From an optimization exercise on the open Yosys and OpenROAD flow, aimed at small area; shortcuts taken in it are not production practice. The RTL was checked by simulation tests, not by an equivalence proof against the original design. The series may have gaps, and a smaller design here may also do less where the tests do not look. With no activity given, the tool overestimates toggling in this design, so its power and IR-drop figures are unreliable.

==> flow/design.v <==
`timescale 1ns / 1ps
    module uart_rx #(
    parameter CLK_FREQ = 100_000_000,
    parameter BAUD_RATE = 115200
)(
    input wire clk,
    input wire rst_n,
    input wire rx,             
    output reg [7:0] rx_data,  
    output reg rx_done         
);
    localparam BAUD_DIV = CLK_FREQ / BAUD_RATE;
    reg [15:0] baud_cnt;
    reg [3:0] bit_idx;
    reg [9:0] rx_shift;
    reg rx_busy;
    reg rx_d1, rx_d2;
    always @(posedge clk) begin
        rx_d1 <= rx;
        rx_d2 <= rx_d1;
    end
    always @(posedge clk or negedge rst_n) begin
        if (!rst_n) begin
            baud_cnt <= 0;
            bit_idx <= 0;
            rx_busy <= 0;
            rx_done <= 0;
            rx_data <= 8'b0;
        end else begin
            rx_done <= 0;
            if (!rx_busy) begin
                if (rx_d2 == 0) begin  
                    rx_busy <= 1;
                    baud_cnt <= BAUD_DIV / 2; 
                    bit_idx <= 0;
                end
            end else begin
                if (baud_cnt == BAUD_DIV - 1) begin
                    baud_cnt <= 0;
                    bit_idx <= bit_idx + 1;
                    case (bit_idx)
                        0: ; 
                        1,2,3,4,5,6,7,8: rx_shift[bit_idx-1] <= rx_d2;
                        9: begin
                            rx_busy <= 0;
                            rx_data <= rx_shift[7:0];
                            rx_done <= 1;
                        end
                    endcase
                end else begin
                    baud_cnt <= baud_cnt + 1;
                end
            end
        end
    end
endmodule
`timescale 1ns / 1ps
module uart_tx #(
    parameter CLK_FREQ = 100000000,
    parameter BAUD_RATE = 115200
)(
    input wire clk,
    input wire rst_n,
    input wire tx_start,         
    input wire [7:0] tx_data,    
    output reg tx,               
    output reg tx_busy           
);
    localparam BAUD_DIV = CLK_FREQ / BAUD_RATE;
    reg [15:0] baud_cnt;
    reg [3:0] bit_idx;
    reg [9:0] tx_shift;
    always @(posedge clk or negedge rst_n) begin
        if(!rst_n) begin
            baud_cnt <= 0;
            bit_idx <= 0;
            tx_shift <= 10'b1111111111;
            tx <= 1'b1;
            tx_busy <= 1'b0;
        end else begin
            if(tx_start && !tx_busy) begin
                tx_shift <= {1'b1, tx_data, 1'b0};
                tx_busy <= 1'b1;
                baud_cnt <= 0;
                bit_idx <= 0;
            end else if(tx_busy) begin
                if(baud_cnt < BAUD_DIV - 1) begin
                    baud_cnt <= baud_cnt + 1;
                end else begin
                    baud_cnt <= 0;
                    tx <= tx_shift[0];
                    tx_shift <= {1'b1, tx_shift[9:1]};  
                    bit_idx <= bit_idx + 1;
                    if(bit_idx == 9) begin
                        tx_busy <= 1'b0;
                    end
                end
            end
        end
    end
endmodule
`timescale 1ns / 1ps
module config_manager (
    input wire clk,
    input wire rst_n,
    input wire [1:0] dip_sw,            
    output reg [2:0] max_per_type,     
    output reg config_changed         
);
reg [1:0] prev_dip_sw;
always @(posedge clk or negedge rst_n) begin
    if (!rst_n) begin
        prev_dip_sw <= 2'b00;
        config_changed <= 1'b0;
    end else begin
        prev_dip_sw <= dip_sw;
        if (prev_dip_sw != dip_sw) begin
            config_changed <= 1'b1;
        end else begin
            config_changed <= 1'b0;
        end
    end
end
always @(*) begin
    case(dip_sw)
        2'b00: max_per_type = 3'd2;   
        2'b01: max_per_type = 3'd3;   
        2'b10: max_per_type = 3'd4;   
        2'b11: max_per_type = 3'd5;   
        default: max_per_type = 3'd2;  
    endcase
end
endmodule
`timescale 1ns/1ps
module storage #(
    parameter MAX_MATRICES = 12,
    parameter MAX_PER_TYPE = 2
)(
    input wire clk,
    input wire rst_n,
    input wire [2:0] max_per_type,
    input wire wr_en,
    input wire [2:0] wr_rows,
    input wire [2:0] wr_cols,
    input wire [99:0] wr_data,
    output reg wr_done,
    output reg [3:0] wr_matrix_id,
    input wire query_en,
    input wire [3:0] query_id,
    output reg [2:0] q_rows,
    output reg [2:0] q_cols,
    output reg [99:0] q_data,
    output reg q_valid,
    output reg [3:0] total_matrices,
    output wire [124:0] matrix_info_flat
);
reg [99:0] matrix_data [0:MAX_MATRICES-1];
reg [2:0] matrix_rows [0:MAX_MATRICES-1];
reg [2:0] matrix_cols [0:MAX_MATRICES-1];
reg matrix_valid [0:MAX_MATRICES-1];
reg [4:0] matrix_spec [0:MAX_MATRICES-1];
reg [31:0] matrix_time [0:MAX_MATRICES-1];  
reg [4:0] spec_count [0:24];   
reg [31:0] global_time_counter;
localparam WR_IDLE = 1'b0;
localparam WR_DO   = 1'b1;
reg wr_state;
reg [4:0] current_spec;
reg [3:0] write_pos;
function [4:0] calc_spec_index;
    input [2:0] rows;
    input [2:0] cols;
    begin
        if (rows >= 1 && rows <= 5 && cols >= 1 && cols <= 5)
            calc_spec_index = (rows - 1) * 5 + (cols - 1);   
        else
            calc_spec_index = 5'd31;  
    end
endfunction
function [3:0] find_write_position;
    input [4:0] spec_idx;
    input [2:0] max_pt;
    integer i;
    reg [3:0] result_pos;
    reg found_empty;
    reg [31:0] oldest_time;
    begin
        if (spec_count[spec_idx] >= max_pt && spec_idx != 5'd31) begin
            oldest_time = 32'hFFFFFFFF;
            result_pos = 0;
            for (i = 0; i < MAX_MATRICES; i = i + 1) begin
                if (matrix_valid[i] && matrix_spec[i] == spec_idx) begin
                    if (matrix_time[i] < oldest_time) begin
                        oldest_time = matrix_time[i];
                        result_pos = i;
                    end
                end
            end
            find_write_position = result_pos;
        end 
        else begin
            found_empty = 1'b0;
            for (i = 0; i < MAX_MATRICES; i = i + 1) begin
                if (!found_empty && !matrix_valid[i]) begin 
                    result_pos = i;
                    found_empty = 1'b1; 
                end
            end
            if (found_empty) begin
                find_write_position = result_pos;
            end else begin
                oldest_time = 32'hFFFFFFFF;
                result_pos = 0;
                for (i = 0; i < MAX_MATRICES; i = i + 1) begin
                    if (matrix_valid[i] && matrix_time[i] < oldest_time) begin
                        oldest_time = matrix_time[i];
                        result_pos = i;
                    end
                end
                find_write_position = result_pos;
            end
        end
    end
endfunction
genvar gi;
generate
    for (gi = 0; gi < 25; gi = gi + 1) begin : spec_flat_gen
        assign matrix_info_flat[gi*5 +: 5] = spec_count[gi];
    end
endgenerate
integer j, k;  
reg was_valid;
reg [4:0] old_spec;
always @(posedge clk or negedge rst_n) begin
    if (!rst_n) begin
        wr_state <= WR_IDLE;
        wr_done <= 0;
        wr_matrix_id <= 0;
        total_matrices <= 0;
        q_valid <= 0;
        global_time_counter <= 0;
        for (j = 0; j < 25; j = j + 1) begin
            spec_count[j] <= 0;
        end
        for (k = 0; k < MAX_MATRICES; k = k + 1) begin
            matrix_valid[k] <= 0;
            matrix_rows[k] <= 0;
            matrix_cols[k] <= 0;
            matrix_data[k] <= 0;
            matrix_spec[k] <= 0;
            matrix_time[k] <= 0;
        end
        q_rows <= 0;
        q_cols <= 0;
        q_data <= 0;
    end else begin
        wr_done <= 0;
        q_valid <= 0;
        global_time_counter <= global_time_counter + 1;
        case (wr_state)
            WR_IDLE: begin
                if (wr_en) begin
                    current_spec <= calc_spec_index(wr_rows, wr_cols);
                    write_pos <= find_write_position(
                        calc_spec_index(wr_rows, wr_cols), 
                        max_per_type
                    );
                    wr_state <= WR_DO;
                end
            end
            WR_DO: begin
                wr_done <= 1'b1;
                was_valid = matrix_valid[write_pos];
                old_spec = matrix_spec[write_pos];
                matrix_valid[write_pos] <= 1'b1;
                matrix_rows[write_pos] <= wr_rows;
                matrix_cols[write_pos] <= wr_cols;
                matrix_data[write_pos] <= wr_data;
                matrix_spec[write_pos] <= current_spec;
                matrix_time[write_pos] <= global_time_counter;
                if (!was_valid) begin
                    total_matrices <= total_matrices + 1;
                    spec_count[current_spec] <= spec_count[current_spec] + 1;
                end else if (old_spec != current_spec) begin
                    spec_count[old_spec] <= spec_count[old_spec] - 1;
                    spec_count[current_spec] <= spec_count[current_spec] + 1;
                end
                wr_matrix_id <= write_pos;
                wr_state <= WR_IDLE;
            end
        endcase
        if (query_en) begin
            if (query_id < MAX_MATRICES) begin
                if (matrix_valid[query_id]) begin
                    q_rows <= matrix_rows[query_id];
                    q_cols <= matrix_cols[query_id];
                    q_data <= matrix_data[query_id];
                    q_valid <= 1'b1;
                end
            end
        end
    end
end
endmodule
`timescale 1ns / 1ps
module matrix_in #(
    parameter CLK_FREQ = 100_000_000,
    parameter BAUD_RATE = 115200,
    parameter SEND_END_MS = 50  
) (
    input wire clk,
    input wire rst_n,
    input wire en,
    input wire rx_done,
    input wire [7:0] rx_data,   
    output reg [2:0] matrix_rows,
    output reg [2:0] matrix_cols,
    output [99:0] matrix_data_flat,  
    output reg [4:0] data_index,    
    output reg input_rows_done,
    output reg input_cols_done,
    output reg input_data_done,
    output reg dimension_error,      
    output reg element_error,        
    output need_restart,
    output reg error_latched
);
integer i;
integer total;   
integer provided;   
localparam SEND_END_CYCLES = (CLK_FREQ/1000) * SEND_END_MS;
reg [7:0] matrix_raw [0:26];    
reg [3:0] matrix_data [0:26];   
reg [5:0] recv_count;           
reg [31:0] rx_quiet_cnt;       
reg element_err_tmp;           
always @(posedge clk or negedge rst_n) begin
    if (!rst_n) begin
        for (i = 0; i < 27; i = i + 1) begin
            matrix_raw[i] <= 8'd0;
            matrix_data[i] <= 4'd0;
        end
        recv_count <= 6'd0;
        rx_quiet_cnt <= 32'd0;
        error_latched <= 1'b0;
        dimension_error <= 1'b0;
        element_error <= 1'b0;
        input_rows_done <= 1'b0;
        input_cols_done <= 1'b0;
        input_data_done <= 1'b0;
        matrix_rows <= 3'd0;
        matrix_cols <= 3'd0;
        data_index <= 5'd0;
    end else begin
        input_data_done <= 1'b0;
        if (en && rx_done) begin
            if (recv_count < 6'd27) begin
                matrix_raw[recv_count] <= rx_data;   
                matrix_data[recv_count] <= rx_data[3:0];   
                recv_count <= recv_count + 1'b1;
            end
            rx_quiet_cnt <= 32'd0;  
        end else begin
            if (en && recv_count != 6'd0) begin
                if (rx_quiet_cnt < 32'hFFFFFFFF) rx_quiet_cnt <= rx_quiet_cnt + 1'b1;
            end else begin
                rx_quiet_cnt <= 32'd0;
            end
        end
        if (en && recv_count != 6'd0 && rx_quiet_cnt >= SEND_END_CYCLES) begin
            input_rows_done <= 1'b0;
            input_cols_done <= 1'b0;
            input_data_done <= 1'b0;
            dimension_error <= 1'b0;
            element_error <= 1'b0;
            error_latched <= 1'b0;
            if (recv_count >= 2) begin
                matrix_rows <= matrix_raw[0][2:0];   
                matrix_cols <= matrix_raw[1][2:0];
                input_rows_done <= 1'b1;
                input_cols_done <= 1'b1;
                if (matrix_raw[0] < 8'd1 || matrix_raw[0] > 8'd5 ||
                    matrix_raw[1] < 8'd1 || matrix_raw[1] > 8'd5) begin
                    dimension_error <= 1'b1;
                    error_latched <= 1'b1;
                end else begin
                    total = matrix_raw[0] * matrix_raw[1];
                    provided = recv_count - 2;  
                    element_err_tmp = 1'b0;
                    for (i = 0; i < 25; i = i + 1) begin   
                        if (i < provided) begin
                            if (matrix_raw[i+2] >= 8'd10) begin
                                element_err_tmp = 1'b1;
                            end
                        end
                    end
                    if (element_err_tmp) begin
                        element_error <= 1'b1;
                        error_latched <= 1'b1;
                    end else begin
                        data_index <= total[4:0];
                        input_data_done <= 1'b1;
                        for (i = 0; i < 25; i = i + 1) begin
                            matrix_data[i] <= (i < total && i < provided) ? matrix_data[i+2] : 4'd0;
                        end
                    end
                end
            end
            recv_count <= 6'd0;
            rx_quiet_cnt <= 32'd0;
        end
    end
end
genvar gi;
generate
    for (gi = 0; gi < 25; gi = gi + 1) begin : FLATTEN
        assign matrix_data_flat[(gi*4)+3 : (gi*4)] = matrix_data[gi];
    end
endgenerate
assign need_restart = 1'b0;  
endmodule
`timescale 1ns / 1ps
module gen #(
    parameter CLK_FREQ = 100_000_000,
    parameter BAUD_RATE = 115200,
    parameter SEND_END_MS = 50,
    parameter SUPPORT_MODE = 1,
    parameter MAX_MATRICES = 12,
    parameter MAX_ELEMENTS = 25,
    parameter RAND_SEED = 32'h87654321
) (
    input wire clk,
    input wire rst_n,
    input wire en,
    input wire rx_done,
    input wire [7:0] rx_data,
    output reg wr_en,
    output reg [2:0] wr_rows,
    output reg [2:0] wr_cols,
    output reg [99:0] wr_data,
    output reg [3:0] wr_matrix_id,
    output reg wr_done,
    output reg param_valid,
    output reg input_complete,
    output reg gen_done,
    output reg [3:0] gen_count,
    output reg error,
    output reg [2:0] error_code,
    output reg error_latched
);
localparam [2:0]
    STATE_IDLE        = 3'b000,
    STATE_RECV_PARAMS = 3'b001,
    STATE_CHECK_PARAMS= 3'b010,
    STATE_GEN_MATRIX  = 3'b011,
    STATE_WRITE_MATRIX= 3'b100,
    STATE_GEN_DONE    = 3'b101,
    STATE_ERROR       = 3'b110;
localparam [2:0]
    ERR_NONE       = 3'b000,
    ERR_DIMENSION  = 3'b001,
    ERR_COUNT      = 3'b010,
    ERR_MODE       = 3'b011,
    ERR_PARAM_CNT  = 3'b100;
reg [2:0] state;
reg [5:0] recv_count;
reg [3:0] expected_k;
reg [31:0] random_seed;
reg [7:0] param_raw [0:3];
reg [2:0] m_reg, n_reg;
reg [3:0] k_reg;
reg [1:0] mode_reg;
reg [4:0] total_elements;
localparam SEND_END_CYCLES = (CLK_FREQ/1000) * SEND_END_MS;
reg [31:0] rx_quiet_cnt;
reg [5:0] recv_index;
reg [3:0] matrix_counter;
reg [4:0] element_counter;
reg [3:0] current_matrix_id;
reg [99:0] current_matrix_data;
reg [4:0] elements_per_matrix;
reg [31:0] lfsr_reg;
wire [31:0] lfsr_next;
assign lfsr_next = {lfsr_reg[30:0], lfsr_reg[31] ^ lfsr_reg[21] ^ lfsr_reg[1] ^ lfsr_reg[0]};
wire [2:0] expected_params = (SUPPORT_MODE == 1) ? 3'd4 : 3'd3;
wire [2:0] row_idx;
wire [2:0] col_idx;
wire [3:0] lfsr_low;
wire [3:0] random_mod10;
assign row_idx = element_counter / n_reg;
assign col_idx = element_counter % n_reg;
assign lfsr_low = lfsr_reg[3:0];
assign random_mod10 = (lfsr_low >= 4'd10) ? (lfsr_low - 4'd10) : lfsr_low;
reg [3:0] elem_value;
always @* begin
    case (mode_reg)
        2'b00: begin 
            elem_value = random_mod10;
        end
        2'b01: begin 
            elem_value = element_counter % 4'd10;
        end
        2'b10: begin 
            elem_value = (row_idx + col_idx) % 4'd10;
        end
        2'b11: begin 
            elem_value = (row_idx == col_idx) ? 4'd1 : 4'd0;
        end
        default: begin
            elem_value = random_mod10;
        end
    endcase
end
integer i;
integer bit_offset;
reg chk_err;
always @(posedge clk or negedge rst_n) begin
    if (!rst_n) begin
        state <= STATE_IDLE;
        recv_index <= 6'd0;
        rx_quiet_cnt <= 32'd0;
        param_valid <= 1'b0;
        input_complete <= 1'b0;
        gen_done <= 1'b0;
        error <= 1'b0;
        error_code <= ERR_NONE;
        error_latched <= 1'b0;
        matrix_counter <= 4'd0;
        element_counter <= 5'd0;
        wr_en <= 1'b0;
        wr_done <= 1'b0;
        wr_rows <= 3'd0;
        wr_cols <= 3'd0;
        wr_data <= 100'd0;
        wr_matrix_id <= 4'd0;
        m_reg <= 3'd0;
        n_reg <= 3'd0;
        k_reg <= 4'd0;
        mode_reg <= 2'd0;
        total_elements <= 5'd0;
        elements_per_matrix <= 5'd0;
        expected_k <= 4'd0;
        current_matrix_id <= 4'd0;
        current_matrix_data <= 100'd0;
        random_seed <= RAND_SEED;
        lfsr_reg <= RAND_SEED;
        for (i = 0; i < 4; i = i + 1) begin
            param_raw[i] <= 8'd0;
        end
    end else begin
        wr_en <= 1'b0;
        wr_done <= 1'b0;
        case (state)
            STATE_IDLE: begin
                if (en) begin
                    state <= STATE_RECV_PARAMS;
                    recv_index <= 6'd0;
                    rx_quiet_cnt <= 32'd0;
                    param_valid <= 1'b0;
                    input_complete <= 1'b0;
                    gen_done <= 1'b0;
                    error <= 1'b0;
                    error_code <= ERR_NONE;
                    error_latched <= 1'b0;
                    matrix_counter <= 4'd0;
                    expected_k <= 4'd0;
                    recv_count <= 6'd0;
                    for (i = 0; i < 4; i = i + 1) begin
                        param_raw[i] <= 8'd0;
                    end
                    lfsr_reg <= random_seed;
                end
            end
            STATE_RECV_PARAMS: begin
                if (rx_done && recv_index < 4) begin
                    param_raw[recv_index] <= rx_data;
                    recv_index <= recv_index + 1'b1;
                    recv_count <= recv_index + 1'b1;
                    rx_quiet_cnt <= 32'd0;
                end else if (recv_index > 0) begin
                    if (rx_quiet_cnt < SEND_END_CYCLES) begin
                        rx_quiet_cnt <= rx_quiet_cnt + 1'b1;
                    end
                end
                if ((recv_index >= 3 && rx_quiet_cnt >= SEND_END_CYCLES) || 
                    (recv_index >= 4)) begin
                    state <= STATE_CHECK_PARAMS;
                    input_complete <= 1'b1;
                end
                if (!en) begin
                    state <= STATE_IDLE;
                end
            end
            STATE_CHECK_PARAMS: begin
                chk_err = 1'b0;
                error <= 1'b0;
                error_latched <= 1'b0;
                error_code <= ERR_NONE;
                if (recv_index < 3) begin
                    chk_err = 1'b1;
                    error_code <= ERR_PARAM_CNT;
                end else begin
                    m_reg <= param_raw[0][2:0];
                    if (param_raw[0] < 8'd1 || param_raw[0] > 8'd5) begin
                        chk_err = 1'b1;
                        error_code <= ERR_DIMENSION;
                    end
                    n_reg <= param_raw[1][2:0];
                    if (param_raw[1] < 8'd1 || param_raw[1] > 8'd5) begin
                        chk_err = 1'b1;
                        error_code <= ERR_DIMENSION;
                    end
                    k_reg <= param_raw[2][3:0];
                    if (param_raw[2] < 8'd1 || param_raw[2] > MAX_MATRICES) begin
                        chk_err = 1'b1;
                        error_code <= ERR_COUNT;
                    end
                    if (SUPPORT_MODE == 1) begin
                        if (recv_index >= 4) begin
                            mode_reg <= param_raw[3][1:0];
                        end else begin
                            mode_reg <= 2'b00;
                        end
                    end else begin
                        mode_reg <= 2'b00;
                    end
                end
                if (!chk_err) begin
                    param_valid <= 1'b1;
                    expected_k <= param_raw[2][3:0];
                    elements_per_matrix <= param_raw[0][2:0] * param_raw[1][2:0];
                    total_elements <= param_raw[0][2:0] * param_raw[1][2:0];
                    matrix_counter <= 4'd0;
                    current_matrix_id <= 4'd0;
                    element_counter <= 5'd0;
                    current_matrix_data <= 100'd0;
                    state <= STATE_GEN_MATRIX;
                end else begin
                    error <= 1'b1;
                    error_latched <= 1'b1;
                    state <= STATE_ERROR;
                end
            end
            STATE_GEN_MATRIX: begin
                if (matrix_counter < k_reg) begin
                    if (element_counter < elements_per_matrix) begin
                        bit_offset = element_counter * 4;
                        case (bit_offset)
                            0:   current_matrix_data[3:0]   <= elem_value;
                            4:   current_matrix_data[7:4]   <= elem_value;
                            8:   current_matrix_data[11:8]  <= elem_value;
                            12:  current_matrix_data[15:12] <= elem_value;
                            16:  current_matrix_data[19:16] <= elem_value;
                            20:  current_matrix_data[23:20] <= elem_value;
                            24:  current_matrix_data[27:24] <= elem_value;
                            28:  current_matrix_data[31:28] <= elem_value;
                            32:  current_matrix_data[35:32] <= elem_value;
                            36:  current_matrix_data[39:36] <= elem_value;
                            40:  current_matrix_data[43:40] <= elem_value;
                            44:  current_matrix_data[47:44] <= elem_value;
                            48:  current_matrix_data[51:48] <= elem_value;
                            52:  current_matrix_data[55:52] <= elem_value;
                            56:  current_matrix_data[59:56] <= elem_value;
                            60:  current_matrix_data[63:60] <= elem_value;
                            64:  current_matrix_data[67:64] <= elem_value;
                            68:  current_matrix_data[71:68] <= elem_value;
                            72:  current_matrix_data[75:72] <= elem_value;
                            76:  current_matrix_data[79:76] <= elem_value;
                            80:  current_matrix_data[83:80] <= elem_value;
                            84:  current_matrix_data[87:84] <= elem_value;
                            88:  current_matrix_data[91:88] <= elem_value;
                            92:  current_matrix_data[95:92] <= elem_value;
                            96:  current_matrix_data[99:96] <= elem_value;
                            default: current_matrix_data[3:0] <= elem_value;
                        endcase
                        lfsr_reg <= lfsr_next;
                        random_seed <= lfsr_next;
                        element_counter <= element_counter + 1'b1;
                    end else begin
                        element_counter <= 5'd0;
                        state <= STATE_WRITE_MATRIX;
                    end
                end else begin
                    state <= STATE_GEN_DONE;
                end
            end
            STATE_WRITE_MATRIX: begin
                wr_rows <= m_reg;
                wr_cols <= n_reg;
                wr_data <= current_matrix_data;
                wr_matrix_id <= current_matrix_id;
                wr_en <= 1'b1;
                wr_done <= 1'b1;
                matrix_counter <= matrix_counter + 1'b1;
                gen_count <= matrix_counter + 1'b1;
                current_matrix_id <= current_matrix_id + 1'b1;
                current_matrix_data <= 100'd0;
                if (matrix_counter + 1 >= k_reg) begin
                    state <= STATE_GEN_DONE;
                end else begin
                    state <= STATE_GEN_MATRIX;
                end
            end
            STATE_GEN_DONE: begin
                gen_done <= 1'b1;
                if (!en) begin
                    state <= STATE_IDLE;
                end
            end
            STATE_ERROR: begin
                if (!en) begin
                    state <= STATE_IDLE;
                end
            end
        endcase
    end
end
endmodule
`timescale 1ns/1ps
module matrix_display #(
    parameter CLK_FREQ = 100_000_000,       
    parameter BAUD_RATE = 115200,          
    parameter MAX_MATRICES = 12            
)(
    input wire clk,
    input wire rst_n,
    input wire display_en,                  
    output reg query_en,                    
    output reg [3:0] query_id,               
    input wire [2:0] q_rows,                
    input wire [2:0] q_cols,                
    input wire [99:0] q_data,               
    input wire q_valid,                     
    input wire [3:0] total_matrices,        
    input wire [124:0] matrix_info_flat,    
    output reg uart_tx_start,                
    output reg [7:0] uart_tx_data,           
    input wire uart_tx_busy,                 
    output reg display_done,                
    output reg [3:0] disp_state             
);
localparam ST_IDLE      = 4'b0000;  
localparam ST_START     = 4'b0001;  
localparam ST_QUERY     = 4'b0010;  
localparam ST_WAIT_DATA = 4'b0011;  
localparam ST_SEND_HDR  = 4'b0100;  
localparam ST_SEND_DATA = 4'b0101;  
localparam ST_NEXT      = 4'b0110;  
localparam ST_SEND_STAT = 4'b0111;  
localparam ST_DONE      = 4'b1000;  
reg [3:0] state, next_state;
reg [3:0] matrix_id;                
reg [2:0] row_idx;                 
reg [2:0] col_idx;                 
reg [99:0] data_buffer;            
reg [2:0] rows_buffer;             
reg [2:0] cols_buffer;             
reg [4:0] byte_counter;            
reg [2:0] char_counter;            
reg [7:0] tx_buffer;               
reg data_ready;
reg sep_phase;                      
wire tx_ready = !uart_tx_busy && !uart_tx_start;
wire [4:0] stat_last = (total_matrices >= 10) ? 5'd17 : 5'd16;                    
localparam ASCII_SPACE  = 8'h20;   
localparam ASCII_CR     = 8'h0D;   
localparam ASCII_LF     = 8'h0A;   
localparam ASCII_COLON  = 8'h3A;   
localparam ASCII_LBRACK = 8'h5B;    
localparam ASCII_RBRACK = 8'h5D;    
localparam ASCII_DASH   = 8'h2D;    
function [7:0] hex_to_ascii;
    input [3:0] hex;
    begin
        if (hex <= 4'h9)
            hex_to_ascii = 8'h30 + hex;   
        else
            hex_to_ascii = 8'h41 + (hex - 4'hA);   
    end
endfunction
always @(posedge clk or negedge rst_n) begin
    if (!rst_n) begin
        state <= ST_IDLE;
        disp_state <= ST_IDLE;
    end else begin
        state <= next_state;
        disp_state <= state;
    end
end
always @(*) begin
    next_state = state;
    case (state)
        ST_IDLE: begin
            if (display_en) begin
                next_state = ST_START;
            end
        end
        ST_START: begin
            next_state = ST_QUERY;
        end
        ST_QUERY: begin
            next_state = ST_WAIT_DATA;
        end
        ST_WAIT_DATA: begin
            if (data_ready) begin
                next_state = ST_SEND_HDR;
            end else if (matrix_id >= total_matrices) begin
                next_state = ST_SEND_STAT;
            end else if (!display_en) begin
                next_state = ST_IDLE;
            end
        end
        ST_SEND_HDR: begin
            if (byte_counter == 5'd19 && tx_ready) begin
                next_state = ST_SEND_DATA;
            end
        end
        ST_SEND_DATA: begin
            if (row_idx >= rows_buffer && tx_ready) begin
                next_state = ST_NEXT;
            end
        end
        ST_NEXT: begin
            if (matrix_id < total_matrices) begin
                next_state = ST_QUERY;
            end else begin
                next_state = ST_SEND_STAT;
            end
        end
        ST_SEND_STAT: begin
            if (byte_counter == stat_last && tx_ready) begin
                next_state = ST_DONE;
            end
        end
        ST_DONE: begin
            if (!display_en) begin
                next_state = ST_IDLE;
            end
        end
        default: next_state = ST_IDLE;
    endcase
end
always @(posedge clk or negedge rst_n) begin
    if (!rst_n) begin
        query_en <= 1'b0;
        query_id <= 4'b0;
        matrix_id <= 4'b0;
        uart_tx_start <= 1'b0;
        uart_tx_data <= 8'b0;
        display_done <= 1'b0;
        byte_counter <= 5'b0;
        char_counter <= 3'b0;
        row_idx <= 3'b0;
        col_idx <= 3'b0;
        data_buffer <= 100'b0;
        rows_buffer <= 3'b0;
        cols_buffer <= 3'b0;
        data_ready <= 1'b0;
        sep_phase <= 1'b0;
    end else begin
        query_en <= 1'b0;
        uart_tx_start <= 1'b0;
        case (state)
            ST_IDLE: begin
                matrix_id <= 4'b0;
                display_done <= 1'b0;
                data_ready <= 1'b0;
            end
            ST_START: begin
                matrix_id <= 4'b0;
                data_ready <= 1'b0;
            end
            ST_QUERY: begin
                if (matrix_id < total_matrices) begin
                    query_en <= 1'b1;
                    query_id <= matrix_id;
                    data_ready <= 1'b0;
                end
            end
            ST_WAIT_DATA: begin
                if (q_valid) begin
                    data_buffer <= q_data;
                    rows_buffer <= q_rows;
                    cols_buffer <= q_cols;
                    data_ready <= 1'b1;
                end
            end
            ST_SEND_HDR: begin
                if (tx_ready) begin
                    uart_tx_start <= 1'b1;
                    case (byte_counter)
                        5'd0:  uart_tx_data <= ASCII_CR;
                        5'd1:  uart_tx_data <= ASCII_LF;
                        5'd2:  uart_tx_data <= 8'h4D;   
                        5'd3:  uart_tx_data <= 8'h61;   
                        5'd4:  uart_tx_data <= 8'h74;   
                        5'd5:  uart_tx_data <= 8'h72;   
                        5'd6:  uart_tx_data <= 8'h69;   
                        5'd7:  uart_tx_data <= 8'h78;   
                        5'd8:  uart_tx_data <= ASCII_SPACE;
                        5'd9:  uart_tx_data <= 8'h23;   
                        5'd10: uart_tx_data <= hex_to_ascii(matrix_id[3:0]);
                        5'd11: uart_tx_data <= ASCII_COLON;
                        5'd12: uart_tx_data <= ASCII_SPACE;
                        5'd13: uart_tx_data <= ASCII_LBRACK;
                        5'd14: uart_tx_data <= hex_to_ascii({1'b0, rows_buffer});
                        5'd15: uart_tx_data <= 8'h78;   
                        5'd16: uart_tx_data <= hex_to_ascii({1'b0, cols_buffer});
                        5'd17: uart_tx_data <= ASCII_RBRACK;
                        5'd18: uart_tx_data <= ASCII_COLON;
                        5'd19: uart_tx_data <= ASCII_SPACE;
                        default: ; 
                    endcase
                    if (byte_counter < 5'd19) begin
                        byte_counter <= byte_counter + 1;
                    end else begin
                        byte_counter <= 5'd0;
                        row_idx <= 3'b0;
                        col_idx <= 3'b0;
                        sep_phase <= 1'b0;
                    end
                end
            end
            ST_SEND_DATA: begin
                if (tx_ready) begin
                    if (row_idx < rows_buffer) begin
                        uart_tx_start <= 1'b1;
                        if (!sep_phase) begin
                            uart_tx_data <= hex_to_ascii(
                                data_buffer[(row_idx * cols_buffer + col_idx) * 4 +: 4]
                            );
                            sep_phase <= 1'b1;
                        end else begin
                            sep_phase <= 1'b0;
                            if (col_idx + 1 < cols_buffer) begin
                                uart_tx_data <= ASCII_SPACE;
                                col_idx <= col_idx + 1;
                            end else begin
                                uart_tx_data <= ASCII_CR;
                                col_idx <= 3'b0;
                                row_idx <= row_idx + 1;
                            end
                        end
                    end
                end
            end
            ST_NEXT: begin
                sep_phase <= 1'b0;
                matrix_id <= matrix_id + 1;
                data_ready <= 1'b0;
                byte_counter <= 5'b0;
            end
            ST_SEND_STAT: begin
                if (tx_ready) begin
                    uart_tx_start <= 1'b1;
                    case (byte_counter)
                        5'd0:  uart_tx_data <= ASCII_CR;
                        5'd1:  uart_tx_data <= ASCII_LF;
                        5'd2:  uart_tx_data <= ASCII_DASH;
                        5'd3:  uart_tx_data <= ASCII_DASH;
                        5'd4:  uart_tx_data <= ASCII_DASH;
                        5'd5:  uart_tx_data <= ASCII_CR;
                        5'd6:  uart_tx_data <= ASCII_LF;
                        5'd7:  uart_tx_data <= 8'h54;   
                        5'd8:  uart_tx_data <= 8'h6F;   
                        5'd9:  uart_tx_data <= 8'h74;   
                        5'd10: uart_tx_data <= 8'h61;   
                        5'd11: uart_tx_data <= 8'h6C;   
                        5'd12: uart_tx_data <= ASCII_COLON;
                        5'd13: uart_tx_data <= ASCII_SPACE;
                        5'd14: begin
                            if (total_matrices < 10) begin
                                uart_tx_data <= 8'h30 + total_matrices;
                            end else begin
                                uart_tx_data <= 8'h30 + (total_matrices / 10);
                            end
                        end
                        5'd15: begin
                            if (total_matrices >= 10) begin
                                uart_tx_data <= 8'h30 + (total_matrices % 10);
                            end else begin
                                uart_tx_data <= ASCII_CR;
                            end
                        end
                        5'd16: begin
                            if (total_matrices >= 10) begin
                                uart_tx_data <= ASCII_CR;
                            end else begin
                                uart_tx_data <= ASCII_LF;
                            end
                        end
                        5'd17: begin
                            if (total_matrices >= 10) begin
                                uart_tx_data <= ASCII_LF;
                            end else begin
                                uart_tx_start <= 1'b0;
                            end
                        end
                        default: ; 
                    endcase
                    if (byte_counter < stat_last) begin
                        byte_counter <= byte_counter + 1;
                    end else begin
                        byte_counter <= 5'd0;
                    end
                end
            end
            ST_DONE: begin
                display_done <= 1'b1;
            end
        endcase
    end
end
endmodule
`timescale 1ns / 1ps
module top #(
    parameter CNT_MAX = 21'd63,   
    parameter CNT_WIDTH = 21            
) (
    input  wire clk,                     
    input  wire rst_n,      
    input  wire [7:0] key,              
    input  wire uart_rx,                 
    output wire uart_tx,                 
    output reg [4:0] state,             
    input  uart_tx_rst_n,                
    input  uart_rx_rst_n,                
    input  send_one,                    
    input  send_two,                     
    input  wire [1:0] mode,             
    output reg input_error,              
    output uart_tx_work,
    output uart_rx_work,
    output work
);
assign work = rst_n;
assign uart_rx_work = uart_rx_rst_n;
assign uart_tx_work = uart_tx_rst_n;
localparam IDLE       = 5'b00001;
localparam MATRIX_IN  = 5'b00010;
localparam MATRIX_GEN = 5'b00100;
localparam MATRIX_DIS = 5'b01000;
localparam MATRIX_OP  = 5'b10000;
wire [7:0] rx_data;
wire rx_done;
uart_rx #(
    .CLK_FREQ(100_000_000),
    .BAUD_RATE(6_250_000)
) uart_rx_inst (
    .clk(clk),
    .rst_n(uart_rx_rst_n),
    .rx(uart_rx),
    .rx_data(rx_data),
    .rx_done(rx_done)
);
reg send_one_d1, send_one_d2;
always @(posedge clk or negedge uart_tx_rst_n) begin
    if (!uart_tx_rst_n) begin
        send_one_d1 <= 1'b0;
        send_one_d2 <= 1'b0;
    end else begin 
        send_one_d1 <= send_one;
        send_one_d2 <= send_one_d1;
    end
end
wire send_flag = ~send_one_d1 & send_one_d2;
reg [CNT_WIDTH-1:0] cnt_20ms;
reg key_flag;
reg key_sync1, key_sync2;      
always @(posedge clk or negedge uart_tx_rst_n) begin
    if (!uart_tx_rst_n) begin
        key_sync1 <= 1'b0;  
        key_sync2 <= 1'b0;
    end else begin
        key_sync1 <= send_two;
        key_sync2 <= key_sync1;  
    end
end
always @(posedge clk or negedge uart_tx_rst_n) begin
    if (!uart_tx_rst_n) begin
        cnt_20ms <= {CNT_WIDTH{1'b0}};  
    end else if (key_sync2 == 1'b0) begin  
        cnt_20ms <= {CNT_WIDTH{1'b0}};
    end else if (cnt_20ms < CNT_MAX) begin  
        cnt_20ms <= cnt_20ms + 1'b1;
    end else begin
        cnt_20ms <= cnt_20ms;  
    end
end
always @(posedge clk or negedge uart_tx_rst_n) begin
    if (!uart_tx_rst_n) begin
        key_flag <= 1'b0;
    end else if (cnt_20ms == CNT_MAX - 1'b1) begin  
        key_flag <= 1'b1;
    end else begin
        key_flag <= 1'b0;
    end
end
wire [2:0] max_per_type;
wire config_changed;
config_manager config_manager_inst (
    .clk(clk),
    .rst_n(rst_n),
    .dip_sw(key[1:0]),            
    .max_per_type(max_per_type),
    .config_changed(config_changed)
);
wire storage_rst_n = rst_n && !config_changed;
wire storage_wr_done;
wire [3:0] storage_wr_matrix_id;
wire [2:0] storage_q_rows;
wire [2:0] storage_q_cols;
wire [99:0] storage_q_data;
wire storage_q_valid;
wire [3:0] storage_total_matrices;
wire [124:0] storage_matrix_info_flat; 
wire [2:0] matrix_rows;
wire [2:0] matrix_cols;
wire [99:0] matrix_data_flat;
wire [4:0] data_index;
wire input_rows_done;
wire input_cols_done;
wire input_data_done;
wire need_restart;
wire error_latched;
wire dimension_error;
wire element_error;
wire en_matrix_in = (state == MATRIX_IN);
wire gen_wr_en;
wire [2:0] gen_wr_rows;
wire [2:0] gen_wr_cols;
wire [99:0] gen_wr_data;
wire [3:0] gen_wr_matrix_id;
wire gen_wr_done;
wire gen_param_valid;
wire gen_input_complete;
wire gen_done;
wire [3:0] gen_count;
wire gen_error;
wire [2:0] gen_error_code;
wire gen_error_latched;
wire matrix_in_wr_en = (state == MATRIX_IN) && input_data_done && !error_latched;
wire display_done;
wire [4:0] disp_state;
wire display_query_en;
wire [3:0] display_query_id;
wire display_tx_start;
wire [7:0] display_tx_data;
wire en_display = (state == MATRIX_DIS);
reg [1:0] matrix_in_wr_cnt;
reg [2:0] matrix_in_rows_latched;
reg [2:0] matrix_in_cols_latched;
reg [99:0] matrix_in_data_latched;
reg [1:0] gen_wr_cnt;
reg [2:0] gen_rows_latched;
reg [2:0] gen_cols_latched;
reg [99:0] gen_data_latched;
reg [1:0] wr_done_cnt;
reg [1:0] q_valid_cnt;
reg [2:0] q_rows_latched;
reg [2:0] q_cols_latched;
reg [99:0] q_data_latched;
wire matrix_in_wr_en_wide = (matrix_in_wr_cnt > 0);
wire gen_wr_en_wide = (gen_wr_cnt > 0);
wire storage_wr_done_wide = (wr_done_cnt > 0);
wire storage_q_valid_wide = (q_valid_cnt > 0);
wire storage_wr_en = matrix_in_wr_en_wide || gen_wr_en_wide;
wire [2:0] storage_wr_rows = matrix_in_wr_en_wide ? matrix_in_rows_latched : gen_rows_latched;
wire [2:0] storage_wr_cols = matrix_in_wr_en_wide ? matrix_in_cols_latched : gen_cols_latched;
wire [99:0] storage_wr_data = matrix_in_wr_en_wide ? matrix_in_data_latched : gen_data_latched;
wire en_gen = (state == MATRIX_GEN);
gen #(
    .CLK_FREQ(100_000),
    .BAUD_RATE(6_250_000),
    .SEND_END_MS(3),
    .SUPPORT_MODE(1),           
    .MAX_MATRICES(12),
    .MAX_ELEMENTS(25),
    .RAND_SEED(32'h87654321)
) gen_inst (
    .clk(clk),
    .rst_n(rst_n),
    .en(en_gen),                 
    .rx_done(rx_done),
    .rx_data(rx_data),
    .wr_en(gen_wr_en),
    .wr_rows(gen_wr_rows),
    .wr_cols(gen_wr_cols),
    .wr_data(gen_wr_data),
    .wr_matrix_id(gen_wr_matrix_id),
    .wr_done(gen_wr_done),
    .param_valid(gen_param_valid),
    .input_complete(gen_input_complete),
    .gen_done(gen_done),
    .gen_count(gen_count),
    .error(gen_error),
    .error_code(gen_error_code),
    .error_latched(gen_error_latched)
);
wire storage_query_en = display_query_en;
wire [3:0] storage_query_id = display_query_id;
storage #(
    .MAX_MATRICES(12)
) storage_inst (
    .clk(clk),
    .rst_n(storage_rst_n),
    .max_per_type(max_per_type),
    .wr_en(storage_wr_en),
    .wr_rows(storage_wr_rows),
    .wr_cols(storage_wr_cols),
    .wr_data(storage_wr_data),
    .wr_done(storage_wr_done),
    .wr_matrix_id(storage_wr_matrix_id),
    .query_en(storage_query_en),
    .query_id(storage_query_id),
    .q_rows(storage_q_rows),
    .q_cols(storage_q_cols),
    .q_data(storage_q_data),
    .q_valid(storage_q_valid),
    .total_matrices(storage_total_matrices),
    .matrix_info_flat(storage_matrix_info_flat)
);
matrix_in #(
    .CLK_FREQ(100_000),
    .BAUD_RATE(6_250_000),
    .SEND_END_MS(3)
) matrix_in_inst (
    .clk(clk),
    .rst_n(rst_n),
    .en(en_matrix_in),
    .rx_done(rx_done),
    .rx_data(rx_data),
    .matrix_rows(matrix_rows),
    .matrix_cols(matrix_cols),
    .matrix_data_flat(matrix_data_flat),
    .data_index(data_index),
    .input_rows_done(input_rows_done),
    .input_cols_done(input_cols_done),
    .input_data_done(input_data_done),
    .dimension_error(dimension_error),
    .element_error(element_error),
    .need_restart(need_restart),
    .error_latched(error_latched)
);
wire tx_busy;
matrix_display #(
    .CLK_FREQ(100_000_000),
    .BAUD_RATE(6_250_000),
    .MAX_MATRICES(12)  
) display_inst (
    .clk(clk),
    .rst_n(rst_n),
    .display_en(en_display),
    .query_en(display_query_en),
    .query_id(display_query_id),
    .q_rows(q_rows_latched),
    .q_cols(q_cols_latched),
    .q_data(q_data_latched),
    .q_valid(storage_q_valid_wide),
    .total_matrices(storage_total_matrices),
    .matrix_info_flat(storage_matrix_info_flat),
    .uart_tx_start(display_tx_start),
    .uart_tx_data(display_tx_data),
    .uart_tx_busy(tx_busy),
    .display_done(display_done),
    .disp_state(disp_state[3:0])   
);
wire uart_tx_start_sel = (state == MATRIX_DIS) ? display_tx_start : send_flag;
wire [7:0] uart_tx_data_sel = (state == MATRIX_DIS) ? display_tx_data : key;
uart_tx #(
    .CLK_FREQ(100_000_000),
    .BAUD_RATE(6_250_000)
) uart_tx_inst (
    .clk(clk),
    .rst_n(uart_tx_rst_n),
    .tx_start(uart_tx_start_sel),
    .tx_data(uart_tx_data_sel),
    .tx(uart_tx),
    .tx_busy(tx_busy)
);
always @(posedge clk or negedge rst_n) begin
    if (!rst_n) begin
        matrix_in_wr_cnt <= 2'b00;
        matrix_in_rows_latched <= 3'b0;
        matrix_in_cols_latched <= 3'b0;
        matrix_in_data_latched <= 100'b0;
    end else begin
        if (matrix_in_wr_en) begin
            matrix_in_rows_latched <= matrix_rows;
            matrix_in_cols_latched <= matrix_cols;
            matrix_in_data_latched <= matrix_data_flat;
            matrix_in_wr_cnt <= 2'b10;   
        end else if (matrix_in_wr_cnt > 0) begin
            matrix_in_wr_cnt <= matrix_in_wr_cnt - 1'b1;
        end
    end
end
always @(posedge clk or negedge rst_n) begin
    if (!rst_n) begin
        gen_wr_cnt <= 2'b00;
        gen_rows_latched <= 3'b0;
        gen_cols_latched <= 3'b0;
        gen_data_latched <= 100'b0;
    end else begin
        if (gen_wr_done) begin
            gen_rows_latched <= gen_wr_rows;
            gen_cols_latched <= gen_wr_cols;
            gen_data_latched <= gen_wr_data;
            gen_wr_cnt <= 2'b10;   
        end else if (gen_wr_cnt > 0) begin
            gen_wr_cnt <= gen_wr_cnt - 1'b1;
        end
    end
end
always @(posedge clk or negedge rst_n) begin
    if (!rst_n) begin
        wr_done_cnt <= 2'b00;
    end else begin
        if (storage_wr_done) begin
            wr_done_cnt <= 2'b10;   
        end else if (wr_done_cnt > 0) begin
            wr_done_cnt <= wr_done_cnt - 1'b1;
        end
    end
end
always @(posedge clk or negedge rst_n) begin
    if (!rst_n) begin
        q_valid_cnt <= 2'b00;
        q_rows_latched <= 3'b0;
        q_cols_latched <= 3'b0;
        q_data_latched <= 100'b0;
    end else begin
        if (storage_q_valid) begin
            q_rows_latched <= storage_q_rows;
            q_cols_latched <= storage_q_cols;
            q_data_latched <= storage_q_data;
            q_valid_cnt <= 2'b10;   
        end else if (q_valid_cnt > 0) begin
            q_valid_cnt <= q_valid_cnt - 1'b1;
        end
    end
end
reg [CNT_WIDTH-1:0] err_cnt;
always @(posedge clk or negedge rst_n) begin
    if (!rst_n) begin
        input_error <= 1'b0;
        err_cnt <= {CNT_WIDTH{1'b0}};
    end else begin
        if (error_latched || gen_error_latched) begin
            err_cnt <= {CNT_WIDTH{1'b0}};
            input_error <= 1'b1;
        end else begin
            if (err_cnt < CNT_MAX) begin
                err_cnt <= err_cnt + 1'b1;
            end else begin
                input_error <= 1'b0;
            end
        end
    end
end
reg [4:0] next_state;
always @(posedge clk or negedge rst_n) begin
    if (!rst_n) begin
        state <= IDLE;
    end else begin
        state <= next_state;
    end
end
always @(*) begin
    next_state = state;
    case (state)
        IDLE: begin
            if (key_flag) begin
                case (mode)
                    2'b00: next_state = MATRIX_IN;
                    2'b01: next_state = MATRIX_GEN;
                    2'b10: next_state = MATRIX_DIS;
                    2'b11: next_state = MATRIX_OP;
                    default: next_state = IDLE;
                endcase
            end
        end
        MATRIX_IN: begin
            if (matrix_in_wr_en) begin
                next_state = IDLE;
            end
            else if (key_flag && (mode != 2'b00)) begin
                next_state = IDLE;
            end
        end
        MATRIX_GEN: begin
            if (gen_done) begin
                next_state = IDLE;
            end
            else if (key_flag && (mode != 2'b01)) begin
                next_state = IDLE;
            end
        end
        MATRIX_DIS: begin
            if (display_done) begin
                next_state = IDLE;
            end
            else if (key_flag && (mode != 2'b10)) begin
                next_state = IDLE;
            end
        end
        MATRIX_OP: begin
            if (key_flag && (mode != 2'b11)) begin
                next_state = IDLE;
            end
        end
        default: next_state = IDLE;
    endcase
end
endmodule
==> flow/run.sh <==
#!/bin/bash
# synth_recipe.tcl (not shown) runs the flow's synth.tcl, then flattens the netlist and writes it again
# the make line also repeats each setting of config.mk as NAME=value (left out here)
make -C /OpenROAD-flow-scripts/flow DESIGN_CONFIG=/design/flow/config.mk WORK_HOME=/design/flow/orfs CLKGATE_MAP_FILE= SYNTH_SCRIPT=/design/flow/synth_recipe.tcl finish
==> flow/config.mk <==
export PLATFORM = sky130hd
export DESIGN_NAME = top
export DESIGN_NICKNAME = top
export VERILOG_FILES = /design/flow/design.v
export SDC_FILE = /design/flow/constraint.sdc
export NUM_CORES = 4
export LEC_CHECK = 0
export CAP_MARGIN = 20
export CORE_MARGIN = 2
export CORE_UTILIZATION = 40
export SLEW_MARGIN = 20
==> flow/constraint.sdc <==
create_clock -name core_clock -period 44.0 [get_ports {clk}]
set_input_delay 8.8000 -clock core_clock [delete_from_list [all_inputs] [get_ports {clk}]]
set_output_delay 8.8000 -clock core_clock [all_outputs]
set_load 0.01 [all_outputs]
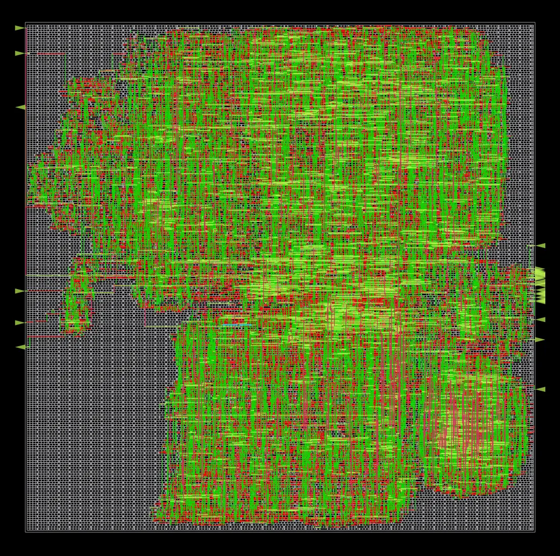
(run_1/final_routing.png)
via count: 131000
top layer in use: met5
overall global routing resource usage: 25.1%
Avg WL per Cell: 24.2 um

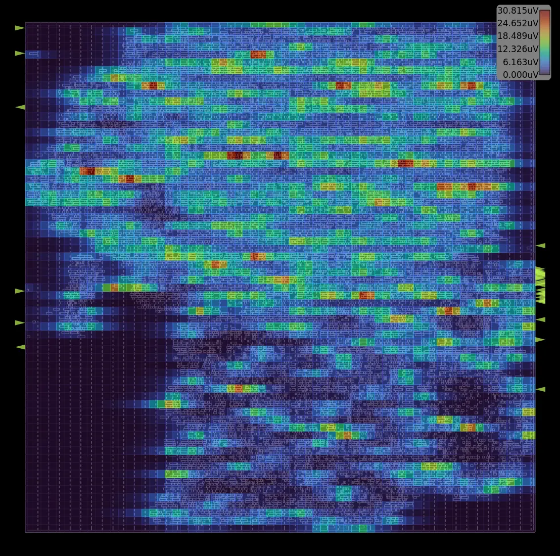
(run_1/final_ir_drop.png)

==> impl_metrics.tcl, run 1 <==
set metrics [dict create \
    global_route.peak_usage_layer "met2" \
    grt_pass1_wl_mm 837 \
    detail_route.first_pass.iterations 8 \
    nNonClkInverters 689 \
    timing.max_slew.rel_slack_pct 16.3 \
    dr.first_iter.drc_count 12700 \
    crit_arrival_ns 41.45 \
    critPathRequiredTime_ns 44.71 \
    syn_inst 17300 \
    starting_utilization_of_the_core_area_pct 40.2 \
    number_of_enable_flip_flop_cells_after_synthesis 17 \
    max_slew.worst_pin.slew_ns 1.25 \
    groute.layer.met1.usage_pct 36.6 \
    met3RoutedLength_mm 35.5 \
    achievable-frequency_mhz 24.5 \
    globalRouteOverflowTotal 0 \
    post_route_cells_drive_above_1_share_pct 14.5 \
    die_width_um 656 \
    drc 0 \
    gpl.final_weighted_congestion 0.989 \
    reg2reg_setup_slack_ns 3.27 \
    timing.final.setup_violations 0 \
    setup_tns_ns 0 \
    setup.worst_path.end_class "flop" \
    worst_r2r_path_depth 190 \
    path_clk_slew_ns 0.06 \
    groute.layer.met2.usage_pct 38.9 \
    sequential_cell_total 3304 \
    n_tap_cell 5663 \
    area.share.sequential_pct 43.8 \
    maxSlewViolCount 0 \
    finish.net_count 17800 \
    timing.final.hold_violations 0 \
    synth_area_leaders "dfrtp_1 48%, mux2_2 8.7%, ha_1 6.2%" \
    num-fill-cells 40400 \
    synth_flop_cell "dfrtp_1" \
    final-seq-area_um2 82800 \
    synth.cell_area_um2 170000 \
    hpwlAfterDp_mm 364 \
    met1Wirelength_mm 253 \
    dr_wl_met2_mm 246 \
    worstSetupStartpointType "flop" \
    cts-buffers-inserted 366 \
    finalWorstSetupSlack_ns 3.27 \
    layout.area.top_class "sequential cells" \
    route.detailed.vias_per_inst 5.73 \
    clockBufferDepth 4 \
    reg2reg_capture_point "storage_inst.write_pos[2]$_DFFE_PP_" \
    dp_worst_setup_slack_ns 2.05 \
    layout.clock.cell_area_share_pct 6.49 \
    timing.clock.skew_ns 0.0862 \
    antennaDiodeCount 15 \
    top_registers "storage_inst.matrix_data: 1200 flops, storage_inst.matrix_time: 384 flops, matrix_in_inst.matrix_raw: 193 flops" \
    finalWirelength_mm 553 \
    grt_use_met3_pct 3.26 \
    run_status "no timing/DRC/antenna violations" \
    synth_top_family_by_area "compound AO/OA/AOI/OAI gates" \
    setup_repair_after_global_routing_missed_its_margin "false" \
    async_reset_ff_share_pct 99.4 \
    rows 239 \
    placeableCoreArea_um2 424000 \
    crit_path_max_fanout 69 \
    area_growth_pct 11.2 \
    clock_sink_count 3304 \
    yosys.area_share.adder_pct 6.82 \
    synth-seq-cells 3304 \
    dpl-instance-area_um2 177000 \
    worst_path_largest_cell_delay_ns 0.68 \
    h_tree_lvl_count 5 \
    largest-register "storage_inst.matrix_data" \
    mux_contribution_to_synthesized_area_pct 11.5 \
    whs_endpoint "uart_rx_inst.rx_d2$_DFF_P_" \
    layoutNonFillerInstCount 22900 \
    cpLargestDelayFamily "compound AO/OA/AOI/OAI gates" \
    clk-insertion-delay-late_ns 0.98 \
    cpMostUsedCell "a21oi_1" \
    final_min_period_over_clock_period_pct 92.6 \
    clock_buffer_count 534 \
    multiInputCombCellCount 12200 \
    syn_avg_cell_area_um2 9.83 \
    multi_input_area_share_pct 43.0 \
    antenna_violating_nets_remaining 0 \
    crit_buf_inv 19 \
    grt_antenna_before_repair 15 \
    synth_simple_gate_area_share_pct 12.6 \
    multi_input_area_um2 81300 \
    port-buffer-count 26 \
    largest_register_ff_count 1200 \
    worst-setup-path-type "flop to flop" \
    synthXorXnorAreaFrac_pct 0.915 \
    hold_start "uart_rx_inst.rx_d1$_DFF_P_" \
    holdPathStages 0 \
    die_area_um2 431000 \
    synth_compound_area_share_pct 15.4 \
    boundaryPins 27 \
    slowest_cell_on_crit_path "mux2i_4" \
    hold-worst-slack_ns 0.330 \
    yosys.area.top_type "dfrtp_1" \
    synthDominantCellAreaShare_pct 47.8 \
    grt_pass1_vias 128000 \
    layout.cell_area.non_filler_um2 189000 \
    distinct_cells_synth 115 \
    fp.dieH_um 656 \
    reg2reg_from "matrix_in_wr_cnt[0]$_DFFE_PN0P_" \
    layout.nonclk_buf_share_pct 1.63 \
    dp.cells 22200 \
    final.signal_buffer_count 355 \
    cts_root_buffer "clkbuf_16" \
    hold_path.class "flop to flop" \
    max_cap_violations 0 \
    synthesis.yosys.warnings 22 \
    seq_area_frac_synth_pct 48.6 \
    post_layout_util_pct 44.7 \
    fin_crit_ns 40.73 \
    tritoncts "done" \
    grt_start_max_net_pins 214 \
]
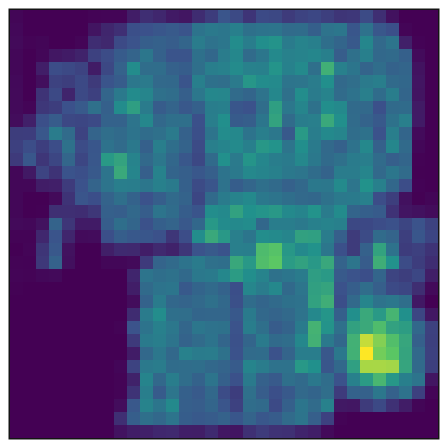
(run_1/wire_density.png)
33 x 33 tiles, from dark purple (low) to yellow (high), scaled to the fullest tile. Values are wire area over tile area, all layers added.
tiles over half the peak	7.2%
mean over tiles	0.21
emptiest ninth of the die	south-west

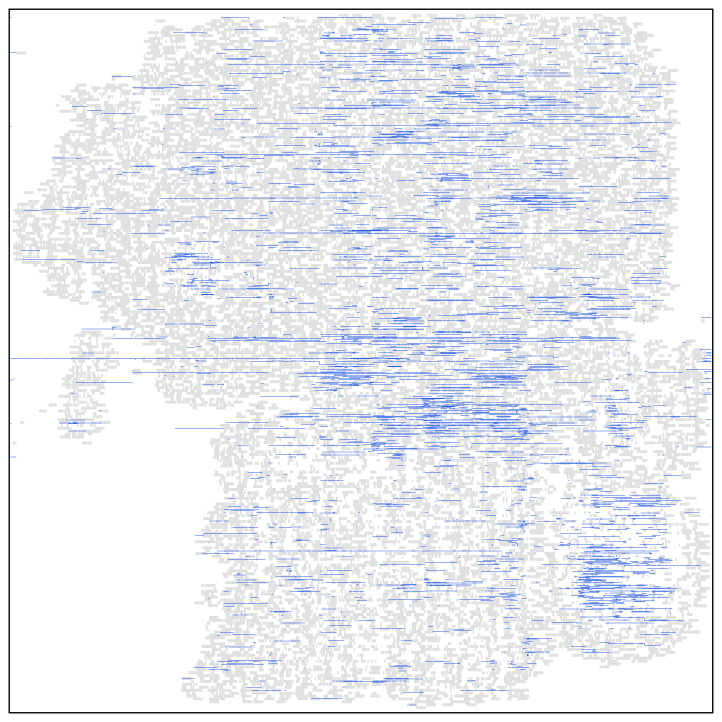
(run_1/met3.png)
share of all routed wire	6.4%
longest straight run	292 um
nets with wire on the layer	1138
main direction	horizontal
wire length on this layer	35.5 mm

-- run 1: cells in the mapped netlist, types with 32 or more instances --
cell type  count
nand2_1     1835
dfrtp_1     3248
and3_1        69
o21ai_1       49
mux2i_1      369
dfstp_2       37
a211oi_1      39
nand2b_1     127
a21oi_1     1686
xor2_1        54
fa_1          45
nor4_1        86
inv_1        680
and2_1       116
nor3_1       169
o31ai_1       73
nand4_1      312
xnor2_1      120
ha_1         848
a22o_1        75
buf_1        132
o211ai_1      32
o22ai_1      125
nor2_1      1725
nand3_1      147
nor2b_1      159
a22oi_1      589
clkbuf_1     997
mux2_2      1317
a31oi_1       87
a21o_1       131
o21ai_0     1283
-- run 1: what timing repair did --
action | in CTS | in global routing
hold endpoints to repair | 0 | 0
setup buffers | 0 | 0
gates resized for setup | 0 | 6
hold buffers | 0 | 0
setup endpoints to repair | 0 | 4
-- run 1: how the worst max path moves through the flow --
stage                                     from                                            end  slack, ns  cells past startpoint
2_1_floorplan                            rst_n  storage_inst.global_time_counter[0]$_DFF_PN0_      -6.04                      1
3_3_place_gp   matrix_in_wr_cnt[0]$_DFFE_PN0P_            storage_inst.write_pos[3]$_DFFE_PP_       1.51                    173
3_5_place_dp   matrix_in_wr_cnt[0]$_DFFE_PN0P_            storage_inst.write_pos[3]$_DFFE_PP_       2.05                    180
4_1_cts        matrix_in_wr_cnt[0]$_DFFE_PN0P_            storage_inst.write_pos[3]$_DFFE_PP_       1.98                    180
5_1_grt        matrix_in_wr_cnt[0]$_DFFE_PN0P_            storage_inst.write_pos[2]$_DFFE_PP_       0.15                    190
6_report       matrix_in_wr_cnt[0]$_DFFE_PN0P_            storage_inst.write_pos[2]$_DFFE_PP_       3.27                    190
-- run 1: cells in the final DEF, fill, tap and decap left out, types with 374 or more instances in the layout --
master	count
dfrtp_1	3242
nand2_1	1831
nor2_1	1707
a21oi_1	1679
mux2_2	1317
o21ai_0	1282
ha_1	846
inv_1	680
a22oi_1	588
clkbuf_16	374
--- run 2 (changed files replaced; the others as in run 1) ---
==> flow/design.v <==
`timescale 1ns / 1ps
module uart_rx (
    input  wire       clk,
    input  wire       rst_n,
    input  wire       rx,
    output reg  [7:0] rx_data,
    output reg        rx_done
);
    reg [3:0] baud_cnt;
    reg [3:0] bit_idx;
    reg       rx_busy;
    reg       rx_d1, rx_d2;
    always @(posedge clk) begin
        rx_d1 <= rx;
        rx_d2 <= rx_d1;
    end
    wire tick = rx_busy && (baud_cnt == 4'd15);
    always @(posedge clk or negedge rst_n) begin
        if (!rst_n) begin
            baud_cnt <= 4'd0;
            bit_idx  <= 4'd0;
            rx_busy  <= 1'b0;
            rx_done  <= 1'b0;
        end else begin
            rx_done <= 1'b0;
            if (!rx_busy) begin
                if (!rx_d2) begin
                    rx_busy  <= 1'b1;
                    baud_cnt <= 4'd8;
                    bit_idx  <= 4'd0;
                end
            end else begin
                baud_cnt <= baud_cnt + 4'd1;
                if (tick) begin
                    bit_idx <= bit_idx + 4'd1;
                    if (bit_idx == 4'd9) begin
                        rx_busy <= 1'b0;
                        rx_done <= 1'b1;
                    end
                end
            end
        end
    end
    always @(posedge clk)
        if (tick && bit_idx != 4'd0 && bit_idx != 4'd9)
            rx_data <= {rx_d2, rx_data[7:1]};
endmodule
`timescale 1ns / 1ps
module uart_tx (
    input  wire       clk,
    input  wire       rst_n,
    input  wire       tx_start,
    input  wire [7:0] tx_data,
    output wire       tx,
    output wire       tx_busy
);
    reg [10:0] sh;
    reg [3:0]  baud_cnt;
    assign tx      = sh[0];
    assign tx_busy = |sh[10:1];
    always @(posedge clk or negedge rst_n) begin
        if (!rst_n) begin
            sh       <= 11'd1;
            baud_cnt <= 4'd0;
        end else if (tx_start && !tx_busy) begin
            sh <= {1'b1, tx_data, 1'b0, 1'b1};
        end else if (tx_busy) begin
            baud_cnt <= baud_cnt + 4'd1;
            if (baud_cnt == 4'd15)
                sh <= {1'b0, sh[10:1]};
        end
    end
endmodule
`timescale 1ns / 1ps
module config_manager (
    input  wire       clk,
    input  wire       rst_n,
    input  wire [1:0] dip_sw,
    output reg        config_changed
);
    reg [1:0] prev_dip_sw;
    always @(posedge clk or negedge rst_n) begin
        if (!rst_n) begin
            prev_dip_sw    <= 2'b00;
            config_changed <= 1'b0;
        end else begin
            prev_dip_sw    <= dip_sw;
            config_changed <= (prev_dip_sw != dip_sw);
        end
    end
endmodule
`timescale 1ns/1ps
module storage (
    input  wire        clk,
    input  wire        rst_n,        
    input  wire        srst_n,       
    input  wire [1:0]  dip_sw,       
    input  wire        wr_en,
    input  wire        wr_sel_in,    
    input  wire [2:0]  in_rows,
    input  wire [2:0]  in_cols,
    input  wire [2:0]  gen_rows,
    input  wire [2:0]  gen_cols,
    input  wire [4:0]  gen_off,
    input  wire        mw_en,        
    input  wire [3:0]  mw_dig,
    input  wire        gw_en,        
    input  wire [3:0]  gw_dig,
    input  wire        query_en,
    input  wire [3:0]  query_id,
    output reg         q_valid,
    output reg  [2:0]  q_rows,
    output reg  [2:0]  q_cols,
    input  wire [4:0]  rd_idx,       
    output wire [3:0]  rd_dig,
    output reg  [3:0]  total_matrices,
    output reg  [4:0]  ph
);
    localparam NB = 14;
    localparam [3:0] IN_BUF0 = 4'd12, GEN_BUF0 = 4'd13;
    always @(posedge clk or negedge rst_n)
        if (!rst_n) ph <= 5'd0;
        else        ph <= (ph == 5'd24) ? 5'd0 : ph + 5'd1;
    reg [3:0] in_buf, gen_buf;
    wire [3:0] tap [0:NB-1];
    genvar gb;
    generate
        for (gb = 0; gb < NB; gb = gb + 1) begin : ring
            reg [99:0] r;
            assign tap[gb] = r[3:0];
            wire [3:0] din = (gw_en && gen_buf == gb) ? gw_dig :
                             (mw_en && in_buf  == gb) ? mw_dig : r[3:0];
            always @(posedge clk)
                r <= {din, r[99:4]};
        end
    endgenerate
    reg [99:0] snap;
    reg [4:0]  copy_cnt;
    reg [3:0]  copy_src;
    reg [4:0]  snap_off;
    wire       copying = (copy_cnt != 5'd0);
    always @(posedge clk)
        snap <= {copying ? tap[copy_src] : snap[3:0], snap[99:4]};
    wire [5:0] rk0 = {1'b0, rd_idx} + {1'b0, snap_off};
    wire [5:0] rk1 = (rk0 >= 6'd25) ? rk0 - 6'd25 : rk0;
    wire [5:0] rk2 = (rk1 >= {1'b0, ph}) ? rk1 - {1'b0, ph} : rk1 + 6'd25 - {1'b0, ph};
    assign rd_dig = snap[rk2[4:0]*4 +: 4];
    reg  [35:0] s_rows;    
    reg  [35:0] s_cols;
    reg  [59:0] s_off;     
    reg  [143:0] older;    
    wire [2:0] w_rows = wr_sel_in ? in_rows : gen_rows;
    wire [2:0] w_cols = wr_sel_in ? in_cols : gen_cols;
    wire [2:0] max_pt = {1'b0, dip_sw} + 3'd2;
    reg  [11:0] same, valid;
    reg  [3:0]  same_cnt;
    integer i, j;
    always @(*) begin
        same_cnt = 4'd0;
        for (i = 0; i < 12; i = i + 1) begin
            valid[i] = (i < total_matrices);
            same[i]  = valid[i] && s_rows[3*i +: 3] == w_rows && s_cols[3*i +: 3] == w_cols;
            same_cnt = same_cnt + {3'd0, same[i]};
        end
    end
    wire        use_same = (same_cnt >= {1'b0, max_pt});
    wire [11:0] cand = use_same ? same : valid;
    reg [11:0] oldest;
    reg [3:0]  oldest_pos;
    always @(*) begin
        oldest_pos = 4'd0;
        for (i = 0; i < 12; i = i + 1) begin
            oldest[i] = cand[i];
            for (j = 0; j < 12; j = j + 1) begin
                if (j < i) oldest[i] = oldest[i] & (!cand[j] | !older[12*j+i]);
                if (j > i) oldest[i] = oldest[i] & (!cand[j] |  older[12*i+j]);
            end
            if (oldest[i]) oldest_pos = oldest_pos | i;
        end
    end
    wire [3:0] find_pos = (use_same || total_matrices == 4'd12) ? oldest_pos : total_matrices;
    reg       wr_state;
    reg [3:0] write_pos;
    reg [2:0] cur_rows, cur_cols;
    reg       cur_in;
    always @(posedge clk) begin
        if (!wr_state && wr_en) begin
            write_pos <= find_pos;
            cur_rows  <= w_rows;
            cur_cols  <= w_cols;
            cur_in    <= wr_sel_in;
        end
    end
    always @(posedge clk or negedge srst_n) begin
        if (!srst_n) begin
            wr_state       <= 1'b0;
            total_matrices <= 4'd0;
            q_valid        <= 1'b0;
        end else begin
            q_valid <= 1'b0;
            if (!wr_state) begin
                if (wr_en) wr_state <= 1'b1;
            end else begin
                wr_state <= 1'b0;
                if (write_pos == total_matrices)
                    total_matrices <= total_matrices + 4'd1;
            end
            if (query_en && query_id < total_matrices)
                q_valid <= 1'b1;
        end
    end
    always @(posedge clk) begin
        if (wr_state) begin
            for (i = 0; i < 12; i = i + 1) begin
                if (write_pos == i) begin
                    s_rows[3*i +: 3] <= cur_rows;
                    s_cols[3*i +: 3] <= cur_cols;
                    s_off[5*i +: 5]  <= cur_in ? 5'd0 : gen_off;
                end
                for (j = i + 1; j < 12; j = j + 1) begin
                    if (write_pos == j) older[12*i+j] <= 1'b1;
                    if (write_pos == i) older[12*i+j] <= 1'b0;
                end
            end
        end
    end
    reg [47:0] map;        
    wire [3:0] old_buf = map[4*write_pos +: 4];
    always @(posedge clk or negedge rst_n) begin
        if (!rst_n) begin
            map     <= {4'd11, 4'd10, 4'd9, 4'd8, 4'd7, 4'd6, 4'd5, 4'd4, 4'd3, 4'd2, 4'd1, 4'd0};
            in_buf  <= IN_BUF0;
            gen_buf <= GEN_BUF0;
        end else if (wr_state) begin
            map[4*write_pos +: 4] <= cur_in ? in_buf : gen_buf;
            if (cur_in) in_buf  <= old_buf;
            else        gen_buf <= old_buf;
        end
    end
    wire q_acc = query_en && (query_id < total_matrices);
    always @(posedge clk or negedge rst_n) begin
        if (!rst_n) begin
            copy_cnt <= 5'd0;
        end else if (q_acc) begin
            copy_cnt <= 5'd25;
        end else if (copying) begin
            copy_cnt <= copy_cnt - 5'd1;
        end
    end
    always @(posedge clk) begin
        if (q_acc) begin
            copy_src <= map[4*query_id +: 4];
            snap_off <= s_off[5*query_id +: 5];
            q_rows   <= s_rows[3*query_id +: 3];
            q_cols   <= s_cols[3*query_id +: 3];
        end
    end
endmodule
`timescale 1ns / 1ps
module matrix_in (
    input  wire       clk,
    input  wire       rst_n,
    input  wire       en,
    input  wire       rx_done,
    input  wire [7:0] rx_data,
    input  wire [4:0] ph,
    output reg  [2:0] matrix_rows,
    output reg  [2:0] matrix_cols,
    output reg        input_data_done,
    output reg        error_latched,
    output wire       mw_en,
    output wire [3:0] mw_dig
);
    reg [4:0] recv_count;     
    reg [8:0] rx_quiet_cnt;   
    reg       dim_bad;
    reg       elem_bad;
    reg       pend;           
    wire quiet_end = rx_quiet_cnt[8] & rx_quiet_cnt[5] & rx_quiet_cnt[3] & rx_quiet_cnt[2];
    wire commit    = en && (recv_count != 5'd0) && quiet_end;
    wire bad_dim   = (rx_data == 8'd0) || (rx_data > 8'd5);
    wire [4:0] n_elem = (recv_count >= 5'd2) ? recv_count - 5'd2 : 5'd0;
    wire       place  = pend && (ph == recv_count - 5'd3);
    wire       zero   = (recv_count != 5'd0) && (ph >= n_elem);
    assign mw_en  = place | zero;
    assign mw_dig = place ? rx_data[3:0] : 4'd0;
    always @(posedge clk or negedge rst_n) begin
        if (!rst_n) begin
            recv_count      <= 5'd0;
            rx_quiet_cnt    <= 9'd0;
            dim_bad         <= 1'b0;
            elem_bad        <= 1'b0;
            pend            <= 1'b0;
            error_latched   <= 1'b0;
            input_data_done <= 1'b0;
            matrix_rows     <= 3'd0;
            matrix_cols     <= 3'd0;
        end else begin
            input_data_done <= 1'b0;
            if (en && rx_done) begin
                if (recv_count < 5'd27 && !commit) begin
                    recv_count <= recv_count + 5'd1;
                    if (recv_count == 5'd0) begin
                        matrix_rows <= rx_data[2:0];
                        dim_bad     <= bad_dim;
                        elem_bad    <= 1'b0;
                    end else if (recv_count == 5'd1) begin
                        matrix_cols <= rx_data[2:0];
                        dim_bad     <= dim_bad | bad_dim;
                    end else begin
                        elem_bad <= elem_bad | (rx_data > 8'd9);
                        pend     <= 1'b1;
                    end
                end
                rx_quiet_cnt <= 9'd0;
            end else if (en && recv_count != 5'd0) begin
                rx_quiet_cnt <= rx_quiet_cnt + 9'd1;
            end else begin
                rx_quiet_cnt <= 9'd0;
            end
            if (commit) begin
                error_latched <= 1'b0;
                if (recv_count >= 5'd2) begin
                    if (dim_bad || elem_bad)
                        error_latched <= 1'b1;
                    else
                        input_data_done <= 1'b1;
                end
                recv_count   <= 5'd0;
                rx_quiet_cnt <= 9'd0;
            end
            if (place)
                pend <= 1'b0;
        end
    end
endmodule
`timescale 1ns / 1ps
module gen #(
    parameter RAND_SEED = 32'h87654321
) (
    input  wire       clk,
    input  wire       rst_n,
    input  wire       en,
    input  wire       rx_done,
    input  wire [7:0] rx_data,
    input  wire [4:0] ph,
    output reg  [2:0] m_reg,
    output reg  [2:0] n_reg,
    output reg        wr_done,
    output reg        gen_done,
    output reg        error_latched,
    output wire       gw_en,
    output wire [3:0] gw_dig,
    output reg  [4:0] gen_off
);
    localparam [2:0]
        S_IDLE  = 3'd0,
        S_RECV  = 3'd1,
        S_CHECK = 3'd2,
        S_GEN   = 3'd3,
        S_WRITE = 3'd4,
        S_DONE  = 3'd5,
        S_ERROR = 3'd6;
    reg [2:0]  state;
    reg [2:0]  recv_index;    
    reg [8:0]  rx_quiet_cnt;  
    reg [3:0]  k_reg;
    reg [1:0]  mode_reg;
    reg        dim_bad, k_bad;
    reg [3:0]  matrix_counter;
    reg [2:0]  row, col;      
    reg [3:0]  e_mod10;       
    reg [31:0] lfsr_reg;
    wire [31:0] lfsr_next = {lfsr_reg[30:0], lfsr_reg[31] ^ lfsr_reg[21] ^ lfsr_reg[1] ^ lfsr_reg[0]};
    wire quiet_end = rx_quiet_cnt[8] & rx_quiet_cnt[5] & rx_quiet_cnt[3] & rx_quiet_cnt[2];
    wire bad_dim   = (rx_data == 8'd0) || (rx_data > 8'd5);
    wire elem      = (state == S_GEN) && (row < m_reg);
    reg [3:0] elem_value;
    always @(*) begin
        case (mode_reg)
            2'b00: elem_value = (lfsr_reg[3:0] >= 4'd10) ? lfsr_reg[3:0] - 4'd10 : lfsr_reg[3:0];
            2'b01: elem_value = e_mod10;
            2'b10: elem_value = {1'b0, row} + {1'b0, col};
            default: elem_value = {3'b000, row == col};
        endcase
    end
    always @(posedge clk or negedge rst_n) begin
        if (!rst_n) begin
            state          <= S_IDLE;
            recv_index     <= 3'd0;
            rx_quiet_cnt   <= 9'd0;
            gen_done       <= 1'b0;
            error_latched  <= 1'b0;
            matrix_counter <= 4'd0;
            wr_done        <= 1'b0;
            m_reg          <= 3'd0;
            n_reg          <= 3'd0;
            k_reg          <= 4'd0;
            mode_reg       <= 2'd0;
            dim_bad        <= 1'b0;
            k_bad          <= 1'b0;
            row            <= 3'd0;
            col            <= 3'd0;
            e_mod10        <= 4'd0;
            lfsr_reg       <= RAND_SEED;
        end else begin
            wr_done <= 1'b0;
            case (state)
                S_IDLE: begin
                    if (en) begin
                        state         <= S_RECV;
                        recv_index    <= 3'd0;
                        rx_quiet_cnt  <= 9'd0;
                        gen_done      <= 1'b0;
                        error_latched <= 1'b0;
                    end
                end
                S_RECV: begin
                    if (rx_done && recv_index < 3'd4) begin
                        case (recv_index[1:0])
                            2'd0: begin
                                m_reg    <= rx_data[2:0];
                                dim_bad  <= bad_dim;
                                mode_reg <= 2'd0;
                            end
                            2'd1: begin
                                n_reg   <= rx_data[2:0];
                                dim_bad <= dim_bad | bad_dim;
                            end
                            2'd2: begin
                                k_reg <= rx_data[3:0];
                                k_bad <= (rx_data == 8'd0) || (rx_data > 8'd12);
                            end
                            default: mode_reg <= rx_data[1:0];
                        endcase
                        recv_index   <= recv_index + 3'd1;
                        rx_quiet_cnt <= 9'd0;
                    end else if (recv_index != 3'd0) begin
                        if (!quiet_end)
                            rx_quiet_cnt <= rx_quiet_cnt + 9'd1;
                    end
                    if ((recv_index >= 3'd3 && quiet_end) || recv_index[2])
                        state <= S_CHECK;
                    if (!en)
                        state <= S_IDLE;
                end
                S_CHECK: begin
                    matrix_counter <= 4'd0;
                    row            <= 3'd0;
                    col            <= 3'd0;
                    e_mod10        <= 4'd0;
                    if (dim_bad || k_bad || recv_index < 3'd3) begin
                        error_latched <= 1'b1;
                        state         <= S_ERROR;
                    end else begin
                        error_latched <= 1'b0;
                        state         <= S_GEN;
                    end
                end
                S_GEN: begin
                    if (elem) begin
                        lfsr_reg <= lfsr_next;
                        e_mod10  <= (e_mod10 == 4'd9) ? 4'd0 : e_mod10 + 4'd1;
                        if (col + 3'd1 == n_reg) begin
                            col <= 3'd0;
                            row <= row + 3'd1;
                        end else begin
                            col <= col + 3'd1;
                        end
                    end else begin
                        row     <= 3'd0;
                        col     <= 3'd0;
                        e_mod10 <= 4'd0;
                        state   <= S_WRITE;
                    end
                end
                S_WRITE: begin
                    wr_done        <= 1'b1;
                    matrix_counter <= matrix_counter + 4'd1;
                    if (matrix_counter + 4'd1 >= k_reg)
                        state <= S_DONE;
                    else
                        state <= S_GEN;
                end
                S_DONE: begin
                    gen_done <= 1'b1;
                    if (!en) state <= S_IDLE;
                end
                S_ERROR: begin
                    if (!en) state <= S_IDLE;
                end
                default: state <= S_IDLE;
            endcase
        end
    end
    reg [3:0] pv;
    reg       pv5;
    reg [3:0] pd1, pd2, pd3, pd4;
    always @(posedge clk or negedge rst_n) begin
        if (!rst_n) begin
            pv  <= 4'd0;
            pv5 <= 1'b0;
        end else begin
            pv  <= {pv[2:0], elem};
            pv5 <= pv[3];
        end
    end
    always @(posedge clk) begin
        pd1 <= elem_value;
        pd2 <= pd1;
        pd3 <= pd2;
        pd4 <= pd3;
        if (pv[3] && !pv5)
            gen_off <= ph;
    end
    assign gw_en  = pv[3];
    assign gw_dig = pd4;
endmodule
`timescale 1ns/1ps
module matrix_display (
    input  wire       clk,
    input  wire       rst_n,
    input  wire       display_en,
    output reg        query_en,
    output reg  [3:0] matrix_id,
    input  wire [2:0] q_rows,
    input  wire [2:0] q_cols,
    input  wire       q_valid,
    output wire [4:0] rd_idx,
    input  wire [3:0] rd_dig,
    input  wire [3:0] total_matrices,
    output reg        uart_tx_start,
    output reg  [7:0] uart_tx_data,
    input  wire       uart_tx_busy,
    output reg        display_done
);
    localparam ST_IDLE      = 4'd0;
    localparam ST_START     = 4'd1;
    localparam ST_QUERY     = 4'd2;
    localparam ST_WAIT_DATA = 4'd3;
    localparam ST_SEND_HDR  = 4'd4;
    localparam ST_SEND_DATA = 4'd5;
    localparam ST_NEXT      = 4'd6;
    localparam ST_SEND_STAT = 4'd7;
    localparam ST_DONE      = 4'd8;
    reg [3:0] state, next_state;
    reg [2:0] row_idx, col_idx;
    reg [4:0] byte_counter;
    reg       data_ready;
    reg       sep_phase;
    wire tx_ready = !uart_tx_busy && !uart_tx_start;
    wire ge10 = (total_matrices >= 4'd10);
    wire [4:0] stat_last = ge10 ? 5'd17 : 5'd16;
    wire has_more = (matrix_id < total_matrices);
    assign rd_idx = row_idx * q_cols + col_idx;
    always @(posedge clk or negedge rst_n) begin
        if (!rst_n) state <= ST_IDLE;
        else        state <= next_state;
    end
    always @(*) begin
        next_state = state;
        case (state)
            ST_IDLE:      if (display_en) next_state = ST_START;
            ST_START:     next_state = ST_QUERY;
            ST_QUERY:     next_state = ST_WAIT_DATA;
            ST_WAIT_DATA: begin
                if (data_ready)       next_state = ST_SEND_HDR;
                else if (!has_more)   next_state = ST_SEND_STAT;
                else if (!display_en) next_state = ST_IDLE;
            end
            ST_SEND_HDR:  if (byte_counter == 5'd19 && tx_ready) next_state = ST_SEND_DATA;
            ST_SEND_DATA: if (row_idx >= q_rows && tx_ready) next_state = ST_NEXT;
            ST_NEXT:      next_state = has_more ? ST_QUERY : ST_SEND_STAT;
            ST_SEND_STAT: if (byte_counter == stat_last && tx_ready) next_state = ST_DONE;
            ST_DONE:      if (!display_en) next_state = ST_IDLE;
            default:      next_state = ST_IDLE;
        endcase
    end
    reg [7:0] hdr;
    always @(*) begin
        case (byte_counter)
            5'd0:  hdr = 8'h0D;
            5'd1:  hdr = 8'h0A;
            5'd2:  hdr = 8'h4D;
            5'd3:  hdr = 8'h61;
            5'd4:  hdr = 8'h74;
            5'd5:  hdr = 8'h72;
            5'd6:  hdr = 8'h69;
            5'd7:  hdr = 8'h78;
            5'd8:  hdr = 8'h20;
            5'd9:  hdr = 8'h23;
            5'd10: hdr = (matrix_id > 4'd9) ? 8'h37 + {4'd0, matrix_id} : 8'h30 + {4'd0, matrix_id};
            5'd11: hdr = 8'h3A;
            5'd12: hdr = 8'h20;
            5'd13: hdr = 8'h5B;
            5'd14: hdr = 8'h30 + {5'd0, q_rows};
            5'd15: hdr = 8'h78;
            5'd16: hdr = 8'h30 + {5'd0, q_cols};
            5'd17: hdr = 8'h5D;
            5'd18: hdr = 8'h3A;
            default: hdr = 8'h20;
        endcase
    end
    reg [7:0] stat;
    always @(*) begin
        case (byte_counter)
            5'd0:  stat = 8'h0D;
            5'd1:  stat = 8'h0A;
            5'd2:  stat = 8'h2D;
            5'd3:  stat = 8'h2D;
            5'd4:  stat = 8'h2D;
            5'd5:  stat = 8'h0D;
            5'd6:  stat = 8'h0A;
            5'd7:  stat = 8'h54;
            5'd8:  stat = 8'h6F;
            5'd9:  stat = 8'h74;
            5'd10: stat = 8'h61;
            5'd11: stat = 8'h6C;
            5'd12: stat = 8'h3A;
            5'd13: stat = 8'h20;
            5'd14: stat = ge10 ? 8'h31 : 8'h30 + {4'd0, total_matrices};
            5'd15: stat = ge10 ? 8'h30 + {4'd0, total_matrices - 4'd10} : 8'h0D;
            5'd16: stat = ge10 ? 8'h0D : 8'h0A;
            default: stat = 8'h0A;
        endcase
    end
    always @(posedge clk or negedge rst_n) begin
        if (!rst_n) begin
            query_en      <= 1'b0;
            matrix_id     <= 4'd0;
            uart_tx_start <= 1'b0;
            uart_tx_data  <= 8'd0;
            display_done  <= 1'b0;
            byte_counter  <= 5'd0;
            row_idx       <= 3'd0;
            col_idx       <= 3'd0;
            data_ready    <= 1'b0;
            sep_phase     <= 1'b0;
        end else begin
            query_en      <= 1'b0;
            uart_tx_start <= 1'b0;
            case (state)
                ST_IDLE: begin
                    matrix_id    <= 4'd0;
                    display_done <= 1'b0;
                    data_ready   <= 1'b0;
                end
                ST_START: begin
                    matrix_id  <= 4'd0;
                    data_ready <= 1'b0;
                end
                ST_QUERY: begin
                    if (has_more) begin
                        query_en   <= 1'b1;
                        data_ready <= 1'b0;
                    end
                end
                ST_WAIT_DATA: begin
                    if (q_valid) data_ready <= 1'b1;
                end
                ST_SEND_HDR: begin
                    if (tx_ready) begin
                        uart_tx_start <= 1'b1;
                        uart_tx_data  <= hdr;
                        if (byte_counter < 5'd19) begin
                            byte_counter <= byte_counter + 5'd1;
                        end else begin
                            byte_counter <= 5'd0;
                            row_idx      <= 3'd0;
                            col_idx      <= 3'd0;
                            sep_phase    <= 1'b0;
                        end
                    end
                end
                ST_SEND_DATA: begin
                    if (tx_ready && row_idx < q_rows) begin
                        uart_tx_start <= 1'b1;
                        if (!sep_phase) begin
                            uart_tx_data <= {4'h3, rd_dig};
                            sep_phase    <= 1'b1;
                        end else begin
                            sep_phase <= 1'b0;
                            if (col_idx + 3'd1 < q_cols) begin
                                uart_tx_data <= 8'h20;
                                col_idx      <= col_idx + 3'd1;
                            end else begin
                                uart_tx_data <= 8'h0D;
                                col_idx      <= 3'd0;
                                row_idx      <= row_idx + 3'd1;
                            end
                        end
                    end
                end
                ST_NEXT: begin
                    sep_phase    <= 1'b0;
                    matrix_id    <= matrix_id + 4'd1;
                    data_ready   <= 1'b0;
                    byte_counter <= 5'd0;
                end
                ST_SEND_STAT: begin
                    if (tx_ready) begin
                        uart_tx_start <= (byte_counter != 5'd17) || ge10;
                        if (byte_counter != 5'd17 || ge10)
                            uart_tx_data <= stat;
                        byte_counter <= (byte_counter < stat_last) ? byte_counter + 5'd1 : 5'd0;
                    end
                end
                ST_DONE: begin
                    display_done <= 1'b1;
                end
                default: ;
            endcase
        end
    end
endmodule
`timescale 1ns / 1ps
module top #(
    parameter CNT_MAX = 6'd63
) (
    input  wire clk,
    input  wire rst_n,
    input  wire [7:0] key,
    input  wire uart_rx,
    output wire uart_tx,
    output reg [4:0] state,
    input  uart_tx_rst_n,
    input  uart_rx_rst_n,
    input  send_one,
    input  send_two,
    input  wire [1:0] mode,
    output reg input_error,
    output uart_tx_work,
    output uart_rx_work,
    output work
);
assign work = rst_n;
assign uart_rx_work = uart_rx_rst_n;
assign uart_tx_work = uart_tx_rst_n;
localparam IDLE       = 5'b00001;
localparam MATRIX_IN  = 5'b00010;
localparam MATRIX_GEN = 5'b00100;
localparam MATRIX_DIS = 5'b01000;
localparam MATRIX_OP  = 5'b10000;
wire [7:0] rx_data;
wire rx_done;
uart_rx uart_rx_inst (
    .clk(clk), .rst_n(uart_rx_rst_n), .rx(uart_rx),
    .rx_data(rx_data), .rx_done(rx_done)
);
reg send_one_d1, send_one_d2;
always @(posedge clk or negedge uart_tx_rst_n) begin
    if (!uart_tx_rst_n) begin
        send_one_d1 <= 1'b0;
        send_one_d2 <= 1'b0;
    end else begin
        send_one_d1 <= send_one;
        send_one_d2 <= send_one_d1;
    end
end
wire send_flag = ~send_one_d1 & send_one_d2;
reg [5:0] cnt_20ms;
reg key_flag;
reg key_sync1, key_sync2;
always @(posedge clk or negedge uart_tx_rst_n) begin
    if (!uart_tx_rst_n) begin
        key_sync1 <= 1'b0;
        key_sync2 <= 1'b0;
        cnt_20ms  <= 6'd0;
        key_flag  <= 1'b0;
    end else begin
        key_sync1 <= send_two;
        key_sync2 <= key_sync1;
        if (!key_sync2)
            cnt_20ms <= 6'd0;
        else if (cnt_20ms != CNT_MAX)
            cnt_20ms <= cnt_20ms + 6'd1;
        key_flag <= (cnt_20ms == CNT_MAX - 6'd1);
    end
end
wire config_changed;
config_manager config_manager_inst (
    .clk(clk), .rst_n(rst_n), .dip_sw(key[1:0]), .config_changed(config_changed)
);
wire storage_rst_n = rst_n && !config_changed;
wire [4:0] ph;
wire [2:0] in_rows, in_cols;
wire input_data_done, error_latched;
wire mw_en;
wire [3:0] mw_dig;
matrix_in matrix_in_inst (
    .clk(clk), .rst_n(rst_n), .en(state == MATRIX_IN),
    .rx_done(rx_done), .rx_data(rx_data), .ph(ph),
    .matrix_rows(in_rows), .matrix_cols(in_cols),
    .input_data_done(input_data_done), .error_latched(error_latched),
    .mw_en(mw_en), .mw_dig(mw_dig)
);
wire matrix_in_wr_en = (state == MATRIX_IN) && input_data_done && !error_latched;
wire [2:0] gen_rows, gen_cols;
wire gen_wr_done, gen_done, gen_error_latched;
wire gw_en;
wire [3:0] gw_dig;
wire [4:0] gen_off;
gen #(.RAND_SEED(32'h87654321)) gen_inst (
    .clk(clk), .rst_n(rst_n), .en(state == MATRIX_GEN),
    .rx_done(rx_done), .rx_data(rx_data), .ph(ph),
    .m_reg(gen_rows), .n_reg(gen_cols),
    .wr_done(gen_wr_done), .gen_done(gen_done), .error_latched(gen_error_latched),
    .gw_en(gw_en), .gw_dig(gw_dig), .gen_off(gen_off)
);
reg [1:0] matrix_in_wr_cnt, gen_wr_cnt, q_valid_cnt;
wire storage_q_valid;
always @(posedge clk or negedge rst_n) begin
    if (!rst_n) begin
        matrix_in_wr_cnt <= 2'd0;
        gen_wr_cnt       <= 2'd0;
        q_valid_cnt      <= 2'd0;
    end else begin
        if (matrix_in_wr_en)            matrix_in_wr_cnt <= 2'd2;
        else if (matrix_in_wr_cnt != 0) matrix_in_wr_cnt <= matrix_in_wr_cnt - 2'd1;
        if (gen_wr_done)                gen_wr_cnt <= 2'd2;
        else if (gen_wr_cnt != 0)       gen_wr_cnt <= gen_wr_cnt - 2'd1;
        if (storage_q_valid)            q_valid_cnt <= 2'd2;
        else if (q_valid_cnt != 0)      q_valid_cnt <= q_valid_cnt - 2'd1;
    end
end
wire matrix_in_wr_en_wide = (matrix_in_wr_cnt != 2'd0);
wire gen_wr_en_wide = (gen_wr_cnt != 2'd0);
wire display_query_en;
wire [3:0] display_query_id;
wire [2:0] q_rows, q_cols;
wire [4:0] rd_idx;
wire [3:0] rd_dig;
wire [3:0] total_matrices;
storage storage_inst (
    .clk(clk), .rst_n(rst_n), .srst_n(storage_rst_n), .dip_sw(key[1:0]),
    .wr_en(matrix_in_wr_en_wide || gen_wr_en_wide), .wr_sel_in(matrix_in_wr_en_wide),
    .in_rows(in_rows), .in_cols(in_cols),
    .gen_rows(gen_rows), .gen_cols(gen_cols), .gen_off(gen_off),
    .mw_en(mw_en), .mw_dig(mw_dig), .gw_en(gw_en), .gw_dig(gw_dig),
    .query_en(display_query_en), .query_id(display_query_id),
    .q_valid(storage_q_valid), .q_rows(q_rows), .q_cols(q_cols),
    .rd_idx(rd_idx), .rd_dig(rd_dig),
    .total_matrices(total_matrices), .ph(ph)
);
wire tx_busy;
wire display_done;
wire display_tx_start;
wire [7:0] display_tx_data;
matrix_display display_inst (
    .clk(clk), .rst_n(rst_n), .display_en(state == MATRIX_DIS),
    .query_en(display_query_en), .matrix_id(display_query_id),
    .q_rows(q_rows), .q_cols(q_cols), .q_valid(q_valid_cnt != 2'd0),
    .rd_idx(rd_idx), .rd_dig(rd_dig),
    .total_matrices(total_matrices),
    .uart_tx_start(display_tx_start), .uart_tx_data(display_tx_data),
    .uart_tx_busy(tx_busy), .display_done(display_done)
);
wire dis = (state == MATRIX_DIS);
uart_tx uart_tx_inst (
    .clk(clk), .rst_n(uart_tx_rst_n),
    .tx_start(dis ? display_tx_start : send_flag),
    .tx_data(dis ? display_tx_data : key),
    .tx(uart_tx), .tx_busy(tx_busy)
);
reg [5:0] err_cnt;
always @(posedge clk or negedge rst_n) begin
    if (!rst_n) begin
        input_error <= 1'b0;
        err_cnt <= 6'd0;
    end else if (error_latched || gen_error_latched) begin
        err_cnt <= 6'd0;
        input_error <= 1'b1;
    end else if (err_cnt != CNT_MAX) begin
        err_cnt <= err_cnt + 6'd1;
    end else begin
        input_error <= 1'b0;
    end
end
reg [4:0] next_state;
always @(posedge clk or negedge rst_n) begin
    if (!rst_n) state <= IDLE;
    else        state <= next_state;
end
always @(*) begin
    next_state = state;
    case (state)
        IDLE: begin
            if (key_flag) begin
                case (mode)
                    2'b00: next_state = MATRIX_IN;
                    2'b01: next_state = MATRIX_GEN;
                    2'b10: next_state = MATRIX_DIS;
                    default: next_state = MATRIX_OP;
                endcase
            end
        end
        MATRIX_IN:  if (matrix_in_wr_en || (key_flag && mode != 2'b00)) next_state = IDLE;
        MATRIX_GEN: if (gen_done || (key_flag && mode != 2'b01)) next_state = IDLE;
        MATRIX_DIS: if (display_done || (key_flag && mode != 2'b10)) next_state = IDLE;
        MATRIX_OP:  if (key_flag && mode != 2'b11) next_state = IDLE;
        default: next_state = IDLE;
    endcase
end
endmodule
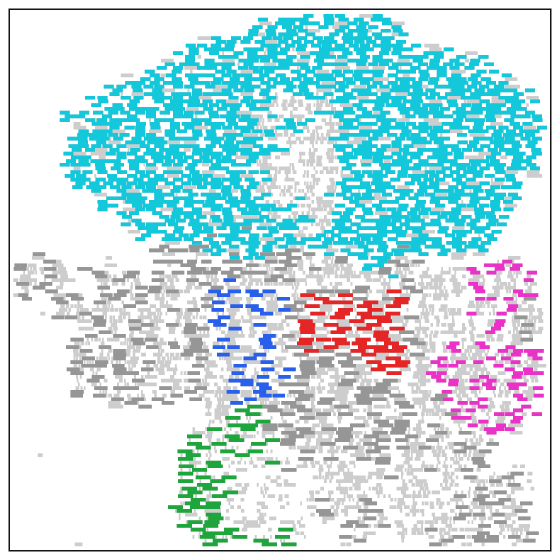
(run_2/registers.png)
Other sequential cells in the stronger grey, the rest of the logic in the fainter grey.
netlist name	colour	placed flops
storage_inst.s_off	red	60
storage_inst.ring.r	cyan	1400
storage_inst.snap	magenta	100
storage_inst.map	blue	48
storage_inst.older	green	66

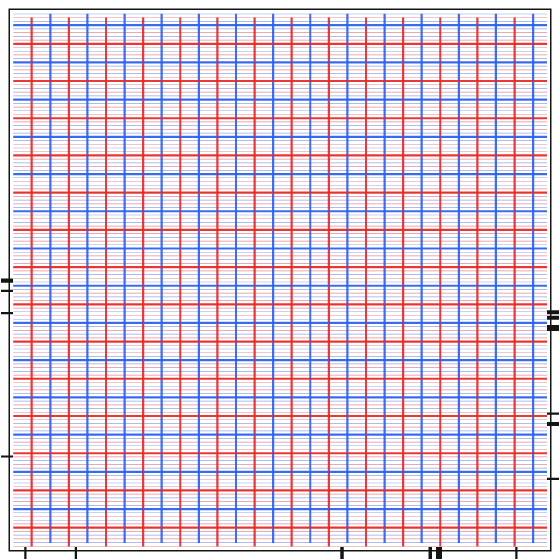
(run_2/pdn.png)
Pins as bars on the die edge.
net	colour
VDD	blue
VSS	red
rows	143
met5 straps	28
met4 straps	28
met1 rails	144

==> run 2 against run 1 <==
- still clean
- via count fell by 75%
- sequential share of layout area rose by 19 points
- count of clock-buffer cells in the layout fell by 277
- utilization rose by 1.7 points
- highest routed layer unchanged
==> impl_metrics.tcl, run 2 <==
set metrics [dict create \
    synth_area_leaders "dfxtp_1 50%, edfxtp_1 12%, dfrtp_1 9.3%" \
    yosysMostFrequentCell "dfxtp_1" \
    placeableCoreArea_um2 152000 \
    h_tree_lvl_count 4 \
    final_min_period_over_clock_period_pct 43.2 \
    worst_path_largest_cell_delay_ns 0.76 \
    antennaDiodeCount 8 \
    slowest_cell_on_crit_path "clkdlybuf4s50_1" \
    die_area_um2 156000 \
    timing.final.setup_violations 0 \
    finalWirelength_mm 121 \
    route.detailed.vias_per_inst 4.85 \
    hpwlAfterDp_mm 81.2 \
    final.signal_buffer_count 59 \
    finalWorstSetupSlack_ns 25.01 \
    met3RoutedLength_mm 5.70 \
    dp_worst_setup_slack_ns 24.97 \
    grt_pass1_wl_mm 189 \
    grt_antenna_before_repair 5 \
    clk-insertion-delay-late_ns 0.84 \
    syn_avg_cell_area_um2 13.3 \
    post_cts.resized_instances 0 \
    largest-register "storage_inst.ring.r" \
    timing.max_slew.rel_slack_pct 25.2 \
    ys_top_cells_by_count "1518 x dfxtp_1, 441 x nand2_1, 237 x edfxtp_1, 228 x dfrtp_1, 220 x nor2_1" \
    crit_buf_inv 2 \
    fp.dieH_um 395 \
    grt_start_max_net_pins 97 \
    layout.cells.most_common_list "1518 x dfxtp_1, 441 x nand2_1, 237 x edfxtp_1" \
    synth.cell_area_um2 61000 \
    n_tap_cell 2030 \
    distinct_cells_synth 94 \
    synth-seq-cells 2023 \
    tritoncts "done" \
    via_count 33300 \
    largest_register_ff_count 1400 \
    yosys.area.top_type "dfxtp_1" \
    achievable-frequency_mhz 52.7 \
    boundaryPins 27 \
    post_route_cells_drive_above_1_share_pct 10.9 \
    port-buffer-count 26 \
    critPathRequiredTime_ns 35.20 \
    crit_path_max_fanout 11 \
    detail_route.wl_per_cell_um 17.7 \
    multi_input_area_share_pct 22.1 \
    holdBufCountCts 0 \
    multi_input_area_um2 15500 \
    nNonClkInverters 160 \
    synthDominantCellAreaShare_pct 49.8 \
    post-cts-setup-buffer-count 0 \
    setup.worst_path.end_class "output pin" \
    clock_sink_count 2023 \
    hold_path.class "flop to flop" \
    timing.final.hold_violations 0 \
    drc 0 \
    final-seq-area_um2 44300 \
    cts-buffers-inserted 191 \
    run_status "no timing/DRC/antenna violations" \
    post_layout_util_pct 46.3 \
    number_of_enable_flip_flop_cells_after_synthesis 237 \
    starting_utilization_of_the_core_area_pct 40.2 \
    clockBufferDepth 3 \
    timing.clock.skew_ns 0.0682 \
    gpl.final_weighted_congestion 0.895 \
    setup_tns_ns 0 \
    cpLargestDelayFamily "buffers and inverters" \
    dr.first_iter.drc_count 2368 \
    crit_arrival_ns 10.19 \
    cpMostUsedCell "clkdlybuf4s50_1" \
    setup_repair_after_global_routing_missed_its_margin "false" \
    dr.max_layer_used "met5" \
    globalRouteTotalUtil_pct 15.5 \
    grt_pass1_vias 32500 \
    area.share.sequential_pct 63.0 \
    layout.nonclk_buf_share_pct 0.730 \
    cts_root_buffer "clkbuf_16" \
    synthesis.yosys.warnings 8 \
    max_cap_violations 0 \
    reg2reg_setup_slack_ns 35.06 \
    met1Wirelength_mm 59.7 \
    maxSlewViolCount 0 \
    worstSetupStartpointType "primary input" \
    clock_buffer_count 257 \
    multiInputCombCellCount 2238 \
]
## run 2: cell types whose count changed after synthesis, sizes merged, moves of 246 or more
cell    change
a21oi    -1559
a22oi     -567
clkbuf    -870
dfrtp    -3020
dfxtp    +1516
ha        -740
inv       -528
mux2     -1322
mux2i     -246
nand2    -1394
nand4     -294
nor2     -1506
o21ai    -1117
## run 2: worst paths after layout
path                                                                    from                                         end  cells after the start
worst max-delay path                                           uart_rx_rst_n                                uart_rx_work                      2
max in group asynchronous                                              rst_n        storage_inst.copy_cnt[4]$_DFFE_PN0P_                      3
worst min register to register            storage_inst.ring[3].r[16]$_DFF_P_          storage_inst.ring[3].r[12]$_DFF_P_                      0
min in group asynchronous       config_manager_inst.config_changed$_DFF_PN0_  storage_inst.total_matrices[2]$_DFFE_PN0P_                      1
worst min-delay path                      storage_inst.ring[3].r[16]$_DFF_P_          storage_inst.ring[3].r[12]$_DFF_P_                      0
worst max register to register               matrix_in_wr_cnt[0]$_DFFE_PN0P_         storage_inst.write_pos[0]$_DFFE_PP_                     27
## run 2: through the flow
stage / instances / hold slack (ns) / instance area, um2
finish: 6871 / 0.291 / 70300
CTS: 6863 / 0.284 / 70300
floorplan: 4591 / 0.266 / 61000
global placement: 6510 / 0.310 / 63400
global route: 6863 / 0.292 / 70300
detailed placement: 6510 / 0.312 / 63400
## run 2: routing by layer
| layer | GRT usage [%] | up-vias |
|---|---|---|
| li1 | - | 16100 |
| met1 | 22.6 | 16200 |
| met2 | 23.2 | 789 |
| met3 | 2.98 | 222 |
| met4 | 5.22 | 2 |
| met5 | 0 | - |
## run 2: cell families after synthesis
group / share of synthesized area [%]
adder cells (fa/ha/maj): 2.72
flip-flops: 72.5
XOR/XNOR: 2.14
AO/OA/AOI/OAI: 7.85
multiplexers: 4.86
AND/OR/NAND/NOR: 7.76
buffers and inverters: 2.14
==> inputs of run 3 (changes only) <==
--- a/flow/design.v
+++ b/flow/design.v
@@ -112,5 +112,5 @@
     output reg  [2:0]  q_rows,
     output reg  [2:0]  q_cols,
-    input  wire [4:0]  rd_idx,       
+    input  wire        rd_adv,       
     output wire [3:0]  rd_dig,
     output reg  [3:0]  total_matrices,
@@ -138,12 +138,9 @@
     reg [4:0]  copy_cnt;
     reg [3:0]  copy_src;
-    reg [4:0]  snap_off;
     wire       copying = (copy_cnt != 5'd0);
     always @(posedge clk)
         snap <= {copying ? tap[copy_src] : snap[3:0], snap[99:4]};
-    wire [5:0] rk0 = {1'b0, rd_idx} + {1'b0, snap_off};
-    wire [5:0] rk1 = (rk0 >= 6'd25) ? rk0 - 6'd25 : rk0;
-    wire [5:0] rk2 = (rk1 >= {1'b0, ph}) ? rk1 - {1'b0, ph} : rk1 + 6'd25 - {1'b0, ph};
-    assign rd_dig = snap[rk2[4:0]*4 +: 4];
+    reg [4:0] rd_ptr;
+    assign rd_dig = snap[rd_ptr*4 +: 4];
     reg  [35:0] s_rows;    
     reg  [35:0] s_cols;
@@ -248,8 +245,16 @@
         end
     end
+    wire [4:0] q_off = s_off[5*query_id +: 5];
+    wire [5:0] qp0 = {1'b0, q_off} - {1'b0, ph} - 6'd1;
+    wire [5:0] qp1 = qp0[5] ? qp0 + 6'd25 : qp0;
+    always @(posedge clk) begin
+        if (q_acc)
+            rd_ptr <= qp1[4:0];
+        else if (!rd_adv)
+            rd_ptr <= (rd_ptr == 5'd0) ? 5'd24 : rd_ptr - 5'd1;
+    end
     always @(posedge clk) begin
         if (q_acc) begin
             copy_src <= map[4*query_id +: 4];
-            snap_off <= s_off[5*query_id +: 5];
             q_rows   <= s_rows[3*query_id +: 3];
             q_cols   <= s_cols[3*query_id +: 3];
@@ -280,4 +285,19 @@
     wire commit    = en && (recv_count != 5'd0) && quiet_end;
     wire bad_dim   = (rx_data == 8'd0) || (rx_data > 8'd5);
+    wire take = en && rx_done && recv_count < 5'd27 && !commit;
+    always @(posedge clk) begin
+        if (take) begin
+            if (recv_count == 5'd0) begin
+                matrix_rows <= rx_data[2:0];
+                dim_bad     <= bad_dim;
+                elem_bad    <= 1'b0;
+            end else if (recv_count == 5'd1) begin
+                matrix_cols <= rx_data[2:0];
+                dim_bad     <= dim_bad | bad_dim;
+            end else begin
+                elem_bad <= elem_bad | (rx_data > 8'd9);
+            end
+        end
+    end
     wire [4:0] n_elem = (recv_count >= 5'd2) ? recv_count - 5'd2 : 5'd0;
     wire       place  = pend && (ph == recv_count - 5'd3);
@@ -289,11 +309,7 @@
             recv_count      <= 5'd0;
             rx_quiet_cnt    <= 9'd0;
-            dim_bad         <= 1'b0;
-            elem_bad        <= 1'b0;
             pend            <= 1'b0;
             error_latched   <= 1'b0;
             input_data_done <= 1'b0;
-            matrix_rows     <= 3'd0;
-            matrix_cols     <= 3'd0;
         end else begin
             input_data_done <= 1'b0;
@@ -301,15 +317,6 @@
                 if (recv_count < 5'd27 && !commit) begin
                     recv_count <= recv_count + 5'd1;
-                    if (recv_count == 5'd0) begin
-                        matrix_rows <= rx_data[2:0];
-                        dim_bad     <= bad_dim;
-                        elem_bad    <= 1'b0;
-                    end else if (recv_count == 5'd1) begin
-                        matrix_cols <= rx_data[2:0];
-                        dim_bad     <= dim_bad | bad_dim;
-                    end else begin
-                        elem_bad <= elem_bad | (rx_data > 8'd9);
-                        pend     <= 1'b1;
-                    end
+                    if (recv_count >= 5'd2)
+                        pend <= 1'b1;
                 end
                 rx_quiet_cnt <= 9'd0;
@@ -376,4 +383,5 @@
     wire bad_dim   = (rx_data == 8'd0) || (rx_data > 8'd5);
     wire elem      = (state == S_GEN) && (row < m_reg);
+    wire take      = (state == S_RECV) && rx_done && (recv_index < 3'd4);
     reg [3:0] elem_value;
     always @(*) begin
@@ -387,21 +395,11 @@
     always @(posedge clk or negedge rst_n) begin
         if (!rst_n) begin
-            state          <= S_IDLE;
-            recv_index     <= 3'd0;
-            rx_quiet_cnt   <= 9'd0;
-            gen_done       <= 1'b0;
-            error_latched  <= 1'b0;
-            matrix_counter <= 4'd0;
-            wr_done        <= 1'b0;
-            m_reg          <= 3'd0;
-            n_reg          <= 3'd0;
-            k_reg          <= 4'd0;
-            mode_reg       <= 2'd0;
-            dim_bad        <= 1'b0;
-            k_bad          <= 1'b0;
-            row            <= 3'd0;
-            col            <= 3'd0;
-            e_mod10        <= 4'd0;
-            lfsr_reg       <= RAND_SEED;
+            state         <= S_IDLE;
+            recv_index    <= 3'd0;
+            rx_quiet_cnt  <= 9'd0;
+            gen_done      <= 1'b0;
+            error_latched <= 1'b0;
+            wr_done       <= 1'b0;
+            lfsr_reg      <= RAND_SEED;
         end else begin
             wr_done <= 1'b0;
@@ -417,21 +415,5 @@
                 end
                 S_RECV: begin
-                    if (rx_done && recv_index < 3'd4) begin
-                        case (recv_index[1:0])
-                            2'd0: begin
-                                m_reg    <= rx_data[2:0];
-                                dim_bad  <= bad_dim;
-                                mode_reg <= 2'd0;
-                            end
-                            2'd1: begin
-                                n_reg   <= rx_data[2:0];
-                                dim_bad <= dim_bad | bad_dim;
-                            end
-                            2'd2: begin
-                                k_reg <= rx_data[3:0];
-                                k_bad <= (rx_data == 8'd0) || (rx_data > 8'd12);
-                            end
-                            default: mode_reg <= rx_data[1:0];
-                        endcase
+                    if (take) begin
                         recv_index   <= recv_index + 3'd1;
                         rx_quiet_cnt <= 9'd0;
@@ -446,8 +428,4 @@
                 end
                 S_CHECK: begin
-                    matrix_counter <= 4'd0;
-                    row            <= 3'd0;
-                    col            <= 3'd0;
-                    e_mod10        <= 4'd0;
                     if (dim_bad || k_bad || recv_index < 3'd3) begin
                         error_latched <= 1'b1;
@@ -459,23 +437,11 @@
                 end
                 S_GEN: begin
-                    if (elem) begin
+                    if (elem)
                         lfsr_reg <= lfsr_next;
-                        e_mod10  <= (e_mod10 == 4'd9) ? 4'd0 : e_mod10 + 4'd1;
-                        if (col + 3'd1 == n_reg) begin
-                            col <= 3'd0;
-                            row <= row + 3'd1;
-                        end else begin
-                            col <= col + 3'd1;
-                        end
-                    end else begin
-                        row     <= 3'd0;
-                        col     <= 3'd0;
-                        e_mod10 <= 4'd0;
-                        state   <= S_WRITE;
-                    end
+                    else
+                        state <= S_WRITE;
                 end
                 S_WRITE: begin
-                    wr_done        <= 1'b1;
-                    matrix_counter <= matrix_counter + 4'd1;
+                    wr_done <= 1'b1;
                     if (matrix_counter + 4'd1 >= k_reg)
                         state <= S_DONE;
@@ -494,4 +460,41 @@
         end
     end
+    always @(posedge clk) begin
+        if (take) begin
+            case (recv_index[1:0])
+                2'd0: begin
+                    m_reg    <= rx_data[2:0];
+                    dim_bad  <= bad_dim;
+                    mode_reg <= 2'd0;
+                end
+                2'd1: begin
+                    n_reg   <= rx_data[2:0];
+                    dim_bad <= dim_bad | bad_dim;
+                end
+                2'd2: begin
+                    k_reg <= rx_data[3:0];
+                    k_bad <= (rx_data == 8'd0) || (rx_data > 8'd12);
+                end
+                default: mode_reg <= rx_data[1:0];
+            endcase
+        end
+        if (state == S_CHECK)
+            matrix_counter <= 4'd0;
+        else if (state == S_WRITE)
+            matrix_counter <= matrix_counter + 4'd1;
+        if (elem) begin
+            e_mod10 <= (e_mod10 == 4'd9) ? 4'd0 : e_mod10 + 4'd1;
+            if (col + 3'd1 == n_reg) begin
+                col <= 3'd0;
+                row <= row + 3'd1;
+            end else begin
+                col <= col + 3'd1;
+            end
+        end else if (state == S_CHECK || state == S_GEN) begin
+            row     <= 3'd0;
+            col     <= 3'd0;
+            e_mod10 <= 4'd0;
+        end
+    end
     reg [3:0] pv;
     reg       pv5;
@@ -527,5 +530,5 @@
     input  wire [2:0] q_cols,
     input  wire       q_valid,
-    output wire [4:0] rd_idx,
+    output wire       rd_adv,
     input  wire [3:0] rd_dig,
     input  wire [3:0] total_matrices,
@@ -553,5 +556,5 @@
     wire [4:0] stat_last = ge10 ? 5'd17 : 5'd16;
     wire has_more = (matrix_id < total_matrices);
-    assign rd_idx = row_idx * q_cols + col_idx;
+    assign rd_adv = (state == ST_SEND_DATA) && tx_ready && (row_idx < q_rows) && sep_phase;
     always @(posedge clk or negedge rst_n) begin
         if (!rst_n) state <= ST_IDLE;
@@ -829,5 +832,5 @@
 wire [3:0] display_query_id;
 wire [2:0] q_rows, q_cols;
-wire [4:0] rd_idx;
+wire rd_adv;
 wire [3:0] rd_dig;
 wire [3:0] total_matrices;
@@ -840,5 +843,5 @@
     .query_en(display_query_en), .query_id(display_query_id),
     .q_valid(storage_q_valid), .q_rows(q_rows), .q_cols(q_cols),
-    .rd_idx(rd_idx), .rd_dig(rd_dig),
+    .rd_adv(rd_adv), .rd_dig(rd_dig),
     .total_matrices(total_matrices), .ph(ph)
 );
@@ -851,5 +854,5 @@
     .query_en(display_query_en), .matrix_id(display_query_id),
     .q_rows(q_rows), .q_cols(q_cols), .q_valid(q_valid_cnt != 2'd0),
-    .rd_idx(rd_idx), .rd_dig(rd_dig),
+    .rd_adv(rd_adv), .rd_dig(rd_dig),
     .total_matrices(total_matrices),
     .uart_tx_start(display_tx_start), .uart_tx_data(display_tx_data),
--- a/flow/config.mk
+++ b/flow/config.mk
@@ -6,6 +6,11 @@
 export NUM_CORES = 4
 export LEC_CHECK = 0
+export ABC_AREA = 1
 export CAP_MARGIN = 20
 export CORE_MARGIN = 2
-export CORE_UTILIZATION = 40
+export CORE_UTILIZATION = 60
+export CTS_BUF_LIST = sky130_fd_sc_hd__clkbuf_16
+export CTS_CLUSTER_DIAMETER = 70
+export CTS_CLUSTER_SIZE = 28
+export PLACE_DENSITY = 0.7
 export SLEW_MARGIN = 20
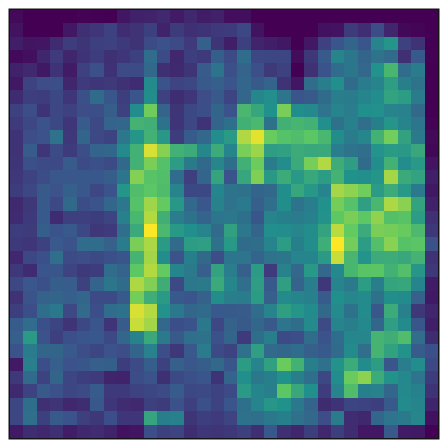
(run_3/wire_density.png)
32 x 32 tiles, from dark purple (low) to yellow (high), scaled to the fullest tile. Values are wire area over tile area, all layers added.
mean over tiles	0.19
nearly empty tiles	4.0%
fullest tile	0.55
densest ninth of the die	east
emptiest ninth of the die	north-west
tiles over half the peak	21%

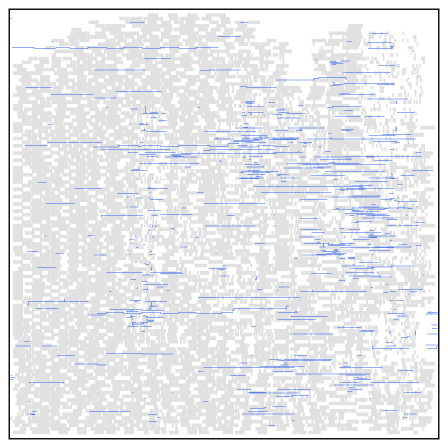
(run_3/met3.png)
nets with wire on the layer	327
main direction	horizontal
wire length on this layer	6170 um
share of all routed wire	5.0%
longest straight run	82.3 um

==> run 3 against run 2 <==
- still clean
- critical path depth grew 1
- first-iteration DRC count grew 21%
- largest cell class unchanged
- highest routed layer is now met4
==> impl_metrics.tcl, run 3 <==
set metrics [dict create \
    detail_route.first_pass.iterations 6 \
    clk-insertion-delay-late_ns 0.70 \
    groute.layer.met1.usage_pct 33.4 \
    fp.dieH_um 321 \
    clockBufferDepth 3 \
    dpl-instance-area_um2 61700 \
    setup.worst_path.end_class "output pin" \
    top_registers "storage_inst.ring.r: 1400 flops, storage_inst.snap: 100 flops, storage_inst.older: 66 flops" \
    critical_path.startpoint "uart_tx_rst_n" \
    path_clk_slew_ns 0.10 \
    layout.cell_area.non_filler_um2 64800 \
    hold_start "storage_inst.ring[0].r[51]$_DFF_P_" \
    drc 0 \
    cts-buffers-inserted 96 \
    layout.cells.most_common_list "1522 x dfxtp_1, 1025 x nand2_1, 504 x inv_1" \
    number_of_enable_flip_flop_cells_after_synthesis 269 \
    synth-seq-cells 2023 \
    die_width_um 321 \
    area_growth_pct 7.74 \
    post_route_cells_drive_above_1_share_pct 4.69 \
    maxSlewViolCount 0 \
    worst-setup-path-type "primary input to output pin" \
    dr.first_iter.drc_count 2876 \
    port-buffer-count 26 \
    reg2reg_from "matrix_in_wr_cnt[0]$_DFFE_PN0P_" \
    placeableCoreArea_um2 99700 \
    max_slew.worst_pin.slew_ns 1.16 \
    worstSetupStartpointType "primary input" \
    tritoncts "done" \
    timing.clock.skew_ns 0.0348 \
    layout.cells.most_common "dfxtp_1" \
    globalRouteTotalUtil_pct 24.0 \
    rows 116 \
    slowest_cell_on_crit_path "clkdlybuf4s50_1" \
    hpwlAfterDp_mm 82.7 \
    timing.critical_path.depth 3 \
    synthDominantCellAreaShare_pct 50.6 \
    grt_use_met3_pct 3.09 \
    final_min_period_over_clock_period_pct 43.1 \
    setup_repair_after_global_routing_missed_its_margin "false" \
    synth_flop_cell "dfxtp_1" \
    achievable-frequency_mhz 52.7 \
    dp_worst_setup_slack_ns 25.00 \
    fin_crit_ns 18.98 \
    synthesis.yosys.warnings 8 \
    grt_antenna_before_repair 0 \
    crit_buf_inv 3 \
    yosys.area.top_type "dfxtp_1" \
    boundaryPins 27 \
    starting_utilization_of_the_core_area_pct 60.3 \
    ys_top_cells_by_count "1522 x dfxtp_1, 1025 x nand2_1, 489 x inv_1, 443 x o21ai_0, 422 x nor2_1" \
    finalWirelength_mm 123 \
    grt_pass1_vias 33800 \
    global_route.peak_usage_layer "met2" \
    synth_area_leaders "dfxtp_1 51%, edfxtp_1 13%, dfrtp_1 8.0%" \
    antenna_violating_nets_remaining 0 \
    timing.max_slew.rel_slack_pct 23.0 \
    cpLargestDelayFamily "buffers and inverters" \
    clock_sink_count 2023 \
    gpl.final_weighted_congestion 0.977 \
    cts_root_buffer "clkbuf_16" \
    crit_arrival_ns 10.18 \
    cpMostUsedCell "clkdlybuf4s50_1" \
    syn_avg_cell_area_um2 11.3 \
    globalRouteOverflowTotal 0 \
    finish.net_count 5497 \
    finalWorstSetupSlack_ns 25.02 \
    post-cts-setup-buffer-count 0 \
    run_status "no timing/DRC/antenna violations" \
    num-fill-cells 7602 \
    timing.final.setup_violations 0 \
    post_layout_util_pct 65.0 \
    largest_register_ff_count 1400 \
    grt_start_max_net_pins 80 \
    holdBufCountCts 0 \
    post_cts.resized_instances 0 \
    critPathRequiredTime_ns 35.20 \
    detail_route.wl_per_cell_um 18.2 \
    crit_path_max_fanout 27 \
    holdPathStages 0 \
    h_tree_lvl_count 3 \
    largest-register "storage_inst.ring.r" \
    hold_path.class "flop to flop" \
    max_cap_violations 0 \
    grt_pass1_wl_mm 191 \
    worst_r2r_path_depth 33 \
    syn_inst 5344 \
    route.detailed.vias_per_inst 5.22 \
    distinct_cells_synth 64 \
    seq_area_frac_synth_pct 73.8 \
    via_count 35100 \
    yosysMostFrequentCell "dfxtp_1" \
    timing.final.hold_violations 0 \
    die_area_um2 103000 \
    async_reset_ff_share_pct 11.5 \
    setup_tns_ns 0 \
    groute.layer.met2.usage_pct 38.7 \
    synth.cell_area_um2 60200 \
    worst_path_largest_cell_delay_ns 0.60 \
]
==> run 3: changes by cell type in the layout (fill, tap and decap cells not counted), sizes merged, moves of 36 or more <==
cell / before / now
o21ai: 215 / 450
nor2b: 38 / 0
inv: 163 / 533
nand2: 441 / 1041
nor2: 220 / 427
nand3: 77 / 214
dfrtp: 228 / 192
mux4: 61 / 0
xnor2: 105 / 18
clkbuf: 257 / 99
a21oi: 129 / 171
mux2i: 124 / 1
==> run 3: metrics by stage <==
stage	hold slack (ns)	instances
after floorplan	0.254	5344
after global placement	0.310	6580
after detailed placement	0.312	6580
after CTS	0.323	6730
after global routing	0.325	6730
final	0.313	6731
==> run 3: area by class of cell <==
cell class                      instances  area, um2  share of cell area [%]
Antenna cell                            1       2.50                 0.00386
Clock inverter                         52        614                   0.948
Multi-Input combinational cell       2697      13300                    20.6
Timing Repair Buffer                   53        467                   0.720
Sequential cell                      2023      44400                    68.5
Tap cell                             1298       1620                    2.51
Inverter                              509       1920                    2.96
Clock buffer                           98       2450                    3.78
==> run 3: cell families after synthesis <==
family	Yosys count	share of synthesized area [%]
mux	3	0.0541
xor+xnor	48	0.699
fa+ha+maj	100	2.19
compound gates	785	7.30
simple gates	1761	11.9
buf+inv	624	4.09
flops	2023	73.8
==> run 3: per-layer routing <==
metal,vias to the layer above,share of wire (%)
li1,17300,-
met1,16600,45
met2,988,46
met3,242,5.0
met4,0,3.6
met5,-,0
==> run 3: worst paths after layout <==
path	endpoint	slack (ns)
worst max register to register	storage_inst.write_pos[1]$_DFFE_PP_	35.54
min in group asynchronous	storage_inst.q_valid$_DFF_PN0_	0.45
worst min register to register	storage_inst.ring[0].r[47]$_DFF_P_	0.31
worst max-delay path	uart_tx_work	25.02
max in group asynchronous	gen_inst.lfsr_reg[28]$_DFFE_PN0P_	33.71
worst min-delay path	storage_inst.ring[0].r[47]$_DFF_P_	0.31
==> inputs of run 4 (changes only) <==
--- a/flow/config.mk
+++ b/flow/config.mk
@@ -10,7 +10,7 @@
 export CORE_MARGIN = 2
 export CORE_UTILIZATION = 60
-export CTS_BUF_LIST = sky130_fd_sc_hd__clkbuf_16
-export CTS_CLUSTER_DIAMETER = 70
-export CTS_CLUSTER_SIZE = 28
+export CTS_BUF_LIST = sky130_fd_sc_hd__clkbuf_8
+export CTS_CLUSTER_DIAMETER = 50
+export CTS_CLUSTER_SIZE = 16
 export PLACE_DENSITY = 0.7
 export SLEW_MARGIN = 20
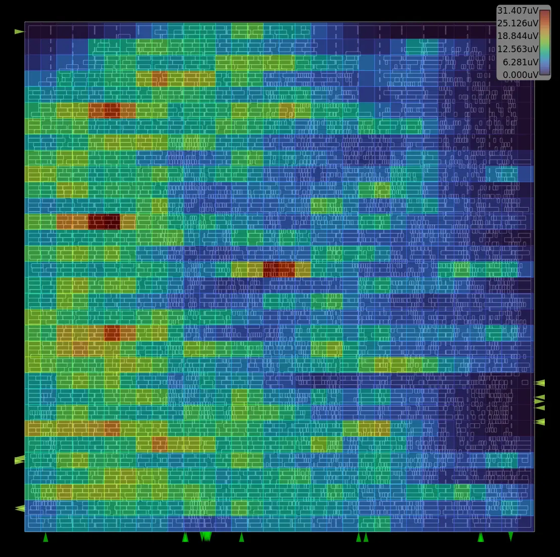
(run_4/final_ir_drop.png)

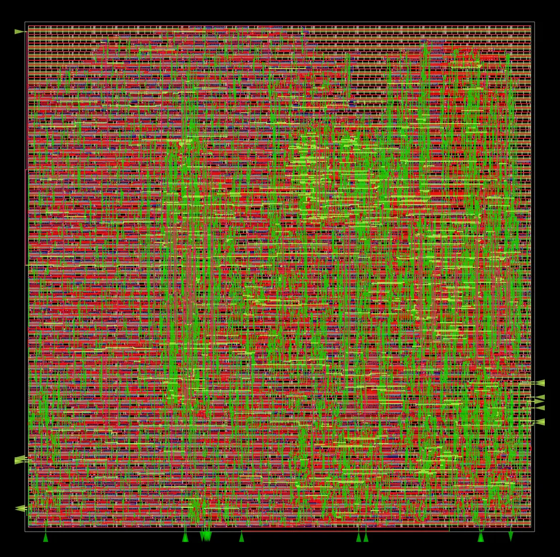
(run_4/final_routing.png)
post-route met1 wirelength: 55.6 mm
top layer in use: met4
met3 wirelength from detailed routing: 5.88 mm

==> run 4 against run 3 <==
- highest routed layer unchanged
- sequential share of layout area is 0.078 points higher
- count of clock-buffer cells in the layout up 69
==> impl_metrics.tcl, run 4 <==
set metrics [dict create \
    run_status "no timing/DRC/antenna violations" \
    syn_avg_cell_area_um2 11.3 \
    path_clk_slew_ns 0.11 \
    setup_tns_ns 0 \
    dr_wl_met2_mm 55.0 \
    dpl-instance-area_um2 61700 \
    post-cts-setup-buffer-count 0 \
    gpl.final_weighted_congestion 0.977 \
    whs_endpoint "storage_inst.ring[13].r[21]$_DFF_P_" \
    synthDominantCellAreaShare_pct 50.6 \
    setup_repair_after_global_routing_missed_its_margin "false" \
    worst_path_largest_cell_delay_ns 0.60 \
    setup.worst_path.end_class "output pin" \
    h_tree_lvl_count 4 \
    hold_start "storage_inst.ring[13].r[25]$_DFF_P_" \
    layout.cells.most_common_list "1522 x dfxtp_1, 1025 x nand2_1, 516 x inv_1" \
    yosys.area.top_type "dfxtp_1" \
    ys_top_cells_by_count "1522 x dfxtp_1, 1025 x nand2_1, 489 x inv_1, 443 x o21ai_0, 422 x nor2_1" \
    worst-setup-path-type "primary input to output pin" \
    die_area_um2 103000 \
    antenna_violating_nets_remaining 0 \
    grt_start_max_net_pins 80 \
    synth_flop_cell "dfxtp_1" \
    via_count 35400 \
    reg2reg_from "matrix_in_wr_cnt[0]$_DFFE_PN0P_" \
    max_slew.worst_pin.slew_ns 1.16 \
    synth-seq-cells 2023 \
    globalRouteTotalUtil_pct 23.8 \
    detail_route.first_pass.iterations 6 \
    crit_path_max_fanout 27 \
    crit_arrival_ns 10.18 \
    detail_route.wl_per_cell_um 17.8 \
    hold-worst-slack_ns 0.305 \
    synth.cell_area_um2 60200 \
    cts_root_buffer "clkbuf_8" \
    maxSlewViolCount 0 \
    number_of_enable_flip_flop_cells_after_synthesis 269 \
    hpwlAfterDp_mm 82.7 \
    distinct_cells_synth 64 \
    crit_buf_inv 3 \
    route.detailed.vias_per_inst 5.18 \
    largest-register "storage_inst.ring.r" \
    worst_r2r_path_depth 33 \
    tritoncts "done" \
    grt_pass1_wl_mm 189 \
    grt_antenna_before_repair 3 \
    cpLargestDelayFamily "buffers and inverters" \
    finish.net_count 5564 \
    finalWirelength_mm 121 \
    async_reset_ff_share_pct 11.5 \
    starting_utilization_of_the_core_area_pct 60.3 \
    critPathRequiredTime_ns 35.20 \
    timing.max_slew.rel_slack_pct 22.6 \
    post_route_cells_drive_above_1_share_pct 6.18 \
    fin_crit_ns 18.98 \
    reg2reg_capture_point "storage_inst.write_pos[1]$_DFFE_PP_" \
    cts-buffers-inserted 163 \
    synthesis.yosys.warnings 8 \
    achievable-frequency_mhz 52.7 \
    clockBufferDepth 3 \
    timing.final.hold_violations 0 \
    die_width_um 321 \
    dr.first_iter.drc_count 2666 \
    layout.cell_area.non_filler_um2 64700 \
    final_min_period_over_clock_period_pct 43.1 \
    area_growth_pct 7.62 \
    worstSetupStartpointType "primary input" \
    syn_inst 5344 \
    post_layout_util_pct 64.9 \
    layout.cells.most_common "dfxtp_1" \
    clk-insertion-delay-late_ns 0.88 \
    top_registers "storage_inst.ring.r: 1400 flops, storage_inst.snap: 100 flops, storage_inst.older: 66 flops" \
    globalRouteOverflowTotal 0 \
    reg2reg_setup_slack_ns 35.60 \
    slowest_cell_on_crit_path "clkdlybuf4s50_1" \
    rows 116 \
    drc 0 \
    placeableCoreArea_um2 99700 \
    port-buffer-count 26 \
    clock_sink_count 2023 \
    seq_area_frac_synth_pct 73.8 \
]
==> run 4: final cells by class <==
class | instances | area, um2
Timing Repair Buffer | 53 | 467
Fill cell | 7629 | 35000
Inverter | 509 | 1920
Tap cell | 1298 | 1620
Clock inverter | 81 | 687
Sequential cell | 2023 | 44400
Multi-Input combinational cell | 2697 | 13300
Antenna cell | 4 | 10.0
Clock buffer | 167 | 2300
==> run 4: per-stage QoR <==
| step | setup slack, ns | cells |
|---|---|---|
| 6_report | 25.02 | 6832 |
| 2_1_floorplan | 26.28 | 5344 |
| 3_3_place_gp | 25.00 | 6580 |
| 5_1_grt | 24.92 | 6830 |
| 3_5_place_dp | 25.00 | 6580 |
| 4_1_cts | 25.00 | 6828 |
==> run 4: worst reg2reg max path: cells and delay by family (launching register included) <==
kind / cells / cell delay [ns]
AO/OA/AOI/OAI: 4 / 0.83
adder cells (fa/ha/maj): 8 / 3.65
flip-flops: 1 / 0.39
buffers and inverters: 7 / 0.72
AND/OR/NAND/NOR: 14 / 2.60
==> run 4: logic make-up after synthesis <==
family	count (synthesis)	share of synthesized area, %
AOI/OAI and AO/OA	785	7.30
buffers and inverters	624	4.09
and+or+nand+nor	1761	11.9
xor gates and xnor gates	48	0.699
DFF	2023	73.8
adders and majority gates	100	2.19
muxes	3	0.0541
==> run 4: worst max-delay path by stage <==
stage,startpoint,endpoint,slack [ns],cells after the start
after floorplan,uart_rx_rst_n,uart_rx_work,26.28,1
after global placement,uart_tx_rst_n,uart_tx_work,25.00,3
after CTS,uart_tx_rst_n,uart_tx_work,25.00,3
after detailed placement,uart_tx_rst_n,uart_tx_work,25.00,3
final,uart_tx_rst_n,uart_tx_work,25.02,3
after global routing,uart_rx_rst_n,uart_rx_work,24.92,2
==> run 4: metal layers <==
layer	vias up	global-route usage (%)
met5	-	0
met3	288	3.86
met4	0	10.7
met2	977	37.5
met1	16700	32.8
li1	17500	-
==> inputs of run 5 (changes only) <==
--- a/flow/design.v
+++ b/flow/design.v
@@ -139,8 +139,22 @@
     reg [3:0]  copy_src;
     wire       copying = (copy_cnt != 5'd0);
+    reg [3:0] src_tap;
+    integer sb;
+    always @(*) begin
+        src_tap = 4'd0;
+        for (sb = 0; sb < NB; sb = sb + 1)
+            if (copy_src == sb) src_tap = tap[sb];
+    end
     always @(posedge clk)
-        snap <= {copying ? tap[copy_src] : snap[3:0], snap[99:4]};
+        snap <= {copying ? src_tap : snap[3:0], snap[99:4]};
     reg [4:0] rd_ptr;
-    assign rd_dig = snap[rd_ptr*4 +: 4];
+    reg [3:0] rd_sel;
+    integer c;
+    always @(*) begin
+        rd_sel = 4'd0;
+        for (c = 0; c < 25; c = c + 1)
+            if (rd_ptr == c) rd_sel = snap[4*c +: 4];
+    end
+    assign rd_dig = rd_sel;
     reg  [35:0] s_rows;    
     reg  [35:0] s_cols;
@@ -223,5 +237,11 @@
     end
     reg [47:0] map;        
-    wire [3:0] old_buf = map[4*write_pos +: 4];
+    reg [3:0] old_buf;
+    integer mb;
+    always @(*) begin
+        old_buf = 4'd0;
+        for (mb = 0; mb < 12; mb = mb + 1)
+            if (write_pos == mb) old_buf = map[4*mb +: 4];
+    end
     always @(posedge clk or negedge rst_n) begin
         if (!rst_n) begin
@@ -230,5 +250,6 @@
             gen_buf <= GEN_BUF0;
         end else if (wr_state) begin
-            map[4*write_pos +: 4] <= cur_in ? in_buf : gen_buf;
+            for (mb = 0; mb < 12; mb = mb + 1)
+                if (write_pos == mb) map[4*mb +: 4] <= cur_in ? in_buf : gen_buf;
             if (cur_in) in_buf  <= old_buf;
             else        gen_buf <= old_buf;
@@ -245,5 +266,18 @@
         end
     end
-    wire [4:0] q_off = s_off[5*query_id +: 5];
+    reg [4:0] q_off;
+    reg [3:0] q_buf;
+    reg [2:0] q_r, q_c;
+    integer qb;
+    always @(*) begin
+        q_off = 5'd0; q_buf = 4'd0; q_r = 3'd0; q_c = 3'd0;
+        for (qb = 0; qb < 12; qb = qb + 1)
+            if (query_id == qb) begin
+                q_off = s_off[5*qb +: 5];
+                q_buf = map[4*qb +: 4];
+                q_r   = s_rows[3*qb +: 3];
+                q_c   = s_cols[3*qb +: 3];
+            end
+    end
     wire [5:0] qp0 = {1'b0, q_off} - {1'b0, ph} - 6'd1;
     wire [5:0] qp1 = qp0[5] ? qp0 + 6'd25 : qp0;
@@ -256,7 +290,7 @@
     always @(posedge clk) begin
         if (q_acc) begin
-            copy_src <= map[4*query_id +: 4];
-            q_rows   <= s_rows[3*query_id +: 3];
-            q_cols   <= s_cols[3*query_id +: 3];
+            copy_src <= q_buf;
+            q_rows   <= q_r;
+            q_cols   <= q_c;
         end
     end
@@ -275,12 +309,12 @@
     output reg        error_latched,
     output wire       mw_en,
-    output wire [3:0] mw_dig
+    output wire [3:0] mw_dig,
+    input  wire       quiet_end,   
+    output wire       quiet_inc    
 );
     reg [4:0] recv_count;     
-    reg [8:0] rx_quiet_cnt;   
     reg       dim_bad;
     reg       elem_bad;
     reg       pend;           
-    wire quiet_end = rx_quiet_cnt[8] & rx_quiet_cnt[5] & rx_quiet_cnt[3] & rx_quiet_cnt[2];
     wire commit    = en && (recv_count != 5'd0) && quiet_end;
     wire bad_dim   = (rx_data == 8'd0) || (rx_data > 8'd5);
@@ -303,4 +337,5 @@
     wire       place  = pend && (ph == recv_count - 5'd3);
     wire       zero   = (recv_count != 5'd0) && (ph >= n_elem);
+    assign quiet_inc = en && !rx_done && (recv_count != 5'd0) && !commit;
     assign mw_en  = place | zero;
     assign mw_dig = place ? rx_data[3:0] : 4'd0;
@@ -308,5 +343,4 @@
         if (!rst_n) begin
             recv_count      <= 5'd0;
-            rx_quiet_cnt    <= 9'd0;
             pend            <= 1'b0;
             error_latched   <= 1'b0;
@@ -320,9 +354,4 @@
                         pend <= 1'b1;
                 end
-                rx_quiet_cnt <= 9'd0;
-            end else if (en && recv_count != 5'd0) begin
-                rx_quiet_cnt <= rx_quiet_cnt + 9'd1;
-            end else begin
-                rx_quiet_cnt <= 9'd0;
             end
             if (commit) begin
@@ -335,5 +364,4 @@
                 end
                 recv_count   <= 5'd0;
-                rx_quiet_cnt <= 9'd0;
             end
             if (place)
@@ -359,5 +387,8 @@
     output wire       gw_en,
     output wire [3:0] gw_dig,
-    output reg  [4:0] gen_off
+    output reg  [4:0] gen_off,
+    input  wire       quiet_end,   
+    output wire       quiet_inc,   
+    output wire       quiet_hold   
 );
     localparam [2:0]
@@ -371,5 +402,4 @@
     reg [2:0]  state;
     reg [2:0]  recv_index;    
-    reg [8:0]  rx_quiet_cnt;  
     reg [3:0]  k_reg;
     reg [1:0]  mode_reg;
@@ -380,8 +410,10 @@
     reg [31:0] lfsr_reg;
     wire [31:0] lfsr_next = {lfsr_reg[30:0], lfsr_reg[31] ^ lfsr_reg[21] ^ lfsr_reg[1] ^ lfsr_reg[0]};
-    wire quiet_end = rx_quiet_cnt[8] & rx_quiet_cnt[5] & rx_quiet_cnt[3] & rx_quiet_cnt[2];
     wire bad_dim   = (rx_data == 8'd0) || (rx_data > 8'd5);
     wire elem      = (state == S_GEN) && (row < m_reg);
     wire take      = (state == S_RECV) && rx_done && (recv_index < 3'd4);
+    wire counting   = (state == S_RECV) && !take && (recv_index != 3'd0);
+    assign quiet_inc  = counting && !quiet_end;
+    assign quiet_hold = counting && quiet_end;
     reg [3:0] elem_value;
     always @(*) begin
@@ -397,5 +429,4 @@
             state         <= S_IDLE;
             recv_index    <= 3'd0;
-            rx_quiet_cnt  <= 9'd0;
             gen_done      <= 1'b0;
             error_latched <= 1'b0;
@@ -409,17 +440,11 @@
                         state         <= S_RECV;
                         recv_index    <= 3'd0;
-                        rx_quiet_cnt  <= 9'd0;
-                        gen_done      <= 1'b0;
+                                    gen_done      <= 1'b0;
                         error_latched <= 1'b0;
                     end
                 end
                 S_RECV: begin
-                    if (take) begin
-                        recv_index   <= recv_index + 3'd1;
-                        rx_quiet_cnt <= 9'd0;
-                    end else if (recv_index != 3'd0) begin
-                        if (!quiet_end)
-                            rx_quiet_cnt <= rx_quiet_cnt + 9'd1;
-                    end
+                    if (take)
+                        recv_index <= recv_index + 3'd1;
                     if ((recv_index >= 3'd3 && quiet_end) || recv_index[2])
                         state <= S_CHECK;
@@ -628,4 +653,7 @@
         endcase
     end
+    wire send_hdr  = (state == ST_SEND_HDR)  && tx_ready;
+    wire send_data = (state == ST_SEND_DATA) && tx_ready && (row_idx < q_rows);
+    wire send_stat = (state == ST_SEND_STAT) && tx_ready;
     always @(posedge clk or negedge rst_n) begin
         if (!rst_n) begin
@@ -633,14 +661,10 @@
             matrix_id     <= 4'd0;
             uart_tx_start <= 1'b0;
-            uart_tx_data  <= 8'd0;
             display_done  <= 1'b0;
             byte_counter  <= 5'd0;
-            row_idx       <= 3'd0;
-            col_idx       <= 3'd0;
             data_ready    <= 1'b0;
-            sep_phase     <= 1'b0;
         end else begin
             query_en      <= 1'b0;
-            uart_tx_start <= 1'b0;
+            uart_tx_start <= send_hdr || send_data || (send_stat && (byte_counter != 5'd17 || ge10));
             case (state)
                 ST_IDLE: begin
@@ -663,38 +687,8 @@
                 end
                 ST_SEND_HDR: begin
-                    if (tx_ready) begin
-                        uart_tx_start <= 1'b1;
-                        uart_tx_data  <= hdr;
-                        if (byte_counter < 5'd19) begin
-                            byte_counter <= byte_counter + 5'd1;
-                        end else begin
-                            byte_counter <= 5'd0;
-                            row_idx      <= 3'd0;
-                            col_idx      <= 3'd0;
-                            sep_phase    <= 1'b0;
-                        end
-                    end
-                end
-                ST_SEND_DATA: begin
-                    if (tx_ready && row_idx < q_rows) begin
-                        uart_tx_start <= 1'b1;
-                        if (!sep_phase) begin
-                            uart_tx_data <= {4'h3, rd_dig};
-                            sep_phase    <= 1'b1;
-                        end else begin
-                            sep_phase <= 1'b0;
-                            if (col_idx + 3'd1 < q_cols) begin
-                                uart_tx_data <= 8'h20;
-                                col_idx      <= col_idx + 3'd1;
-                            end else begin
-                                uart_tx_data <= 8'h0D;
-                                col_idx      <= 3'd0;
-                                row_idx      <= row_idx + 3'd1;
-                            end
-                        end
-                    end
+                    if (tx_ready)
+                        byte_counter <= (byte_counter < 5'd19) ? byte_counter + 5'd1 : 5'd0;
                 end
                 ST_NEXT: begin
-                    sep_phase    <= 1'b0;
                     matrix_id    <= matrix_id + 4'd1;
                     data_ready   <= 1'b0;
@@ -702,10 +696,6 @@
                 end
                 ST_SEND_STAT: begin
-                    if (tx_ready) begin
-                        uart_tx_start <= (byte_counter != 5'd17) || ge10;
-                        if (byte_counter != 5'd17 || ge10)
-                            uart_tx_data <= stat;
+                    if (tx_ready)
                         byte_counter <= (byte_counter < stat_last) ? byte_counter + 5'd1 : 5'd0;
-                    end
                 end
                 ST_DONE: begin
@@ -716,4 +706,34 @@
         end
     end
+    always @(posedge clk) begin
+        if (send_hdr) begin
+            uart_tx_data <= hdr;
+            if (byte_counter == 5'd19) begin
+                row_idx   <= 3'd0;
+                col_idx   <= 3'd0;
+                sep_phase <= 1'b0;
+            end
+        end
+        if (send_data) begin
+            if (!sep_phase) begin
+                uart_tx_data <= {4'h3, rd_dig};
+                sep_phase    <= 1'b1;
+            end else begin
+                sep_phase <= 1'b0;
+                if (col_idx + 3'd1 < q_cols) begin
+                    uart_tx_data <= 8'h20;
+                    col_idx      <= col_idx + 3'd1;
+                end else begin
+                    uart_tx_data <= 8'h0D;
+                    col_idx      <= 3'd0;
+                    row_idx      <= row_idx + 3'd1;
+                end
+            end
+        end
+        if (state == ST_NEXT)
+            sep_phase <= 1'b0;
+        if (send_stat && (byte_counter != 5'd17 || ge10))
+            uart_tx_data <= stat;
+    end
 endmodule
 `timescale 1ns / 1ps
@@ -787,4 +807,15 @@
 wire storage_rst_n = rst_n && !config_changed;
 wire [4:0] ph;
+reg [8:0] quiet_cnt;
+wire quiet_end = quiet_cnt[8] & quiet_cnt[5] & quiet_cnt[3] & quiet_cnt[2];
+wire in_quiet_inc, gen_quiet_inc, gen_quiet_hold;
+always @(posedge clk or negedge rst_n) begin
+    if (!rst_n)
+        quiet_cnt <= 9'd0;
+    else if (in_quiet_inc || gen_quiet_inc)
+        quiet_cnt <= quiet_cnt + 9'd1;
+    else if (!gen_quiet_hold)
+        quiet_cnt <= 9'd0;
+end
 wire [2:0] in_rows, in_cols;
 wire input_data_done, error_latched;
@@ -796,5 +827,6 @@
     .matrix_rows(in_rows), .matrix_cols(in_cols),
     .input_data_done(input_data_done), .error_latched(error_latched),
-    .mw_en(mw_en), .mw_dig(mw_dig)
+    .mw_en(mw_en), .mw_dig(mw_dig),
+    .quiet_end(quiet_end), .quiet_inc(in_quiet_inc)
 );
 wire matrix_in_wr_en = (state == MATRIX_IN) && input_data_done && !error_latched;
@@ -809,5 +841,6 @@
     .m_reg(gen_rows), .n_reg(gen_cols),
     .wr_done(gen_wr_done), .gen_done(gen_done), .error_latched(gen_error_latched),
-    .gw_en(gw_en), .gw_dig(gw_dig), .gen_off(gen_off)
+    .gw_en(gw_en), .gw_dig(gw_dig), .gen_off(gen_off),
+    .quiet_end(quiet_end), .quiet_inc(gen_quiet_inc), .quiet_hold(gen_quiet_hold)
 );
 reg [1:0] matrix_in_wr_cnt, gen_wr_cnt, q_valid_cnt;
--- a/flow/config.mk
+++ b/flow/config.mk
@@ -9,8 +9,8 @@
 export CAP_MARGIN = 20
 export CORE_MARGIN = 2
-export CORE_UTILIZATION = 60
+export CORE_UTILIZATION = 75
 export CTS_BUF_LIST = sky130_fd_sc_hd__clkbuf_8
 export CTS_CLUSTER_DIAMETER = 50
 export CTS_CLUSTER_SIZE = 16
-export PLACE_DENSITY = 0.7
+export PLACE_DENSITY = 0.82
 export SLEW_MARGIN = 20
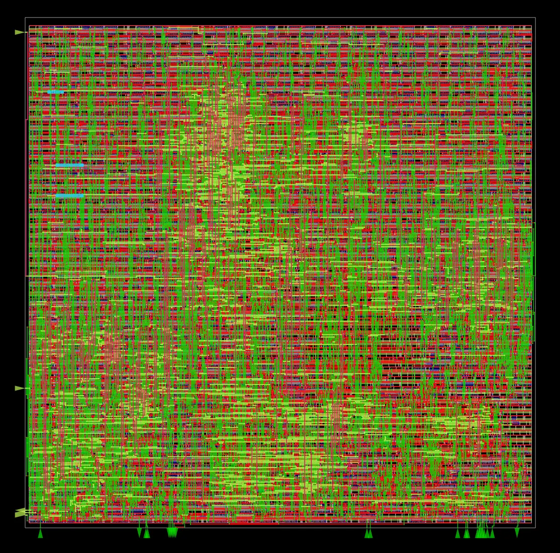
(run_5/final_routing.png)
met3 wirelength from detailed routing: 12.5 mm
wire length on met2: 70.5 mm
post-route met1 wirelength: 53.3 mm
overall global routing resource usage: 36.1%

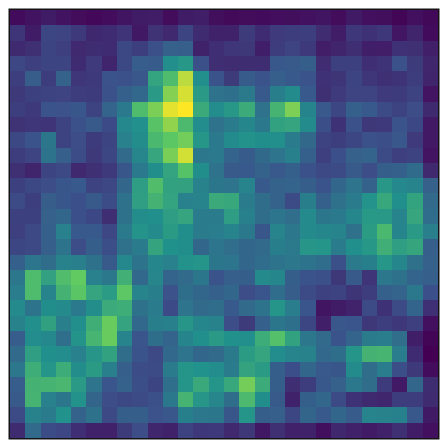
(run_5/wire_density.png)
28 x 28 tiles, from dark purple (low) to yellow (high), scaled to the fullest tile. Values are wire area over tile area, all layers added.
fullest tile	0.93
mean over tiles	0.31
nearly empty tiles	0.40%
emptiest ninth of the die	north-east
tiles over half the peak	16%

==> run 5 against run 4 <==
- still clean
- count of clock-buffer cells in the layout is 5 lower
- sequential share of layout area is 1.1 points higher
- die area is 21% lower
- via count is 5.6% higher
- cell area is 2.1% lower
- register-to-register slack worse by 0.26 ns
- first-iteration DRC count is 67% higher
- critical endpoint is now work
==> impl_metrics.tcl, run 5 <==
set metrics [dict create \
    synth_compound_area_share_pct 7.88 \
    synthDominantCellAreaShare_pct 51.8 \
    finish.net_count 5211 \
    top_registers "storage_inst.ring.r: 1400 flops, storage_inst.snap: 100 flops, storage_inst.older: 66 flops" \
    yosys.area_share.adder_pct 2.23 \
    grt_start_max_net_pins 98 \
    timing.final.setup_violations 0 \
    maxSlewViolCount 0 \
    post-cts-setup-buffer-count 0 \
    fin_crit_ns 19.01 \
    via_count 37400 \
    layoutNonFillerInstCount 6208 \
    run_status "no timing/DRC/antenna violations" \
    worst_path_largest_cell_delay_ns 0.73 \
    hold_path.class "flop to flop" \
    cts_root_buffer "clkbuf_8" \
    globalRouteOverflowTotal 0 \
    drc 0 \
    reg2reg_from "matrix_in_wr_cnt[0]$_DFFE_PN0P_" \
    holdPathStages 0 \
    max_cap_violations 0 \
    groute.layer.met2.usage_pct 59.7 \
    synthesis.yosys.warnings 8 \
    synth_flop_cell "dfxtp_1" \
    dr.first_iter.drc_count 4454 \
    layout.cells.most_common "dfxtp_1" \
    tritoncts "done" \
    groute.layer.met1.usage_pct 44.3 \
    hold_start "storage_inst.ring[10].r[65]$_DFF_P_" \
    distinct_cells_synth 76 \
    reg2reg_setup_slack_ns 35.34 \
    cpLargestDelayFamily "buffers and inverters" \
    grt_pass1_vias 38000 \
    synth_simple_gate_area_share_pct 9.95 \
    die_width_um 285 \
    critPathRequiredTime_ns 35.20 \
    yosysMostFrequentCell "dfxtp_1" \
    timing.max_slew.rel_slack_pct 25.5 \
    setup_tns_ns 0 \
    starting_utilization_of_the_core_area_pct 76.0 \
    die_area_um2 81000 \
    gpl.final_weighted_congestion 0.940 \
    finalWorstSetupSlack_ns 24.99 \
    crit_arrival_ns 10.21 \
    post_cts.resized_instances 0 \
    grt_antenna_before_repair 6 \
    largest-register "storage_inst.ring.r" \
    clk-insertion-delay-late_ns 0.91 \
    setup_repair_after_global_routing_missed_its_margin "false" \
    crit_buf_inv 2 \
    max_slew.worst_pin.slew_ns 1.11 \
    setup.worst_path.end_class "output pin" \
    timing.clock.skew_ns 0.0863 \
    timing.final.hold_violations 0 \
    async_reset_ff_share_pct 10.4 \
    antenna_violating_nets_remaining 0 \
    h_tree_lvl_count 4 \
    slowest_cell_on_crit_path "clkdlybuf4s50_1" \
    area_growth_pct 7.33 \
    syn_inst 4964 \
    boundaryPins 27 \
    worst-setup-path-type "primary input to output pin" \
    hold-worst-slack_ns 0.285 \
    clockBufferDepth 3 \
    clock_sink_count 2014 \
    largest_register_ff_count 1400 \
    layout.cells.most_common_list "1529 x dfxtp_1, 838 x nand2_1, 530 x inv_1" \
    synth_top_family_by_area "simple AND/OR/NAND/NOR gates" \
    fp.dieH_um 285 \
    path_clk_slew_ns 0.10 \
    detail_route.wl_per_cell_um 23.4 \
    mux_contribution_to_synthesized_area_pct 0.104 \
    ys_top_cells_by_count "1529 x dfxtp_1, 839 x nand2_1, 503 x inv_1, 347 x o21ai_0, 294 x nor2_1" \
    route.detailed.vias_per_inst 6.02 \
    rows 102 \
    reg2reg_capture_point "storage_inst.write_pos[3]$_DFFE_PP_" \
    cts-buffers-inserted 158 \
    syn_avg_cell_area_um2 11.9 \
    synthXorXnorAreaFrac_pct 1.07 \
    achievable-frequency_mhz 52.6 \
    grt_pass1_wl_mm 221 \
    post_route_cells_drive_above_1_share_pct 6.97 \
    yosys.area.top_type "dfxtp_1" \
    synth.cell_area_um2 59100 \
    holdBufCountCts 0 \
    grt_use_met3_pct 7.44 \
    port-buffer-count 26 \
    crit_path_max_fanout 97 \
    hpwlAfterDp_mm 94.3 \
    synth_area_leaders "dfxtp_1 52%, edfxtp_1 14%, dfrtp_1 7.2%" \
    dp.cells 5974 \
    detail_route.first_pass.iterations 7 \
    synth-seq-cells 2014 \
    worstPathCellList "buf_6 > clkdlybuf4s50_1" \
    whs_endpoint "storage_inst.ring[10].r[61]$_DFF_P_" \
    number_of_enable_flip_flop_cells_after_synthesis 276 \
    global_route.peak_usage_layer "met2" \
    dp_worst_setup_slack_ns 24.37 \
    worst_r2r_path_depth 36 \
    worstSetupStartpointType "primary input" \
    finalWirelength_mm 145 \
    seq_area_frac_synth_pct 74.8 \
    final_min_period_over_clock_period_pct 43.2 \
    placeableCoreArea_um2 77700 \
    num-fill-cells 3789 \
]
-- run 5: cell types whose count changed after synthesis, sizes merged, moves of 24 or more --
cell and delta:
nand2 -189, nor2 -129, o21ai -87, nand3 -85, o211ai +66, a21oi -64
inv +26, nor3 +26, clkbuf -24
-- run 5: per-layer routing --
layer / vias to the layer above / wire length, um
met1: 17800 / 53300
met3: 680 / 12500
li1: 16500 / -
met5: - / 34
met2: 2411 / 70500
met4: 6 / 9090
-- run 5: cell families after synthesis --
| family | Yosys count |
|---|---|
| flops | 2014 |
| simple gates | 1415 |
| compound gates | 754 |
| buf+inv | 603 |
| fa+ha+maj | 100 |
| xor+xnor | 72 |
| mux | 6 |
-- run 5: layout make-up --
cell class,instances,area (um2),share of cell area [%]
Clock buffer,162,2230,3.52
Sequential cell,2014,44200,69.7
Antenna cell,4,10.0,0.0158
Timing Repair Buffer,48,422,0.665
Inverter,525,1980,3.12
Multi-Input combinational cell,2347,12600,19.8
Clock inverter,68,713,1.12
Tap cell,1040,1300,2.05
-- run 5: worst max path at each step --
stage,start,to,slack (ns),cells past startpoint
after global placement,uart_tx_rst_n,uart_tx_work,24.43,2
after detailed placement,uart_tx_rst_n,uart_tx_work,24.37,2
after floorplan,uart_rx_rst_n,uart_rx_work,26.28,1
final,rst_n,work,24.99,2
after CTS,uart_tx_rst_n,uart_tx_work,24.37,2
after global routing,rst_n,work,24.83,2
-- run 5: through the flow --
stage	util, %	cell area (um2)
global route	81.6	63400
CTS	81.6	63400
detailed placement	77.8	60500
global placement	77.8	60500
floorplan	-	59100
finish	81.6	63400
==> inputs of run 6 (changes only) <==
--- a/flow/config.mk
+++ b/flow/config.mk
@@ -9,8 +9,8 @@
 export CAP_MARGIN = 20
 export CORE_MARGIN = 2
-export CORE_UTILIZATION = 75
+export CORE_UTILIZATION = 70
 export CTS_BUF_LIST = sky130_fd_sc_hd__clkbuf_8
-export CTS_CLUSTER_DIAMETER = 50
-export CTS_CLUSTER_SIZE = 16
-export PLACE_DENSITY = 0.82
+export CTS_CLUSTER_DIAMETER = 40
+export CTS_CLUSTER_SIZE = 20
+export PLACE_DENSITY = 0.78
 export SLEW_MARGIN = 20
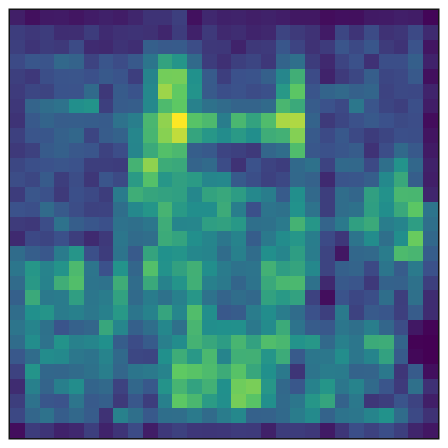
(run_6/wire_density.png)
29 x 29 tiles, from dark purple (low) to yellow (high), scaled to the fullest tile. Values are wire area over tile area, all layers added.
nearly empty tiles	0.60%
fullest tile	0.70
tiles over half the peak	20%
mean over tiles	0.24

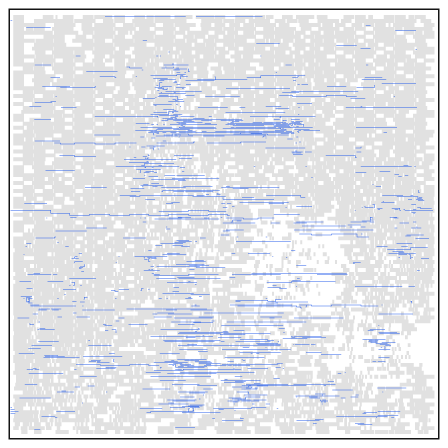
(run_6/met3.png)
main direction	horizontal
nets with wire on the layer	473
longest straight run	70.3 um
wire length on this layer	8630 um
share of all routed wire	6.6%

==> run 6 against run 5 <==
- non-clock buffer count increased by 3
- cell area rose by 1.3%
- sequential share of layout area shrank 0.89 points
- global-route usage is 5.6 points lower
- synthesized cell count is the same
- cell count grew 1.7%
- count of clock-buffer cells in the layout grew 15
- clock skew shrank 0.021 ns
==> impl_metrics.tcl, run 6 <==
set metrics [dict create \
    cpMostUsedCell "clkdlybuf4s50_1" \
    run_status "no timing/DRC/antenna violations" \
    grt_antenna_before_repair 6 \
    globalRouteTotalUtil_pct 30.5 \
    clockBufferDepth 3 \
    dr.first_iter.drc_count 3083 \
    final_min_period_over_clock_period_pct 43.1 \
    setup_tns_ns 0 \
    via_count 35300 \
    setup_repair_after_global_routing_missed_its_margin "false" \
    critical_path.startpoint "uart_rx_rst_n" \
    grt_pass1_vias 35500 \
    layout.cells.most_common_list "1529 x dfxtp_1, 839 x nand2_1, 518 x inv_1" \
    async_reset_ff_share_pct 10.4 \
    hpwlAfterDp_mm 86.3 \
    yosysMostFrequentCell "dfxtp_1" \
    port-buffer-count 26 \
    yosys.area.top_type "dfxtp_1" \
    rows 106 \
    worst_path_largest_cell_delay_ns 0.74 \
    gpl.final_weighted_congestion 0.938 \
    layout.cells.most_common "dfxtp_1" \
    h_tree_lvl_count 4 \
    timing.clock.skew_ns 0.0652 \
    crit_arrival_ns 10.17 \
    die_width_um 295 \
    seq_area_frac_synth_pct 74.8 \
    die_area_um2 86700 \
    worstSetupStartpointType "primary input" \
    cts_root_buffer "clkbuf_8" \
    holdBufCountCts 0 \
    grt_pass1_wl_mm 200 \
    placeableCoreArea_um2 83600 \
    crit_buf_inv 2 \
    maxSlewViolCount 0 \
    timing.final.hold_violations 0 \
    worst-setup-path-type "primary input to output pin" \
    finalWirelength_mm 130 \
    syn_avg_cell_area_um2 11.9 \
    antenna_violating_nets_remaining 0 \
    timing.max_slew.rel_slack_pct 25.1 \
    distinct_cells_synth 76 \
    top_registers "storage_inst.ring.r: 1400 flops, storage_inst.snap: 100 flops, storage_inst.older: 66 flops" \
    crit_path_max_fanout 11 \
    tritoncts "done" \
    reg2reg_from "matrix_in_wr_cnt[0]$_DFFE_PN0P_" \
    boundaryPins 27 \
    achievable-frequency_mhz 52.7 \
    clock_sink_count 2014 \
    post_cts.resized_instances 0 \
    setup.worst_path.end_class "output pin" \
    finish.net_count 5220 \
    detail_route.first_pass.iterations 6 \
    route.detailed.vias_per_inst 5.60 \
    worstPathCellList "clkdlybuf4s50_1 > clkdlybuf4s50_1" \
    synth.cell_area_um2 59100 \
    timing.final.setup_violations 0 \
    max_slew.worst_pin.slew_ns 1.12 \
    slowest_cell_on_crit_path "clkdlybuf4s50_1" \
    syn_inst 4964 \
    ys_top_cells_by_count "1529 x dfxtp_1, 839 x nand2_1, 503 x inv_1, 347 x o21ai_0, 294 x nor2_1" \
    synth-seq-cells 2014 \
    largest-register "storage_inst.ring.r" \
    max_cap_violations 0 \
    critPathRequiredTime_ns 35.20 \
    grt_start_max_net_pins 71 \
    cpLargestDelayFamily "buffers and inverters" \
    area_growth_pct 8.72 \
    synth_flop_cell "dfxtp_1" \
    starting_utilization_of_the_core_area_pct 70.7 \
    number_of_enable_flip_flop_cells_after_synthesis 276 \
    path_clk_slew_ns 0.12 \
    hold_path.class "flop to flop" \
    hold_start "storage_inst.ring[7].r[37]$_DFF_P_" \
    largest_register_ff_count 1400 \
    clk-insertion-delay-late_ns 0.91 \
    globalRouteOverflowTotal 0 \
    post-cts-setup-buffer-count 0 \
    detail_route.wl_per_cell_um 20.6 \
    synthDominantCellAreaShare_pct 51.8 \
    cts-buffers-inserted 164 \
    synthesis.yosys.warnings 8 \
    synth_area_leaders "dfxtp_1 52%, edfxtp_1 14%, dfrtp_1 7.2%" \
    drc 0 \
    fp.dieH_um 295 \
    post_route_cells_drive_above_1_share_pct 8.28 \
    fin_crit_ns 18.97 \
]
-- run 6: cell counts after synthesis --
No cell type changed its count.
-- run 6: area by class of cell --
class | count | area (um2)
Tap cell | 1080 | 1350
Clock inverter | 116 | 1240
Clock buffer | 177 | 2440
Inverter | 525 | 1980
Timing Repair Buffer | 51 | 457
Antenna cell | 5 | 12.5
Multi-Input combinational cell | 2347 | 12600
Fill cell | 4848 | 19300
Sequential cell | 2014 | 44200
-- run 6: worst paths after layout --
check	cells after the start	slack (ns)	endpoint
min in group asynchronous	1	0.33	storage_inst.total_matrices[1]$_DFFE_PN0P_
worst max register to register	36	35.51	storage_inst.write_pos[3]$_DFFE_PP_
worst max-delay path	2	25.03	uart_rx_work
worst min-delay path	0	0.30	storage_inst.ring[7].r[33]$_DFF_P_
max in group asynchronous	4	34.62	storage_inst.q_valid$_DFF_PN0_
worst min register to register	0	0.30	storage_inst.ring[7].r[33]$_DFF_P_
-- run 6: layer usage --
| metal | vias up | track usage [%] | part of all wire (%) |
|---|---|---|---|
| met4 | 2 | 12.2 | 3.5 |
| met3 | 334 | 5.36 | 6.6 |
| li1 | 16600 | - | - |
| met1 | 17000 | 40.0 | 41 |
| met2 | 1431 | 50.7 | 48 |
| met5 | - | 0 | 0.0092 |
-- run 6: cell families after synthesis --
logic type,count (synthesis),synth area share (%)
DFF,2014,74.8
adders and majority gates,100,2.23
buffers and inverters,603,3.99
AOI/OAI and AO/OA,754,7.88
muxes,6,0.104
xor gates and xnor gates,72,1.07
and+or+nand+nor,1415,9.95
-- run 6: stage by stage --
step	setup slack, ns	instances	utilization, %	cell area [um2]	hold WS, ns
detailed placement	25.04	6016	72.4	60500	0.312
finish	25.03	6315	76.9	64200	0.297
global placement	25.03	6016	72.4	60500	0.310
global route	24.93	6312	76.9	64200	0.299
floorplan	26.28	4964	-	59100	0.254
CTS	25.02	6309	76.8	64200	0.296
-- run 6: worst reg2reg max path: cells and delay by family (launching register included) --
family / cells / cell delay, ns
adders and majority gates: 8 / 3.40
and+or+nand+nor: 10 / 1.84
AOI/OAI and AO/OA: 9 / 1.47
buffers and inverters: 9 / 1.27
DFF: 1 / 0.39
==> inputs of run 7 (changes only) <==
==> flow/flow/run.sh (new file) <==
#!/bin/bash
set -euo pipefail
export CTS_ARGS="-sink_clustering_enable -repair_clock_nets -dont_use_dummy_load -sink_clustering_size 16 -sink_clustering_max_diameter 50 -buf_list sky130_fd_sc_hd__clkbuf_8"
bash standard.sh > standard.log 2>&1
==> flow/standard.sh (new file) <==
#!/bin/bash
# synth_recipe.tcl (not shown) runs the flow's synth.tcl, then flattens the netlist and writes it again
# the make line also repeats each setting of config.mk as NAME=value (left out here)
make -C /OpenROAD-flow-scripts/flow DESIGN_CONFIG=/design/flow/config.mk WORK_HOME=/design/flow/orfs CLKGATE_MAP_FILE= SYNTH_SCRIPT=/design/flow/synth_recipe.tcl "${@:-finish}"
--- a/flow/config.mk
+++ b/flow/config.mk
@@ -9,8 +9,8 @@
 export CAP_MARGIN = 20
 export CORE_MARGIN = 2
-export CORE_UTILIZATION = 70
+export CORE_UTILIZATION = 60
 export CTS_BUF_LIST = sky130_fd_sc_hd__clkbuf_8
-export CTS_CLUSTER_DIAMETER = 40
-export CTS_CLUSTER_SIZE = 20
-export PLACE_DENSITY = 0.78
+export CTS_CLUSTER_DIAMETER = 50
+export CTS_CLUSTER_SIZE = 16
+export PLACE_DENSITY = 0.7
 export SLEW_MARGIN = 20
removed: flow/run.sh
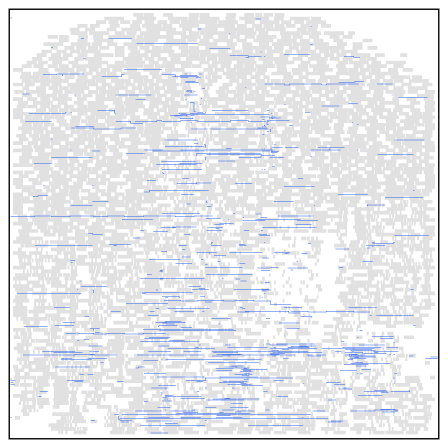
(run_7/met3.png)
nets with wire on the layer	306
main direction	horizontal
wire length on this layer	6650 um
share of all routed wire	5.9%

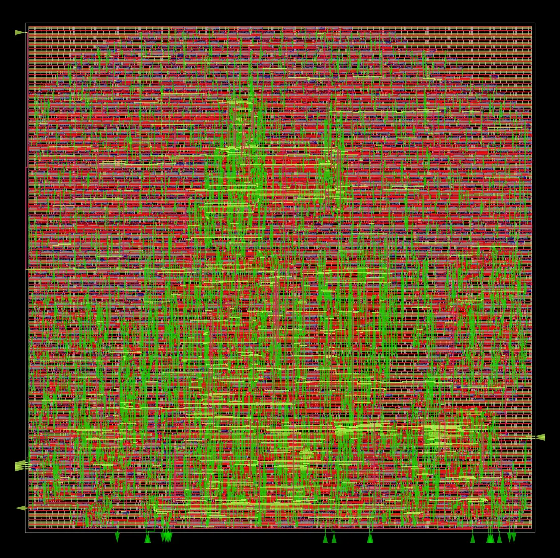
(run_7/final_routing.png)
met3 wirelength from detailed routing: 6.65 mm
wire length on met2: 49.3 mm
via count: 33600
post-route met1 wirelength: 52.8 mm
overall global routing resource usage: 22.3%

==> run 7 against run 6 <==
- clock skew rose by 0.021 ns
- via count decreased by 5.0%
- flip-flop and latch count unchanged
- register-to-register slack is essentially flat
- largest cell class unchanged
==> impl_metrics.tcl, run 7 <==
set metrics [dict create \
    reg2reg_capture_point "storage_inst.write_pos[1]$_DFFE_PP_" \
    async_reset_ff_share_pct 10.4 \
    timing.final.hold_violations 0 \
    detail_route.wl_per_cell_um 17.5 \
    antenna_violating_nets_remaining 0 \
    yosys.area.top_type "dfxtp_1" \
    synthesis.yosys.warnings 8 \
    route.detailed.vias_per_inst 5.25 \
    syn_inst 4964 \
    syn_avg_cell_area_um2 11.9 \
    h_tree_lvl_count 4 \
    clockBufferDepth 3 \
    crit_path_max_fanout 27 \
    holdBufCountCts 0 \
    setup.worst_path.end_class "output pin" \
    reg2reg_setup_slack_ns 35.52 \
    setup_repair_after_global_routing_missed_its_margin "false" \
    layout.cells.most_common "dfxtp_1" \
    worst-setup-path-type "primary input to output pin" \
    max_slew.worst_pin.slew_ns 1.05 \
    area_growth_pct 6.76 \
    setup_tns_ns 0 \
    seq_area_frac_synth_pct 74.8 \
    crit_arrival_ns 10.21 \
    grt_pass1_vias 32400 \
    dpl-instance-area_um2 60700 \
    detail_route.first_pass.iterations 6 \
    run_status "no timing/DRC/antenna violations" \
    timing.final.setup_violations 0 \
    globalRouteOverflowTotal 0 \
    worstSetupStartpointType "primary input" \
    hpwlAfterDp_mm 78.6 \
    finish.net_count 5219 \
    ys_top_cells_by_count "1529 x dfxtp_1, 839 x nand2_1, 503 x inv_1, 347 x o21ai_0, 294 x nor2_1" \
    largest-register "storage_inst.ring.r" \
    layout.cells.most_common_list "1529 x dfxtp_1, 839 x nand2_1, 503 x inv_1" \
    grt_pass1_wl_mm 176 \
    clock_sink_count 2014 \
    path_clk_slew_ns 0.08 \
    holdPathStages 0 \
    post-cts-setup-buffer-count 0 \
    placeableCoreArea_um2 98000 \
    critical_path.startpoint "uart_tx_rst_n" \
    port-buffer-count 26 \
    hold_path.class "flop to flop" \
    num-fill-cells 7444 \
    finalWirelength_mm 112 \
    boundaryPins 27 \
    fin_crit_ns 19.01 \
    largest_register_ff_count 1400 \
    post_cts.resized_instances 0 \
    layout.cell_area.non_filler_um2 63100 \
    cts-buffers-inserted 166 \
    clk-insertion-delay-late_ns 0.86 \
    rows 115 \
    max_cap_violations 0 \
    reg2reg_from "matrix_in_wr_cnt[0]$_DFFE_PN0P_" \
    synthDominantCellAreaShare_pct 51.8 \
    distinct_cells_synth 76 \
    worst_r2r_path_depth 32 \
    gpl.final_weighted_congestion 0.924 \
    yosysMostFrequentCell "dfxtp_1" \
    die_area_um2 101000 \
    grt_antenna_before_repair 5 \
    final_min_period_over_clock_period_pct 43.2 \
    synth-seq-cells 2014 \
    drc 0 \
    synth_area_leaders "dfxtp_1 52%, edfxtp_1 14%, dfrtp_1 7.2%" \
    timing.max_slew.rel_slack_pct 29.8 \
    achievable-frequency_mhz 52.6 \
    synth.cell_area_um2 59100 \
    maxSlewViolCount 0 \
    starting_utilization_of_the_core_area_pct 60.3 \
    crit_end "uart_tx_work" \
    synth_flop_cell "dfxtp_1" \
    fp.dieH_um 318 \
    dr.first_iter.drc_count 2795 \
    cts_root_buffer "clkbuf_8" \
    die_width_um 318 \
    critPathRequiredTime_ns 35.20 \
    post_route_cells_drive_above_1_share_pct 6.25 \
    timing.clock.skew_ns 0.0860 \
    grt_start_max_net_pins 73 \
    top_registers "storage_inst.ring.r: 1400 flops, storage_inst.snap: 100 flops, storage_inst.older: 66 flops" \
    number_of_enable_flip_flop_cells_after_synthesis 276 \
    tritoncts "done" \
]
[run 7: worst max-delay path: stages]
cell             delay, ns
clkdlybuf4s50_1       0.45
buf_4                 0.33
clkdlybuf4s50_1       0.61
[run 7: stage by stage]
step	utilization (%)	std cells	setup slack (ns)	hold slack [ns]
floorplan	-	4964	26.28	0.254
global placement	62.0	6220	24.97	0.310
detailed placement	62.0	6220	24.96	0.312
CTS	64.3	6386	24.97	0.269
global route	64.4	6390	24.88	0.278
finish	64.4	6392	24.99	0.268
[run 7: area by class of cell]
cell class                      instances  area, um2  area share [%]
Multi-Input combinational cell       2347      12600            19.9
Antenna cell                            5       12.5          0.0198
Clock buffer                          166       2280            3.62
Inverter                              525       1980            3.14
Tap cell                             1287       1610            2.55
Timing Repair Buffer                   48        430           0.682
Sequential cell                      2014      44200            70.0
[run 7: how the worst min path moves through the flow]
stage                                                       startpoint                                   to  slack (ns)
after floorplan           config_manager_inst.config_changed$_DFF_PN0_       storage_inst.q_valid$_DFF_PN0_        0.25
after global placement              storage_inst.ring[5].r[52]$_DFF_P_   storage_inst.ring[5].r[48]$_DFF_P_        0.31
after detailed placement            storage_inst.ring[0].r[82]$_DFF_P_   storage_inst.ring[0].r[78]$_DFF_P_        0.31
after CTS                          storage_inst.ring[12].r[51]$_DFF_P_  storage_inst.ring[12].r[47]$_DFF_P_        0.27
after global routing                storage_inst.ring[5].r[55]$_DFF_P_   storage_inst.ring[5].r[51]$_DFF_P_        0.28
final                              storage_inst.ring[12].r[51]$_DFF_P_  storage_inst.ring[12].r[47]$_DFF_P_        0.27
[run 7: cell families after synthesis]
| logic type | share of synthesized area, % |
|---|---|
| DFF | 74.8 |
| and+or+nand+nor | 9.95 |
| AOI/OAI and AO/OA | 7.88 |
| buffers and inverters | 3.99 |
| adders and majority gates | 2.23 |
| xor gates and xnor gates | 1.07 |
| muxes | 0.104 |
[run 7: layer usage]
| metal | share of wire (%) | vias to the layer above | global-route usage [%] |
|---|---|---|---|
| li1 | - | 16400 | - |
| met1 | 47 | 15900 | 32.2 |
| met2 | 44 | 941 | 34.3 |
| met3 | 5.9 | 241 | 4.00 |
| met4 | 2.7 | 0 | 7.52 |
| met5 | 0 | - | 0 |
==> inputs of run 8 (changes only) <==
==> flow/flow/run.sh (replaced) <==
#!/bin/bash
set -euo pipefail
export RECOVER_POWER=100
export CTS_ARGS="-sink_clustering_enable -repair_clock_nets -dont_use_dummy_load -sink_clustering_size 16 -sink_clustering_max_diameter 50 -buf_list sky130_fd_sc_hd__clkbuf_8"
bash standard.sh > standard.log 2>&1
--- a/flow/config.mk
+++ b/flow/config.mk
@@ -9,8 +9,8 @@
 export CAP_MARGIN = 20
 export CORE_MARGIN = 2
-export CORE_UTILIZATION = 60
+export CORE_UTILIZATION = 75
 export CTS_BUF_LIST = sky130_fd_sc_hd__clkbuf_8
 export CTS_CLUSTER_DIAMETER = 50
 export CTS_CLUSTER_SIZE = 16
-export PLACE_DENSITY = 0.7
+export PLACE_DENSITY = 0.82
 export SLEW_MARGIN = 20
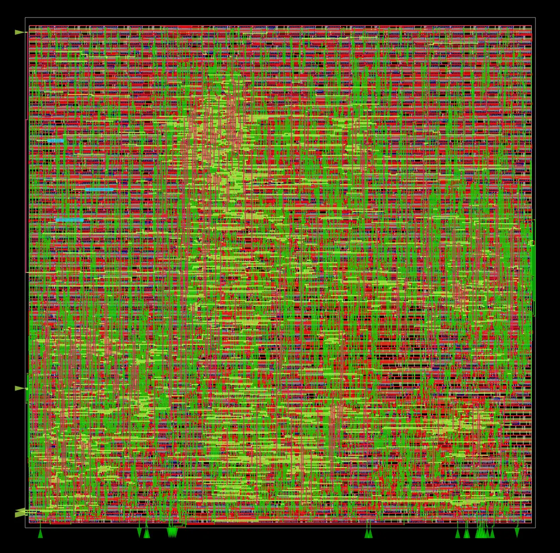
(run_8/final_routing.png)
overall routed net length: 140 mm
overall global routing resource usage: 34.8%
top layer in use: met5

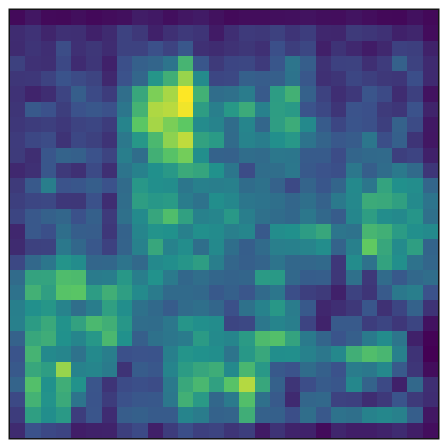
(run_8/wire_density.png)
28 x 28 tiles, from dark purple (low) to yellow (high), scaled to the fullest tile. Values are wire area over tile area, all layers added.
emptiest ninth of the die	north-east
nearly empty tiles	0.30%
mean over tiles	0.30
fullest tile	0.88

==> run 8 against run 7 <==
- now fails the layout checks on capacitance limit, slew limit
- wire length up 25%
- register-to-register slack got worse by 1.3 ns
- flip-flop and latch count is the same
==> impl_metrics.tcl, run 8 <==
set metrics [dict create \
    final_min_period_over_clock_period_pct 51.2 \
    worstSetupStartpointType "primary input" \
    fin_crit_ns 22.53 \
    number_of_enable_flip_flop_cells_after_synthesis 276 \
    whs_endpoint "storage_inst.ring[10].r[47]$_DFF_P_" \
    crit_path_max_fanout 97 \
    cts_root_buffer "clkbuf_8" \
    timing.final.setup_violations 0 \
    tritoncts "done" \
    critPathRequiredTime_ns 35.20 \
    run_status "failed layout checks" \
    holdBufCountCts 0 \
    timing.final.hold_violations 0 \
    drc 0 \
    seq_area_frac_synth_pct 74.8 \
    rows 102 \
    clockBufferDepth 3 \
    post-cts-setup-buffer-count 0 \
    distinct_cells_synth 76 \
    post_route_cells_drive_above_1_share_pct 5.52 \
    route.detailed.vias_per_inst 5.99 \
    syn_avg_cell_area_um2 11.9 \
    final-seq-area_um2 44200 \
    cts-buffers-inserted 158 \
    starting_utilization_of_the_core_area_pct 76.0 \
    crit_arrival_ns 13.73 \
    max_cap_violations 8 \
    h_tree_lvl_count 4 \
    synth-seq-cells 2014 \
    placeableCoreArea_um2 77700 \
    largest-register "storage_inst.ring.r" \
    via_count 36700 \
    crit_buf_inv 2 \
    antenna_violating_nets_remaining 0 \
    timing.max_slew.rel_slack_pct -266 \
    reasons_for_failing_layout_checks "capacitance limit, slew limit" \
    hold_path.class "flop to flop" \
    grt_pass1_wl_mm 213 \
    dp_worst_setup_slack_ns 24.37 \
    worstPathCellList "clkbuf_1 > dlygate4sd3_1" \
    area_growth_pct 5.85 \
    grt_start_max_net_pins 98 \
    finalWorstSetupSlack_ns 21.47 \
    holdPathStages 0 \
    slowest_cell_on_crit_path "clkbuf_1" \
    synthesis.yosys.warnings 8 \
    max_slew.worst_pin.slew_ns 5.49 \
    synth.cell_area_um2 59100 \
    worst_r2r_path_depth 32 \
    largest_register_ff_count 1400 \
    layout.cells.most_common_list "1529 x dfxtp_1, 845 x nand2_1, 505 x inv_1" \
    clock_sink_count 2014 \
    hold_start "storage_inst.ring[10].r[51]$_DFF_P_" \
    syn_inst 4964 \
    path_clk_slew_ns 0.10 \
    fp.dieH_um 285 \
    maxSlewViolCount 303 \
    num-fill-cells 3932 \
    yosysMostFrequentCell "dfxtp_1" \
    detail_route.first_pass.iterations 9 \
    dr.first_iter.drc_count 4113 \
    die_area_um2 81000 \
    post_cts.resized_instances 0 \
    die_width_um 285 \
    worst_path_largest_cell_delay_ns 3.78 \
    hpwlAfterDp_mm 94.3 \
    setup_tns_ns 0 \
    grt_antenna_before_repair 7 \
    ys_top_cells_by_count "1529 x dfxtp_1, 839 x nand2_1, 503 x inv_1, 347 x o21ai_0, 294 x nor2_1" \
    top_registers "storage_inst.ring.r: 1400 flops, storage_inst.snap: 100 flops, storage_inst.older: 66 flops" \
    port-buffer-count 26 \
    cpLargestDelayFamily "buffers and inverters" \
    grt_pass1_vias 37100 \
    setup_repair_after_global_routing_missed_its_margin "false" \
    detail_route.wl_per_cell_um 22.8 \
    critical_path.startpoint "rst_n" \
    gpl.final_weighted_congestion 0.940 \
    async_reset_ff_share_pct 10.4 \
    setup.worst_path.end_class "output pin" \
    timing.clock.skew_ns 0.134 \
    finish.net_count 5213 \
    worst-setup-path-type "primary input to output pin" \
    globalRouteOverflowTotal 0 \
    reg2reg_from "matrix_in_wr_cnt[0]$_DFFE_PN0P_" \
    achievable-frequency_mhz 44.4 \
    layout.cells.most_common "dfxtp_1" \
    clk-insertion-delay-late_ns 0.87 \
    synth_area_leaders "dfxtp_1 52%, edfxtp_1 14%, dfrtp_1 7.2%" \
    reg2reg_setup_slack_ns 34.19 \
    reg2reg_capture_point "storage_inst.write_pos[1]$_DFFE_PP_" \
    boundaryPins 27 \
    multi_input_area_um2 12500 \
    yosys.area.top_type "dfxtp_1" \
    synthDominantCellAreaShare_pct 51.8 \
    synth_flop_cell "dfxtp_1" \
]
## run 8: metal layers
metal	share of wire, %	routed length (um)	GRT usage (%)
met1	37	51800	42.8
met2	48	67700	58.0
met3	8.7	12200	7.51
met5	0.024	34	0
met4	5.9	8240	18.2
## run 8: worst max path at each step
stage                     slack [ns]  cells after the start           end
after detailed placement       24.37                      2  uart_tx_work
after global placement         24.43                      2  uart_tx_work
after floorplan                26.28                      1  uart_rx_work
final                          21.47                      2          work
after global routing           20.68                      2          work
after CTS                      24.37                      2  uart_tx_work
## run 8: cell families after synthesis
logic type,Yosys count,share of synthesized area (%)
buffers and inverters,603,3.99
DFF,2014,74.8
AOI/OAI and AO/OA,754,7.88
and+or+nand+nor,1415,9.95
xor gates and xnor gates,72,1.07
muxes,6,0.104
adders and majority gates,100,2.23
## run 8: area by class of cell
type                            count  area share (%)
Sequential cell                  2014            70.6
Clock buffer                      158            3.48
Multi-Input combinational cell   2347            20.0
Timing Repair Buffer               50           0.618
Tap cell                         1040            2.08
Inverter                          525            3.17
Antenna cell                        3          0.0120
## run 8: per-stage QoR
step	instance area [um2]	utilization, %	std cells	hold WS, ns
after detailed placement	60500	77.8	5974	0.312
after floorplan	59100	-	4964	0.254
after CTS	62600	80.6	6132	0.255
after global routing	62500	80.5	6136	0.280
after global placement	60500	77.8	5974	0.310
final	62500	80.5	6137	0.278
==> inputs of run 9 (changes only) <==
==> flow/flow/run.sh (replaced) <==
#!/bin/bash
set -euo pipefail
export CTS_ARGS="-sink_clustering_enable -repair_clock_nets -dont_use_dummy_load -sink_clustering_size 16 -sink_clustering_max_diameter 50 -buf_list sky130_fd_sc_hd__clkbuf_8"
bash standard.sh > standard.log 2>&1
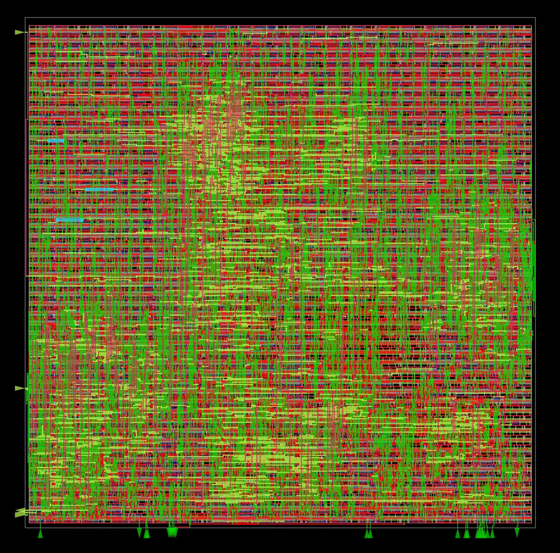
(run_9/final_routing.png)
post-route met1 wirelength: 51.8 mm
via count: 36800
wire length on met2: 67.7 mm
overall routed net length: 140 mm
Avg WL per Cell: 22.8 um

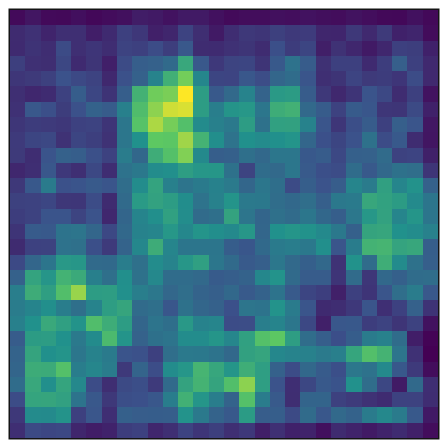
(run_9/wire_density.png)
28 x 28 tiles, from dark purple (low) to yellow (high), scaled to the fullest tile. Values are wire area over tile area, all layers added.
nearly empty tiles	0.30%
mean over tiles	0.30
emptiest ninth of the die	north-east
fullest tile	0.90
tiles over half the peak	17%

==> run 9 against run 8 <==
- the run now finishes clean
- via count barely moved
- worst hold slack gained 0.00077 ns
- sequential share of layout area is 0.14 points lower
- utilization rose by 0.16 points
- wire length about the same
- synthesized cell count did not move
- global-route usage unchanged
- die area unchanged
- worst setup slack better by 3.4 ns
- critical endpoint unchanged
- largest cell class unchanged
==> impl_metrics.tcl, run 9 <==
set metrics [dict create \
    grt_pass1_wl_mm 213 \
    final_min_period_over_clock_period_pct 43.5 \
    number_of_enable_flip_flop_cells_after_synthesis 276 \
    port-buffer-count 26 \
    grt_antenna_before_repair 7 \
    synth-seq-cells 2014 \
    timing.clock.skew_ns 0.136 \
    fp.dieH_um 285 \
    critPathRequiredTime_ns 35.20 \
    run_status "no timing/DRC/antenna violations" \
    finalWorstSetupSlack_ns 24.86 \
    max_slew.worst_pin.slew_ns 1.04 \
    layout.cells.most_common_list "1529 x dfxtp_1, 839 x nand2_1, 503 x inv_1" \
    cpLargestDelayFamily "buffers and inverters" \
    max_cap_violations 0 \
    crit_buf_inv 2 \
    ys_top_cells_by_count "1529 x dfxtp_1, 839 x nand2_1, 503 x inv_1, 347 x o21ai_0, 294 x nor2_1" \
    layoutNonFillerInstCount 6136 \
    post_cts.resized_instances 0 \
    detail_route.first_pass.iterations 7 \
    grt_start_max_net_pins 98 \
    yosysMostFrequentCell "dfxtp_1" \
    slowest_cell_on_crit_path "clkdlybuf4s50_1" \
    mux_contribution_to_synthesized_area_pct 0.104 \
    clock_sink_count 2014 \
    starting_utilization_of_the_core_area_pct 76.0 \
    syn_avg_cell_area_um2 11.9 \
    timing.max_slew.rel_slack_pct 30.8 \
    achievable-frequency_mhz 52.3 \
    hpwlAfterDp_mm 94.3 \
    hold-worst-slack_ns 0.279 \
    syn_inst 4964 \
    gpl.final_weighted_congestion 0.940 \
    path_clk_slew_ns 0.09 \
    cts-buffers-inserted 158 \
    grt_pass1_vias 37100 \
    boundaryPins 27 \
    setup_tns_ns 0 \
    cts_root_buffer "clkbuf_8" \
    synth_area_leaders "dfxtp_1 52%, edfxtp_1 14%, dfrtp_1 7.2%" \
    area_growth_pct 6.07 \
    timing.final.setup_violations 0 \
    dp.cells 5974 \
    post_route_cells_drive_above_1_share_pct 6.20 \
    async_reset_ff_share_pct 10.4 \
    dp_worst_setup_slack_ns 24.37 \
    synthXorXnorAreaFrac_pct 1.07 \
    crit_path_max_fanout 97 \
    worstPathCellList "buf_6 > clkdlybuf4s50_1" \
    num-fill-cells 3887 \
    setup.worst_path.end_class "output pin" \
    holdBufCountCts 0 \
    rows 102 \
    yosys.area.top_type "dfxtp_1" \
    yosys.area_share.adder_pct 2.23 \
    post-cts-setup-buffer-count 0 \
    reg2reg_setup_slack_ns 35.21 \
    clk-insertion-delay-late_ns 0.87 \
    synth_compound_area_share_pct 7.88 \
    synthDominantCellAreaShare_pct 51.8 \
    worst-setup-path-type "primary input to output pin" \
    route.detailed.vias_per_inst 5.99 \
    tritoncts "done" \
    h_tree_lvl_count 4 \
    finish.net_count 5213 \
    antenna_violating_nets_remaining 0 \
    layout.cells.most_common "dfxtp_1" \
    dr.first_iter.drc_count 4140 \
    synth.cell_area_um2 59100 \
    clockBufferDepth 3 \
    synth_top_family_by_area "simple AND/OR/NAND/NOR gates" \
    die_width_um 285 \
    hold_path.class "flop to flop" \
    largest-register "storage_inst.ring.r" \
    distinct_cells_synth 76 \
    crit_arrival_ns 10.34 \
    worstSetupStartpointType "primary input" \
    worst_path_largest_cell_delay_ns 0.81 \
    globalRouteOverflowTotal 0 \
    synth_simple_gate_area_share_pct 9.95 \
    dpl-instance-area_um2 60500 \
    largest_register_ff_count 1400 \
    timing.final.hold_violations 0 \
    globalRouteTotalUtil_pct 34.8 \
    setup_repair_after_global_routing_missed_its_margin "false" \
    top_registers "storage_inst.ring.r: 1400 flops, storage_inst.snap: 100 flops, storage_inst.older: 66 flops" \
    die_area_um2 81000 \
    maxSlewViolCount 0 \
    drc 0 \
    synth_flop_cell "dfxtp_1" \
    placeableCoreArea_um2 77700 \
    layout.cell_area.non_filler_um2 62700 \
    fin_crit_ns 19.14 \
    synthesis.yosys.warnings 8 \
    seq_area_frac_synth_pct 74.8 \
]
run 9: cell families (layout without fill, tap and decap cells):
| kind of cell | Yosys count | after routing |
|---|---|---|
| buffers and inverters | 603 | 733 |
| AND/OR/NAND/NOR | 1415 | 1415 |
| multiplexers | 6 | 6 |
| adder cells (fa/ha/maj) | 100 | 100 |
| AO/OA/AOI/OAI | 754 | 754 |
| other | 0 | 2 |
| flip-flops | 2014 | 2014 |
| XOR/XNOR | 72 | 72 |
run 9: worst paths after layout:
| path | endpoint | cells after the start | start |
|---|---|---|---|
| max reg2reg | storage_inst.write_pos[3]$_DFFE_PP_ | 36 | matrix_in_wr_cnt[0]$_DFFE_PN0P_ |
| min in group asynchronous | storage_inst.q_valid$_DFF_PN0_ | 1 | config_manager_inst.config_changed$_DFF_PN0_ |
| min reg2reg | storage_inst.ring[10].r[61]$_DFF_P_ | 0 | storage_inst.ring[10].r[65]$_DFF_P_ |
| max in group asynchronous | storage_inst.copy_cnt[1]$_DFFE_PN0P_ | 2 | rst_n |
| max | work | 2 | rst_n |
| min | storage_inst.ring[10].r[61]$_DFF_P_ | 0 | storage_inst.ring[10].r[65]$_DFF_P_ |
run 9: per-layer routing:
metal / wire length [um] / global-route usage (%) / vias to the layer above
li1: - / - / 16400
met1: 51800 / 42.8 / 17500
met2: 67700 / 58.0 / 2208
met3: 12400 / 7.51 / 664
met4: 8090 / 18.2 / 6
met5: 34 / 0 / -
run 9: area by class of cell:
cell class	instances	area (um2)	share of cell area, %
Sequential cell	2014	44200	70.5
Antenna cell	2	5.00	0.00799
Inverter	525	1980	3.16
Clock buffer	158	2170	3.47
Timing Repair Buffer	50	448	0.715
Tap cell	1040	1300	2.08
Multi-Input combinational cell	2347	12600	20.1
run 9: per-stage QoR:
stage	utilization (%)
after floorplan	-
after global routing	80.6
after global placement	77.8
final	80.6
after detailed placement	77.8
after CTS	80.6
==> inputs of run 10 (changes only) <==
--- a/flow/config.mk
+++ b/flow/config.mk
@@ -7,5 +7,5 @@
 export LEC_CHECK = 0
 export ABC_AREA = 1
-export CAP_MARGIN = 20
+export CAP_MARGIN = 0
 export CORE_MARGIN = 2
 export CORE_UTILIZATION = 75
@@ -14,3 +14,3 @@
 export CTS_CLUSTER_SIZE = 16
 export PLACE_DENSITY = 0.82
-export SLEW_MARGIN = 20
+export SLEW_MARGIN = 0
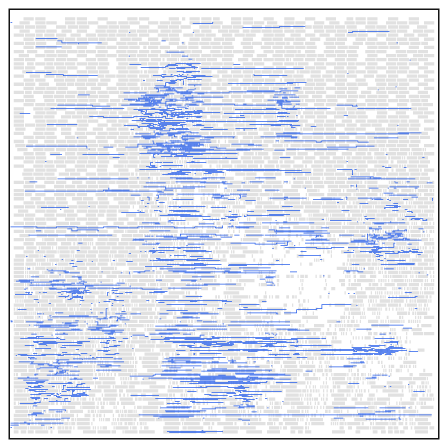
(run_10/met3.png)
share of all routed wire	8.6%
main direction	horizontal
longest straight run	195 um
nets with wire on the layer	721

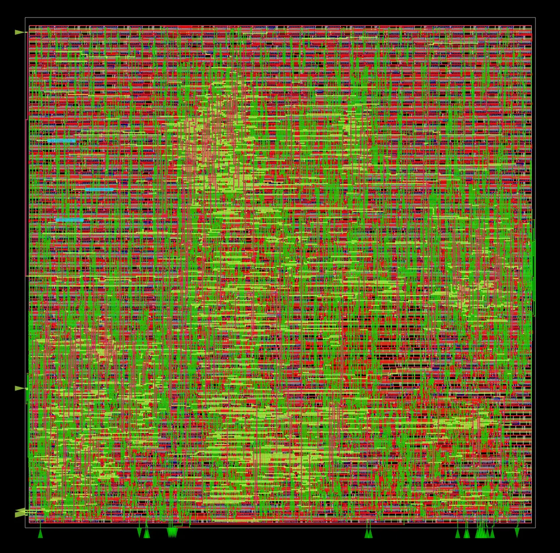
(run_10/final_routing.png)
overall routed net length: 140 mm
via count: 36600
Avg WL per Cell: 22.8 um
met3 wirelength from detailed routing: 12.0 mm
post-route met1 wirelength: 52.0 mm

==> run 10 against run 9 <==
- still clean
- cell area about the same
- worst hold slack got worse by 0.0097 ns
- sequential share of layout area hardly changed
- global-route usage unchanged
- worst setup slack worse by 0.46 ns
- die area is the same
- synthesized area unchanged
- clock skew down 0.0033 ns
- cell count is essentially flat
- first-iteration DRC count down 2.3%
- critical path depth did not move
- critical path type unchanged
- largest cell class unchanged
==> impl_metrics.tcl, run 10 <==
set metrics [dict create \
    timing.clock.skew_ns 0.133 \
    ys_top_cells_by_count "1529 x dfxtp_1, 839 x nand2_1, 503 x inv_1, 347 x o21ai_0, 294 x nor2_1" \
    area_growth_pct 6.02 \
    layout.cells.most_common "dfxtp_1" \
    slowest_cell_on_crit_path "clkdlybuf4s50_1" \
    grt_antenna_before_repair 7 \
    globalRouteOverflowTotal 0 \
    top_registers "storage_inst.ring.r: 1400 flops, storage_inst.snap: 100 flops, storage_inst.older: 66 flops" \
    number_of_enable_flip_flop_cells_after_synthesis 276 \
    crit_path_max_fanout 27 \
    globalRouteTotalUtil_pct 34.8 \
    post-cts-setup-buffer-count 0 \
    dp.cells 5974 \
    clk-insertion-delay-late_ns 0.87 \
    num-fill-cells 3891 \
    finish.net_count 5211 \
    setup_repair_after_global_routing_missed_its_margin "false" \
    synth_area_leaders "dfxtp_1 52%, edfxtp_1 14%, dfrtp_1 7.2%" \
    holdBufCountCts 0 \
    maxSlewViolCount 0 \
    worst_r2r_path_depth 36 \
    max_slew.worst_pin.slew_ns 1.22 \
    drc 0 \
    placeableCoreArea_um2 77700 \
    yosys.area.top_type "dfxtp_1" \
    starting_utilization_of_the_core_area_pct 76.0 \
    post_cts.resized_instances 0 \
    timing.max_slew.rel_slack_pct 18.5 \
    clockBufferDepth 3 \
    cts-buffers-inserted 158 \
    worst-setup-path-type "primary input to output pin" \
    gpl.final_weighted_congestion 0.940 \
    synthDominantCellAreaShare_pct 51.8 \
    seq_area_frac_synth_pct 74.8 \
    whs_endpoint "storage_inst.ring[10].r[61]$_DFF_P_" \
    detail_route.first_pass.iterations 7 \
    setup_tns_ns 0 \
    syn_avg_cell_area_um2 11.9 \
    synth_flop_cell "dfxtp_1" \
    post_route_cells_drive_above_1_share_pct 6.15 \
    tritoncts "done" \
    critPathRequiredTime_ns 35.20 \
    post_layout_util_pct 80.6 \
    largest_register_ff_count 1400 \
    hold-worst-slack_ns 0.269 \
    fp.dieH_um 285 \
    port-buffer-count 26 \
    path_clk_slew_ns 0.09 \
    run_status "no timing/DRC/antenna violations" \
    largest-register "storage_inst.ring.r" \
    setup.worst_path.end_class "output pin" \
    die_width_um 285 \
    grt_start_max_net_pins 98 \
    holdPathStages 0 \
    cts_root_buffer "clkbuf_8" \
    cpLargestDelayFamily "buffers and inverters" \
    synth-seq-cells 2014 \
    final_min_period_over_clock_period_pct 44.5 \
    hold_path.class "flop to flop" \
    layoutNonFillerInstCount 6134 \
    rows 102 \
    die_area_um2 81000 \
    critical_path.startpoint "uart_tx_rst_n" \
    max_cap_violations 0 \
    reg2reg_setup_slack_ns 35.26 \
    async_reset_ff_share_pct 10.4 \
    worst_path_largest_cell_delay_ns 1.28 \
    fin_crit_ns 19.60 \
    worstSetupStartpointType "primary input" \
    synthesis.yosys.warnings 8 \
    antenna_violating_nets_remaining 0 \
    h_tree_lvl_count 4 \
    crit_buf_inv 2 \
    clock_sink_count 2014 \
    syn_inst 4964 \
    cpMostUsedCell "clkdlybuf4s50_1" \
    yosysMostFrequentCell "dfxtp_1" \
    distinct_cells_synth 76 \
    achievable-frequency_mhz 51.0 \
    crit_arrival_ns 10.80 \
    hold_start "storage_inst.ring[10].r[65]$_DFF_P_" \
    dr.first_iter.drc_count 4046 \
    timing.final.hold_violations 0 \
    boundaryPins 27 \
    layout.cells.most_common_list "1529 x dfxtp_1, 839 x nand2_1, 503 x inv_1" \
    reg2reg_capture_point "storage_inst.write_pos[3]$_DFFE_PP_" \
    hpwlAfterDp_mm 94.3 \
    grt_pass1_vias 37100 \
    route.detailed.vias_per_inst 5.97 \
    synth.cell_area_um2 59100 \
    reg2reg_from "matrix_in_wr_cnt[0]$_DFFE_PN0P_" \
    worstPathCellList "clkdlybuf4s50_1 > clkdlybuf4s50_1" \
    grt_pass1_wl_mm 213 \
    timing.final.setup_violations 0 \
]
==> run 10: routing by layer <==
metal / track usage [%] / vias up / part of all wire, %
met3: 7.51 / 634 / 8.6
met2: 58.0 / 2167 / 49
met1: 42.8 / 17400 / 37
met4: 18.2 / 6 / 5.6
met5: 0 / - / 0.029
li1: - / 16400 / -
==> run 10: area by class of cell <==
cell class	instances	area [um2]	area share, %
Sequential cell	2014	44200	70.5
Multi-Input combinational cell	2347	12600	20.1
Clock buffer	158	2170	3.47
Inverter	525	1980	3.16
Tap cell	1040	1300	2.08
Timing Repair Buffer	48	427	0.681
Antenna cell	2	5.00	0.00799
==> run 10: stage by stage <==
stage          area [um2]  setup WS [ns]
2_1_floorplan       59100          26.28
3_3_place_gp        60500          24.43
3_5_place_dp        60500          24.37
4_1_cts             62600          24.37
5_1_grt             62600          24.21
6_report            62600          24.40
==> run 10: logic make-up after synthesis <==
kind of cell    after synthesis  synth area share (%)
compound gates              754                  7.88
xor+xnor                     72                  1.07
fa+ha+maj                   100                  2.23
buf+inv                     603                  3.99
flops                      2014                  74.8
mux                           6                 0.104
simple gates               1415                  9.95
==> run 10: how the worst max path moves through the flow <==
stage / to / slack (ns) / cells after the start
2_1_floorplan: uart_rx_work / 26.28 / 1
3_3_place_gp: uart_tx_work / 24.43 / 2
3_5_place_dp: uart_tx_work / 24.37 / 2
4_1_cts: uart_tx_work / 24.37 / 2
5_1_grt: uart_tx_work / 24.21 / 2
6_report: uart_tx_work / 24.40 / 2
==> inputs of run 11 (changes only) <==
==> flow/flow/run.sh (replaced) <==
#!/bin/bash
set -euo pipefail
rm -rf myscripts
cp -r "$FLOW_HOME/scripts" myscripts
cp flow/abc_area.script myscripts/abc_area.script
export CTS_ARGS="-sink_clustering_enable -repair_clock_nets -dont_use_dummy_load -sink_clustering_size 16 -sink_clustering_max_diameter 50 -buf_list sky130_fd_sc_hd__clkbuf_8"
bash standard.sh "SCRIPTS_DIR=$PWD/myscripts" finish > standard.log 2>&1
==> flow/flow/abc_area.script (new file) <==
strash
dch -f
map -a
strash
dch -f
map -a
strash
dch -f
amap
topo
--- a/flow/config.mk
+++ b/flow/config.mk
@@ -7,5 +7,5 @@
 export LEC_CHECK = 0
 export ABC_AREA = 1
-export CAP_MARGIN = 0
+export CAP_MARGIN = 20
 export CORE_MARGIN = 2
 export CORE_UTILIZATION = 75
@@ -14,3 +14,3 @@
 export CTS_CLUSTER_SIZE = 16
 export PLACE_DENSITY = 0.82
-export SLEW_MARGIN = 0
+export SLEW_MARGIN = 20
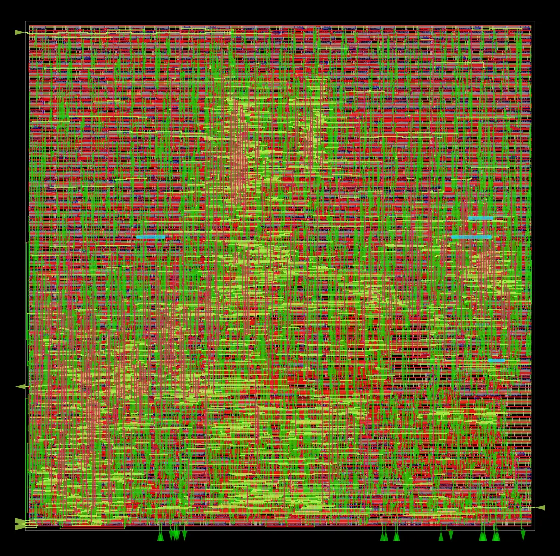
(run_11/final_routing.png)
post-route met1 wirelength: 52.6 mm
wire length on met2: 68.3 mm
overall routed net length: 146 mm
via count: 35800
met3 wirelength from detailed routing: 14.6 mm

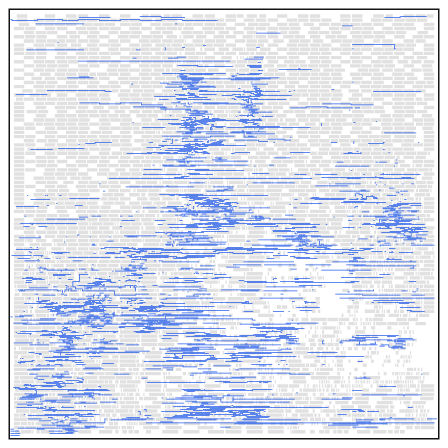
(run_11/met3.png)
nets with wire on the layer	869
longest straight run	189 um

==> run 11 against run 10 <==
- still clean on timing, DRC and antenna
- clock skew shrank 0.0060 ns
- worst setup slack improved by 0.59 ns
- sequential share of layout area rose by 1.7 points
- count of clock-buffer cells in the layout is 2 lower
- register-to-register slack got worse by 1.6 ns
- cell area shrank 2.3%
- utilization increased by 0.22 points
- critical path type unchanged
- critical endpoint is now uart_rx_work
- highest routed layer unchanged
==> impl_metrics.tcl, run 11 <==
set metrics [dict create \
    timing.clock.skew_ns 0.127 \
    grt_antenna_before_repair 10 \
    crit_arrival_ns 10.20 \
    syn_avg_cell_area_um2 13.2 \
    max_cap_violations 0 \
    rows 101 \
    cpMostUsedCell "clkdlybuf4s50_1" \
    holdPathStages 0 \
    distinct_cells_synth 61 \
    synth_area_leaders "dfxtp_1 54%, edfxtp_1 15%, dfrtp_1 7.4%" \
    reg2reg_setup_slack_ns 33.64 \
    clock_sink_count 2014 \
    reg2reg_from "matrix_in_wr_cnt[1]$_DFFE_PN0P_" \
    largest-register "storage_inst.ring.r" \
    starting_utilization_of_the_core_area_pct 75.5 \
    max_slew.worst_pin.slew_ns 1.23 \
    synthesis.yosys.warnings 8 \
    detail_route.wl_per_cell_um 26.5 \
    detail_route.first_pass.iterations 9 \
    timing.final.hold_violations 0 \
    drc 0 \
    post-cts-setup-buffer-count 0 \
    route.detailed.vias_per_inst 6.49 \
    worst-setup-path-type "primary input to output pin" \
    h_tree_lvl_count 4 \
    critical_path.startpoint "uart_rx_rst_n" \
    holdBufCountCts 0 \
    maxSlewViolCount 0 \
    post_route_cells_drive_above_1_share_pct 5.69 \
    setup_repair_after_global_routing_missed_its_margin "false" \
    syn_inst 4314 \
    synth-seq-cells 2014 \
    cts-buffers-inserted 156 \
    layout.cells.most_common "dfxtp_1" \
    dr.max_layer_used "met5" \
    synthDominantCellAreaShare_pct 53.6 \
    worst_r2r_path_depth 34 \
    fp.dieH_um 280 \
    post_cts.resized_instances 0 \
    seq_area_frac_synth_pct 77.3 \
    placeableCoreArea_um2 75700 \
    grt_pass1_vias 36500 \
    setup.worst_path.end_class "output pin" \
    setup_tns_ns 0 \
    final_min_period_over_clock_period_pct 43.2 \
    yosysMostFrequentCell "dfxtp_1" \
    grt_pass1_wl_mm 218 \
    hold_path.class "flop to flop" \
    port-buffer-count 26 \
    post_layout_util_pct 80.8 \
    clockBufferDepth 3 \
    worstSetupStartpointType "primary input" \
    area_growth_pct 7.05 \
    cpLargestDelayFamily "buffers and inverters" \
    boundaryPins 27 \
    ys_top_cells_by_count "1529 x dfxtp_1, 431 x nor2_1, 381 x clkinv_1, 276 x edfxtp_1, 257 x nand2_1" \
    whs_endpoint "storage_inst.ring[1].r[72]$_DFF_P_" \
    number_of_enable_flip_flop_cells_after_synthesis 276 \
    achievable-frequency_mhz 52.6 \
    run_status "no timing/DRC/antenna violations" \
    worstPathCellList "clkdlybuf4s50_1 > clkdlybuf4s50_1" \
    dr.first_iter.drc_count 4947 \
    reg2reg_capture_point "storage_inst.write_pos[0]$_DFFE_PP_" \
    fin_crit_ns 19.00 \
    clk-insertion-delay-late_ns 0.88 \
    crit_path_max_fanout 11 \
    path_clk_slew_ns 0.09 \
    tritoncts "done" \
    die_width_um 280 \
    cts_root_buffer "clkbuf_8" \
    layoutNonFillerInstCount 5519 \
    crit_buf_inv 2 \
    async_reset_ff_share_pct 10.4 \
]
[run 11: cell count changes in the layout (fill, tap and decap cells not counted), moves of 118 or more]
cell	before	now
nand2_1	839	257
inv_1	503	0
clkinv_1	3	381
nor2_1	284	417
o22ai_1	44	162
o21ai_0	347	129
[run 11: worst max path at each step]
stage / to / slack [ns] / cells after the start
after global routing: uart_rx_work / 24.90 / 2
after global placement: uart_rx_work / 25.01 / 2
after CTS: uart_rx_work / 24.99 / 2
after detailed placement: uart_rx_work / 24.99 / 2
after floorplan: uart_rx_work / 26.28 / 1
final: uart_rx_work / 25.00 / 2
[run 11: cell type report]
cell class                 instances  area [um2]
multi-input combinational       1915       11600
tap                              978        1220
timing repair buffer              66         569
inverter                         381        1430
antenna                            9        22.5
sequential                      2014       44200
clock buffer                     156        2150
fill                            3610       14500
[run 11: per-layer routing]
layer / GRT usage, % / vias up
met1: 46.3 / 16900
met4: 23.4 / 8
met2: 60.5 / 2599
met5: 0 / -
li1: - / 15400
met3: 8.79 / 872
[run 11: through the flow]
| step | hold slack, ns | setup slack (ns) |
|---|---|---|
| after floorplan | 0.266 | 26.28 |
| after global placement | 0.309 | 25.01 |
| after detailed placement | 0.312 | 24.99 |
| after CTS | 0.266 | 24.99 |
| after global routing | 0.282 | 24.90 |
| final | 0.277 | 25.00 |
[run 11: cell families (layout without fill, tap and decap cells)]
group | Yosys count | after routing | share of synthesized area (%)
AO/OA/AOI/OAI | 863 | 863 | 10.6
flip-flops | 2014 | 2014 | 77.3
buffers and inverters | 385 | 603 | 2.55
other | 0 | 9 | 0
AND/OR/NAND/NOR | 952 | 952 | 7.20
adder cells (fa/ha/maj) | 100 | 100 | 2.31
==> inputs of run 12 (changes only) <==
==> flow/flow/abc_area.script (replaced) <==
strash
&get -n
&deepsyn -T 60
&put
dch -f
map -a
strash
dch -f
map -a
strash
dch -f
amap
topo
--- a/flow/config.mk
+++ b/flow/config.mk
@@ -9,8 +9,8 @@
 export CAP_MARGIN = 20
 export CORE_MARGIN = 2
-export CORE_UTILIZATION = 75
+export CORE_UTILIZATION = 70
 export CTS_BUF_LIST = sky130_fd_sc_hd__clkbuf_8
 export CTS_CLUSTER_DIAMETER = 50
 export CTS_CLUSTER_SIZE = 16
-export PLACE_DENSITY = 0.82
+export PLACE_DENSITY = 0.78
 export SLEW_MARGIN = 20
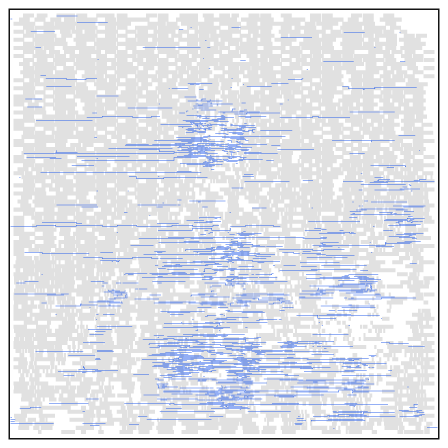
(run_12/met3.png)
share of all routed wire	9.6%
longest straight run	144 um
main direction	horizontal

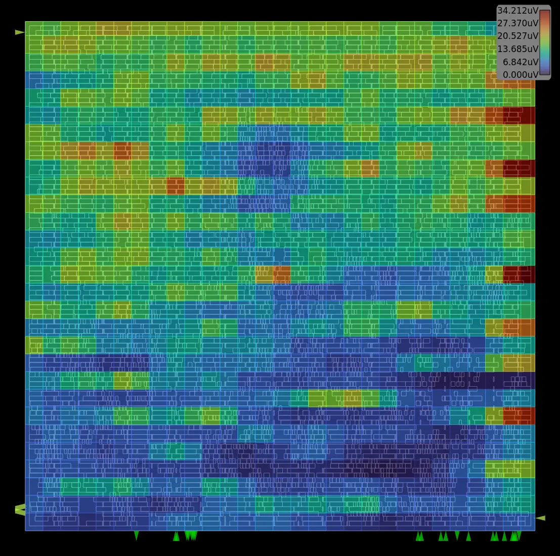
(run_12/final_ir_drop.png)

==> run 12 against run 11 <==
- cell count shrank 1.1%
- largest cell class unchanged
- clock skew shrank 0.023 ns
- non-clock buffer count shrank 12
- die area grew 5.8%
- sequential share of layout area grew 0.86 points
- cell area shrank 1.2%
- synthesized area shrank 1.2%
- wire length shrank 18%
- still clean on timing, DRC and antenna
- critical path depth is the same
- highest routed layer unchanged
- maximum frequency is essentially flat
==> impl_metrics.tcl, run 12 <==
set metrics [dict create \
    number_of_enable_flip_flop_cells_after_synthesis 276 \
    setup.worst_path.end_class "output pin" \
    yosysMostFrequentCell "dfxtp_1" \
    placeableCoreArea_um2 80200 \
    grt_start_max_net_pins 80 \
    dr.first_iter.drc_count 3892 \
    holdBufCountCts 0 \
    detail_route.wl_per_cell_um 22.0 \
    timing.final.hold_violations 0 \
    starting_utilization_of_the_core_area_pct 70.4 \
    layout.cells.most_common_list "1529 x dfxtp_1, 371 x nor2_1, 358 x clkinv_1" \
    h_tree_lvl_count 4 \
    hold-worst-slack_ns 0.276 \
    async_reset_ff_share_pct 10.4 \
    die_area_um2 82900 \
    port-buffer-count 26 \
    post-cts-setup-buffer-count 0 \
    reg2reg_from "matrix_in_wr_cnt[0]$_DFFE_PN0P_" \
    globalRouteTotalUtil_pct 29.2 \
    die_width_um 288 \
    finish.net_count 4513 \
    layout.cells.most_common "dfxtp_1" \
    post_layout_util_pct 75.4 \
    fp.dieH_um 288 \
    globalRouteOverflowTotal 0 \
    route.detailed.vias_per_inst 5.99 \
    crit_end "uart_rx_work" \
    maxSlewViolCount 0 \
    synthesis.yosys.warnings 8 \
    synth.cell_area_um2 56500 \
    cts_root_buffer "clkbuf_8" \
    finalWirelength_mm 120 \
    worstSetupStartpointType "primary input" \
    timing.final.setup_violations 0 \
    slowest_cell_on_crit_path "clkdlybuf4s50_1" \
    detail_route.first_pass.iterations 7 \
    crit_buf_inv 2 \
    critical_path.startpoint "uart_rx_rst_n" \
    cpMostUsedCell "clkdlybuf4s50_1" \
    hold_path.class "flop to flop" \
    clk-insertion-delay-late_ns 0.82 \
    setup_repair_after_global_routing_missed_its_margin "false" \
    max_cap_violations 0 \
    achievable-frequency_mhz 52.6 \
    clockBufferDepth 3 \
    worst_r2r_path_depth 29 \
    syn_avg_cell_area_um2 13.5 \
    cpLargestDelayFamily "buffers and inverters" \
    antenna_violating_nets_remaining 0 \
    post_cts.resized_instances 0 \
    boundaryPins 27 \
    synth_area_leaders "dfxtp_1 54%, edfxtp_1 15%, dfrtp_1 7.5%" \
    critPathRequiredTime_ns 35.20 \
    clock_sink_count 2014 \
    rows 104 \
    timing.max_slew.rel_slack_pct 16.0 \
    final_min_period_over_clock_period_pct 43.2 \
    grt_pass1_wl_mm 182 \
    distinct_cells_synth 63 \
    dp_worst_setup_slack_ns 24.96 \
    num-fill-cells 4802 \
    worst-setup-path-type "primary input to output pin" \
    timing.critical_path.depth 2 \
    reg2reg_setup_slack_ns 34.06 \
    path_clk_slew_ns 0.09 \
    via_count 32700 \
    hpwlAfterDp_mm 83.0 \
    crit_path_max_fanout 11 \
    top_registers "storage_inst.ring.r: 1400 flops, storage_inst.snap: 100 flops, storage_inst.older: 66 flops" \
    max_slew.worst_pin.slew_ns 1.25 \
    cts-buffers-inserted 157 \
    area_growth_pct 7.07 \
    timing.clock.skew_ns 0.104 \
    synthDominantCellAreaShare_pct 54.2 \
    crit_arrival_ns 10.20 \
    largest_register_ff_count 1400 \
    synth_flop_cell "dfxtp_1" \
    grt_pass1_vias 32300 \
    grt_antenna_before_repair 11 \
    largest-register "storage_inst.ring.r" \
    synth-seq-cells 2014 \
    finalWorstSetupSlack_ns 25.00 \
    drc 0 \
    ys_top_cells_by_count "1529 x dfxtp_1, 380 x nor2_1, 358 x clkinv_1, 276 x edfxtp_1, 235 x nand2_1" \
    yosys.area.top_type "dfxtp_1" \
    setup_tns_ns 0 \
    fin_crit_ns 19.00 \
    tritoncts "done" \
    syn_inst 4187 \
    seq_area_frac_synth_pct 78.2 \
    worstPathCellList "clkdlybuf4s50_1 > clkdlybuf4s50_1" \
    worst_path_largest_cell_delay_ns 0.76 \
    reg2reg_capture_point "storage_inst.write_pos[2]$_DFFE_PP_" \
    post_route_cells_drive_above_1_share_pct 5.42 \
    run_status "no timing/DRC/antenna violations" \
    gpl.final_weighted_congestion 0.999 \
]
## run 12: layout make-up
| type | instances | area, um2 | share of cell area [%] |
|---|---|---|---|
| Tap cell | 1060 | 1330 | 2.19 |
| Clock buffer | 157 | 2160 | 3.57 |
| Inverter | 358 | 1340 | 2.22 |
| Sequential cell | 2014 | 44200 | 73.1 |
| Multi-Input combinational cell | 1811 | 10900 | 18.1 |
| Timing Repair Buffer | 54 | 479 | 0.793 |
| Antenna cell | 5 | 12.5 | 0.0207 |
## run 12: stage by stage
step                      area, um2  cells
after detailed placement      58300   5295
after global placement        58300   5295
after CTS                     60400   5452
after global routing          60400   5457
after floorplan               56500   4187
final                         60400   5459
## run 12: layer usage
metal | GRT usage (%) | wire length [um] | vias up
met2 | 45.6 | 54300 | 1749
met5 | 0 | 27 | -
li1 | - | - | 15000
met4 | 11.9 | 4840 | 4
met3 | 6.25 | 11500 | 416
met1 | 40.4 | 49600 | 15500
## run 12: kinds of logic (layout without fill, tap and decap cells)
logic type	count (synthesis)	after routing	synth area share, %
compound gates	842	842	10.3
simple gates	869	869	6.69
buf+inv	362	569	2.43
flops	2014	2014	78.2
other cells	0	5	0
fa+ha+maj	100	100	2.34
## run 12: worst min-delay path by stage
stage	from	end	slack, ns	cells after the start
after floorplan	config_manager_inst.config_changed$_DFF_PN0_	storage_inst.q_valid$_DFF_PN0_	0.27	1
after global placement	storage_inst.ring[3].r[76]$_DFF_P_	storage_inst.ring[3].r[72]$_DFF_P_	0.31	0
after detailed placement	storage_inst.ring[2].r[99]$_DFF_P_	storage_inst.ring[2].r[95]$_DFF_P_	0.31	0
after CTS	storage_inst.ring[5].r[36]$_DFF_P_	storage_inst.ring[5].r[32]$_DFF_P_	0.26	0
after global routing	storage_inst.ring[5].r[36]$_DFF_P_	storage_inst.ring[5].r[32]$_DFF_P_	0.28	0
final	storage_inst.ring[5].r[36]$_DFF_P_	storage_inst.ring[5].r[32]$_DFF_P_	0.28	0

## Gallery

IR drop over the die.
picture 1
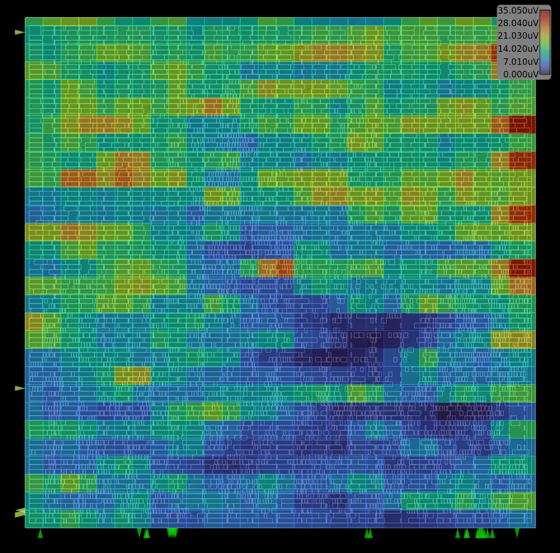
picture 2
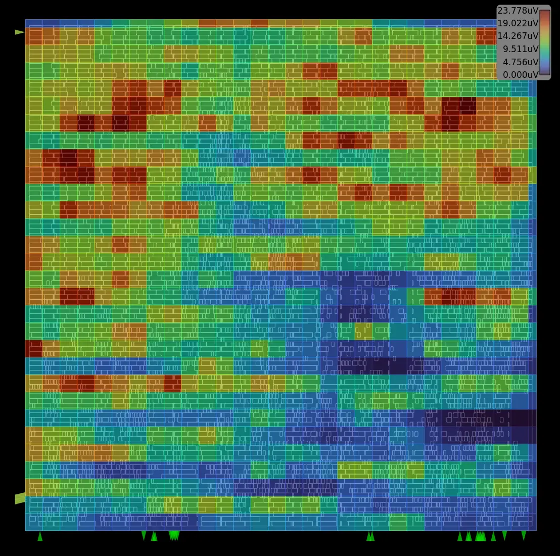
picture 3
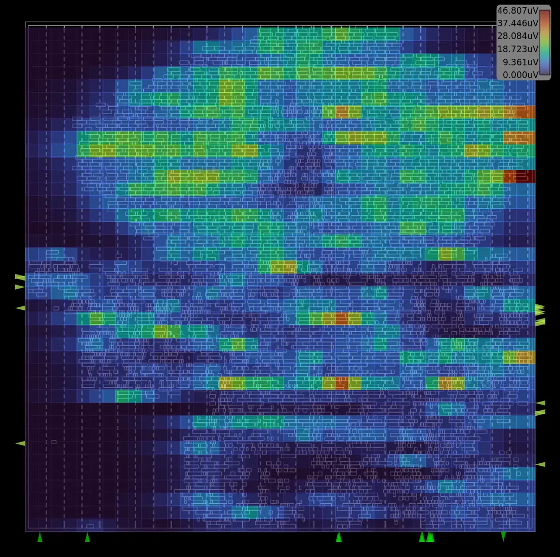
picture 4
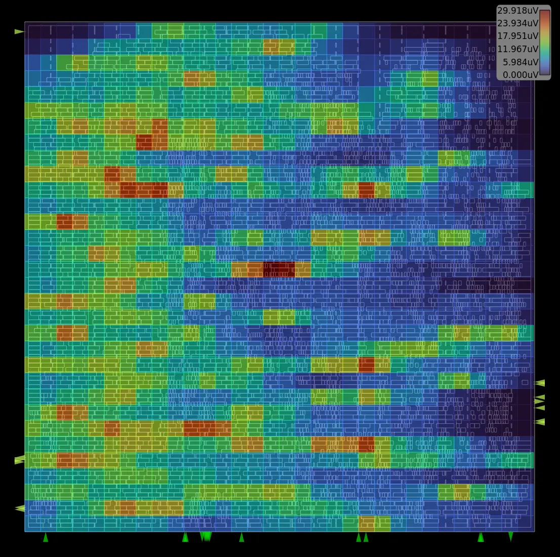
Run 6 is picture 2.
Run 3 is picture 4.
Run 2 is picture 3.
Run 5 is picture 1.


## Gallery

Signal wires on met3.
image #1
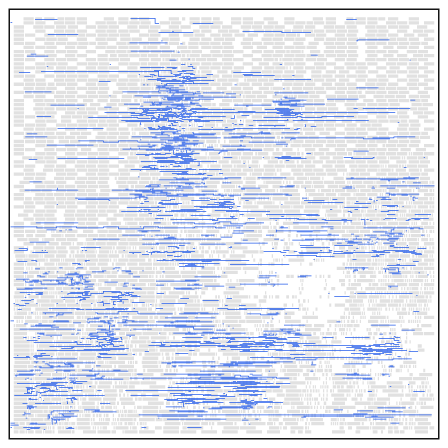
image #2
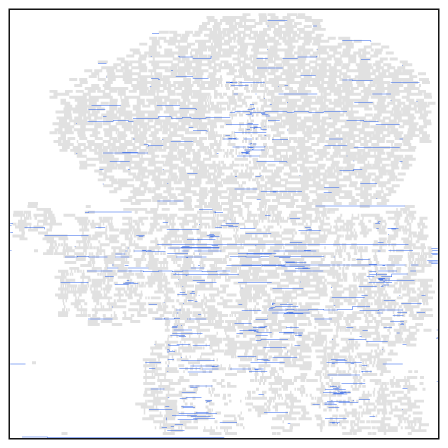
image #3
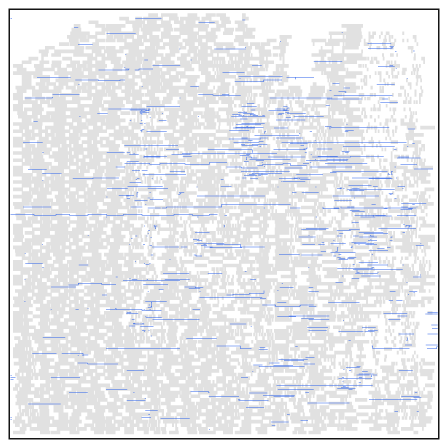
- run 4 = image #3
- run 2 = image #2
- run 5 = image #1

Key to image #2:
nets with wire on the layer	250
longest straight run	231 um
share of all routed wire	4.7%

==> port drivers added, routing unchanged <==
Ports are ideal in the flow. The routed layouts listed here were re-timed in OpenROAD. Step 1 sets driving cells, clkbuf_16 on the clock port and buf_2 on the other inputs (assumed; they add their load-dependent delay and slew). Step 2 adds t to the input delays and takes it off the output delays; t is the mean of the earliest and latest rising clock arrival at the registers after step 1. Input paths then give back, and output paths get back, about the clock's delay inside the block. Slacks: no drivers / after step 1 / after step 2; pairs: no drivers / after step 1.
| run | t, ns | setup slack, ns | worst setup path at the end |
|---|---|---|---|
| run 1 | 1.043 | 3.266 / 3.266 / 3.266 | register to register |
| run 2 | 0.865 | 25.010 / 24.988 / 24.988 | input to output |
| run 3 | 0.756 | 25.019 / 24.997 / 24.997 | input to output |
| run 4 | 0.916 | 25.020 / 24.998 / 24.998 | input to output |
| run 5 | 0.923 | 24.986 / 24.947 / 24.947 | input to output |
| run 6 | 0.942 | 25.032 / 25.010 / 25.010 | input to output |
| run 7 | 0.867 | 24.987 / 24.960 / 24.960 | input to output |
| run 8 | 0.849 | 21.471 / 21.401 / 21.401 | input to output |
| run 9 | 0.849 | 24.863 / 24.824 / 24.824 | input to output |
| run 10 | 0.847 | 24.404 / 24.382 / 24.382 | input to output |
| run 11 | 0.881 | 24.995 / 24.974 / 24.974 | input to output |
| run 12 | 0.837 | 25.000 / 24.978 / 24.978 | input to output |
For run 8, which loses most, drivers alone change the setup slack by -0.070 ns; drivers and shift together by -0.070 ns.
